This is an optimization exercise on Yosys and OpenROAD, whose aim is small area, a short achievable clock period and few clock cycles, not a production implementation.
Not every run is shown, and edits may drop behaviour that the tests do not exercise.
Function was not checked in any run shown here: the RTL went through the layout flow alone.

`config.mk`:
```
export PLATFORM = sky130hd
export DESIGN_NAME = exponent
export DESIGN_NICKNAME = exponent
export VERILOG_FILES = /design/flow/design.v
export SDC_FILE = /design/flow/constraint.sdc
export NUM_CORES = 4
export LEC_CHECK = 0
export CAP_MARGIN = 20
export CORE_MARGIN = 2
export CORE_UTILIZATION = 40
export PLACE_DENSITY = 0.6
export SLEW_MARGIN = 20
```
`constraint.sdc`:
```
create_clock -name core_clock -period 10.0 [get_ports {clock}]
set_input_delay 2.0000 -clock core_clock [delete_from_list [all_inputs] [get_ports {clock}]]
set_output_delay 2.0000 -clock core_clock [all_outputs]
set_load 0.01 [all_outputs]
```
`design.v`:
```
`timescale 1ps/1ps
module exponent (clock, reset_n, enable, x, a, p, ready);
    input logic clock, reset_n, enable;
    input logic [31:0] x, a;
    output logic [31:0] p;
    output logic ready;
    logic [31:0] b;       
    logic [30:0] e;       
    logic busy, mulph;
    wire [31:0] mi = mulph ? p : b;
    wire [31:0] m;        
    wire pm_1;
    wire pm_2;
    wire pm_3;
    wire pm_4;
    wire pm_5;
    wire pm_6;
    wire pm_7;
    wire pm_8;
    wire pm_9;
    wire pm_10;
    wire pm_11;
    wire pm_12;
    wire pm_13;
    wire pm_14;
    wire pm_15;
    wire pm_16;
    wire pm_17;
    wire pm_18;
    wire pm_19;
    wire pm_20;
    wire pm_21;
    wire pm_22;
    wire pm_23;
    wire pm_24;
    wire pm_25;
    wire pm_26;
    wire pm_27;
    wire pm_28;
    wire pm_29;
    wire pm_30;
    wire pm_31;
    wire pm_32;
    wire pm_33;
    wire pm_34;
    wire pm_35;
    wire pm_36;
    wire pm_37;
    wire pm_38;
    wire pm_39;
    wire pm_40;
    wire pm_41;
    wire pm_42;
    wire pm_43;
    wire pm_44;
    wire pm_45;
    wire pm_46;
    wire pm_47;
    wire pm_48;
    wire pm_49;
    wire pm_50;
    wire pm_51;
    wire pm_52;
    wire pm_53;
    wire pm_54;
    wire pm_55;
    wire pm_56;
    wire pm_57;
    wire pm_58;
    wire pm_59;
    wire pm_60;
    wire pm_61;
    wire pm_62;
    wire pm_63;
    wire pm_64;
    wire pm_65;
    wire pm_66;
    wire pm_67;
    wire pm_68;
    wire pm_69;
    wire pm_70;
    wire pm_71;
    wire pm_72;
    wire pm_73;
    wire pm_74;
    wire pm_75;
    wire pm_76;
    wire pm_77;
    wire pm_78;
    wire pm_79;
    wire pm_80;
    wire pm_81;
    wire pm_82;
    wire pm_83;
    wire pm_84;
    wire pm_85;
    wire pm_86;
    wire pm_87;
    wire pm_88;
    wire pm_89;
    wire pm_90;
    wire pm_91;
    wire pm_92;
    wire pm_93;
    wire pm_94;
    wire pm_95;
    wire pm_96;
    wire pm_97;
    wire pm_98;
    wire pm_99;
    wire pm_100;
    wire pm_101;
    wire pm_102;
    wire pm_103;
    wire pm_104;
    wire pm_105;
    wire pm_106;
    wire pm_107;
    wire pm_108;
    wire pm_109;
    wire pm_110;
    wire pm_111;
    wire pm_112;
    wire pm_113;
    wire pm_114;
    wire pm_115;
    wire pm_116;
    wire pm_117;
    wire pm_118;
    wire pm_119;
    wire pm_120;
    wire pm_121;
    wire pm_122;
    wire pm_123;
    wire pm_124;
    wire pm_125;
    wire pm_126;
    wire pm_127;
    wire pm_128;
    wire pm_129;
    wire pm_130;
    wire pm_131;
    wire pm_132;
    wire pm_133;
    wire pm_134;
    wire pm_135;
    wire pm_136;
    wire pm_137;
    wire pm_138;
    wire pm_139;
    wire pm_140;
    wire pm_141;
    wire pm_142;
    wire pm_143;
    wire pm_144;
    wire pm_145;
    wire pm_146;
    wire pm_147;
    wire pm_148;
    wire pm_149;
    wire pm_150;
    wire pm_151;
    wire pm_152;
    wire pm_153;
    wire pm_154;
    wire pm_155;
    wire pm_156;
    wire pm_157;
    wire pm_158;
    wire pm_159;
    wire pm_160;
    wire pm_161;
    wire pm_162;
    wire pm_163;
    wire pm_164;
    wire pm_165;
    wire pm_166;
    wire pm_167;
    wire pm_168;
    wire pm_169;
    wire pm_170;
    wire pm_171;
    wire pm_172;
    wire pm_173;
    wire pm_174;
    wire pm_175;
    wire pm_176;
    wire pm_177;
    wire pm_178;
    wire pm_179;
    wire pm_180;
    wire pm_181;
    wire pm_182;
    wire pm_183;
    wire pm_184;
    wire pm_185;
    wire pm_186;
    wire pm_187;
    wire pm_188;
    wire pm_189;
    wire pm_190;
    wire pm_191;
    wire pm_192;
    wire pm_193;
    wire pm_194;
    wire pm_195;
    wire pm_196;
    wire pm_197;
    wire pm_198;
    wire pm_199;
    wire pm_200;
    wire pm_201;
    wire pm_202;
    wire pm_203;
    wire pm_204;
    wire pm_205;
    wire pm_206;
    wire pm_207;
    wire pm_208;
    wire pm_209;
    wire pm_210;
    wire pm_211;
    wire pm_212;
    wire pm_213;
    wire pm_214;
    wire pm_215;
    wire pm_216;
    wire pm_217;
    wire pm_218;
    wire pm_219;
    wire pm_220;
    wire pm_221;
    wire pm_222;
    wire pm_223;
    wire pm_224;
    wire pm_225;
    wire pm_226;
    wire pm_227;
    wire pm_228;
    wire pm_229;
    wire pm_230;
    wire pm_231;
    wire pm_232;
    wire pm_233;
    wire pm_234;
    wire pm_235;
    wire pm_236;
    wire pm_237;
    wire pm_238;
    wire pm_239;
    wire pm_240;
    wire pm_241;
    wire pm_242;
    wire pm_243;
    wire pm_244;
    wire pm_245;
    wire pm_246;
    wire pm_247;
    wire pm_248;
    wire pm_249;
    wire pm_250;
    wire pm_251;
    wire pm_252;
    wire pm_253;
    wire pm_254;
    wire pm_255;
    wire pm_256;
    wire pm_257;
    wire pm_258;
    wire pm_259;
    wire pm_260;
    wire pm_261;
    wire pm_262;
    wire pm_263;
    wire pm_264;
    wire pm_265;
    wire pm_266;
    wire pm_267;
    wire pm_268;
    wire pm_269;
    wire pm_270;
    wire pm_271;
    wire pm_272;
    wire pm_273;
    wire pm_274;
    wire pm_275;
    wire pm_276;
    wire pm_277;
    wire pm_278;
    wire pm_279;
    wire pm_280;
    wire pm_281;
    wire pm_282;
    wire pm_283;
    wire pm_284;
    wire pm_285;
    wire pm_286;
    wire pm_287;
    wire pm_288;
    wire pm_289;
    wire pm_290;
    wire pm_291;
    wire pm_292;
    wire pm_293;
    wire pm_294;
    wire pm_295;
    wire pm_296;
    wire pm_297;
    wire pm_298;
    wire pm_299;
    wire pm_300;
    wire pm_301;
    wire pm_302;
    wire pm_303;
    wire pm_304;
    wire pm_305;
    wire pm_306;
    wire pm_307;
    wire pm_308;
    wire pm_309;
    wire pm_310;
    wire pm_311;
    wire pm_312;
    wire pm_313;
    wire pm_314;
    wire pm_315;
    wire pm_316;
    wire pm_317;
    wire pm_318;
    wire pm_319;
    wire pm_320;
    wire pm_321;
    wire pm_322;
    wire pm_323;
    wire pm_324;
    wire pm_325;
    wire pm_326;
    wire pm_327;
    wire pm_328;
    wire pm_329;
    wire pm_330;
    wire pm_331;
    wire pm_332;
    wire pm_333;
    wire pm_334;
    wire pm_335;
    wire pm_336;
    wire pm_337;
    wire pm_338;
    wire pm_339;
    wire pm_340;
    wire pm_341;
    wire pm_342;
    wire pm_343;
    wire pm_344;
    wire pm_345;
    wire pm_346;
    wire pm_347;
    wire pm_348;
    wire pm_349;
    wire pm_350;
    wire pm_351;
    wire pm_352;
    wire pm_353;
    wire pm_354;
    wire pm_355;
    wire pm_356;
    wire pm_357;
    wire pm_358;
    wire pm_359;
    wire pm_360;
    wire pm_361;
    wire pm_362;
    wire pm_363;
    wire pm_364;
    wire pm_365;
    wire pm_366;
    wire pm_367;
    wire pm_368;
    wire pm_369;
    wire pm_370;
    wire pm_371;
    wire pm_372;
    wire pm_373;
    wire pm_374;
    wire pm_375;
    wire pm_376;
    wire pm_377;
    wire pm_378;
    wire pm_379;
    wire pm_380;
    wire pm_381;
    wire pm_382;
    wire pm_383;
    wire pm_384;
    wire pm_385;
    wire pm_386;
    wire pm_387;
    wire pm_388;
    wire pm_389;
    wire pm_390;
    wire pm_391;
    wire pm_392;
    wire pm_393;
    wire pm_394;
    wire pm_395;
    wire pm_396;
    wire pm_397;
    wire pm_398;
    wire pm_399;
    wire pm_400;
    wire pm_401;
    wire pm_402;
    wire pm_403;
    wire pm_404;
    wire pm_405;
    wire pm_406;
    wire pm_407;
    wire pm_408;
    wire pm_409;
    wire pm_410;
    wire pm_411;
    wire pm_412;
    wire pm_413;
    wire pm_414;
    wire pm_415;
    wire pm_416;
    wire pm_417;
    wire pm_418;
    wire pm_419;
    wire pm_420;
    wire pm_421;
    wire pm_422;
    wire pm_423;
    wire pm_424;
    wire pm_425;
    wire pm_426;
    wire pm_427;
    wire pm_428;
    wire pm_429;
    wire pm_430;
    wire pm_431;
    wire pm_432;
    wire pm_433;
    wire pm_434;
    wire pm_435;
    wire pm_436;
    wire pm_437;
    wire pm_438;
    wire pm_439;
    wire pm_440;
    wire pm_441;
    wire pm_442;
    wire pm_443;
    wire pm_444;
    wire pm_445;
    wire pm_446;
    wire pm_447;
    wire pm_448;
    wire pm_449;
    wire pm_450;
    wire pm_451;
    wire pm_452;
    wire pm_453;
    wire pm_454;
    wire pm_455;
    wire pm_456;
    wire pm_457;
    wire pm_458;
    wire pm_459;
    wire pm_460;
    wire pm_461;
    wire pm_462;
    wire pm_463;
    wire pm_464;
    wire pm_465;
    wire pm_466;
    wire pm_467;
    wire pm_468;
    wire pm_469;
    wire pm_470;
    wire pm_471;
    wire pm_472;
    wire pm_473;
    wire pm_474;
    wire pm_475;
    wire pm_476;
    wire pm_477;
    wire pm_478;
    wire pm_479;
    wire pm_480;
    wire pm_481;
    wire pm_482;
    wire pm_483;
    wire pm_484;
    wire pm_485;
    wire pm_486;
    wire pm_487;
    wire pm_488;
    wire pm_489;
    wire pm_490;
    wire pm_491;
    wire pm_492;
    wire pm_493;
    wire pm_494;
    wire pm_495;
    wire pm_496;
    wire pm_497;
    wire pm_498;
    wire pm_499;
    wire pm_500;
    wire pm_501;
    wire pm_502;
    wire pm_503;
    wire pm_504;
    wire pm_505;
    wire pm_506;
    wire pm_507;
    wire pm_508;
    wire pm_509;
    wire pm_510;
    wire pm_511;
    wire pm_512;
    wire pm_513;
    wire pm_514;
    wire pm_515;
    wire pm_516;
    wire pm_517;
    wire pm_518;
    wire pm_519;
    wire pm_520;
    wire pm_521;
    wire pm_522;
    wire pm_523;
    wire pm_524;
    wire pm_525;
    wire pm_526;
    wire pm_527;
    wire pm_528;
    wire pm_529;
    wire pm_530;
    wire pm_531;
    wire pm_532;
    wire pm_533;
    wire pm_534;
    wire pm_535;
    wire pm_536;
    wire pm_537;
    wire pm_538;
    wire pm_539;
    wire pm_540;
    wire pm_541;
    wire pm_542;
    wire pm_543;
    wire pm_544;
    wire pm_545;
    wire pm_546;
    wire pm_547;
    wire pm_548;
    wire pm_549;
    wire pm_550;
    wire pm_551;
    wire pm_552;
    wire pm_553;
    wire pm_554;
    wire pm_555;
    wire pm_556;
    wire pm_557;
    wire pm_558;
    wire pm_559;
    wire pm_560;
    wire pm_561;
    wire pm_562;
    wire pm_563;
    wire pm_564;
    wire pm_565;
    wire pm_566;
    wire pm_567;
    wire pm_568;
    wire pm_569;
    wire pm_570;
    wire pm_571;
    wire pm_572;
    wire pm_573;
    wire pm_574;
    wire pm_575;
    wire pm_576;
    wire pm_577;
    wire pm_578;
    wire pm_579;
    wire pm_580;
    wire pm_581;
    wire pm_582;
    wire pm_583;
    wire pm_584;
    wire pm_585;
    wire pm_586;
    wire pm_587;
    wire pm_588;
    wire pm_589;
    wire pm_590;
    wire pm_591;
    wire pm_592;
    wire pm_593;
    wire pm_594;
    wire pm_595;
    wire pm_596;
    wire pm_597;
    wire pm_598;
    wire pm_599;
    wire pm_600;
    wire pm_601;
    wire pm_602;
    wire pm_603;
    wire pm_604;
    wire pm_605;
    wire pm_606;
    wire pm_607;
    wire pm_608;
    wire pm_609;
    wire pm_610;
    wire pm_611;
    wire pm_612;
    wire pm_613;
    wire pm_614;
    wire pm_615;
    wire pm_616;
    wire pm_617;
    wire pm_618;
    wire pm_619;
    wire pm_620;
    wire pm_621;
    wire pm_622;
    wire pm_623;
    wire pm_624;
    wire pm_625;
    wire pm_626;
    wire pm_627;
    wire pm_628;
    wire pm_629;
    wire pm_630;
    wire pm_631;
    wire pm_632;
    wire pm_633;
    wire pm_634;
    wire pm_635;
    wire pm_636;
    wire pm_637;
    wire pm_638;
    wire pm_639;
    wire pm_640;
    wire pm_641;
    wire pm_642;
    wire pm_643;
    wire pm_644;
    wire pm_645;
    wire pm_646;
    wire pm_647;
    wire pm_648;
    wire pm_649;
    wire pm_650;
    wire pm_651;
    wire pm_652;
    wire pm_653;
    wire pm_654;
    wire pm_655;
    wire pm_656;
    wire pm_657;
    wire pm_658;
    wire pm_659;
    wire pm_660;
    wire pm_661;
    wire pm_662;
    wire pm_663;
    wire pm_664;
    wire pm_665;
    wire pm_666;
    wire pm_667;
    wire pm_668;
    wire pm_669;
    wire pm_670;
    wire pm_671;
    wire pm_672;
    wire pm_673;
    wire pm_674;
    wire pm_675;
    wire pm_676;
    wire pm_677;
    wire pm_678;
    wire pm_679;
    wire pm_680;
    wire pm_681;
    wire pm_682;
    wire pm_683;
    wire pm_684;
    wire pm_685;
    wire pm_686;
    wire pm_687;
    wire pm_688;
    wire pm_689;
    wire pm_690;
    wire pm_691;
    wire pm_692;
    wire pm_693;
    wire pm_694;
    wire pm_695;
    wire pm_696;
    wire pm_697;
    wire pm_698;
    wire pm_699;
    wire pm_700;
    wire pm_701;
    wire pm_702;
    wire pm_703;
    wire pm_704;
    wire pm_705;
    wire pm_706;
    wire pm_707;
    wire pm_708;
    wire pm_709;
    wire pm_710;
    wire pm_711;
    wire pm_712;
    wire pm_713;
    wire pm_714;
    wire pm_715;
    wire pm_716;
    wire pm_717;
    wire pm_718;
    wire pm_719;
    wire pm_720;
    wire pm_721;
    wire pm_722;
    wire pm_723;
    wire pm_724;
    wire pm_725;
    wire pm_726;
    wire pm_727;
    wire pm_728;
    wire pm_729;
    wire pm_730;
    wire pm_731;
    wire pm_732;
    wire pm_733;
    wire pm_734;
    wire pm_735;
    wire pm_736;
    wire pm_737;
    wire pm_738;
    wire pm_739;
    wire pm_740;
    wire pm_741;
    wire pm_742;
    wire pm_743;
    wire pm_744;
    wire pm_745;
    wire pm_746;
    wire pm_747;
    wire pm_748;
    wire pm_749;
    wire pm_750;
    wire pm_751;
    wire pm_752;
    wire pm_753;
    wire pm_754;
    wire pm_755;
    wire pm_756;
    wire pm_757;
    wire pm_758;
    wire pm_759;
    wire pm_760;
    wire pm_761;
    wire pm_762;
    wire pm_763;
    wire pm_764;
    wire pm_765;
    wire pm_766;
    wire pm_767;
    wire pm_768;
    wire pm_769;
    wire pm_770;
    wire pm_771;
    wire pm_772;
    wire pm_773;
    wire pm_774;
    wire pm_775;
    wire pm_776;
    wire pm_777;
    wire pm_778;
    wire pm_779;
    wire pm_780;
    wire pm_781;
    wire pm_782;
    wire pm_783;
    wire pm_784;
    wire pm_785;
    wire pm_786;
    wire pm_787;
    wire pm_788;
    wire pm_789;
    wire pm_790;
    wire pm_791;
    wire pm_792;
    wire pm_793;
    wire pm_794;
    wire pm_795;
    wire pm_796;
    wire pm_797;
    wire pm_798;
    wire pm_799;
    wire pm_800;
    wire pm_801;
    wire pm_802;
    wire pm_803;
    wire pm_804;
    wire pm_805;
    wire pm_806;
    wire pm_807;
    wire pm_808;
    wire pm_809;
    wire pm_810;
    wire pm_811;
    wire pm_812;
    wire pm_813;
    wire pm_814;
    wire pm_815;
    wire pm_816;
    wire pm_817;
    wire pm_818;
    wire pm_819;
    wire pm_820;
    wire pm_821;
    wire pm_822;
    wire pm_823;
    wire pm_824;
    wire pm_825;
    wire pm_826;
    wire pm_827;
    wire pm_828;
    wire pm_829;
    wire pm_830;
    wire pm_831;
    wire pm_832;
    wire pm_833;
    wire pm_834;
    wire pm_835;
    wire pm_836;
    wire pm_837;
    wire pm_838;
    wire pm_839;
    wire pm_840;
    wire pm_841;
    wire pm_842;
    wire pm_843;
    wire pm_844;
    wire pm_845;
    wire pm_846;
    wire pm_847;
    wire pm_848;
    wire pm_849;
    wire pm_850;
    wire pm_851;
    wire pm_852;
    wire pm_853;
    wire pm_854;
    wire pm_855;
    wire pm_856;
    wire pm_857;
    wire pm_858;
    wire pm_859;
    wire pm_860;
    wire pm_861;
    wire pm_862;
    wire pm_863;
    wire pm_864;
    wire pm_865;
    wire pm_866;
    wire pm_867;
    wire pm_868;
    wire pm_869;
    wire pm_870;
    wire pm_871;
    wire pm_872;
    wire pm_873;
    wire pm_874;
    wire pm_875;
    wire pm_876;
    wire pm_877;
    wire pm_878;
    wire pm_879;
    wire pm_880;
    wire pm_881;
    wire pm_882;
    wire pm_883;
    wire pm_884;
    wire pm_885;
    wire pm_886;
    wire pm_887;
    wire pm_888;
    wire pm_889;
    wire pm_890;
    wire pm_891;
    wire pm_892;
    wire pm_893;
    wire pm_894;
    wire pm_895;
    wire pm_896;
    wire pm_897;
    wire pm_898;
    wire pm_899;
    wire pm_900;
    assign pm_1 = (mi[2] & b[0]) ^ (mi[1] & b[1]) ^ (mi[0] & b[2]);
    assign pm_2 = ((mi[2] & b[0]) & (mi[1] & b[1])) | ((mi[2] & b[0]) & (mi[0] & b[2])) | ((mi[1] & b[1]) & (mi[0] & b[2]));
    assign pm_3 = (mi[3] & b[0]) ^ (mi[2] & b[1]) ^ (mi[1] & b[2]);
    assign pm_4 = ((mi[3] & b[0]) & (mi[2] & b[1])) | ((mi[3] & b[0]) & (mi[1] & b[2])) | ((mi[2] & b[1]) & (mi[1] & b[2]));
    assign pm_5 = (mi[0] & b[3]) ^ pm_2 ^ pm_3;
    assign pm_6 = ((mi[0] & b[3]) & pm_2) | ((mi[0] & b[3]) & pm_3) | (pm_2 & pm_3);
    assign pm_7 = (mi[4] & b[0]) ^ (mi[3] & b[1]) ^ (mi[2] & b[2]);
    assign pm_8 = ((mi[4] & b[0]) & (mi[3] & b[1])) | ((mi[4] & b[0]) & (mi[2] & b[2])) | ((mi[3] & b[1]) & (mi[2] & b[2]));
    assign pm_9 = (mi[1] & b[3]) ^ (mi[0] & b[4]) ^ pm_4;
    assign pm_10 = ((mi[1] & b[3]) & (mi[0] & b[4])) | ((mi[1] & b[3]) & pm_4) | ((mi[0] & b[4]) & pm_4);
    assign pm_11 = pm_7 ^ pm_6 ^ pm_9;
    assign pm_12 = (pm_7 & pm_6) | (pm_7 & pm_9) | (pm_6 & pm_9);
    assign pm_13 = (mi[5] & b[0]) ^ (mi[4] & b[1]) ^ (mi[3] & b[2]);
    assign pm_14 = ((mi[5] & b[0]) & (mi[4] & b[1])) | ((mi[5] & b[0]) & (mi[3] & b[2])) | ((mi[4] & b[1]) & (mi[3] & b[2]));
    assign pm_15 = (mi[2] & b[3]) ^ (mi[1] & b[4]) ^ (mi[0] & b[5]);
    assign pm_16 = ((mi[2] & b[3]) & (mi[1] & b[4])) | ((mi[2] & b[3]) & (mi[0] & b[5])) | ((mi[1] & b[4]) & (mi[0] & b[5]));
    assign pm_17 = pm_8 ^ pm_13 ^ pm_15;
    assign pm_18 = (pm_8 & pm_13) | (pm_8 & pm_15) | (pm_13 & pm_15);
    assign pm_19 = pm_10 ^ pm_17 ^ pm_12;
    assign pm_20 = (pm_10 & pm_17) | (pm_10 & pm_12) | (pm_17 & pm_12);
    assign pm_21 = (mi[6] & b[0]) ^ (mi[5] & b[1]) ^ (mi[4] & b[2]);
    assign pm_22 = ((mi[6] & b[0]) & (mi[5] & b[1])) | ((mi[6] & b[0]) & (mi[4] & b[2])) | ((mi[5] & b[1]) & (mi[4] & b[2]));
    assign pm_23 = (mi[3] & b[3]) ^ (mi[2] & b[4]) ^ (mi[1] & b[5]);
    assign pm_24 = ((mi[3] & b[3]) & (mi[2] & b[4])) | ((mi[3] & b[3]) & (mi[1] & b[5])) | ((mi[2] & b[4]) & (mi[1] & b[5]));
    assign pm_25 = (mi[0] & b[6]) ^ pm_14 ^ pm_16;
    assign pm_26 = ((mi[0] & b[6]) & pm_14) | ((mi[0] & b[6]) & pm_16) | (pm_14 & pm_16);
    assign pm_27 = pm_21 ^ pm_23 ^ pm_18;
    assign pm_28 = (pm_21 & pm_23) | (pm_21 & pm_18) | (pm_23 & pm_18);
    assign pm_29 = pm_25 ^ pm_27 ^ pm_20;
    assign pm_30 = (pm_25 & pm_27) | (pm_25 & pm_20) | (pm_27 & pm_20);
    assign pm_31 = (mi[7] & b[0]) ^ (mi[6] & b[1]) ^ (mi[5] & b[2]);
    assign pm_32 = ((mi[7] & b[0]) & (mi[6] & b[1])) | ((mi[7] & b[0]) & (mi[5] & b[2])) | ((mi[6] & b[1]) & (mi[5] & b[2]));
    assign pm_33 = (mi[4] & b[3]) ^ (mi[3] & b[4]) ^ (mi[2] & b[5]);
    assign pm_34 = ((mi[4] & b[3]) & (mi[3] & b[4])) | ((mi[4] & b[3]) & (mi[2] & b[5])) | ((mi[3] & b[4]) & (mi[2] & b[5]));
    assign pm_35 = (mi[1] & b[6]) ^ (mi[0] & b[7]) ^ pm_22;
    assign pm_36 = ((mi[1] & b[6]) & (mi[0] & b[7])) | ((mi[1] & b[6]) & pm_22) | ((mi[0] & b[7]) & pm_22);
    assign pm_37 = pm_24 ^ pm_31 ^ pm_33;
    assign pm_38 = (pm_24 & pm_31) | (pm_24 & pm_33) | (pm_31 & pm_33);
    assign pm_39 = pm_26 ^ pm_35 ^ pm_37;
    assign pm_40 = (pm_26 & pm_35) | (pm_26 & pm_37) | (pm_35 & pm_37);
    assign pm_41 = pm_28 ^ pm_39 ^ pm_30;
    assign pm_42 = (pm_28 & pm_39) | (pm_28 & pm_30) | (pm_39 & pm_30);
    assign pm_43 = (mi[8] & b[0]) ^ (mi[7] & b[1]) ^ (mi[6] & b[2]);
    assign pm_44 = ((mi[8] & b[0]) & (mi[7] & b[1])) | ((mi[8] & b[0]) & (mi[6] & b[2])) | ((mi[7] & b[1]) & (mi[6] & b[2]));
    assign pm_45 = (mi[5] & b[3]) ^ (mi[4] & b[4]) ^ (mi[3] & b[5]);
    assign pm_46 = ((mi[5] & b[3]) & (mi[4] & b[4])) | ((mi[5] & b[3]) & (mi[3] & b[5])) | ((mi[4] & b[4]) & (mi[3] & b[5]));
    assign pm_47 = (mi[2] & b[6]) ^ (mi[1] & b[7]) ^ (mi[0] & b[8]);
    assign pm_48 = ((mi[2] & b[6]) & (mi[1] & b[7])) | ((mi[2] & b[6]) & (mi[0] & b[8])) | ((mi[1] & b[7]) & (mi[0] & b[8]));
    assign pm_49 = pm_32 ^ pm_34 ^ pm_43;
    assign pm_50 = (pm_32 & pm_34) | (pm_32 & pm_43) | (pm_34 & pm_43);
    assign pm_51 = pm_45 ^ pm_47 ^ pm_36;
    assign pm_52 = (pm_45 & pm_47) | (pm_45 & pm_36) | (pm_47 & pm_36);
    assign pm_53 = pm_38 ^ pm_49 ^ pm_51;
    assign pm_54 = (pm_38 & pm_49) | (pm_38 & pm_51) | (pm_49 & pm_51);
    assign pm_55 = pm_40 ^ pm_53 ^ pm_42;
    assign pm_56 = (pm_40 & pm_53) | (pm_40 & pm_42) | (pm_53 & pm_42);
    assign pm_57 = (mi[9] & b[0]) ^ (mi[8] & b[1]) ^ (mi[7] & b[2]);
    assign pm_58 = ((mi[9] & b[0]) & (mi[8] & b[1])) | ((mi[9] & b[0]) & (mi[7] & b[2])) | ((mi[8] & b[1]) & (mi[7] & b[2]));
    assign pm_59 = (mi[6] & b[3]) ^ (mi[5] & b[4]) ^ (mi[4] & b[5]);
    assign pm_60 = ((mi[6] & b[3]) & (mi[5] & b[4])) | ((mi[6] & b[3]) & (mi[4] & b[5])) | ((mi[5] & b[4]) & (mi[4] & b[5]));
    assign pm_61 = (mi[3] & b[6]) ^ (mi[2] & b[7]) ^ (mi[1] & b[8]);
    assign pm_62 = ((mi[3] & b[6]) & (mi[2] & b[7])) | ((mi[3] & b[6]) & (mi[1] & b[8])) | ((mi[2] & b[7]) & (mi[1] & b[8]));
    assign pm_63 = (mi[0] & b[9]) ^ pm_44 ^ pm_46;
    assign pm_64 = ((mi[0] & b[9]) & pm_44) | ((mi[0] & b[9]) & pm_46) | (pm_44 & pm_46);
    assign pm_65 = pm_48 ^ pm_57 ^ pm_59;
    assign pm_66 = (pm_48 & pm_57) | (pm_48 & pm_59) | (pm_57 & pm_59);
    assign pm_67 = pm_61 ^ pm_50 ^ pm_63;
    assign pm_68 = (pm_61 & pm_50) | (pm_61 & pm_63) | (pm_50 & pm_63);
    assign pm_69 = pm_65 ^ pm_52 ^ pm_67;
    assign pm_70 = (pm_65 & pm_52) | (pm_65 & pm_67) | (pm_52 & pm_67);
    assign pm_71 = pm_54 ^ pm_69 ^ pm_56;
    assign pm_72 = (pm_54 & pm_69) | (pm_54 & pm_56) | (pm_69 & pm_56);
    assign pm_73 = (mi[10] & b[0]) ^ (mi[9] & b[1]) ^ (mi[8] & b[2]);
    assign pm_74 = ((mi[10] & b[0]) & (mi[9] & b[1])) | ((mi[10] & b[0]) & (mi[8] & b[2])) | ((mi[9] & b[1]) & (mi[8] & b[2]));
    assign pm_75 = (mi[7] & b[3]) ^ (mi[6] & b[4]) ^ (mi[5] & b[5]);
    assign pm_76 = ((mi[7] & b[3]) & (mi[6] & b[4])) | ((mi[7] & b[3]) & (mi[5] & b[5])) | ((mi[6] & b[4]) & (mi[5] & b[5]));
    assign pm_77 = (mi[4] & b[6]) ^ (mi[3] & b[7]) ^ (mi[2] & b[8]);
    assign pm_78 = ((mi[4] & b[6]) & (mi[3] & b[7])) | ((mi[4] & b[6]) & (mi[2] & b[8])) | ((mi[3] & b[7]) & (mi[2] & b[8]));
    assign pm_79 = (mi[1] & b[9]) ^ (mi[0] & b[10]) ^ pm_58;
    assign pm_80 = ((mi[1] & b[9]) & (mi[0] & b[10])) | ((mi[1] & b[9]) & pm_58) | ((mi[0] & b[10]) & pm_58);
    assign pm_81 = pm_60 ^ pm_62 ^ pm_73;
    assign pm_82 = (pm_60 & pm_62) | (pm_60 & pm_73) | (pm_62 & pm_73);
    assign pm_83 = pm_75 ^ pm_77 ^ pm_64;
    assign pm_84 = (pm_75 & pm_77) | (pm_75 & pm_64) | (pm_77 & pm_64);
    assign pm_85 = pm_66 ^ pm_79 ^ pm_81;
    assign pm_86 = (pm_66 & pm_79) | (pm_66 & pm_81) | (pm_79 & pm_81);
    assign pm_87 = pm_68 ^ pm_83 ^ pm_85;
    assign pm_88 = (pm_68 & pm_83) | (pm_68 & pm_85) | (pm_83 & pm_85);
    assign pm_89 = pm_70 ^ pm_87 ^ pm_72;
    assign pm_90 = (pm_70 & pm_87) | (pm_70 & pm_72) | (pm_87 & pm_72);
    assign pm_91 = (mi[11] & b[0]) ^ (mi[10] & b[1]) ^ (mi[9] & b[2]);
    assign pm_92 = ((mi[11] & b[0]) & (mi[10] & b[1])) | ((mi[11] & b[0]) & (mi[9] & b[2])) | ((mi[10] & b[1]) & (mi[9] & b[2]));
    assign pm_93 = (mi[8] & b[3]) ^ (mi[7] & b[4]) ^ (mi[6] & b[5]);
    assign pm_94 = ((mi[8] & b[3]) & (mi[7] & b[4])) | ((mi[8] & b[3]) & (mi[6] & b[5])) | ((mi[7] & b[4]) & (mi[6] & b[5]));
    assign pm_95 = (mi[5] & b[6]) ^ (mi[4] & b[7]) ^ (mi[3] & b[8]);
    assign pm_96 = ((mi[5] & b[6]) & (mi[4] & b[7])) | ((mi[5] & b[6]) & (mi[3] & b[8])) | ((mi[4] & b[7]) & (mi[3] & b[8]));
    assign pm_97 = (mi[2] & b[9]) ^ (mi[1] & b[10]) ^ (mi[0] & b[11]);
    assign pm_98 = ((mi[2] & b[9]) & (mi[1] & b[10])) | ((mi[2] & b[9]) & (mi[0] & b[11])) | ((mi[1] & b[10]) & (mi[0] & b[11]));
    assign pm_99 = pm_74 ^ pm_76 ^ pm_78;
    assign pm_100 = (pm_74 & pm_76) | (pm_74 & pm_78) | (pm_76 & pm_78);
    assign pm_101 = pm_91 ^ pm_93 ^ pm_95;
    assign pm_102 = (pm_91 & pm_93) | (pm_91 & pm_95) | (pm_93 & pm_95);
    assign pm_103 = pm_97 ^ pm_80 ^ pm_82;
    assign pm_104 = (pm_97 & pm_80) | (pm_97 & pm_82) | (pm_80 & pm_82);
    assign pm_105 = pm_99 ^ pm_101 ^ pm_84;
    assign pm_106 = (pm_99 & pm_101) | (pm_99 & pm_84) | (pm_101 & pm_84);
    assign pm_107 = pm_86 ^ pm_103 ^ pm_105;
    assign pm_108 = (pm_86 & pm_103) | (pm_86 & pm_105) | (pm_103 & pm_105);
    assign pm_109 = pm_88 ^ pm_107 ^ pm_90;
    assign pm_110 = (pm_88 & pm_107) | (pm_88 & pm_90) | (pm_107 & pm_90);
    assign pm_111 = (mi[12] & b[0]) ^ (mi[11] & b[1]) ^ (mi[10] & b[2]);
    assign pm_112 = ((mi[12] & b[0]) & (mi[11] & b[1])) | ((mi[12] & b[0]) & (mi[10] & b[2])) | ((mi[11] & b[1]) & (mi[10] & b[2]));
    assign pm_113 = (mi[9] & b[3]) ^ (mi[8] & b[4]) ^ (mi[7] & b[5]);
    assign pm_114 = ((mi[9] & b[3]) & (mi[8] & b[4])) | ((mi[9] & b[3]) & (mi[7] & b[5])) | ((mi[8] & b[4]) & (mi[7] & b[5]));
    assign pm_115 = (mi[6] & b[6]) ^ (mi[5] & b[7]) ^ (mi[4] & b[8]);
    assign pm_116 = ((mi[6] & b[6]) & (mi[5] & b[7])) | ((mi[6] & b[6]) & (mi[4] & b[8])) | ((mi[5] & b[7]) & (mi[4] & b[8]));
    assign pm_117 = (mi[3] & b[9]) ^ (mi[2] & b[10]) ^ (mi[1] & b[11]);
    assign pm_118 = ((mi[3] & b[9]) & (mi[2] & b[10])) | ((mi[3] & b[9]) & (mi[1] & b[11])) | ((mi[2] & b[10]) & (mi[1] & b[11]));
    assign pm_119 = (mi[0] & b[12]) ^ pm_92 ^ pm_94;
    assign pm_120 = ((mi[0] & b[12]) & pm_92) | ((mi[0] & b[12]) & pm_94) | (pm_92 & pm_94);
    assign pm_121 = pm_96 ^ pm_98 ^ pm_111;
    assign pm_122 = (pm_96 & pm_98) | (pm_96 & pm_111) | (pm_98 & pm_111);
    assign pm_123 = pm_113 ^ pm_115 ^ pm_117;
    assign pm_124 = (pm_113 & pm_115) | (pm_113 & pm_117) | (pm_115 & pm_117);
    assign pm_125 = pm_100 ^ pm_102 ^ pm_119;
    assign pm_126 = (pm_100 & pm_102) | (pm_100 & pm_119) | (pm_102 & pm_119);
    assign pm_127 = pm_121 ^ pm_123 ^ pm_104;
    assign pm_128 = (pm_121 & pm_123) | (pm_121 & pm_104) | (pm_123 & pm_104);
    assign pm_129 = pm_125 ^ pm_106 ^ pm_127;
    assign pm_130 = (pm_125 & pm_106) | (pm_125 & pm_127) | (pm_106 & pm_127);
    assign pm_131 = pm_108 ^ pm_129 ^ pm_110;
    assign pm_132 = (pm_108 & pm_129) | (pm_108 & pm_110) | (pm_129 & pm_110);
    assign pm_133 = (mi[13] & b[0]) ^ (mi[12] & b[1]) ^ (mi[11] & b[2]);
    assign pm_134 = ((mi[13] & b[0]) & (mi[12] & b[1])) | ((mi[13] & b[0]) & (mi[11] & b[2])) | ((mi[12] & b[1]) & (mi[11] & b[2]));
    assign pm_135 = (mi[10] & b[3]) ^ (mi[9] & b[4]) ^ (mi[8] & b[5]);
    assign pm_136 = ((mi[10] & b[3]) & (mi[9] & b[4])) | ((mi[10] & b[3]) & (mi[8] & b[5])) | ((mi[9] & b[4]) & (mi[8] & b[5]));
    assign pm_137 = (mi[7] & b[6]) ^ (mi[6] & b[7]) ^ (mi[5] & b[8]);
    assign pm_138 = ((mi[7] & b[6]) & (mi[6] & b[7])) | ((mi[7] & b[6]) & (mi[5] & b[8])) | ((mi[6] & b[7]) & (mi[5] & b[8]));
    assign pm_139 = (mi[4] & b[9]) ^ (mi[3] & b[10]) ^ (mi[2] & b[11]);
    assign pm_140 = ((mi[4] & b[9]) & (mi[3] & b[10])) | ((mi[4] & b[9]) & (mi[2] & b[11])) | ((mi[3] & b[10]) & (mi[2] & b[11]));
    assign pm_141 = (mi[1] & b[12]) ^ (mi[0] & b[13]) ^ pm_112;
    assign pm_142 = ((mi[1] & b[12]) & (mi[0] & b[13])) | ((mi[1] & b[12]) & pm_112) | ((mi[0] & b[13]) & pm_112);
    assign pm_143 = pm_114 ^ pm_116 ^ pm_118;
    assign pm_144 = (pm_114 & pm_116) | (pm_114 & pm_118) | (pm_116 & pm_118);
    assign pm_145 = pm_133 ^ pm_135 ^ pm_137;
    assign pm_146 = (pm_133 & pm_135) | (pm_133 & pm_137) | (pm_135 & pm_137);
    assign pm_147 = pm_139 ^ pm_120 ^ pm_122;
    assign pm_148 = (pm_139 & pm_120) | (pm_139 & pm_122) | (pm_120 & pm_122);
    assign pm_149 = pm_124 ^ pm_141 ^ pm_143;
    assign pm_150 = (pm_124 & pm_141) | (pm_124 & pm_143) | (pm_141 & pm_143);
    assign pm_151 = pm_145 ^ pm_126 ^ pm_147;
    assign pm_152 = (pm_145 & pm_126) | (pm_145 & pm_147) | (pm_126 & pm_147);
    assign pm_153 = pm_149 ^ pm_128 ^ pm_151;
    assign pm_154 = (pm_149 & pm_128) | (pm_149 & pm_151) | (pm_128 & pm_151);
    assign pm_155 = pm_130 ^ pm_153 ^ pm_132;
    assign pm_156 = (pm_130 & pm_153) | (pm_130 & pm_132) | (pm_153 & pm_132);
    assign pm_157 = (mi[14] & b[0]) ^ (mi[13] & b[1]) ^ (mi[12] & b[2]);
    assign pm_158 = ((mi[14] & b[0]) & (mi[13] & b[1])) | ((mi[14] & b[0]) & (mi[12] & b[2])) | ((mi[13] & b[1]) & (mi[12] & b[2]));
    assign pm_159 = (mi[11] & b[3]) ^ (mi[10] & b[4]) ^ (mi[9] & b[5]);
    assign pm_160 = ((mi[11] & b[3]) & (mi[10] & b[4])) | ((mi[11] & b[3]) & (mi[9] & b[5])) | ((mi[10] & b[4]) & (mi[9] & b[5]));
    assign pm_161 = (mi[8] & b[6]) ^ (mi[7] & b[7]) ^ (mi[6] & b[8]);
    assign pm_162 = ((mi[8] & b[6]) & (mi[7] & b[7])) | ((mi[8] & b[6]) & (mi[6] & b[8])) | ((mi[7] & b[7]) & (mi[6] & b[8]));
    assign pm_163 = (mi[5] & b[9]) ^ (mi[4] & b[10]) ^ (mi[3] & b[11]);
    assign pm_164 = ((mi[5] & b[9]) & (mi[4] & b[10])) | ((mi[5] & b[9]) & (mi[3] & b[11])) | ((mi[4] & b[10]) & (mi[3] & b[11]));
    assign pm_165 = (mi[2] & b[12]) ^ (mi[1] & b[13]) ^ (mi[0] & b[14]);
    assign pm_166 = ((mi[2] & b[12]) & (mi[1] & b[13])) | ((mi[2] & b[12]) & (mi[0] & b[14])) | ((mi[1] & b[13]) & (mi[0] & b[14]));
    assign pm_167 = pm_134 ^ pm_136 ^ pm_138;
    assign pm_168 = (pm_134 & pm_136) | (pm_134 & pm_138) | (pm_136 & pm_138);
    assign pm_169 = pm_140 ^ pm_157 ^ pm_159;
    assign pm_170 = (pm_140 & pm_157) | (pm_140 & pm_159) | (pm_157 & pm_159);
    assign pm_171 = pm_161 ^ pm_163 ^ pm_165;
    assign pm_172 = (pm_161 & pm_163) | (pm_161 & pm_165) | (pm_163 & pm_165);
    assign pm_173 = pm_142 ^ pm_144 ^ pm_146;
    assign pm_174 = (pm_142 & pm_144) | (pm_142 & pm_146) | (pm_144 & pm_146);
    assign pm_175 = pm_167 ^ pm_169 ^ pm_171;
    assign pm_176 = (pm_167 & pm_169) | (pm_167 & pm_171) | (pm_169 & pm_171);
    assign pm_177 = pm_148 ^ pm_150 ^ pm_173;
    assign pm_178 = (pm_148 & pm_150) | (pm_148 & pm_173) | (pm_150 & pm_173);
    assign pm_179 = pm_175 ^ pm_152 ^ pm_177;
    assign pm_180 = (pm_175 & pm_152) | (pm_175 & pm_177) | (pm_152 & pm_177);
    assign pm_181 = pm_154 ^ pm_179 ^ pm_156;
    assign pm_182 = (pm_154 & pm_179) | (pm_154 & pm_156) | (pm_179 & pm_156);
    assign pm_183 = (mi[15] & b[0]) ^ (mi[14] & b[1]) ^ (mi[13] & b[2]);
    assign pm_184 = ((mi[15] & b[0]) & (mi[14] & b[1])) | ((mi[15] & b[0]) & (mi[13] & b[2])) | ((mi[14] & b[1]) & (mi[13] & b[2]));
    assign pm_185 = (mi[12] & b[3]) ^ (mi[11] & b[4]) ^ (mi[10] & b[5]);
    assign pm_186 = ((mi[12] & b[3]) & (mi[11] & b[4])) | ((mi[12] & b[3]) & (mi[10] & b[5])) | ((mi[11] & b[4]) & (mi[10] & b[5]));
    assign pm_187 = (mi[9] & b[6]) ^ (mi[8] & b[7]) ^ (mi[7] & b[8]);
    assign pm_188 = ((mi[9] & b[6]) & (mi[8] & b[7])) | ((mi[9] & b[6]) & (mi[7] & b[8])) | ((mi[8] & b[7]) & (mi[7] & b[8]));
    assign pm_189 = (mi[6] & b[9]) ^ (mi[5] & b[10]) ^ (mi[4] & b[11]);
    assign pm_190 = ((mi[6] & b[9]) & (mi[5] & b[10])) | ((mi[6] & b[9]) & (mi[4] & b[11])) | ((mi[5] & b[10]) & (mi[4] & b[11]));
    assign pm_191 = (mi[3] & b[12]) ^ (mi[2] & b[13]) ^ (mi[1] & b[14]);
    assign pm_192 = ((mi[3] & b[12]) & (mi[2] & b[13])) | ((mi[3] & b[12]) & (mi[1] & b[14])) | ((mi[2] & b[13]) & (mi[1] & b[14]));
    assign pm_193 = (mi[0] & b[15]) ^ pm_158 ^ pm_160;
    assign pm_194 = ((mi[0] & b[15]) & pm_158) | ((mi[0] & b[15]) & pm_160) | (pm_158 & pm_160);
    assign pm_195 = pm_162 ^ pm_164 ^ pm_166;
    assign pm_196 = (pm_162 & pm_164) | (pm_162 & pm_166) | (pm_164 & pm_166);
    assign pm_197 = pm_183 ^ pm_185 ^ pm_187;
    assign pm_198 = (pm_183 & pm_185) | (pm_183 & pm_187) | (pm_185 & pm_187);
    assign pm_199 = pm_189 ^ pm_191 ^ pm_168;
    assign pm_200 = (pm_189 & pm_191) | (pm_189 & pm_168) | (pm_191 & pm_168);
    assign pm_201 = pm_170 ^ pm_172 ^ pm_193;
    assign pm_202 = (pm_170 & pm_172) | (pm_170 & pm_193) | (pm_172 & pm_193);
    assign pm_203 = pm_195 ^ pm_197 ^ pm_174;
    assign pm_204 = (pm_195 & pm_197) | (pm_195 & pm_174) | (pm_197 & pm_174);
    assign pm_205 = pm_199 ^ pm_176 ^ pm_201;
    assign pm_206 = (pm_199 & pm_176) | (pm_199 & pm_201) | (pm_176 & pm_201);
    assign pm_207 = pm_178 ^ pm_203 ^ pm_205;
    assign pm_208 = (pm_178 & pm_203) | (pm_178 & pm_205) | (pm_203 & pm_205);
    assign pm_209 = pm_180 ^ pm_207 ^ pm_182;
    assign pm_210 = (pm_180 & pm_207) | (pm_180 & pm_182) | (pm_207 & pm_182);
    assign pm_211 = (mi[16] & b[0]) ^ (mi[15] & b[1]) ^ (mi[14] & b[2]);
    assign pm_212 = ((mi[16] & b[0]) & (mi[15] & b[1])) | ((mi[16] & b[0]) & (mi[14] & b[2])) | ((mi[15] & b[1]) & (mi[14] & b[2]));
    assign pm_213 = (mi[13] & b[3]) ^ (mi[12] & b[4]) ^ (mi[11] & b[5]);
    assign pm_214 = ((mi[13] & b[3]) & (mi[12] & b[4])) | ((mi[13] & b[3]) & (mi[11] & b[5])) | ((mi[12] & b[4]) & (mi[11] & b[5]));
    assign pm_215 = (mi[10] & b[6]) ^ (mi[9] & b[7]) ^ (mi[8] & b[8]);
    assign pm_216 = ((mi[10] & b[6]) & (mi[9] & b[7])) | ((mi[10] & b[6]) & (mi[8] & b[8])) | ((mi[9] & b[7]) & (mi[8] & b[8]));
    assign pm_217 = (mi[7] & b[9]) ^ (mi[6] & b[10]) ^ (mi[5] & b[11]);
    assign pm_218 = ((mi[7] & b[9]) & (mi[6] & b[10])) | ((mi[7] & b[9]) & (mi[5] & b[11])) | ((mi[6] & b[10]) & (mi[5] & b[11]));
    assign pm_219 = (mi[4] & b[12]) ^ (mi[3] & b[13]) ^ (mi[2] & b[14]);
    assign pm_220 = ((mi[4] & b[12]) & (mi[3] & b[13])) | ((mi[4] & b[12]) & (mi[2] & b[14])) | ((mi[3] & b[13]) & (mi[2] & b[14]));
    assign pm_221 = (mi[1] & b[15]) ^ (mi[0] & b[16]) ^ pm_184;
    assign pm_222 = ((mi[1] & b[15]) & (mi[0] & b[16])) | ((mi[1] & b[15]) & pm_184) | ((mi[0] & b[16]) & pm_184);
    assign pm_223 = pm_186 ^ pm_188 ^ pm_190;
    assign pm_224 = (pm_186 & pm_188) | (pm_186 & pm_190) | (pm_188 & pm_190);
    assign pm_225 = pm_192 ^ pm_211 ^ pm_213;
    assign pm_226 = (pm_192 & pm_211) | (pm_192 & pm_213) | (pm_211 & pm_213);
    assign pm_227 = pm_215 ^ pm_217 ^ pm_219;
    assign pm_228 = (pm_215 & pm_217) | (pm_215 & pm_219) | (pm_217 & pm_219);
    assign pm_229 = pm_194 ^ pm_196 ^ pm_198;
    assign pm_230 = (pm_194 & pm_196) | (pm_194 & pm_198) | (pm_196 & pm_198);
    assign pm_231 = pm_221 ^ pm_223 ^ pm_225;
    assign pm_232 = (pm_221 & pm_223) | (pm_221 & pm_225) | (pm_223 & pm_225);
    assign pm_233 = pm_227 ^ pm_200 ^ pm_202;
    assign pm_234 = (pm_227 & pm_200) | (pm_227 & pm_202) | (pm_200 & pm_202);
    assign pm_235 = pm_229 ^ pm_231 ^ pm_204;
    assign pm_236 = (pm_229 & pm_231) | (pm_229 & pm_204) | (pm_231 & pm_204);
    assign pm_237 = pm_206 ^ pm_233 ^ pm_235;
    assign pm_238 = (pm_206 & pm_233) | (pm_206 & pm_235) | (pm_233 & pm_235);
    assign pm_239 = pm_208 ^ pm_237 ^ pm_210;
    assign pm_240 = (pm_208 & pm_237) | (pm_208 & pm_210) | (pm_237 & pm_210);
    assign pm_241 = (mi[17] & b[0]) ^ (mi[16] & b[1]) ^ (mi[15] & b[2]);
    assign pm_242 = ((mi[17] & b[0]) & (mi[16] & b[1])) | ((mi[17] & b[0]) & (mi[15] & b[2])) | ((mi[16] & b[1]) & (mi[15] & b[2]));
    assign pm_243 = (mi[14] & b[3]) ^ (mi[13] & b[4]) ^ (mi[12] & b[5]);
    assign pm_244 = ((mi[14] & b[3]) & (mi[13] & b[4])) | ((mi[14] & b[3]) & (mi[12] & b[5])) | ((mi[13] & b[4]) & (mi[12] & b[5]));
    assign pm_245 = (mi[11] & b[6]) ^ (mi[10] & b[7]) ^ (mi[9] & b[8]);
    assign pm_246 = ((mi[11] & b[6]) & (mi[10] & b[7])) | ((mi[11] & b[6]) & (mi[9] & b[8])) | ((mi[10] & b[7]) & (mi[9] & b[8]));
    assign pm_247 = (mi[8] & b[9]) ^ (mi[7] & b[10]) ^ (mi[6] & b[11]);
    assign pm_248 = ((mi[8] & b[9]) & (mi[7] & b[10])) | ((mi[8] & b[9]) & (mi[6] & b[11])) | ((mi[7] & b[10]) & (mi[6] & b[11]));
    assign pm_249 = (mi[5] & b[12]) ^ (mi[4] & b[13]) ^ (mi[3] & b[14]);
    assign pm_250 = ((mi[5] & b[12]) & (mi[4] & b[13])) | ((mi[5] & b[12]) & (mi[3] & b[14])) | ((mi[4] & b[13]) & (mi[3] & b[14]));
    assign pm_251 = (mi[2] & b[15]) ^ (mi[1] & b[16]) ^ (mi[0] & b[17]);
    assign pm_252 = ((mi[2] & b[15]) & (mi[1] & b[16])) | ((mi[2] & b[15]) & (mi[0] & b[17])) | ((mi[1] & b[16]) & (mi[0] & b[17]));
    assign pm_253 = pm_212 ^ pm_214 ^ pm_216;
    assign pm_254 = (pm_212 & pm_214) | (pm_212 & pm_216) | (pm_214 & pm_216);
    assign pm_255 = pm_218 ^ pm_220 ^ pm_241;
    assign pm_256 = (pm_218 & pm_220) | (pm_218 & pm_241) | (pm_220 & pm_241);
    assign pm_257 = pm_243 ^ pm_245 ^ pm_247;
    assign pm_258 = (pm_243 & pm_245) | (pm_243 & pm_247) | (pm_245 & pm_247);
    assign pm_259 = pm_249 ^ pm_251 ^ pm_222;
    assign pm_260 = (pm_249 & pm_251) | (pm_249 & pm_222) | (pm_251 & pm_222);
    assign pm_261 = pm_224 ^ pm_226 ^ pm_228;
    assign pm_262 = (pm_224 & pm_226) | (pm_224 & pm_228) | (pm_226 & pm_228);
    assign pm_263 = pm_253 ^ pm_255 ^ pm_257;
    assign pm_264 = (pm_253 & pm_255) | (pm_253 & pm_257) | (pm_255 & pm_257);
    assign pm_265 = pm_230 ^ pm_259 ^ pm_232;
    assign pm_266 = (pm_230 & pm_259) | (pm_230 & pm_232) | (pm_259 & pm_232);
    assign pm_267 = pm_261 ^ pm_263 ^ pm_234;
    assign pm_268 = (pm_261 & pm_263) | (pm_261 & pm_234) | (pm_263 & pm_234);
    assign pm_269 = pm_265 ^ pm_236 ^ pm_267;
    assign pm_270 = (pm_265 & pm_236) | (pm_265 & pm_267) | (pm_236 & pm_267);
    assign pm_271 = pm_238 ^ pm_269 ^ pm_240;
    assign pm_272 = (pm_238 & pm_269) | (pm_238 & pm_240) | (pm_269 & pm_240);
    assign pm_273 = (mi[18] & b[0]) ^ (mi[17] & b[1]) ^ (mi[16] & b[2]);
    assign pm_274 = ((mi[18] & b[0]) & (mi[17] & b[1])) | ((mi[18] & b[0]) & (mi[16] & b[2])) | ((mi[17] & b[1]) & (mi[16] & b[2]));
    assign pm_275 = (mi[15] & b[3]) ^ (mi[14] & b[4]) ^ (mi[13] & b[5]);
    assign pm_276 = ((mi[15] & b[3]) & (mi[14] & b[4])) | ((mi[15] & b[3]) & (mi[13] & b[5])) | ((mi[14] & b[4]) & (mi[13] & b[5]));
    assign pm_277 = (mi[12] & b[6]) ^ (mi[11] & b[7]) ^ (mi[10] & b[8]);
    assign pm_278 = ((mi[12] & b[6]) & (mi[11] & b[7])) | ((mi[12] & b[6]) & (mi[10] & b[8])) | ((mi[11] & b[7]) & (mi[10] & b[8]));
    assign pm_279 = (mi[9] & b[9]) ^ (mi[8] & b[10]) ^ (mi[7] & b[11]);
    assign pm_280 = ((mi[9] & b[9]) & (mi[8] & b[10])) | ((mi[9] & b[9]) & (mi[7] & b[11])) | ((mi[8] & b[10]) & (mi[7] & b[11]));
    assign pm_281 = (mi[6] & b[12]) ^ (mi[5] & b[13]) ^ (mi[4] & b[14]);
    assign pm_282 = ((mi[6] & b[12]) & (mi[5] & b[13])) | ((mi[6] & b[12]) & (mi[4] & b[14])) | ((mi[5] & b[13]) & (mi[4] & b[14]));
    assign pm_283 = (mi[3] & b[15]) ^ (mi[2] & b[16]) ^ (mi[1] & b[17]);
    assign pm_284 = ((mi[3] & b[15]) & (mi[2] & b[16])) | ((mi[3] & b[15]) & (mi[1] & b[17])) | ((mi[2] & b[16]) & (mi[1] & b[17]));
    assign pm_285 = (mi[0] & b[18]) ^ pm_242 ^ pm_244;
    assign pm_286 = ((mi[0] & b[18]) & pm_242) | ((mi[0] & b[18]) & pm_244) | (pm_242 & pm_244);
    assign pm_287 = pm_246 ^ pm_248 ^ pm_250;
    assign pm_288 = (pm_246 & pm_248) | (pm_246 & pm_250) | (pm_248 & pm_250);
    assign pm_289 = pm_252 ^ pm_273 ^ pm_275;
    assign pm_290 = (pm_252 & pm_273) | (pm_252 & pm_275) | (pm_273 & pm_275);
    assign pm_291 = pm_277 ^ pm_279 ^ pm_281;
    assign pm_292 = (pm_277 & pm_279) | (pm_277 & pm_281) | (pm_279 & pm_281);
    assign pm_293 = pm_283 ^ pm_254 ^ pm_256;
    assign pm_294 = (pm_283 & pm_254) | (pm_283 & pm_256) | (pm_254 & pm_256);
    assign pm_295 = pm_258 ^ pm_285 ^ pm_287;
    assign pm_296 = (pm_258 & pm_285) | (pm_258 & pm_287) | (pm_285 & pm_287);
    assign pm_297 = pm_289 ^ pm_291 ^ pm_260;
    assign pm_298 = (pm_289 & pm_291) | (pm_289 & pm_260) | (pm_291 & pm_260);
    assign pm_299 = pm_262 ^ pm_264 ^ pm_293;
    assign pm_300 = (pm_262 & pm_264) | (pm_262 & pm_293) | (pm_264 & pm_293);
    assign pm_301 = pm_295 ^ pm_297 ^ pm_266;
    assign pm_302 = (pm_295 & pm_297) | (pm_295 & pm_266) | (pm_297 & pm_266);
    assign pm_303 = pm_299 ^ pm_268 ^ pm_301;
    assign pm_304 = (pm_299 & pm_268) | (pm_299 & pm_301) | (pm_268 & pm_301);
    assign pm_305 = pm_270 ^ pm_303 ^ pm_272;
    assign pm_306 = (pm_270 & pm_303) | (pm_270 & pm_272) | (pm_303 & pm_272);
    assign pm_307 = (mi[19] & b[0]) ^ (mi[18] & b[1]) ^ (mi[17] & b[2]);
    assign pm_308 = ((mi[19] & b[0]) & (mi[18] & b[1])) | ((mi[19] & b[0]) & (mi[17] & b[2])) | ((mi[18] & b[1]) & (mi[17] & b[2]));
    assign pm_309 = (mi[16] & b[3]) ^ (mi[15] & b[4]) ^ (mi[14] & b[5]);
    assign pm_310 = ((mi[16] & b[3]) & (mi[15] & b[4])) | ((mi[16] & b[3]) & (mi[14] & b[5])) | ((mi[15] & b[4]) & (mi[14] & b[5]));
    assign pm_311 = (mi[13] & b[6]) ^ (mi[12] & b[7]) ^ (mi[11] & b[8]);
    assign pm_312 = ((mi[13] & b[6]) & (mi[12] & b[7])) | ((mi[13] & b[6]) & (mi[11] & b[8])) | ((mi[12] & b[7]) & (mi[11] & b[8]));
    assign pm_313 = (mi[10] & b[9]) ^ (mi[9] & b[10]) ^ (mi[8] & b[11]);
    assign pm_314 = ((mi[10] & b[9]) & (mi[9] & b[10])) | ((mi[10] & b[9]) & (mi[8] & b[11])) | ((mi[9] & b[10]) & (mi[8] & b[11]));
    assign pm_315 = (mi[7] & b[12]) ^ (mi[6] & b[13]) ^ (mi[5] & b[14]);
    assign pm_316 = ((mi[7] & b[12]) & (mi[6] & b[13])) | ((mi[7] & b[12]) & (mi[5] & b[14])) | ((mi[6] & b[13]) & (mi[5] & b[14]));
    assign pm_317 = (mi[4] & b[15]) ^ (mi[3] & b[16]) ^ (mi[2] & b[17]);
    assign pm_318 = ((mi[4] & b[15]) & (mi[3] & b[16])) | ((mi[4] & b[15]) & (mi[2] & b[17])) | ((mi[3] & b[16]) & (mi[2] & b[17]));
    assign pm_319 = (mi[1] & b[18]) ^ (mi[0] & b[19]) ^ pm_274;
    assign pm_320 = ((mi[1] & b[18]) & (mi[0] & b[19])) | ((mi[1] & b[18]) & pm_274) | ((mi[0] & b[19]) & pm_274);
    assign pm_321 = pm_276 ^ pm_278 ^ pm_280;
    assign pm_322 = (pm_276 & pm_278) | (pm_276 & pm_280) | (pm_278 & pm_280);
    assign pm_323 = pm_282 ^ pm_284 ^ pm_307;
    assign pm_324 = (pm_282 & pm_284) | (pm_282 & pm_307) | (pm_284 & pm_307);
    assign pm_325 = pm_309 ^ pm_311 ^ pm_313;
    assign pm_326 = (pm_309 & pm_311) | (pm_309 & pm_313) | (pm_311 & pm_313);
    assign pm_327 = pm_315 ^ pm_317 ^ pm_286;
    assign pm_328 = (pm_315 & pm_317) | (pm_315 & pm_286) | (pm_317 & pm_286);
    assign pm_329 = pm_288 ^ pm_290 ^ pm_292;
    assign pm_330 = (pm_288 & pm_290) | (pm_288 & pm_292) | (pm_290 & pm_292);
    assign pm_331 = pm_319 ^ pm_321 ^ pm_323;
    assign pm_332 = (pm_319 & pm_321) | (pm_319 & pm_323) | (pm_321 & pm_323);
    assign pm_333 = pm_325 ^ pm_294 ^ pm_296;
    assign pm_334 = (pm_325 & pm_294) | (pm_325 & pm_296) | (pm_294 & pm_296);
    assign pm_335 = pm_327 ^ pm_329 ^ pm_331;
    assign pm_336 = (pm_327 & pm_329) | (pm_327 & pm_331) | (pm_329 & pm_331);
    assign pm_337 = pm_298 ^ pm_300 ^ pm_333;
    assign pm_338 = (pm_298 & pm_300) | (pm_298 & pm_333) | (pm_300 & pm_333);
    assign pm_339 = pm_335 ^ pm_302 ^ pm_337;
    assign pm_340 = (pm_335 & pm_302) | (pm_335 & pm_337) | (pm_302 & pm_337);
    assign pm_341 = pm_304 ^ pm_339 ^ pm_306;
    assign pm_342 = (pm_304 & pm_339) | (pm_304 & pm_306) | (pm_339 & pm_306);
    assign pm_343 = (mi[20] & b[0]) ^ (mi[19] & b[1]) ^ (mi[18] & b[2]);
    assign pm_344 = ((mi[20] & b[0]) & (mi[19] & b[1])) | ((mi[20] & b[0]) & (mi[18] & b[2])) | ((mi[19] & b[1]) & (mi[18] & b[2]));
    assign pm_345 = (mi[17] & b[3]) ^ (mi[16] & b[4]) ^ (mi[15] & b[5]);
    assign pm_346 = ((mi[17] & b[3]) & (mi[16] & b[4])) | ((mi[17] & b[3]) & (mi[15] & b[5])) | ((mi[16] & b[4]) & (mi[15] & b[5]));
    assign pm_347 = (mi[14] & b[6]) ^ (mi[13] & b[7]) ^ (mi[12] & b[8]);
    assign pm_348 = ((mi[14] & b[6]) & (mi[13] & b[7])) | ((mi[14] & b[6]) & (mi[12] & b[8])) | ((mi[13] & b[7]) & (mi[12] & b[8]));
    assign pm_349 = (mi[11] & b[9]) ^ (mi[10] & b[10]) ^ (mi[9] & b[11]);
    assign pm_350 = ((mi[11] & b[9]) & (mi[10] & b[10])) | ((mi[11] & b[9]) & (mi[9] & b[11])) | ((mi[10] & b[10]) & (mi[9] & b[11]));
    assign pm_351 = (mi[8] & b[12]) ^ (mi[7] & b[13]) ^ (mi[6] & b[14]);
    assign pm_352 = ((mi[8] & b[12]) & (mi[7] & b[13])) | ((mi[8] & b[12]) & (mi[6] & b[14])) | ((mi[7] & b[13]) & (mi[6] & b[14]));
    assign pm_353 = (mi[5] & b[15]) ^ (mi[4] & b[16]) ^ (mi[3] & b[17]);
    assign pm_354 = ((mi[5] & b[15]) & (mi[4] & b[16])) | ((mi[5] & b[15]) & (mi[3] & b[17])) | ((mi[4] & b[16]) & (mi[3] & b[17]));
    assign pm_355 = (mi[2] & b[18]) ^ (mi[1] & b[19]) ^ (mi[0] & b[20]);
    assign pm_356 = ((mi[2] & b[18]) & (mi[1] & b[19])) | ((mi[2] & b[18]) & (mi[0] & b[20])) | ((mi[1] & b[19]) & (mi[0] & b[20]));
    assign pm_357 = pm_308 ^ pm_310 ^ pm_312;
    assign pm_358 = (pm_308 & pm_310) | (pm_308 & pm_312) | (pm_310 & pm_312);
    assign pm_359 = pm_314 ^ pm_316 ^ pm_318;
    assign pm_360 = (pm_314 & pm_316) | (pm_314 & pm_318) | (pm_316 & pm_318);
    assign pm_361 = pm_343 ^ pm_345 ^ pm_347;
    assign pm_362 = (pm_343 & pm_345) | (pm_343 & pm_347) | (pm_345 & pm_347);
    assign pm_363 = pm_349 ^ pm_351 ^ pm_353;
    assign pm_364 = (pm_349 & pm_351) | (pm_349 & pm_353) | (pm_351 & pm_353);
    assign pm_365 = pm_355 ^ pm_320 ^ pm_322;
    assign pm_366 = (pm_355 & pm_320) | (pm_355 & pm_322) | (pm_320 & pm_322);
    assign pm_367 = pm_324 ^ pm_326 ^ pm_357;
    assign pm_368 = (pm_324 & pm_326) | (pm_324 & pm_357) | (pm_326 & pm_357);
    assign pm_369 = pm_359 ^ pm_361 ^ pm_363;
    assign pm_370 = (pm_359 & pm_361) | (pm_359 & pm_363) | (pm_361 & pm_363);
    assign pm_371 = pm_328 ^ pm_330 ^ pm_365;
    assign pm_372 = (pm_328 & pm_330) | (pm_328 & pm_365) | (pm_330 & pm_365);
    assign pm_373 = pm_332 ^ pm_367 ^ pm_369;
    assign pm_374 = (pm_332 & pm_367) | (pm_332 & pm_369) | (pm_367 & pm_369);
    assign pm_375 = pm_334 ^ pm_371 ^ pm_336;
    assign pm_376 = (pm_334 & pm_371) | (pm_334 & pm_336) | (pm_371 & pm_336);
    assign pm_377 = pm_373 ^ pm_338 ^ pm_375;
    assign pm_378 = (pm_373 & pm_338) | (pm_373 & pm_375) | (pm_338 & pm_375);
    assign pm_379 = pm_340 ^ pm_377 ^ pm_342;
    assign pm_380 = (pm_340 & pm_377) | (pm_340 & pm_342) | (pm_377 & pm_342);
    assign pm_381 = (mi[21] & b[0]) ^ (mi[20] & b[1]) ^ (mi[19] & b[2]);
    assign pm_382 = ((mi[21] & b[0]) & (mi[20] & b[1])) | ((mi[21] & b[0]) & (mi[19] & b[2])) | ((mi[20] & b[1]) & (mi[19] & b[2]));
    assign pm_383 = (mi[18] & b[3]) ^ (mi[17] & b[4]) ^ (mi[16] & b[5]);
    assign pm_384 = ((mi[18] & b[3]) & (mi[17] & b[4])) | ((mi[18] & b[3]) & (mi[16] & b[5])) | ((mi[17] & b[4]) & (mi[16] & b[5]));
    assign pm_385 = (mi[15] & b[6]) ^ (mi[14] & b[7]) ^ (mi[13] & b[8]);
    assign pm_386 = ((mi[15] & b[6]) & (mi[14] & b[7])) | ((mi[15] & b[6]) & (mi[13] & b[8])) | ((mi[14] & b[7]) & (mi[13] & b[8]));
    assign pm_387 = (mi[12] & b[9]) ^ (mi[11] & b[10]) ^ (mi[10] & b[11]);
    assign pm_388 = ((mi[12] & b[9]) & (mi[11] & b[10])) | ((mi[12] & b[9]) & (mi[10] & b[11])) | ((mi[11] & b[10]) & (mi[10] & b[11]));
    assign pm_389 = (mi[9] & b[12]) ^ (mi[8] & b[13]) ^ (mi[7] & b[14]);
    assign pm_390 = ((mi[9] & b[12]) & (mi[8] & b[13])) | ((mi[9] & b[12]) & (mi[7] & b[14])) | ((mi[8] & b[13]) & (mi[7] & b[14]));
    assign pm_391 = (mi[6] & b[15]) ^ (mi[5] & b[16]) ^ (mi[4] & b[17]);
    assign pm_392 = ((mi[6] & b[15]) & (mi[5] & b[16])) | ((mi[6] & b[15]) & (mi[4] & b[17])) | ((mi[5] & b[16]) & (mi[4] & b[17]));
    assign pm_393 = (mi[3] & b[18]) ^ (mi[2] & b[19]) ^ (mi[1] & b[20]);
    assign pm_394 = ((mi[3] & b[18]) & (mi[2] & b[19])) | ((mi[3] & b[18]) & (mi[1] & b[20])) | ((mi[2] & b[19]) & (mi[1] & b[20]));
    assign pm_395 = (mi[0] & b[21]) ^ pm_344 ^ pm_346;
    assign pm_396 = ((mi[0] & b[21]) & pm_344) | ((mi[0] & b[21]) & pm_346) | (pm_344 & pm_346);
    assign pm_397 = pm_348 ^ pm_350 ^ pm_352;
    assign pm_398 = (pm_348 & pm_350) | (pm_348 & pm_352) | (pm_350 & pm_352);
    assign pm_399 = pm_354 ^ pm_356 ^ pm_381;
    assign pm_400 = (pm_354 & pm_356) | (pm_354 & pm_381) | (pm_356 & pm_381);
    assign pm_401 = pm_383 ^ pm_385 ^ pm_387;
    assign pm_402 = (pm_383 & pm_385) | (pm_383 & pm_387) | (pm_385 & pm_387);
    assign pm_403 = pm_389 ^ pm_391 ^ pm_393;
    assign pm_404 = (pm_389 & pm_391) | (pm_389 & pm_393) | (pm_391 & pm_393);
    assign pm_405 = pm_358 ^ pm_360 ^ pm_362;
    assign pm_406 = (pm_358 & pm_360) | (pm_358 & pm_362) | (pm_360 & pm_362);
    assign pm_407 = pm_364 ^ pm_395 ^ pm_397;
    assign pm_408 = (pm_364 & pm_395) | (pm_364 & pm_397) | (pm_395 & pm_397);
    assign pm_409 = pm_399 ^ pm_401 ^ pm_403;
    assign pm_410 = (pm_399 & pm_401) | (pm_399 & pm_403) | (pm_401 & pm_403);
    assign pm_411 = pm_366 ^ pm_368 ^ pm_370;
    assign pm_412 = (pm_366 & pm_368) | (pm_366 & pm_370) | (pm_368 & pm_370);
    assign pm_413 = pm_405 ^ pm_407 ^ pm_409;
    assign pm_414 = (pm_405 & pm_407) | (pm_405 & pm_409) | (pm_407 & pm_409);
    assign pm_415 = pm_372 ^ pm_374 ^ pm_411;
    assign pm_416 = (pm_372 & pm_374) | (pm_372 & pm_411) | (pm_374 & pm_411);
    assign pm_417 = pm_413 ^ pm_376 ^ pm_415;
    assign pm_418 = (pm_413 & pm_376) | (pm_413 & pm_415) | (pm_376 & pm_415);
    assign pm_419 = pm_378 ^ pm_417 ^ pm_380;
    assign pm_420 = (pm_378 & pm_417) | (pm_378 & pm_380) | (pm_417 & pm_380);
    assign pm_421 = (mi[22] & b[0]) ^ (mi[21] & b[1]) ^ (mi[20] & b[2]);
    assign pm_422 = ((mi[22] & b[0]) & (mi[21] & b[1])) | ((mi[22] & b[0]) & (mi[20] & b[2])) | ((mi[21] & b[1]) & (mi[20] & b[2]));
    assign pm_423 = (mi[19] & b[3]) ^ (mi[18] & b[4]) ^ (mi[17] & b[5]);
    assign pm_424 = ((mi[19] & b[3]) & (mi[18] & b[4])) | ((mi[19] & b[3]) & (mi[17] & b[5])) | ((mi[18] & b[4]) & (mi[17] & b[5]));
    assign pm_425 = (mi[16] & b[6]) ^ (mi[15] & b[7]) ^ (mi[14] & b[8]);
    assign pm_426 = ((mi[16] & b[6]) & (mi[15] & b[7])) | ((mi[16] & b[6]) & (mi[14] & b[8])) | ((mi[15] & b[7]) & (mi[14] & b[8]));
    assign pm_427 = (mi[13] & b[9]) ^ (mi[12] & b[10]) ^ (mi[11] & b[11]);
    assign pm_428 = ((mi[13] & b[9]) & (mi[12] & b[10])) | ((mi[13] & b[9]) & (mi[11] & b[11])) | ((mi[12] & b[10]) & (mi[11] & b[11]));
    assign pm_429 = (mi[10] & b[12]) ^ (mi[9] & b[13]) ^ (mi[8] & b[14]);
    assign pm_430 = ((mi[10] & b[12]) & (mi[9] & b[13])) | ((mi[10] & b[12]) & (mi[8] & b[14])) | ((mi[9] & b[13]) & (mi[8] & b[14]));
    assign pm_431 = (mi[7] & b[15]) ^ (mi[6] & b[16]) ^ (mi[5] & b[17]);
    assign pm_432 = ((mi[7] & b[15]) & (mi[6] & b[16])) | ((mi[7] & b[15]) & (mi[5] & b[17])) | ((mi[6] & b[16]) & (mi[5] & b[17]));
    assign pm_433 = (mi[4] & b[18]) ^ (mi[3] & b[19]) ^ (mi[2] & b[20]);
    assign pm_434 = ((mi[4] & b[18]) & (mi[3] & b[19])) | ((mi[4] & b[18]) & (mi[2] & b[20])) | ((mi[3] & b[19]) & (mi[2] & b[20]));
    assign pm_435 = (mi[1] & b[21]) ^ (mi[0] & b[22]) ^ pm_382;
    assign pm_436 = ((mi[1] & b[21]) & (mi[0] & b[22])) | ((mi[1] & b[21]) & pm_382) | ((mi[0] & b[22]) & pm_382);
    assign pm_437 = pm_384 ^ pm_386 ^ pm_388;
    assign pm_438 = (pm_384 & pm_386) | (pm_384 & pm_388) | (pm_386 & pm_388);
    assign pm_439 = pm_390 ^ pm_392 ^ pm_394;
    assign pm_440 = (pm_390 & pm_392) | (pm_390 & pm_394) | (pm_392 & pm_394);
    assign pm_441 = pm_421 ^ pm_423 ^ pm_425;
    assign pm_442 = (pm_421 & pm_423) | (pm_421 & pm_425) | (pm_423 & pm_425);
    assign pm_443 = pm_427 ^ pm_429 ^ pm_431;
    assign pm_444 = (pm_427 & pm_429) | (pm_427 & pm_431) | (pm_429 & pm_431);
    assign pm_445 = pm_433 ^ pm_396 ^ pm_398;
    assign pm_446 = (pm_433 & pm_396) | (pm_433 & pm_398) | (pm_396 & pm_398);
    assign pm_447 = pm_400 ^ pm_402 ^ pm_404;
    assign pm_448 = (pm_400 & pm_402) | (pm_400 & pm_404) | (pm_402 & pm_404);
    assign pm_449 = pm_435 ^ pm_437 ^ pm_439;
    assign pm_450 = (pm_435 & pm_437) | (pm_435 & pm_439) | (pm_437 & pm_439);
    assign pm_451 = pm_441 ^ pm_443 ^ pm_406;
    assign pm_452 = (pm_441 & pm_443) | (pm_441 & pm_406) | (pm_443 & pm_406);
    assign pm_453 = pm_408 ^ pm_445 ^ pm_410;
    assign pm_454 = (pm_408 & pm_445) | (pm_408 & pm_410) | (pm_445 & pm_410);
    assign pm_455 = pm_447 ^ pm_449 ^ pm_412;
    assign pm_456 = (pm_447 & pm_449) | (pm_447 & pm_412) | (pm_449 & pm_412);
    assign pm_457 = pm_451 ^ pm_414 ^ pm_453;
    assign pm_458 = (pm_451 & pm_414) | (pm_451 & pm_453) | (pm_414 & pm_453);
    assign pm_459 = pm_416 ^ pm_455 ^ pm_457;
    assign pm_460 = (pm_416 & pm_455) | (pm_416 & pm_457) | (pm_455 & pm_457);
    assign pm_461 = pm_418 ^ pm_459 ^ pm_420;
    assign pm_462 = (pm_418 & pm_459) | (pm_418 & pm_420) | (pm_459 & pm_420);
    assign pm_463 = (mi[23] & b[0]) ^ (mi[22] & b[1]) ^ (mi[21] & b[2]);
    assign pm_464 = ((mi[23] & b[0]) & (mi[22] & b[1])) | ((mi[23] & b[0]) & (mi[21] & b[2])) | ((mi[22] & b[1]) & (mi[21] & b[2]));
    assign pm_465 = (mi[20] & b[3]) ^ (mi[19] & b[4]) ^ (mi[18] & b[5]);
    assign pm_466 = ((mi[20] & b[3]) & (mi[19] & b[4])) | ((mi[20] & b[3]) & (mi[18] & b[5])) | ((mi[19] & b[4]) & (mi[18] & b[5]));
    assign pm_467 = (mi[17] & b[6]) ^ (mi[16] & b[7]) ^ (mi[15] & b[8]);
    assign pm_468 = ((mi[17] & b[6]) & (mi[16] & b[7])) | ((mi[17] & b[6]) & (mi[15] & b[8])) | ((mi[16] & b[7]) & (mi[15] & b[8]));
    assign pm_469 = (mi[14] & b[9]) ^ (mi[13] & b[10]) ^ (mi[12] & b[11]);
    assign pm_470 = ((mi[14] & b[9]) & (mi[13] & b[10])) | ((mi[14] & b[9]) & (mi[12] & b[11])) | ((mi[13] & b[10]) & (mi[12] & b[11]));
    assign pm_471 = (mi[11] & b[12]) ^ (mi[10] & b[13]) ^ (mi[9] & b[14]);
    assign pm_472 = ((mi[11] & b[12]) & (mi[10] & b[13])) | ((mi[11] & b[12]) & (mi[9] & b[14])) | ((mi[10] & b[13]) & (mi[9] & b[14]));
    assign pm_473 = (mi[8] & b[15]) ^ (mi[7] & b[16]) ^ (mi[6] & b[17]);
    assign pm_474 = ((mi[8] & b[15]) & (mi[7] & b[16])) | ((mi[8] & b[15]) & (mi[6] & b[17])) | ((mi[7] & b[16]) & (mi[6] & b[17]));
    assign pm_475 = (mi[5] & b[18]) ^ (mi[4] & b[19]) ^ (mi[3] & b[20]);
    assign pm_476 = ((mi[5] & b[18]) & (mi[4] & b[19])) | ((mi[5] & b[18]) & (mi[3] & b[20])) | ((mi[4] & b[19]) & (mi[3] & b[20]));
    assign pm_477 = (mi[2] & b[21]) ^ (mi[1] & b[22]) ^ (mi[0] & b[23]);
    assign pm_478 = ((mi[2] & b[21]) & (mi[1] & b[22])) | ((mi[2] & b[21]) & (mi[0] & b[23])) | ((mi[1] & b[22]) & (mi[0] & b[23]));
    assign pm_479 = pm_422 ^ pm_424 ^ pm_426;
    assign pm_480 = (pm_422 & pm_424) | (pm_422 & pm_426) | (pm_424 & pm_426);
    assign pm_481 = pm_428 ^ pm_430 ^ pm_432;
    assign pm_482 = (pm_428 & pm_430) | (pm_428 & pm_432) | (pm_430 & pm_432);
    assign pm_483 = pm_434 ^ pm_463 ^ pm_465;
    assign pm_484 = (pm_434 & pm_463) | (pm_434 & pm_465) | (pm_463 & pm_465);
    assign pm_485 = pm_467 ^ pm_469 ^ pm_471;
    assign pm_486 = (pm_467 & pm_469) | (pm_467 & pm_471) | (pm_469 & pm_471);
    assign pm_487 = pm_473 ^ pm_475 ^ pm_477;
    assign pm_488 = (pm_473 & pm_475) | (pm_473 & pm_477) | (pm_475 & pm_477);
    assign pm_489 = pm_436 ^ pm_438 ^ pm_440;
    assign pm_490 = (pm_436 & pm_438) | (pm_436 & pm_440) | (pm_438 & pm_440);
    assign pm_491 = pm_442 ^ pm_444 ^ pm_479;
    assign pm_492 = (pm_442 & pm_444) | (pm_442 & pm_479) | (pm_444 & pm_479);
    assign pm_493 = pm_481 ^ pm_483 ^ pm_485;
    assign pm_494 = (pm_481 & pm_483) | (pm_481 & pm_485) | (pm_483 & pm_485);
    assign pm_495 = pm_487 ^ pm_446 ^ pm_448;
    assign pm_496 = (pm_487 & pm_446) | (pm_487 & pm_448) | (pm_446 & pm_448);
    assign pm_497 = pm_450 ^ pm_489 ^ pm_491;
    assign pm_498 = (pm_450 & pm_489) | (pm_450 & pm_491) | (pm_489 & pm_491);
    assign pm_499 = pm_493 ^ pm_452 ^ pm_454;
    assign pm_500 = (pm_493 & pm_452) | (pm_493 & pm_454) | (pm_452 & pm_454);
    assign pm_501 = pm_495 ^ pm_497 ^ pm_456;
    assign pm_502 = (pm_495 & pm_497) | (pm_495 & pm_456) | (pm_497 & pm_456);
    assign pm_503 = pm_458 ^ pm_499 ^ pm_501;
    assign pm_504 = (pm_458 & pm_499) | (pm_458 & pm_501) | (pm_499 & pm_501);
    assign pm_505 = pm_460 ^ pm_503 ^ pm_462;
    assign pm_506 = (pm_460 & pm_503) | (pm_460 & pm_462) | (pm_503 & pm_462);
    assign pm_507 = (mi[24] & b[0]) ^ (mi[23] & b[1]) ^ (mi[22] & b[2]);
    assign pm_508 = ((mi[24] & b[0]) & (mi[23] & b[1])) | ((mi[24] & b[0]) & (mi[22] & b[2])) | ((mi[23] & b[1]) & (mi[22] & b[2]));
    assign pm_509 = (mi[21] & b[3]) ^ (mi[20] & b[4]) ^ (mi[19] & b[5]);
    assign pm_510 = ((mi[21] & b[3]) & (mi[20] & b[4])) | ((mi[21] & b[3]) & (mi[19] & b[5])) | ((mi[20] & b[4]) & (mi[19] & b[5]));
    assign pm_511 = (mi[18] & b[6]) ^ (mi[17] & b[7]) ^ (mi[16] & b[8]);
    assign pm_512 = ((mi[18] & b[6]) & (mi[17] & b[7])) | ((mi[18] & b[6]) & (mi[16] & b[8])) | ((mi[17] & b[7]) & (mi[16] & b[8]));
    assign pm_513 = (mi[15] & b[9]) ^ (mi[14] & b[10]) ^ (mi[13] & b[11]);
    assign pm_514 = ((mi[15] & b[9]) & (mi[14] & b[10])) | ((mi[15] & b[9]) & (mi[13] & b[11])) | ((mi[14] & b[10]) & (mi[13] & b[11]));
    assign pm_515 = (mi[12] & b[12]) ^ (mi[11] & b[13]) ^ (mi[10] & b[14]);
    assign pm_516 = ((mi[12] & b[12]) & (mi[11] & b[13])) | ((mi[12] & b[12]) & (mi[10] & b[14])) | ((mi[11] & b[13]) & (mi[10] & b[14]));
    assign pm_517 = (mi[9] & b[15]) ^ (mi[8] & b[16]) ^ (mi[7] & b[17]);
    assign pm_518 = ((mi[9] & b[15]) & (mi[8] & b[16])) | ((mi[9] & b[15]) & (mi[7] & b[17])) | ((mi[8] & b[16]) & (mi[7] & b[17]));
    assign pm_519 = (mi[6] & b[18]) ^ (mi[5] & b[19]) ^ (mi[4] & b[20]);
    assign pm_520 = ((mi[6] & b[18]) & (mi[5] & b[19])) | ((mi[6] & b[18]) & (mi[4] & b[20])) | ((mi[5] & b[19]) & (mi[4] & b[20]));
    assign pm_521 = (mi[3] & b[21]) ^ (mi[2] & b[22]) ^ (mi[1] & b[23]);
    assign pm_522 = ((mi[3] & b[21]) & (mi[2] & b[22])) | ((mi[3] & b[21]) & (mi[1] & b[23])) | ((mi[2] & b[22]) & (mi[1] & b[23]));
    assign pm_523 = (mi[0] & b[24]) ^ pm_464 ^ pm_466;
    assign pm_524 = ((mi[0] & b[24]) & pm_464) | ((mi[0] & b[24]) & pm_466) | (pm_464 & pm_466);
    assign pm_525 = pm_468 ^ pm_470 ^ pm_472;
    assign pm_526 = (pm_468 & pm_470) | (pm_468 & pm_472) | (pm_470 & pm_472);
    assign pm_527 = pm_474 ^ pm_476 ^ pm_478;
    assign pm_528 = (pm_474 & pm_476) | (pm_474 & pm_478) | (pm_476 & pm_478);
    assign pm_529 = pm_507 ^ pm_509 ^ pm_511;
    assign pm_530 = (pm_507 & pm_509) | (pm_507 & pm_511) | (pm_509 & pm_511);
    assign pm_531 = pm_513 ^ pm_515 ^ pm_517;
    assign pm_532 = (pm_513 & pm_515) | (pm_513 & pm_517) | (pm_515 & pm_517);
    assign pm_533 = pm_519 ^ pm_521 ^ pm_480;
    assign pm_534 = (pm_519 & pm_521) | (pm_519 & pm_480) | (pm_521 & pm_480);
    assign pm_535 = pm_482 ^ pm_484 ^ pm_486;
    assign pm_536 = (pm_482 & pm_484) | (pm_482 & pm_486) | (pm_484 & pm_486);
    assign pm_537 = pm_488 ^ pm_523 ^ pm_525;
    assign pm_538 = (pm_488 & pm_523) | (pm_488 & pm_525) | (pm_523 & pm_525);
    assign pm_539 = pm_527 ^ pm_529 ^ pm_531;
    assign pm_540 = (pm_527 & pm_529) | (pm_527 & pm_531) | (pm_529 & pm_531);
    assign pm_541 = pm_490 ^ pm_492 ^ pm_533;
    assign pm_542 = (pm_490 & pm_492) | (pm_490 & pm_533) | (pm_492 & pm_533);
    assign pm_543 = pm_494 ^ pm_535 ^ pm_537;
    assign pm_544 = (pm_494 & pm_535) | (pm_494 & pm_537) | (pm_535 & pm_537);
    assign pm_545 = pm_539 ^ pm_496 ^ pm_498;
    assign pm_546 = (pm_539 & pm_496) | (pm_539 & pm_498) | (pm_496 & pm_498);
    assign pm_547 = pm_541 ^ pm_543 ^ pm_500;
    assign pm_548 = (pm_541 & pm_543) | (pm_541 & pm_500) | (pm_543 & pm_500);
    assign pm_549 = pm_545 ^ pm_502 ^ pm_547;
    assign pm_550 = (pm_545 & pm_502) | (pm_545 & pm_547) | (pm_502 & pm_547);
    assign pm_551 = pm_504 ^ pm_549 ^ pm_506;
    assign pm_552 = (pm_504 & pm_549) | (pm_504 & pm_506) | (pm_549 & pm_506);
    assign pm_553 = (mi[25] & b[0]) ^ (mi[24] & b[1]) ^ (mi[23] & b[2]);
    assign pm_554 = ((mi[25] & b[0]) & (mi[24] & b[1])) | ((mi[25] & b[0]) & (mi[23] & b[2])) | ((mi[24] & b[1]) & (mi[23] & b[2]));
    assign pm_555 = (mi[22] & b[3]) ^ (mi[21] & b[4]) ^ (mi[20] & b[5]);
    assign pm_556 = ((mi[22] & b[3]) & (mi[21] & b[4])) | ((mi[22] & b[3]) & (mi[20] & b[5])) | ((mi[21] & b[4]) & (mi[20] & b[5]));
    assign pm_557 = (mi[19] & b[6]) ^ (mi[18] & b[7]) ^ (mi[17] & b[8]);
    assign pm_558 = ((mi[19] & b[6]) & (mi[18] & b[7])) | ((mi[19] & b[6]) & (mi[17] & b[8])) | ((mi[18] & b[7]) & (mi[17] & b[8]));
    assign pm_559 = (mi[16] & b[9]) ^ (mi[15] & b[10]) ^ (mi[14] & b[11]);
    assign pm_560 = ((mi[16] & b[9]) & (mi[15] & b[10])) | ((mi[16] & b[9]) & (mi[14] & b[11])) | ((mi[15] & b[10]) & (mi[14] & b[11]));
    assign pm_561 = (mi[13] & b[12]) ^ (mi[12] & b[13]) ^ (mi[11] & b[14]);
    assign pm_562 = ((mi[13] & b[12]) & (mi[12] & b[13])) | ((mi[13] & b[12]) & (mi[11] & b[14])) | ((mi[12] & b[13]) & (mi[11] & b[14]));
    assign pm_563 = (mi[10] & b[15]) ^ (mi[9] & b[16]) ^ (mi[8] & b[17]);
    assign pm_564 = ((mi[10] & b[15]) & (mi[9] & b[16])) | ((mi[10] & b[15]) & (mi[8] & b[17])) | ((mi[9] & b[16]) & (mi[8] & b[17]));
    assign pm_565 = (mi[7] & b[18]) ^ (mi[6] & b[19]) ^ (mi[5] & b[20]);
    assign pm_566 = ((mi[7] & b[18]) & (mi[6] & b[19])) | ((mi[7] & b[18]) & (mi[5] & b[20])) | ((mi[6] & b[19]) & (mi[5] & b[20]));
    assign pm_567 = (mi[4] & b[21]) ^ (mi[3] & b[22]) ^ (mi[2] & b[23]);
    assign pm_568 = ((mi[4] & b[21]) & (mi[3] & b[22])) | ((mi[4] & b[21]) & (mi[2] & b[23])) | ((mi[3] & b[22]) & (mi[2] & b[23]));
    assign pm_569 = (mi[1] & b[24]) ^ (mi[0] & b[25]) ^ pm_508;
    assign pm_570 = ((mi[1] & b[24]) & (mi[0] & b[25])) | ((mi[1] & b[24]) & pm_508) | ((mi[0] & b[25]) & pm_508);
    assign pm_571 = pm_510 ^ pm_512 ^ pm_514;
    assign pm_572 = (pm_510 & pm_512) | (pm_510 & pm_514) | (pm_512 & pm_514);
    assign pm_573 = pm_516 ^ pm_518 ^ pm_520;
    assign pm_574 = (pm_516 & pm_518) | (pm_516 & pm_520) | (pm_518 & pm_520);
    assign pm_575 = pm_522 ^ pm_553 ^ pm_555;
    assign pm_576 = (pm_522 & pm_553) | (pm_522 & pm_555) | (pm_553 & pm_555);
    assign pm_577 = pm_557 ^ pm_559 ^ pm_561;
    assign pm_578 = (pm_557 & pm_559) | (pm_557 & pm_561) | (pm_559 & pm_561);
    assign pm_579 = pm_563 ^ pm_565 ^ pm_567;
    assign pm_580 = (pm_563 & pm_565) | (pm_563 & pm_567) | (pm_565 & pm_567);
    assign pm_581 = pm_524 ^ pm_526 ^ pm_528;
    assign pm_582 = (pm_524 & pm_526) | (pm_524 & pm_528) | (pm_526 & pm_528);
    assign pm_583 = pm_530 ^ pm_532 ^ pm_569;
    assign pm_584 = (pm_530 & pm_532) | (pm_530 & pm_569) | (pm_532 & pm_569);
    assign pm_585 = pm_571 ^ pm_573 ^ pm_575;
    assign pm_586 = (pm_571 & pm_573) | (pm_571 & pm_575) | (pm_573 & pm_575);
    assign pm_587 = pm_577 ^ pm_579 ^ pm_534;
    assign pm_588 = (pm_577 & pm_579) | (pm_577 & pm_534) | (pm_579 & pm_534);
    assign pm_589 = pm_536 ^ pm_538 ^ pm_581;
    assign pm_590 = (pm_536 & pm_538) | (pm_536 & pm_581) | (pm_538 & pm_581);
    assign pm_591 = pm_540 ^ pm_583 ^ pm_585;
    assign pm_592 = (pm_540 & pm_583) | (pm_540 & pm_585) | (pm_583 & pm_585);
    assign pm_593 = pm_542 ^ pm_587 ^ pm_544;
    assign pm_594 = (pm_542 & pm_587) | (pm_542 & pm_544) | (pm_587 & pm_544);
    assign pm_595 = pm_589 ^ pm_591 ^ pm_546;
    assign pm_596 = (pm_589 & pm_591) | (pm_589 & pm_546) | (pm_591 & pm_546);
    assign pm_597 = pm_593 ^ pm_548 ^ pm_595;
    assign pm_598 = (pm_593 & pm_548) | (pm_593 & pm_595) | (pm_548 & pm_595);
    assign pm_599 = pm_550 ^ pm_597 ^ pm_552;
    assign pm_600 = (pm_550 & pm_597) | (pm_550 & pm_552) | (pm_597 & pm_552);
    assign pm_601 = (mi[26] & b[0]) ^ (mi[25] & b[1]) ^ (mi[24] & b[2]);
    assign pm_602 = ((mi[26] & b[0]) & (mi[25] & b[1])) | ((mi[26] & b[0]) & (mi[24] & b[2])) | ((mi[25] & b[1]) & (mi[24] & b[2]));
    assign pm_603 = (mi[23] & b[3]) ^ (mi[22] & b[4]) ^ (mi[21] & b[5]);
    assign pm_604 = ((mi[23] & b[3]) & (mi[22] & b[4])) | ((mi[23] & b[3]) & (mi[21] & b[5])) | ((mi[22] & b[4]) & (mi[21] & b[5]));
    assign pm_605 = (mi[20] & b[6]) ^ (mi[19] & b[7]) ^ (mi[18] & b[8]);
    assign pm_606 = ((mi[20] & b[6]) & (mi[19] & b[7])) | ((mi[20] & b[6]) & (mi[18] & b[8])) | ((mi[19] & b[7]) & (mi[18] & b[8]));
    assign pm_607 = (mi[17] & b[9]) ^ (mi[16] & b[10]) ^ (mi[15] & b[11]);
    assign pm_608 = ((mi[17] & b[9]) & (mi[16] & b[10])) | ((mi[17] & b[9]) & (mi[15] & b[11])) | ((mi[16] & b[10]) & (mi[15] & b[11]));
    assign pm_609 = (mi[14] & b[12]) ^ (mi[13] & b[13]) ^ (mi[12] & b[14]);
    assign pm_610 = ((mi[14] & b[12]) & (mi[13] & b[13])) | ((mi[14] & b[12]) & (mi[12] & b[14])) | ((mi[13] & b[13]) & (mi[12] & b[14]));
    assign pm_611 = (mi[11] & b[15]) ^ (mi[10] & b[16]) ^ (mi[9] & b[17]);
    assign pm_612 = ((mi[11] & b[15]) & (mi[10] & b[16])) | ((mi[11] & b[15]) & (mi[9] & b[17])) | ((mi[10] & b[16]) & (mi[9] & b[17]));
    assign pm_613 = (mi[8] & b[18]) ^ (mi[7] & b[19]) ^ (mi[6] & b[20]);
    assign pm_614 = ((mi[8] & b[18]) & (mi[7] & b[19])) | ((mi[8] & b[18]) & (mi[6] & b[20])) | ((mi[7] & b[19]) & (mi[6] & b[20]));
    assign pm_615 = (mi[5] & b[21]) ^ (mi[4] & b[22]) ^ (mi[3] & b[23]);
    assign pm_616 = ((mi[5] & b[21]) & (mi[4] & b[22])) | ((mi[5] & b[21]) & (mi[3] & b[23])) | ((mi[4] & b[22]) & (mi[3] & b[23]));
    assign pm_617 = (mi[2] & b[24]) ^ (mi[1] & b[25]) ^ (mi[0] & b[26]);
    assign pm_618 = ((mi[2] & b[24]) & (mi[1] & b[25])) | ((mi[2] & b[24]) & (mi[0] & b[26])) | ((mi[1] & b[25]) & (mi[0] & b[26]));
    assign pm_619 = pm_554 ^ pm_556 ^ pm_558;
    assign pm_620 = (pm_554 & pm_556) | (pm_554 & pm_558) | (pm_556 & pm_558);
    assign pm_621 = pm_560 ^ pm_562 ^ pm_564;
    assign pm_622 = (pm_560 & pm_562) | (pm_560 & pm_564) | (pm_562 & pm_564);
    assign pm_623 = pm_566 ^ pm_568 ^ pm_601;
    assign pm_624 = (pm_566 & pm_568) | (pm_566 & pm_601) | (pm_568 & pm_601);
    assign pm_625 = pm_603 ^ pm_605 ^ pm_607;
    assign pm_626 = (pm_603 & pm_605) | (pm_603 & pm_607) | (pm_605 & pm_607);
    assign pm_627 = pm_609 ^ pm_611 ^ pm_613;
    assign pm_628 = (pm_609 & pm_611) | (pm_609 & pm_613) | (pm_611 & pm_613);
    assign pm_629 = pm_615 ^ pm_617 ^ pm_570;
    assign pm_630 = (pm_615 & pm_617) | (pm_615 & pm_570) | (pm_617 & pm_570);
    assign pm_631 = pm_572 ^ pm_574 ^ pm_576;
    assign pm_632 = (pm_572 & pm_574) | (pm_572 & pm_576) | (pm_574 & pm_576);
    assign pm_633 = pm_578 ^ pm_580 ^ pm_619;
    assign pm_634 = (pm_578 & pm_580) | (pm_578 & pm_619) | (pm_580 & pm_619);
    assign pm_635 = pm_621 ^ pm_623 ^ pm_625;
    assign pm_636 = (pm_621 & pm_623) | (pm_621 & pm_625) | (pm_623 & pm_625);
    assign pm_637 = pm_627 ^ pm_582 ^ pm_584;
    assign pm_638 = (pm_627 & pm_582) | (pm_627 & pm_584) | (pm_582 & pm_584);
    assign pm_639 = pm_629 ^ pm_586 ^ pm_631;
    assign pm_640 = (pm_629 & pm_586) | (pm_629 & pm_631) | (pm_586 & pm_631);
    assign pm_641 = pm_633 ^ pm_635 ^ pm_588;
    assign pm_642 = (pm_633 & pm_635) | (pm_633 & pm_588) | (pm_635 & pm_588);
    assign pm_643 = pm_590 ^ pm_637 ^ pm_592;
    assign pm_644 = (pm_590 & pm_637) | (pm_590 & pm_592) | (pm_637 & pm_592);
    assign pm_645 = pm_639 ^ pm_641 ^ pm_594;
    assign pm_646 = (pm_639 & pm_641) | (pm_639 & pm_594) | (pm_641 & pm_594);
    assign pm_647 = pm_643 ^ pm_596 ^ pm_645;
    assign pm_648 = (pm_643 & pm_596) | (pm_643 & pm_645) | (pm_596 & pm_645);
    assign pm_649 = pm_598 ^ pm_647 ^ pm_600;
    assign pm_650 = (pm_598 & pm_647) | (pm_598 & pm_600) | (pm_647 & pm_600);
    assign pm_651 = (mi[27] & b[0]) ^ (mi[26] & b[1]) ^ (mi[25] & b[2]);
    assign pm_652 = ((mi[27] & b[0]) & (mi[26] & b[1])) | ((mi[27] & b[0]) & (mi[25] & b[2])) | ((mi[26] & b[1]) & (mi[25] & b[2]));
    assign pm_653 = (mi[24] & b[3]) ^ (mi[23] & b[4]) ^ (mi[22] & b[5]);
    assign pm_654 = ((mi[24] & b[3]) & (mi[23] & b[4])) | ((mi[24] & b[3]) & (mi[22] & b[5])) | ((mi[23] & b[4]) & (mi[22] & b[5]));
    assign pm_655 = (mi[21] & b[6]) ^ (mi[20] & b[7]) ^ (mi[19] & b[8]);
    assign pm_656 = ((mi[21] & b[6]) & (mi[20] & b[7])) | ((mi[21] & b[6]) & (mi[19] & b[8])) | ((mi[20] & b[7]) & (mi[19] & b[8]));
    assign pm_657 = (mi[18] & b[9]) ^ (mi[17] & b[10]) ^ (mi[16] & b[11]);
    assign pm_658 = ((mi[18] & b[9]) & (mi[17] & b[10])) | ((mi[18] & b[9]) & (mi[16] & b[11])) | ((mi[17] & b[10]) & (mi[16] & b[11]));
    assign pm_659 = (mi[15] & b[12]) ^ (mi[14] & b[13]) ^ (mi[13] & b[14]);
    assign pm_660 = ((mi[15] & b[12]) & (mi[14] & b[13])) | ((mi[15] & b[12]) & (mi[13] & b[14])) | ((mi[14] & b[13]) & (mi[13] & b[14]));
    assign pm_661 = (mi[12] & b[15]) ^ (mi[11] & b[16]) ^ (mi[10] & b[17]);
    assign pm_662 = ((mi[12] & b[15]) & (mi[11] & b[16])) | ((mi[12] & b[15]) & (mi[10] & b[17])) | ((mi[11] & b[16]) & (mi[10] & b[17]));
    assign pm_663 = (mi[9] & b[18]) ^ (mi[8] & b[19]) ^ (mi[7] & b[20]);
    assign pm_664 = ((mi[9] & b[18]) & (mi[8] & b[19])) | ((mi[9] & b[18]) & (mi[7] & b[20])) | ((mi[8] & b[19]) & (mi[7] & b[20]));
    assign pm_665 = (mi[6] & b[21]) ^ (mi[5] & b[22]) ^ (mi[4] & b[23]);
    assign pm_666 = ((mi[6] & b[21]) & (mi[5] & b[22])) | ((mi[6] & b[21]) & (mi[4] & b[23])) | ((mi[5] & b[22]) & (mi[4] & b[23]));
    assign pm_667 = (mi[3] & b[24]) ^ (mi[2] & b[25]) ^ (mi[1] & b[26]);
    assign pm_668 = ((mi[3] & b[24]) & (mi[2] & b[25])) | ((mi[3] & b[24]) & (mi[1] & b[26])) | ((mi[2] & b[25]) & (mi[1] & b[26]));
    assign pm_669 = (mi[0] & b[27]) ^ pm_602 ^ pm_604;
    assign pm_670 = ((mi[0] & b[27]) & pm_602) | ((mi[0] & b[27]) & pm_604) | (pm_602 & pm_604);
    assign pm_671 = pm_606 ^ pm_608 ^ pm_610;
    assign pm_672 = (pm_606 & pm_608) | (pm_606 & pm_610) | (pm_608 & pm_610);
    assign pm_673 = pm_612 ^ pm_614 ^ pm_616;
    assign pm_674 = (pm_612 & pm_614) | (pm_612 & pm_616) | (pm_614 & pm_616);
    assign pm_675 = pm_618 ^ pm_651 ^ pm_653;
    assign pm_676 = (pm_618 & pm_651) | (pm_618 & pm_653) | (pm_651 & pm_653);
    assign pm_677 = pm_655 ^ pm_657 ^ pm_659;
    assign pm_678 = (pm_655 & pm_657) | (pm_655 & pm_659) | (pm_657 & pm_659);
    assign pm_679 = pm_661 ^ pm_663 ^ pm_665;
    assign pm_680 = (pm_661 & pm_663) | (pm_661 & pm_665) | (pm_663 & pm_665);
    assign pm_681 = pm_667 ^ pm_620 ^ pm_622;
    assign pm_682 = (pm_667 & pm_620) | (pm_667 & pm_622) | (pm_620 & pm_622);
    assign pm_683 = pm_624 ^ pm_626 ^ pm_628;
    assign pm_684 = (pm_624 & pm_626) | (pm_624 & pm_628) | (pm_626 & pm_628);
    assign pm_685 = pm_669 ^ pm_671 ^ pm_673;
    assign pm_686 = (pm_669 & pm_671) | (pm_669 & pm_673) | (pm_671 & pm_673);
    assign pm_687 = pm_675 ^ pm_677 ^ pm_679;
    assign pm_688 = (pm_675 & pm_677) | (pm_675 & pm_679) | (pm_677 & pm_679);
    assign pm_689 = pm_630 ^ pm_632 ^ pm_634;
    assign pm_690 = (pm_630 & pm_632) | (pm_630 & pm_634) | (pm_632 & pm_634);
    assign pm_691 = pm_681 ^ pm_636 ^ pm_683;
    assign pm_692 = (pm_681 & pm_636) | (pm_681 & pm_683) | (pm_636 & pm_683);
    assign pm_693 = pm_685 ^ pm_687 ^ pm_638;
    assign pm_694 = (pm_685 & pm_687) | (pm_685 & pm_638) | (pm_687 & pm_638);
    assign pm_695 = pm_640 ^ pm_689 ^ pm_691;
    assign pm_696 = (pm_640 & pm_689) | (pm_640 & pm_691) | (pm_689 & pm_691);
    assign pm_697 = pm_642 ^ pm_693 ^ pm_644;
    assign pm_698 = (pm_642 & pm_693) | (pm_642 & pm_644) | (pm_693 & pm_644);
    assign pm_699 = pm_695 ^ pm_646 ^ pm_697;
    assign pm_700 = (pm_695 & pm_646) | (pm_695 & pm_697) | (pm_646 & pm_697);
    assign pm_701 = pm_648 ^ pm_699 ^ pm_650;
    assign pm_702 = (pm_648 & pm_699) | (pm_648 & pm_650) | (pm_699 & pm_650);
    assign pm_703 = (mi[28] & b[0]) ^ (mi[27] & b[1]) ^ (mi[26] & b[2]);
    assign pm_704 = ((mi[28] & b[0]) & (mi[27] & b[1])) | ((mi[28] & b[0]) & (mi[26] & b[2])) | ((mi[27] & b[1]) & (mi[26] & b[2]));
    assign pm_705 = (mi[25] & b[3]) ^ (mi[24] & b[4]) ^ (mi[23] & b[5]);
    assign pm_706 = ((mi[25] & b[3]) & (mi[24] & b[4])) | ((mi[25] & b[3]) & (mi[23] & b[5])) | ((mi[24] & b[4]) & (mi[23] & b[5]));
    assign pm_707 = (mi[22] & b[6]) ^ (mi[21] & b[7]) ^ (mi[20] & b[8]);
    assign pm_708 = ((mi[22] & b[6]) & (mi[21] & b[7])) | ((mi[22] & b[6]) & (mi[20] & b[8])) | ((mi[21] & b[7]) & (mi[20] & b[8]));
    assign pm_709 = (mi[19] & b[9]) ^ (mi[18] & b[10]) ^ (mi[17] & b[11]);
    assign pm_710 = ((mi[19] & b[9]) & (mi[18] & b[10])) | ((mi[19] & b[9]) & (mi[17] & b[11])) | ((mi[18] & b[10]) & (mi[17] & b[11]));
    assign pm_711 = (mi[16] & b[12]) ^ (mi[15] & b[13]) ^ (mi[14] & b[14]);
    assign pm_712 = ((mi[16] & b[12]) & (mi[15] & b[13])) | ((mi[16] & b[12]) & (mi[14] & b[14])) | ((mi[15] & b[13]) & (mi[14] & b[14]));
    assign pm_713 = (mi[13] & b[15]) ^ (mi[12] & b[16]) ^ (mi[11] & b[17]);
    assign pm_714 = ((mi[13] & b[15]) & (mi[12] & b[16])) | ((mi[13] & b[15]) & (mi[11] & b[17])) | ((mi[12] & b[16]) & (mi[11] & b[17]));
    assign pm_715 = (mi[10] & b[18]) ^ (mi[9] & b[19]) ^ (mi[8] & b[20]);
    assign pm_716 = ((mi[10] & b[18]) & (mi[9] & b[19])) | ((mi[10] & b[18]) & (mi[8] & b[20])) | ((mi[9] & b[19]) & (mi[8] & b[20]));
    assign pm_717 = (mi[7] & b[21]) ^ (mi[6] & b[22]) ^ (mi[5] & b[23]);
    assign pm_718 = ((mi[7] & b[21]) & (mi[6] & b[22])) | ((mi[7] & b[21]) & (mi[5] & b[23])) | ((mi[6] & b[22]) & (mi[5] & b[23]));
    assign pm_719 = (mi[4] & b[24]) ^ (mi[3] & b[25]) ^ (mi[2] & b[26]);
    assign pm_720 = ((mi[4] & b[24]) & (mi[3] & b[25])) | ((mi[4] & b[24]) & (mi[2] & b[26])) | ((mi[3] & b[25]) & (mi[2] & b[26]));
    assign pm_721 = (mi[1] & b[27]) ^ (mi[0] & b[28]) ^ pm_652;
    assign pm_722 = ((mi[1] & b[27]) & (mi[0] & b[28])) | ((mi[1] & b[27]) & pm_652) | ((mi[0] & b[28]) & pm_652);
    assign pm_723 = pm_654 ^ pm_656 ^ pm_658;
    assign pm_724 = (pm_654 & pm_656) | (pm_654 & pm_658) | (pm_656 & pm_658);
    assign pm_725 = pm_660 ^ pm_662 ^ pm_664;
    assign pm_726 = (pm_660 & pm_662) | (pm_660 & pm_664) | (pm_662 & pm_664);
    assign pm_727 = pm_666 ^ pm_668 ^ pm_703;
    assign pm_728 = (pm_666 & pm_668) | (pm_666 & pm_703) | (pm_668 & pm_703);
    assign pm_729 = pm_705 ^ pm_707 ^ pm_709;
    assign pm_730 = (pm_705 & pm_707) | (pm_705 & pm_709) | (pm_707 & pm_709);
    assign pm_731 = pm_711 ^ pm_713 ^ pm_715;
    assign pm_732 = (pm_711 & pm_713) | (pm_711 & pm_715) | (pm_713 & pm_715);
    assign pm_733 = pm_717 ^ pm_719 ^ pm_670;
    assign pm_734 = (pm_717 & pm_719) | (pm_717 & pm_670) | (pm_719 & pm_670);
    assign pm_735 = pm_672 ^ pm_674 ^ pm_676;
    assign pm_736 = (pm_672 & pm_674) | (pm_672 & pm_676) | (pm_674 & pm_676);
    assign pm_737 = pm_678 ^ pm_680 ^ pm_721;
    assign pm_738 = (pm_678 & pm_680) | (pm_678 & pm_721) | (pm_680 & pm_721);
    assign pm_739 = pm_723 ^ pm_725 ^ pm_727;
    assign pm_740 = (pm_723 & pm_725) | (pm_723 & pm_727) | (pm_725 & pm_727);
    assign pm_741 = pm_729 ^ pm_731 ^ pm_682;
    assign pm_742 = (pm_729 & pm_731) | (pm_729 & pm_682) | (pm_731 & pm_682);
    assign pm_743 = pm_684 ^ pm_686 ^ pm_733;
    assign pm_744 = (pm_684 & pm_686) | (pm_684 & pm_733) | (pm_686 & pm_733);
    assign pm_745 = pm_688 ^ pm_735 ^ pm_737;
    assign pm_746 = (pm_688 & pm_735) | (pm_688 & pm_737) | (pm_735 & pm_737);
    assign pm_747 = pm_739 ^ pm_690 ^ pm_741;
    assign pm_748 = (pm_739 & pm_690) | (pm_739 & pm_741) | (pm_690 & pm_741);
    assign pm_749 = pm_692 ^ pm_743 ^ pm_745;
    assign pm_750 = (pm_692 & pm_743) | (pm_692 & pm_745) | (pm_743 & pm_745);
    assign pm_751 = pm_694 ^ pm_747 ^ pm_696;
    assign pm_752 = (pm_694 & pm_747) | (pm_694 & pm_696) | (pm_747 & pm_696);
    assign pm_753 = pm_749 ^ pm_698 ^ pm_751;
    assign pm_754 = (pm_749 & pm_698) | (pm_749 & pm_751) | (pm_698 & pm_751);
    assign pm_755 = pm_700 ^ pm_753 ^ pm_702;
    assign pm_756 = (pm_700 & pm_753) | (pm_700 & pm_702) | (pm_753 & pm_702);
    assign pm_757 = (mi[29] & b[0]) ^ (mi[28] & b[1]) ^ (mi[27] & b[2]);
    assign pm_758 = ((mi[29] & b[0]) & (mi[28] & b[1])) | ((mi[29] & b[0]) & (mi[27] & b[2])) | ((mi[28] & b[1]) & (mi[27] & b[2]));
    assign pm_759 = (mi[26] & b[3]) ^ (mi[25] & b[4]) ^ (mi[24] & b[5]);
    assign pm_760 = ((mi[26] & b[3]) & (mi[25] & b[4])) | ((mi[26] & b[3]) & (mi[24] & b[5])) | ((mi[25] & b[4]) & (mi[24] & b[5]));
    assign pm_761 = (mi[23] & b[6]) ^ (mi[22] & b[7]) ^ (mi[21] & b[8]);
    assign pm_762 = ((mi[23] & b[6]) & (mi[22] & b[7])) | ((mi[23] & b[6]) & (mi[21] & b[8])) | ((mi[22] & b[7]) & (mi[21] & b[8]));
    assign pm_763 = (mi[20] & b[9]) ^ (mi[19] & b[10]) ^ (mi[18] & b[11]);
    assign pm_764 = ((mi[20] & b[9]) & (mi[19] & b[10])) | ((mi[20] & b[9]) & (mi[18] & b[11])) | ((mi[19] & b[10]) & (mi[18] & b[11]));
    assign pm_765 = (mi[17] & b[12]) ^ (mi[16] & b[13]) ^ (mi[15] & b[14]);
    assign pm_766 = ((mi[17] & b[12]) & (mi[16] & b[13])) | ((mi[17] & b[12]) & (mi[15] & b[14])) | ((mi[16] & b[13]) & (mi[15] & b[14]));
    assign pm_767 = (mi[14] & b[15]) ^ (mi[13] & b[16]) ^ (mi[12] & b[17]);
    assign pm_768 = ((mi[14] & b[15]) & (mi[13] & b[16])) | ((mi[14] & b[15]) & (mi[12] & b[17])) | ((mi[13] & b[16]) & (mi[12] & b[17]));
    assign pm_769 = (mi[11] & b[18]) ^ (mi[10] & b[19]) ^ (mi[9] & b[20]);
    assign pm_770 = ((mi[11] & b[18]) & (mi[10] & b[19])) | ((mi[11] & b[18]) & (mi[9] & b[20])) | ((mi[10] & b[19]) & (mi[9] & b[20]));
    assign pm_771 = (mi[8] & b[21]) ^ (mi[7] & b[22]) ^ (mi[6] & b[23]);
    assign pm_772 = ((mi[8] & b[21]) & (mi[7] & b[22])) | ((mi[8] & b[21]) & (mi[6] & b[23])) | ((mi[7] & b[22]) & (mi[6] & b[23]));
    assign pm_773 = (mi[5] & b[24]) ^ (mi[4] & b[25]) ^ (mi[3] & b[26]);
    assign pm_774 = ((mi[5] & b[24]) & (mi[4] & b[25])) | ((mi[5] & b[24]) & (mi[3] & b[26])) | ((mi[4] & b[25]) & (mi[3] & b[26]));
    assign pm_775 = (mi[2] & b[27]) ^ (mi[1] & b[28]) ^ (mi[0] & b[29]);
    assign pm_776 = ((mi[2] & b[27]) & (mi[1] & b[28])) | ((mi[2] & b[27]) & (mi[0] & b[29])) | ((mi[1] & b[28]) & (mi[0] & b[29]));
    assign pm_777 = pm_704 ^ pm_706 ^ pm_708;
    assign pm_778 = (pm_704 & pm_706) | (pm_704 & pm_708) | (pm_706 & pm_708);
    assign pm_779 = pm_710 ^ pm_712 ^ pm_714;
    assign pm_780 = (pm_710 & pm_712) | (pm_710 & pm_714) | (pm_712 & pm_714);
    assign pm_781 = pm_716 ^ pm_718 ^ pm_720;
    assign pm_782 = (pm_716 & pm_718) | (pm_716 & pm_720) | (pm_718 & pm_720);
    assign pm_783 = pm_757 ^ pm_759 ^ pm_761;
    assign pm_784 = (pm_757 & pm_759) | (pm_757 & pm_761) | (pm_759 & pm_761);
    assign pm_785 = pm_763 ^ pm_765 ^ pm_767;
    assign pm_786 = (pm_763 & pm_765) | (pm_763 & pm_767) | (pm_765 & pm_767);
    assign pm_787 = pm_769 ^ pm_771 ^ pm_773;
    assign pm_788 = (pm_769 & pm_771) | (pm_769 & pm_773) | (pm_771 & pm_773);
    assign pm_789 = pm_775 ^ pm_722 ^ pm_724;
    assign pm_790 = (pm_775 & pm_722) | (pm_775 & pm_724) | (pm_722 & pm_724);
    assign pm_791 = pm_726 ^ pm_728 ^ pm_730;
    assign pm_792 = (pm_726 & pm_728) | (pm_726 & pm_730) | (pm_728 & pm_730);
    assign pm_793 = pm_732 ^ pm_777 ^ pm_779;
    assign pm_794 = (pm_732 & pm_777) | (pm_732 & pm_779) | (pm_777 & pm_779);
    assign pm_795 = pm_781 ^ pm_783 ^ pm_785;
    assign pm_796 = (pm_781 & pm_783) | (pm_781 & pm_785) | (pm_783 & pm_785);
    assign pm_797 = pm_787 ^ pm_734 ^ pm_736;
    assign pm_798 = (pm_787 & pm_734) | (pm_787 & pm_736) | (pm_734 & pm_736);
    assign pm_799 = pm_738 ^ pm_789 ^ pm_740;
    assign pm_800 = (pm_738 & pm_789) | (pm_738 & pm_740) | (pm_789 & pm_740);
    assign pm_801 = pm_791 ^ pm_793 ^ pm_795;
    assign pm_802 = (pm_791 & pm_793) | (pm_791 & pm_795) | (pm_793 & pm_795);
    assign pm_803 = pm_742 ^ pm_744 ^ pm_746;
    assign pm_804 = (pm_742 & pm_744) | (pm_742 & pm_746) | (pm_744 & pm_746);
    assign pm_805 = pm_797 ^ pm_799 ^ pm_801;
    assign pm_806 = (pm_797 & pm_799) | (pm_797 & pm_801) | (pm_799 & pm_801);
    assign pm_807 = pm_748 ^ pm_750 ^ pm_803;
    assign pm_808 = (pm_748 & pm_750) | (pm_748 & pm_803) | (pm_750 & pm_803);
    assign pm_809 = pm_805 ^ pm_752 ^ pm_807;
    assign pm_810 = (pm_805 & pm_752) | (pm_805 & pm_807) | (pm_752 & pm_807);
    assign pm_811 = pm_754 ^ pm_809 ^ pm_756;
    assign pm_812 = (pm_754 & pm_809) | (pm_754 & pm_756) | (pm_809 & pm_756);
    assign pm_813 = (mi[30] & b[0]) ^ (mi[29] & b[1]) ^ (mi[28] & b[2]);
    assign pm_814 = ((mi[30] & b[0]) & (mi[29] & b[1])) | ((mi[30] & b[0]) & (mi[28] & b[2])) | ((mi[29] & b[1]) & (mi[28] & b[2]));
    assign pm_815 = (mi[27] & b[3]) ^ (mi[26] & b[4]) ^ (mi[25] & b[5]);
    assign pm_816 = ((mi[27] & b[3]) & (mi[26] & b[4])) | ((mi[27] & b[3]) & (mi[25] & b[5])) | ((mi[26] & b[4]) & (mi[25] & b[5]));
    assign pm_817 = (mi[24] & b[6]) ^ (mi[23] & b[7]) ^ (mi[22] & b[8]);
    assign pm_818 = ((mi[24] & b[6]) & (mi[23] & b[7])) | ((mi[24] & b[6]) & (mi[22] & b[8])) | ((mi[23] & b[7]) & (mi[22] & b[8]));
    assign pm_819 = (mi[21] & b[9]) ^ (mi[20] & b[10]) ^ (mi[19] & b[11]);
    assign pm_820 = ((mi[21] & b[9]) & (mi[20] & b[10])) | ((mi[21] & b[9]) & (mi[19] & b[11])) | ((mi[20] & b[10]) & (mi[19] & b[11]));
    assign pm_821 = (mi[18] & b[12]) ^ (mi[17] & b[13]) ^ (mi[16] & b[14]);
    assign pm_822 = ((mi[18] & b[12]) & (mi[17] & b[13])) | ((mi[18] & b[12]) & (mi[16] & b[14])) | ((mi[17] & b[13]) & (mi[16] & b[14]));
    assign pm_823 = (mi[15] & b[15]) ^ (mi[14] & b[16]) ^ (mi[13] & b[17]);
    assign pm_824 = ((mi[15] & b[15]) & (mi[14] & b[16])) | ((mi[15] & b[15]) & (mi[13] & b[17])) | ((mi[14] & b[16]) & (mi[13] & b[17]));
    assign pm_825 = (mi[12] & b[18]) ^ (mi[11] & b[19]) ^ (mi[10] & b[20]);
    assign pm_826 = ((mi[12] & b[18]) & (mi[11] & b[19])) | ((mi[12] & b[18]) & (mi[10] & b[20])) | ((mi[11] & b[19]) & (mi[10] & b[20]));
    assign pm_827 = (mi[9] & b[21]) ^ (mi[8] & b[22]) ^ (mi[7] & b[23]);
    assign pm_828 = ((mi[9] & b[21]) & (mi[8] & b[22])) | ((mi[9] & b[21]) & (mi[7] & b[23])) | ((mi[8] & b[22]) & (mi[7] & b[23]));
    assign pm_829 = (mi[6] & b[24]) ^ (mi[5] & b[25]) ^ (mi[4] & b[26]);
    assign pm_830 = ((mi[6] & b[24]) & (mi[5] & b[25])) | ((mi[6] & b[24]) & (mi[4] & b[26])) | ((mi[5] & b[25]) & (mi[4] & b[26]));
    assign pm_831 = (mi[3] & b[27]) ^ (mi[2] & b[28]) ^ (mi[1] & b[29]);
    assign pm_832 = ((mi[3] & b[27]) & (mi[2] & b[28])) | ((mi[3] & b[27]) & (mi[1] & b[29])) | ((mi[2] & b[28]) & (mi[1] & b[29]));
    assign pm_833 = (mi[0] & b[30]) ^ pm_758 ^ pm_760;
    assign pm_834 = ((mi[0] & b[30]) & pm_758) | ((mi[0] & b[30]) & pm_760) | (pm_758 & pm_760);
    assign pm_835 = pm_762 ^ pm_764 ^ pm_766;
    assign pm_836 = (pm_762 & pm_764) | (pm_762 & pm_766) | (pm_764 & pm_766);
    assign pm_837 = pm_768 ^ pm_770 ^ pm_772;
    assign pm_838 = (pm_768 & pm_770) | (pm_768 & pm_772) | (pm_770 & pm_772);
    assign pm_839 = pm_774 ^ pm_776 ^ pm_813;
    assign pm_840 = (pm_774 & pm_776) | (pm_774 & pm_813) | (pm_776 & pm_813);
    assign pm_841 = pm_815 ^ pm_817 ^ pm_819;
    assign pm_842 = (pm_815 & pm_817) | (pm_815 & pm_819) | (pm_817 & pm_819);
    assign pm_843 = pm_821 ^ pm_823 ^ pm_825;
    assign pm_844 = (pm_821 & pm_823) | (pm_821 & pm_825) | (pm_823 & pm_825);
    assign pm_845 = pm_827 ^ pm_829 ^ pm_831;
    assign pm_846 = (pm_827 & pm_829) | (pm_827 & pm_831) | (pm_829 & pm_831);
    assign pm_847 = pm_778 ^ pm_780 ^ pm_782;
    assign pm_848 = (pm_778 & pm_780) | (pm_778 & pm_782) | (pm_780 & pm_782);
    assign pm_849 = pm_784 ^ pm_786 ^ pm_788;
    assign pm_850 = (pm_784 & pm_786) | (pm_784 & pm_788) | (pm_786 & pm_788);
    assign pm_851 = pm_833 ^ pm_835 ^ pm_837;
    assign pm_852 = (pm_833 & pm_835) | (pm_833 & pm_837) | (pm_835 & pm_837);
    assign pm_853 = pm_839 ^ pm_841 ^ pm_843;
    assign pm_854 = (pm_839 & pm_841) | (pm_839 & pm_843) | (pm_841 & pm_843);
    assign pm_855 = pm_845 ^ pm_790 ^ pm_792;
    assign pm_856 = (pm_845 & pm_790) | (pm_845 & pm_792) | (pm_790 & pm_792);
    assign pm_857 = pm_794 ^ pm_847 ^ pm_796;
    assign pm_858 = (pm_794 & pm_847) | (pm_794 & pm_796) | (pm_847 & pm_796);
    assign pm_859 = pm_849 ^ pm_851 ^ pm_853;
    assign pm_860 = (pm_849 & pm_851) | (pm_849 & pm_853) | (pm_851 & pm_853);
    assign pm_861 = pm_798 ^ pm_800 ^ pm_855;
    assign pm_862 = (pm_798 & pm_800) | (pm_798 & pm_855) | (pm_800 & pm_855);
    assign pm_863 = pm_802 ^ pm_857 ^ pm_859;
    assign pm_864 = (pm_802 & pm_857) | (pm_802 & pm_859) | (pm_857 & pm_859);
    assign pm_865 = pm_804 ^ pm_861 ^ pm_806;
    assign pm_866 = (pm_804 & pm_861) | (pm_804 & pm_806) | (pm_861 & pm_806);
    assign pm_867 = pm_863 ^ pm_808 ^ pm_865;
    assign pm_868 = (pm_863 & pm_808) | (pm_863 & pm_865) | (pm_808 & pm_865);
    assign pm_869 = pm_810 ^ pm_867 ^ pm_812;
    assign pm_870 = (pm_810 & pm_867) | (pm_810 & pm_812) | (pm_867 & pm_812);
    assign pm_871 = (mi[31] & b[0]) ^ (mi[30] & b[1]) ^ (mi[29] & b[2]);
    assign pm_872 = (mi[28] & b[3]) ^ (mi[27] & b[4]) ^ (mi[26] & b[5]);
    assign pm_873 = (mi[25] & b[6]) ^ (mi[24] & b[7]) ^ (mi[23] & b[8]);
    assign pm_874 = (mi[22] & b[9]) ^ (mi[21] & b[10]) ^ (mi[20] & b[11]);
    assign pm_875 = (mi[19] & b[12]) ^ (mi[18] & b[13]) ^ (mi[17] & b[14]);
    assign pm_876 = (mi[16] & b[15]) ^ (mi[15] & b[16]) ^ (mi[14] & b[17]);
    assign pm_877 = (mi[13] & b[18]) ^ (mi[12] & b[19]) ^ (mi[11] & b[20]);
    assign pm_878 = (mi[10] & b[21]) ^ (mi[9] & b[22]) ^ (mi[8] & b[23]);
    assign pm_879 = (mi[7] & b[24]) ^ (mi[6] & b[25]) ^ (mi[5] & b[26]);
    assign pm_880 = (mi[4] & b[27]) ^ (mi[3] & b[28]) ^ (mi[2] & b[29]);
    assign pm_881 = (mi[1] & b[30]) ^ (mi[0] & b[31]) ^ pm_814;
    assign pm_882 = pm_816 ^ pm_818 ^ pm_820;
    assign pm_883 = pm_822 ^ pm_824 ^ pm_826;
    assign pm_884 = pm_828 ^ pm_830 ^ pm_832;
    assign pm_885 = pm_871 ^ pm_872 ^ pm_873;
    assign pm_886 = pm_874 ^ pm_875 ^ pm_876;
    assign pm_887 = pm_877 ^ pm_878 ^ pm_879;
    assign pm_888 = pm_880 ^ pm_834 ^ pm_836;
    assign pm_889 = pm_838 ^ pm_840 ^ pm_842;
    assign pm_890 = pm_844 ^ pm_846 ^ pm_881;
    assign pm_891 = pm_882 ^ pm_883 ^ pm_884;
    assign pm_892 = pm_885 ^ pm_886 ^ pm_887;
    assign pm_893 = pm_848 ^ pm_850 ^ pm_852;
    assign pm_894 = pm_888 ^ pm_854 ^ pm_889;
    assign pm_895 = pm_890 ^ pm_891 ^ pm_892;
    assign pm_896 = pm_856 ^ pm_858 ^ pm_893;
    assign pm_897 = pm_860 ^ pm_894 ^ pm_895;
    assign pm_898 = pm_862 ^ pm_896 ^ pm_864;
    assign pm_899 = pm_897 ^ pm_866 ^ pm_898;
    assign pm_900 = pm_868 ^ pm_899 ^ pm_870;
    wire pm_g0_0 = (mi[0] & b[0]) & 1'b0;
    wire pm_p0_0 = (mi[0] & b[0]) ^ 1'b0;
    wire pm_g0_1 = (mi[1] & b[0]) & (mi[0] & b[1]);
    wire pm_p0_1 = (mi[1] & b[0]) ^ (mi[0] & b[1]);
    wire pm_g0_2 = pm_1 & 1'b0;
    wire pm_p0_2 = pm_1 ^ 1'b0;
    wire pm_g0_3 = pm_5 & 1'b0;
    wire pm_p0_3 = pm_5 ^ 1'b0;
    wire pm_g0_4 = pm_11 & 1'b0;
    wire pm_p0_4 = pm_11 ^ 1'b0;
    wire pm_g0_5 = pm_19 & 1'b0;
    wire pm_p0_5 = pm_19 ^ 1'b0;
    wire pm_g0_6 = pm_29 & 1'b0;
    wire pm_p0_6 = pm_29 ^ 1'b0;
    wire pm_g0_7 = pm_41 & 1'b0;
    wire pm_p0_7 = pm_41 ^ 1'b0;
    wire pm_g0_8 = pm_55 & 1'b0;
    wire pm_p0_8 = pm_55 ^ 1'b0;
    wire pm_g0_9 = pm_71 & 1'b0;
    wire pm_p0_9 = pm_71 ^ 1'b0;
    wire pm_g0_10 = pm_89 & 1'b0;
    wire pm_p0_10 = pm_89 ^ 1'b0;
    wire pm_g0_11 = pm_109 & 1'b0;
    wire pm_p0_11 = pm_109 ^ 1'b0;
    wire pm_g0_12 = pm_131 & 1'b0;
    wire pm_p0_12 = pm_131 ^ 1'b0;
    wire pm_g0_13 = pm_155 & 1'b0;
    wire pm_p0_13 = pm_155 ^ 1'b0;
    wire pm_g0_14 = pm_181 & 1'b0;
    wire pm_p0_14 = pm_181 ^ 1'b0;
    wire pm_g0_15 = pm_209 & 1'b0;
    wire pm_p0_15 = pm_209 ^ 1'b0;
    wire pm_g0_16 = pm_239 & 1'b0;
    wire pm_p0_16 = pm_239 ^ 1'b0;
    wire pm_g0_17 = pm_271 & 1'b0;
    wire pm_p0_17 = pm_271 ^ 1'b0;
    wire pm_g0_18 = pm_305 & 1'b0;
    wire pm_p0_18 = pm_305 ^ 1'b0;
    wire pm_g0_19 = pm_341 & 1'b0;
    wire pm_p0_19 = pm_341 ^ 1'b0;
    wire pm_g0_20 = pm_379 & 1'b0;
    wire pm_p0_20 = pm_379 ^ 1'b0;
    wire pm_g0_21 = pm_419 & 1'b0;
    wire pm_p0_21 = pm_419 ^ 1'b0;
    wire pm_g0_22 = pm_461 & 1'b0;
    wire pm_p0_22 = pm_461 ^ 1'b0;
    wire pm_g0_23 = pm_505 & 1'b0;
    wire pm_p0_23 = pm_505 ^ 1'b0;
    wire pm_g0_24 = pm_551 & 1'b0;
    wire pm_p0_24 = pm_551 ^ 1'b0;
    wire pm_g0_25 = pm_599 & 1'b0;
    wire pm_p0_25 = pm_599 ^ 1'b0;
    wire pm_g0_26 = pm_649 & 1'b0;
    wire pm_p0_26 = pm_649 ^ 1'b0;
    wire pm_g0_27 = pm_701 & 1'b0;
    wire pm_p0_27 = pm_701 ^ 1'b0;
    wire pm_g0_28 = pm_755 & 1'b0;
    wire pm_p0_28 = pm_755 ^ 1'b0;
    wire pm_g0_29 = pm_811 & 1'b0;
    wire pm_p0_29 = pm_811 ^ 1'b0;
    wire pm_g0_30 = pm_869 & 1'b0;
    wire pm_p0_30 = pm_869 ^ 1'b0;
    wire pm_g0_31 = pm_900 & 1'b0;
    wire pm_p0_31 = pm_900 ^ 1'b0;
    wire pm_g1_1 = pm_g0_1 | (pm_p0_1 & pm_g0_0);
    wire pm_pp1_1 = pm_p0_1 & pm_p0_0;
    wire pm_g1_3 = pm_g0_3 | (pm_p0_3 & pm_g0_2);
    wire pm_pp1_3 = pm_p0_3 & pm_p0_2;
    wire pm_g1_5 = pm_g0_5 | (pm_p0_5 & pm_g0_4);
    wire pm_pp1_5 = pm_p0_5 & pm_p0_4;
    wire pm_g1_7 = pm_g0_7 | (pm_p0_7 & pm_g0_6);
    wire pm_pp1_7 = pm_p0_7 & pm_p0_6;
    wire pm_g1_9 = pm_g0_9 | (pm_p0_9 & pm_g0_8);
    wire pm_pp1_9 = pm_p0_9 & pm_p0_8;
    wire pm_g1_11 = pm_g0_11 | (pm_p0_11 & pm_g0_10);
    wire pm_pp1_11 = pm_p0_11 & pm_p0_10;
    wire pm_g1_13 = pm_g0_13 | (pm_p0_13 & pm_g0_12);
    wire pm_pp1_13 = pm_p0_13 & pm_p0_12;
    wire pm_g1_15 = pm_g0_15 | (pm_p0_15 & pm_g0_14);
    wire pm_pp1_15 = pm_p0_15 & pm_p0_14;
    wire pm_g1_17 = pm_g0_17 | (pm_p0_17 & pm_g0_16);
    wire pm_pp1_17 = pm_p0_17 & pm_p0_16;
    wire pm_g1_19 = pm_g0_19 | (pm_p0_19 & pm_g0_18);
    wire pm_pp1_19 = pm_p0_19 & pm_p0_18;
    wire pm_g1_21 = pm_g0_21 | (pm_p0_21 & pm_g0_20);
    wire pm_pp1_21 = pm_p0_21 & pm_p0_20;
    wire pm_g1_23 = pm_g0_23 | (pm_p0_23 & pm_g0_22);
    wire pm_pp1_23 = pm_p0_23 & pm_p0_22;
    wire pm_g1_25 = pm_g0_25 | (pm_p0_25 & pm_g0_24);
    wire pm_pp1_25 = pm_p0_25 & pm_p0_24;
    wire pm_g1_27 = pm_g0_27 | (pm_p0_27 & pm_g0_26);
    wire pm_pp1_27 = pm_p0_27 & pm_p0_26;
    wire pm_g1_29 = pm_g0_29 | (pm_p0_29 & pm_g0_28);
    wire pm_pp1_29 = pm_p0_29 & pm_p0_28;
    wire pm_g1_31 = pm_g0_31 | (pm_p0_31 & pm_g0_30);
    wire pm_pp1_31 = pm_p0_31 & pm_p0_30;
    wire pm_g2_2 = pm_g0_2 | (pm_p0_2 & pm_g1_1);
    wire pm_pp2_2 = pm_p0_2 & pm_pp1_1;
    wire pm_g2_3 = pm_g1_3 | (pm_pp1_3 & pm_g1_1);
    wire pm_pp2_3 = pm_pp1_3 & pm_pp1_1;
    wire pm_g2_6 = pm_g0_6 | (pm_p0_6 & pm_g1_5);
    wire pm_pp2_6 = pm_p0_6 & pm_pp1_5;
    wire pm_g2_7 = pm_g1_7 | (pm_pp1_7 & pm_g1_5);
    wire pm_pp2_7 = pm_pp1_7 & pm_pp1_5;
    wire pm_g2_10 = pm_g0_10 | (pm_p0_10 & pm_g1_9);
    wire pm_pp2_10 = pm_p0_10 & pm_pp1_9;
    wire pm_g2_11 = pm_g1_11 | (pm_pp1_11 & pm_g1_9);
    wire pm_pp2_11 = pm_pp1_11 & pm_pp1_9;
    wire pm_g2_14 = pm_g0_14 | (pm_p0_14 & pm_g1_13);
    wire pm_pp2_14 = pm_p0_14 & pm_pp1_13;
    wire pm_g2_15 = pm_g1_15 | (pm_pp1_15 & pm_g1_13);
    wire pm_pp2_15 = pm_pp1_15 & pm_pp1_13;
    wire pm_g2_18 = pm_g0_18 | (pm_p0_18 & pm_g1_17);
    wire pm_pp2_18 = pm_p0_18 & pm_pp1_17;
    wire pm_g2_19 = pm_g1_19 | (pm_pp1_19 & pm_g1_17);
    wire pm_pp2_19 = pm_pp1_19 & pm_pp1_17;
    wire pm_g2_22 = pm_g0_22 | (pm_p0_22 & pm_g1_21);
    wire pm_pp2_22 = pm_p0_22 & pm_pp1_21;
    wire pm_g2_23 = pm_g1_23 | (pm_pp1_23 & pm_g1_21);
    wire pm_pp2_23 = pm_pp1_23 & pm_pp1_21;
    wire pm_g2_26 = pm_g0_26 | (pm_p0_26 & pm_g1_25);
    wire pm_pp2_26 = pm_p0_26 & pm_pp1_25;
    wire pm_g2_27 = pm_g1_27 | (pm_pp1_27 & pm_g1_25);
    wire pm_pp2_27 = pm_pp1_27 & pm_pp1_25;
    wire pm_g2_30 = pm_g0_30 | (pm_p0_30 & pm_g1_29);
    wire pm_pp2_30 = pm_p0_30 & pm_pp1_29;
    wire pm_g2_31 = pm_g1_31 | (pm_pp1_31 & pm_g1_29);
    wire pm_pp2_31 = pm_pp1_31 & pm_pp1_29;
    wire pm_g3_4 = pm_g0_4 | (pm_p0_4 & pm_g2_3);
    wire pm_pp3_4 = pm_p0_4 & pm_pp2_3;
    wire pm_g3_5 = pm_g1_5 | (pm_pp1_5 & pm_g2_3);
    wire pm_pp3_5 = pm_pp1_5 & pm_pp2_3;
    wire pm_g3_6 = pm_g2_6 | (pm_pp2_6 & pm_g2_3);
    wire pm_pp3_6 = pm_pp2_6 & pm_pp2_3;
    wire pm_g3_7 = pm_g2_7 | (pm_pp2_7 & pm_g2_3);
    wire pm_pp3_7 = pm_pp2_7 & pm_pp2_3;
    wire pm_g3_12 = pm_g0_12 | (pm_p0_12 & pm_g2_11);
    wire pm_pp3_12 = pm_p0_12 & pm_pp2_11;
    wire pm_g3_13 = pm_g1_13 | (pm_pp1_13 & pm_g2_11);
    wire pm_pp3_13 = pm_pp1_13 & pm_pp2_11;
    wire pm_g3_14 = pm_g2_14 | (pm_pp2_14 & pm_g2_11);
    wire pm_pp3_14 = pm_pp2_14 & pm_pp2_11;
    wire pm_g3_15 = pm_g2_15 | (pm_pp2_15 & pm_g2_11);
    wire pm_pp3_15 = pm_pp2_15 & pm_pp2_11;
    wire pm_g3_20 = pm_g0_20 | (pm_p0_20 & pm_g2_19);
    wire pm_pp3_20 = pm_p0_20 & pm_pp2_19;
    wire pm_g3_21 = pm_g1_21 | (pm_pp1_21 & pm_g2_19);
    wire pm_pp3_21 = pm_pp1_21 & pm_pp2_19;
    wire pm_g3_22 = pm_g2_22 | (pm_pp2_22 & pm_g2_19);
    wire pm_pp3_22 = pm_pp2_22 & pm_pp2_19;
    wire pm_g3_23 = pm_g2_23 | (pm_pp2_23 & pm_g2_19);
    wire pm_pp3_23 = pm_pp2_23 & pm_pp2_19;
    wire pm_g3_28 = pm_g0_28 | (pm_p0_28 & pm_g2_27);
    wire pm_pp3_28 = pm_p0_28 & pm_pp2_27;
    wire pm_g3_29 = pm_g1_29 | (pm_pp1_29 & pm_g2_27);
    wire pm_pp3_29 = pm_pp1_29 & pm_pp2_27;
    wire pm_g3_30 = pm_g2_30 | (pm_pp2_30 & pm_g2_27);
    wire pm_pp3_30 = pm_pp2_30 & pm_pp2_27;
    wire pm_g3_31 = pm_g2_31 | (pm_pp2_31 & pm_g2_27);
    wire pm_pp3_31 = pm_pp2_31 & pm_pp2_27;
    wire pm_g4_8 = pm_g0_8 | (pm_p0_8 & pm_g3_7);
    wire pm_pp4_8 = pm_p0_8 & pm_pp3_7;
    wire pm_g4_9 = pm_g1_9 | (pm_pp1_9 & pm_g3_7);
    wire pm_pp4_9 = pm_pp1_9 & pm_pp3_7;
    wire pm_g4_10 = pm_g2_10 | (pm_pp2_10 & pm_g3_7);
    wire pm_pp4_10 = pm_pp2_10 & pm_pp3_7;
    wire pm_g4_11 = pm_g2_11 | (pm_pp2_11 & pm_g3_7);
    wire pm_pp4_11 = pm_pp2_11 & pm_pp3_7;
    wire pm_g4_12 = pm_g3_12 | (pm_pp3_12 & pm_g3_7);
    wire pm_pp4_12 = pm_pp3_12 & pm_pp3_7;
    wire pm_g4_13 = pm_g3_13 | (pm_pp3_13 & pm_g3_7);
    wire pm_pp4_13 = pm_pp3_13 & pm_pp3_7;
    wire pm_g4_14 = pm_g3_14 | (pm_pp3_14 & pm_g3_7);
    wire pm_pp4_14 = pm_pp3_14 & pm_pp3_7;
    wire pm_g4_15 = pm_g3_15 | (pm_pp3_15 & pm_g3_7);
    wire pm_pp4_15 = pm_pp3_15 & pm_pp3_7;
    wire pm_g4_24 = pm_g0_24 | (pm_p0_24 & pm_g3_23);
    wire pm_pp4_24 = pm_p0_24 & pm_pp3_23;
    wire pm_g4_25 = pm_g1_25 | (pm_pp1_25 & pm_g3_23);
    wire pm_pp4_25 = pm_pp1_25 & pm_pp3_23;
    wire pm_g4_26 = pm_g2_26 | (pm_pp2_26 & pm_g3_23);
    wire pm_pp4_26 = pm_pp2_26 & pm_pp3_23;
    wire pm_g4_27 = pm_g2_27 | (pm_pp2_27 & pm_g3_23);
    wire pm_pp4_27 = pm_pp2_27 & pm_pp3_23;
    wire pm_g4_28 = pm_g3_28 | (pm_pp3_28 & pm_g3_23);
    wire pm_pp4_28 = pm_pp3_28 & pm_pp3_23;
    wire pm_g4_29 = pm_g3_29 | (pm_pp3_29 & pm_g3_23);
    wire pm_pp4_29 = pm_pp3_29 & pm_pp3_23;
    wire pm_g4_30 = pm_g3_30 | (pm_pp3_30 & pm_g3_23);
    wire pm_pp4_30 = pm_pp3_30 & pm_pp3_23;
    wire pm_g4_31 = pm_g3_31 | (pm_pp3_31 & pm_g3_23);
    wire pm_pp4_31 = pm_pp3_31 & pm_pp3_23;
    wire pm_g5_16 = pm_g0_16 | (pm_p0_16 & pm_g4_15);
    wire pm_pp5_16 = pm_p0_16 & pm_pp4_15;
    wire pm_g5_17 = pm_g1_17 | (pm_pp1_17 & pm_g4_15);
    wire pm_pp5_17 = pm_pp1_17 & pm_pp4_15;
    wire pm_g5_18 = pm_g2_18 | (pm_pp2_18 & pm_g4_15);
    wire pm_pp5_18 = pm_pp2_18 & pm_pp4_15;
    wire pm_g5_19 = pm_g2_19 | (pm_pp2_19 & pm_g4_15);
    wire pm_pp5_19 = pm_pp2_19 & pm_pp4_15;
    wire pm_g5_20 = pm_g3_20 | (pm_pp3_20 & pm_g4_15);
    wire pm_pp5_20 = pm_pp3_20 & pm_pp4_15;
    wire pm_g5_21 = pm_g3_21 | (pm_pp3_21 & pm_g4_15);
    wire pm_pp5_21 = pm_pp3_21 & pm_pp4_15;
    wire pm_g5_22 = pm_g3_22 | (pm_pp3_22 & pm_g4_15);
    wire pm_pp5_22 = pm_pp3_22 & pm_pp4_15;
    wire pm_g5_23 = pm_g3_23 | (pm_pp3_23 & pm_g4_15);
    wire pm_pp5_23 = pm_pp3_23 & pm_pp4_15;
    wire pm_g5_24 = pm_g4_24 | (pm_pp4_24 & pm_g4_15);
    wire pm_pp5_24 = pm_pp4_24 & pm_pp4_15;
    wire pm_g5_25 = pm_g4_25 | (pm_pp4_25 & pm_g4_15);
    wire pm_pp5_25 = pm_pp4_25 & pm_pp4_15;
    wire pm_g5_26 = pm_g4_26 | (pm_pp4_26 & pm_g4_15);
    wire pm_pp5_26 = pm_pp4_26 & pm_pp4_15;
    wire pm_g5_27 = pm_g4_27 | (pm_pp4_27 & pm_g4_15);
    wire pm_pp5_27 = pm_pp4_27 & pm_pp4_15;
    wire pm_g5_28 = pm_g4_28 | (pm_pp4_28 & pm_g4_15);
    wire pm_pp5_28 = pm_pp4_28 & pm_pp4_15;
    wire pm_g5_29 = pm_g4_29 | (pm_pp4_29 & pm_g4_15);
    wire pm_pp5_29 = pm_pp4_29 & pm_pp4_15;
    wire pm_g5_30 = pm_g4_30 | (pm_pp4_30 & pm_g4_15);
    wire pm_pp5_30 = pm_pp4_30 & pm_pp4_15;
    wire pm_g5_31 = pm_g4_31 | (pm_pp4_31 & pm_g4_15);
    wire pm_pp5_31 = pm_pp4_31 & pm_pp4_15;
    assign m[0] = pm_p0_0;
    assign m[1] = pm_p0_1 ^ pm_g0_0;
    assign m[2] = pm_p0_2 ^ pm_g1_1;
    assign m[3] = pm_p0_3 ^ pm_g2_2;
    assign m[4] = pm_p0_4 ^ pm_g2_3;
    assign m[5] = pm_p0_5 ^ pm_g3_4;
    assign m[6] = pm_p0_6 ^ pm_g3_5;
    assign m[7] = pm_p0_7 ^ pm_g3_6;
    assign m[8] = pm_p0_8 ^ pm_g3_7;
    assign m[9] = pm_p0_9 ^ pm_g4_8;
    assign m[10] = pm_p0_10 ^ pm_g4_9;
    assign m[11] = pm_p0_11 ^ pm_g4_10;
    assign m[12] = pm_p0_12 ^ pm_g4_11;
    assign m[13] = pm_p0_13 ^ pm_g4_12;
    assign m[14] = pm_p0_14 ^ pm_g4_13;
    assign m[15] = pm_p0_15 ^ pm_g4_14;
    assign m[16] = pm_p0_16 ^ pm_g4_15;
    assign m[17] = pm_p0_17 ^ pm_g5_16;
    assign m[18] = pm_p0_18 ^ pm_g5_17;
    assign m[19] = pm_p0_19 ^ pm_g5_18;
    assign m[20] = pm_p0_20 ^ pm_g5_19;
    assign m[21] = pm_p0_21 ^ pm_g5_20;
    assign m[22] = pm_p0_22 ^ pm_g5_21;
    assign m[23] = pm_p0_23 ^ pm_g5_22;
    assign m[24] = pm_p0_24 ^ pm_g5_23;
    assign m[25] = pm_p0_25 ^ pm_g5_24;
    assign m[26] = pm_p0_26 ^ pm_g5_25;
    assign m[27] = pm_p0_27 ^ pm_g5_26;
    assign m[28] = pm_p0_28 ^ pm_g5_27;
    assign m[29] = pm_p0_29 ^ pm_g5_28;
    assign m[30] = pm_p0_30 ^ pm_g5_29;
    assign m[31] = pm_p0_31 ^ pm_g5_30;
    always @(posedge clock) begin
        if (!reset_n) begin
            busy <= 1'b0;
            ready <= 1'b0;
        end else if (busy) begin
            if (mulph) begin
                p <= m;
                e <= e >> 1;
                mulph <= 1'b0;
                if (e[30:1] == 31'd0) begin
                    busy <= 1'b0;
                    ready <= 1'b1;
                end
            end else if (e == 31'd0) begin
                busy <= 1'b0;
                ready <= 1'b1;
            end else begin
                b <= m;
                if (e[0]) mulph <= 1'b1;
                else e <= e >> 1;
            end
        end else if (!ready) begin
            ready <= 1'b1;
        end else if (enable) begin
            ready <= 1'b0;
            busy <= 1'b1;
            mulph <= 1'b0;
            p <= a[0] ? x : 32'd1;
            b <= x;
            e <= a[31:1];
        end
    end
endmodule
```
`run.sh`:
```
#!/bin/bash
# synth_recipe.tcl (not shown) runs the flow's synth.tcl, then flattens the netlist and writes it again
# the make line also repeats each setting of config.mk as NAME=value (left out here)
make -C /OpenROAD-flow-scripts/flow DESIGN_CONFIG=/design/flow/config.mk WORK_HOME=/design/flow/orfs CLKGATE_MAP_FILE= SYNTH_SCRIPT=/design/flow/synth_recipe.tcl finish
```
==> results.cfg, run 1 <==
[clock_tree]
clk_path_buf_depth = 2
cts-buffers-inserted = 9
clk-insertion-delay-late_ns = 0.38
cts_htree_levels = 3
worst_setup_hold_path_clk_slew_ns = 0.08
cts.sink_count = 98
tritoncts = yes
clock_tree.root_cell = clkbuf_16

[final_layout]
nets = 2657
post_route_cells_drive_above_1_share_pct = 14.0
insertedDiodeCount = 0
areaGrowthSynthToFinish_pct = 16.6

[yosys]
post_synth_num_cell_types = 52
synth_instances = 1978
synth-seq-area-share_pct = 15.2
synth_async_sr_flop_share_pct = 0
ys_ff_latch = 98
yosys.area.top_type_share_pct = 45.4
cell_types_occupying_the_most_area_after_synthesis = fa_1, edfxtp_1, inv_1, and2_1, nor2_1
most_instantiated_library_cell_after_synthesis = fa_1
synth_area_per_cell_um2 = 9.70
netlist_top_cells_count = fa_1, inv_1, nor2_1
yosys_warnings = 1
synth_top_cell_by_area = fa_1
mappedNetlistArea_um2 = 19200
synthFlopType = edfxtp_1
syn_nets = 2485
synth-edff-count = 96

[timing]
layout_setup_ws_ns = -2.05
total_negative_setup_slack_ns = -15.08
worst-slew-pin-transition_ns = 0.913
endpoints_failing_hold = 0
rsz0062_at_grt = true
skew_ns = 0.0122
timing.final.setup_violations = 12
timing.final.max_slew_violations = 0
fmax_ghz = 0.0830
period_minus_slack_ns = 12.05
slew_headroom_pct = 38.9
final.period_utilization_pct = 120
worst_hold_slack_ns = 0.482

[run_status]
run_status = failed layout checks
so_faults = negative setup slack

[setup_path]
r2r_start = mulph
maximum_fanout_along_the_worst_path = 7
critPathRequiredTime_ns = 10.11
r2r_cells = 51
worst_path_largest_cell_delay_ns = 0.47
timing.critical_path.to_type = register
timing.critical_path.from_type = register
critical_path_class = register to register
worstReg2RegEnd = b[31]
worst_path_most_repeated_cell = fa_2
reg2reg_setup_slack_ns = -2.05
critPathSlowestCell = fa_2
critical_path_arrival_ns = 12.15

[floorplanning]
die_x_um = 223
die_h_um = 223
initial_core_util_pct = 40.4

[flow_run]
number_of_maximum_capacitance_constraint_violations = 0

[global_route]
grt_use_total_pct = 27.7
number_of_antenna_violations_at_the_first_check_in_global_routing = 1
first_global_vias = 16300
global_route_wire_length_before_repair_um = 101000
grt-ovfl-total = 0
maximum_number_of_pins_on_one_net_before_global_route_repair = 57

[detailed_routing]
via_count = 14600
average_wire_per_standard_cell_um = 23.9
ant_nets = 0
drt_iter0_markers = 1282
vias_per_cell = 5.28
dr.pass1.iters = 5
drc_violation_count_after_routing = 0

[worst_hold_path]
min_path_type = register to register
worstHoldEndpoint = ready
whs_path_depth = 2
holdCritStartpoint = ready

[placed_design]
placement.cell_area_um2 = 21800
finalWeightedCongestion = 0.943
port_buffers = 99
place_hpwl_um = 52700
==> run 1: worst max path at each step <==
stage,start,endpoint,slack (ns)
CTS,mulph,p[31],-2.09
floorplan,mulph,b[31],-1.91
detailed placement,mulph,p[31],-2.25
global route,mulph,b[31],-2.46
finish,mulph,b[31],-2.05
global placement,mulph,b[31],-2.06
==> run 1: timing repair <==
action	CTS	global route
resized for setup	24	21
hold buffers	0	0
pin swaps	12	7
setup buffers	4	1
setup endpoints to repair	14	17
==> run 1: cell usage in the layout (no fill, tap or decap), drive strengths merged, types with 24 or more instances in the layout <==
cell,n
nor2b,50
buf,160
fa,435
mux2,34
xnor2,43
mux2i,61
nor2,200
o21ai,24
nand2,192
edfxtp,96
and2,155
inv,437
clkdlybuf4s50,99
==> run 1: per-layer routing <==
layer	vias to the layer above	track usage, %	share of wire [%]
met1	7435	36.1	39
li1	6216	-	-
met5	-	0	0
met4	0	13.7	5.9
met3	209	7.27	10
met2	763	43.1	44
==> run 1: cell type report <==
class / count / area, um^2 / share of cell area, %
clock buffers: 9 / 225 / 1.01
clock inverters: 7 / 81.3 / 0.363
inverters: 435 / 1640 / 7.31
multi-input cells: 1347 / 14500 / 64.6
flip-flops and latches: 98 / 2930 / 13.1
well taps: 615 / 769 / 3.44
repair buffers: 259 / 2280 / 10.2
==> run 1: critical path: cells and delay by family, from the launching register on <==
family | cells | cell delay [ns]
AND/OR/NAND/NOR | 1 | 0.12
AO/OA/AOI/OAI | 2 | 0.26
buffers and inverters | 12 | 0.78
multiplexers | 1 | 0.19
XOR/XNOR | 6 | 1.04
flip-flops | 1 | 0.42
adder cells (fa/ha/maj) | 29 | 8.95
==> run 1: per-stage QoR <==
step                instances  setup slack (ns)
floorplan                1978             -1.91
global placement         2747             -2.06
detailed placement       2747             -2.25
CTS                      2767             -2.09
global route             2770             -2.46
finish                   2770             -2.05
==> run 1: registers in the layout, summed over array words and instances (netlist names) <==
signal,cells
mulph,1
ready,1
b,32
e,31
p,32
busy,1
==> run 1: kinds of logic (layout without fill, tap and decap cells) <==
logic type | after synthesis | after routing | synth area share (%)
and+or+nand+nor | 640 | 640 | 15.9
buffers and inverters | 533 | 710 | 10.9
adders and majority gates | 440 | 440 | 45.7
AOI/OAI and AO/OA | 118 | 118 | 4.64
DFF | 98 | 98 | 15.2
muxes | 95 | 95 | 5.18
xor gates and xnor gates | 54 | 54 | 2.50
Run 1, M4 wires:
(3 px per um) Supply wires on this layer in grey.
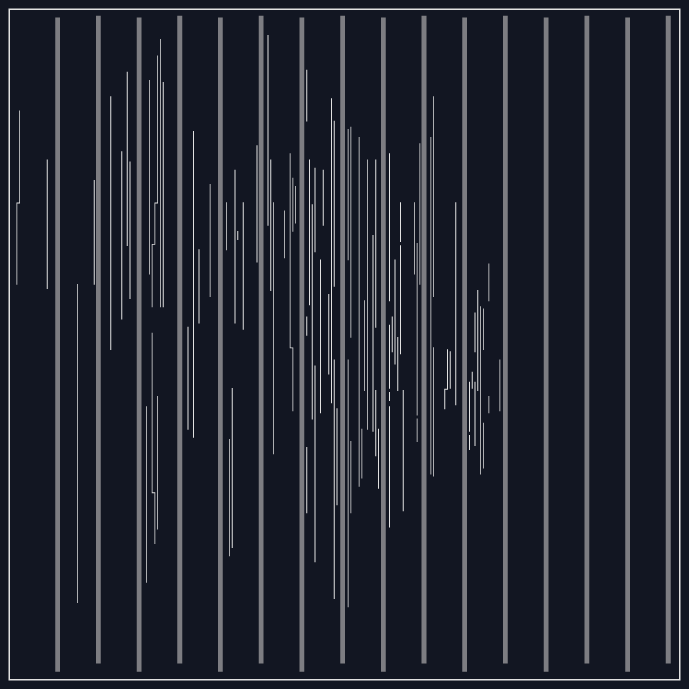
nets with wire on the layer	71
share of all routed wire	5.9%
wire length on this layer	3,930 um
main direction	vertical
longest straight run	116 um

Run 1, cell placement:
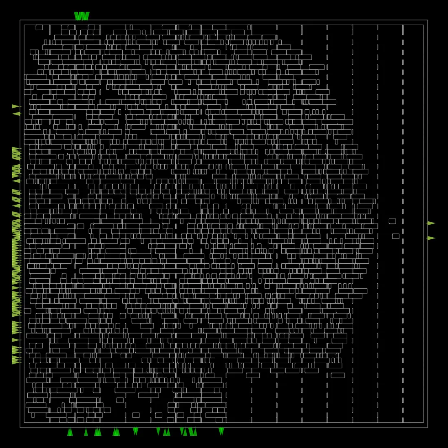
tapcells inserted: 615
final core area utilization: 47.1%
Filler cells: 4,511
core footprint: 47,500 um^2
count of standard-cell rows: 80

Run 1, top view of the die:
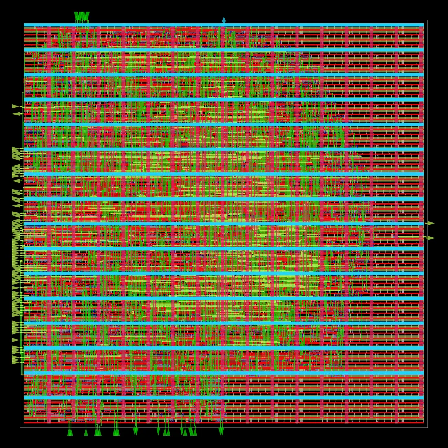
cell area after layout: 22,400 um^2
final standard cell count with taps included and fillers excluded: 2,770
Total Routed Length: 66,100 um
count of boundary I/O pins: 100
Die Footprint: 49,700 um^2

Run 1, cell density map:
(1.5 px per um) The die is cut into 22 by 22 equal tiles; dark purple is low, yellow is high, 0 to 100% covered.
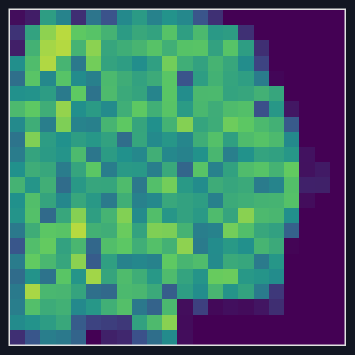

--- run 2: outline of the changes from run 1 ---
design.v: 2100 -> 2100 lines; modules unchanged: 0
  exponent: edited, 2099 -> 2099 lines
Run 2, cell density map:
(1.5 px per um) The die is cut into 22 by 22 equal tiles; dark purple is low, yellow is high, 0 to 100% covered.
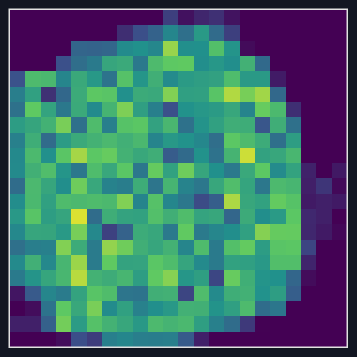
emptiest ninth of the die	north-east
tiles over 75% full	7.4%
nearly empty tiles	22%
mean over tiles	41%
fullest tile	95%

==> run 2 against run 1 <==
Against the previous run:
- the run now finishes clean
- clock-buffer cell count unchanged
- non-clock buffer count down 128
- fmax up 43%
- clock skew down 0.0014 ns
- global-route usage down 1.6 points
- via count down 4.3%
- die area up 1.2%
- flip-flop and latch count unchanged
==> results.cfg, run 2 <==
[yosys]
yosys.area.top_type_share_pct = 42.3
synth_async_sr_flop_share_pct = 0
most_instantiated_library_cell_after_synthesis = fa_1
synth-seq-area-share_pct = 15.0
synth-edff-count = 96
synth_area_per_cell_um2 = 9.89
synth_instances = 1964
synthFlopType = edfxtp_1
post_synth_num_cell_types = 53
synth_compound_gate_area_share_pct = 3.54
netlist_top_cells_count = fa_1, inv_1, and2_1
synthAdderAreaFrac_pct = 46.1
cell_types_occupying_the_most_area_after_synthesis = fa_1, edfxtp_1, and2_1, inv_1, ha_1
synth_top_cell_by_area = fa_1
post_synth_xor_area_fraction_pct = 3.58

[clock_tree]
worst_setup_hold_path_clk_slew_ns = 0.08
clk_path_buf_depth = 2
clock_tree.root_cell = clkbuf_16
ctsHoldBuffers = 0
post_cts_resized = 0
cts_htree_levels = 3
cts-buffers-inserted = 9
cts.sink_count = 98
post_cts_buffers = 0
clk-insertion-delay-late_ns = 0.37
tritoncts = yes

[global_route]
maximum_number_of_pins_on_one_net_before_global_route_repair = 65
grt_use_total_pct = 26.1
global_route_wire_length_before_repair_um = 96600
first_global_vias = 15600
grt-ovfl-total = 0

[setup_path]
maximum_fanout_along_the_worst_path = 25
r2r_start = mulph
r2r_cells = 22
critical_path_class = register to register
worstReg2RegEnd = b[30]
timing.critical_path.from_type = register
critPathRequiredTime_ns = 10.13

[timing]
total_negative_setup_slack_ns = 0
skew_ns = 0.0108
rsz0062_at_grt = false
period_minus_slack_ns = 8.45
timing.final.setup_violations = 0
endpoints_failing_hold = 0
final.period_utilization_pct = 84.5
timing.final.max_slew_violations = 0
worst-slew-pin-transition_ns = 1.03
slew_headroom_pct = 29.7

[final_layout]
commonest_cells_after_routing_fill_and_taps_aside = fa_1, inv_1, and2_1
filler_cell_count = 4554
post_layout_nonfiller_instances = 2624
post_route_cells_drive_above_1_share_pct = 4.93
nets = 2540
mostFrequentLayoutCell = fa_1

[floorplanning]
initial_core_util_pct = 40.6
die_x_um = 224
floorplan.io_pins = 100
rows = 80
floorplan.die_area_um2 = 50300
die_h_um = 224
core_um2 = 47800

[detailed_routing]
vias_per_cell = 5.33
average_wire_per_standard_cell_um = 23.9
via_count = 14000
drc_violation_count_after_routing = 0
finalWirelength_um = 62800
ant_nets = 0

[placed_design]
finalWeightedCongestion = 0.908
port_buffers = 99
numPlacedInstances = 2606
place_hpwl_um = 46100

[worst_hold_path]
min_path_type = register to register
holdCritStartpoint = ready

[run_status]
run_status = finished clean

[flow_run]
number_of_maximum_capacitance_constraint_violations = 0
Run 2, M4 wires:
(3 px per um) Supply wires on this layer in grey.
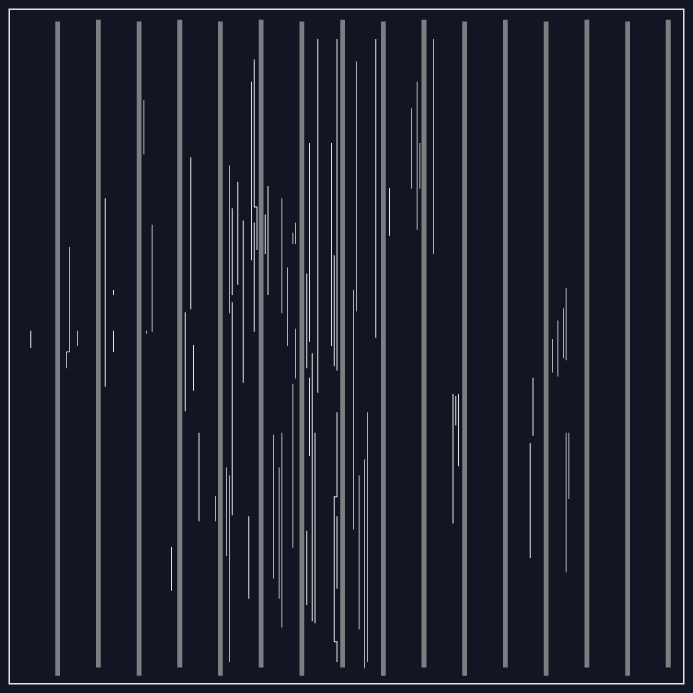
nets with wire on the layer	49
main direction	vertical
share of all routed wire	4.5%
wire length on this layer	2,840 um
longest straight run	118 um

## run 2: cell count changes in the layout (fill, tap and decap cells not counted), sizes merged, moves of 12 or more
cell and delta:
inv -51, a211oi -12, nor2b +44, o211a -13
o211ai -12, nor2 -146, fa -25, a211o -12
buf -128, xnor2 +21, ha +54, mux2i -21
and2 +102
## run 2: cell type report
class	instances	area (um^2)	share of cell area [%]
clock inverter	7	93.8	0.439
sequential	98	2930	13.7
inverter	382	1430	6.71
multi-input combinational	1382	14700	68.6
clock buffer	9	225	1.05
timing repair buffer	131	1260	5.91
tap	615	769	3.60
## run 2: routing by layer
metal  up-vias  wire, um  track usage [%]
li1       5928         -                -
met1      7239     25100             33.8
met2       665     29600             42.9
met3       154      5230             5.50
met4         6      2840             10.1
met5         -        37                0
## run 2: critical path, cell delays in order (launching register included)
cell      delay [ns]
edfxtp_1        0.79
buf_4           0.46
mux2i_1         0.81
and2b_1         0.30
fa_1            0.49
inv_1           0.05
fa_1            0.46
fa_1            0.51
fa_1            0.49
inv_1           0.05
fa_1            0.38
fa_1            0.56
fa_1            0.44
ha_1            0.36
nand3_1         0.16
nor3_1          0.29
o21ai_0         0.14
a31oi_1         0.39
nor2_1          0.13
o21ai_0         0.30
a21oi_1         0.13
xnor2_1         0.20
mux2_2          0.30
## run 2: how the worst max path moves through the flow
stage                from  endpoint  slack, ns  cells after the start
global route        mulph     b[30]       1.21                     22
global placement    mulph     b[30]       1.67                     22
CTS                 mulph     b[30]       1.57                     22
finish              mulph     b[30]       1.55                     22
floorplan           mulph     b[31]       3.26                     25
detailed placement  mulph     b[30]       1.60                     22
## run 2: logic make-up after synthesis
logic type,count (synthesis)
mux,75
fa+ha+maj,469
simple gates,656
compound gates,105
flops,98
xor+xnor,77
buf+inv,484
## run 2: stage by stage
step,hold WS (ns),setup WS (ns),cell area [um^2],util [%]
after floorplan,0.479,3.26,19400,-
after global placement,0.451,1.67,21000,43.9
after detailed placement,0.464,1.60,21000,43.9
after CTS,0.484,1.57,21300,44.6
after global routing,0.518,1.21,21400,44.7
final,0.486,1.55,21400,44.7

re-timing with driven ports:
The results above use ideal ports. As a check the final layouts listed here were re-extracted and re-timed, cells and wires unchanged. Step 1: set_driving_cell puts a clkbuf_16 on clock and a buf_2 on each other input, an assumption about the parent block. Step 2 also shifts input and output timing later by t, the mid clock arrival at the registers, as if the neighbouring blocks saw the same clock. a / b / c = ideal / step 1 / step 2; a / b = the first two.
run	t, ns	setup WS [ns]	clock arrival spread, ns	slew at the worst register clock pin (ns)	pins driven straight from the clock port
run 1	0.414	-2.046 / -2.046 / -2.046	0.012 / 0.012	0.08 / 0.08	1
run 2	0.412	1.553 / 1.553 / 1.553	0.011 / 0.010	0.08 / 0.08	1
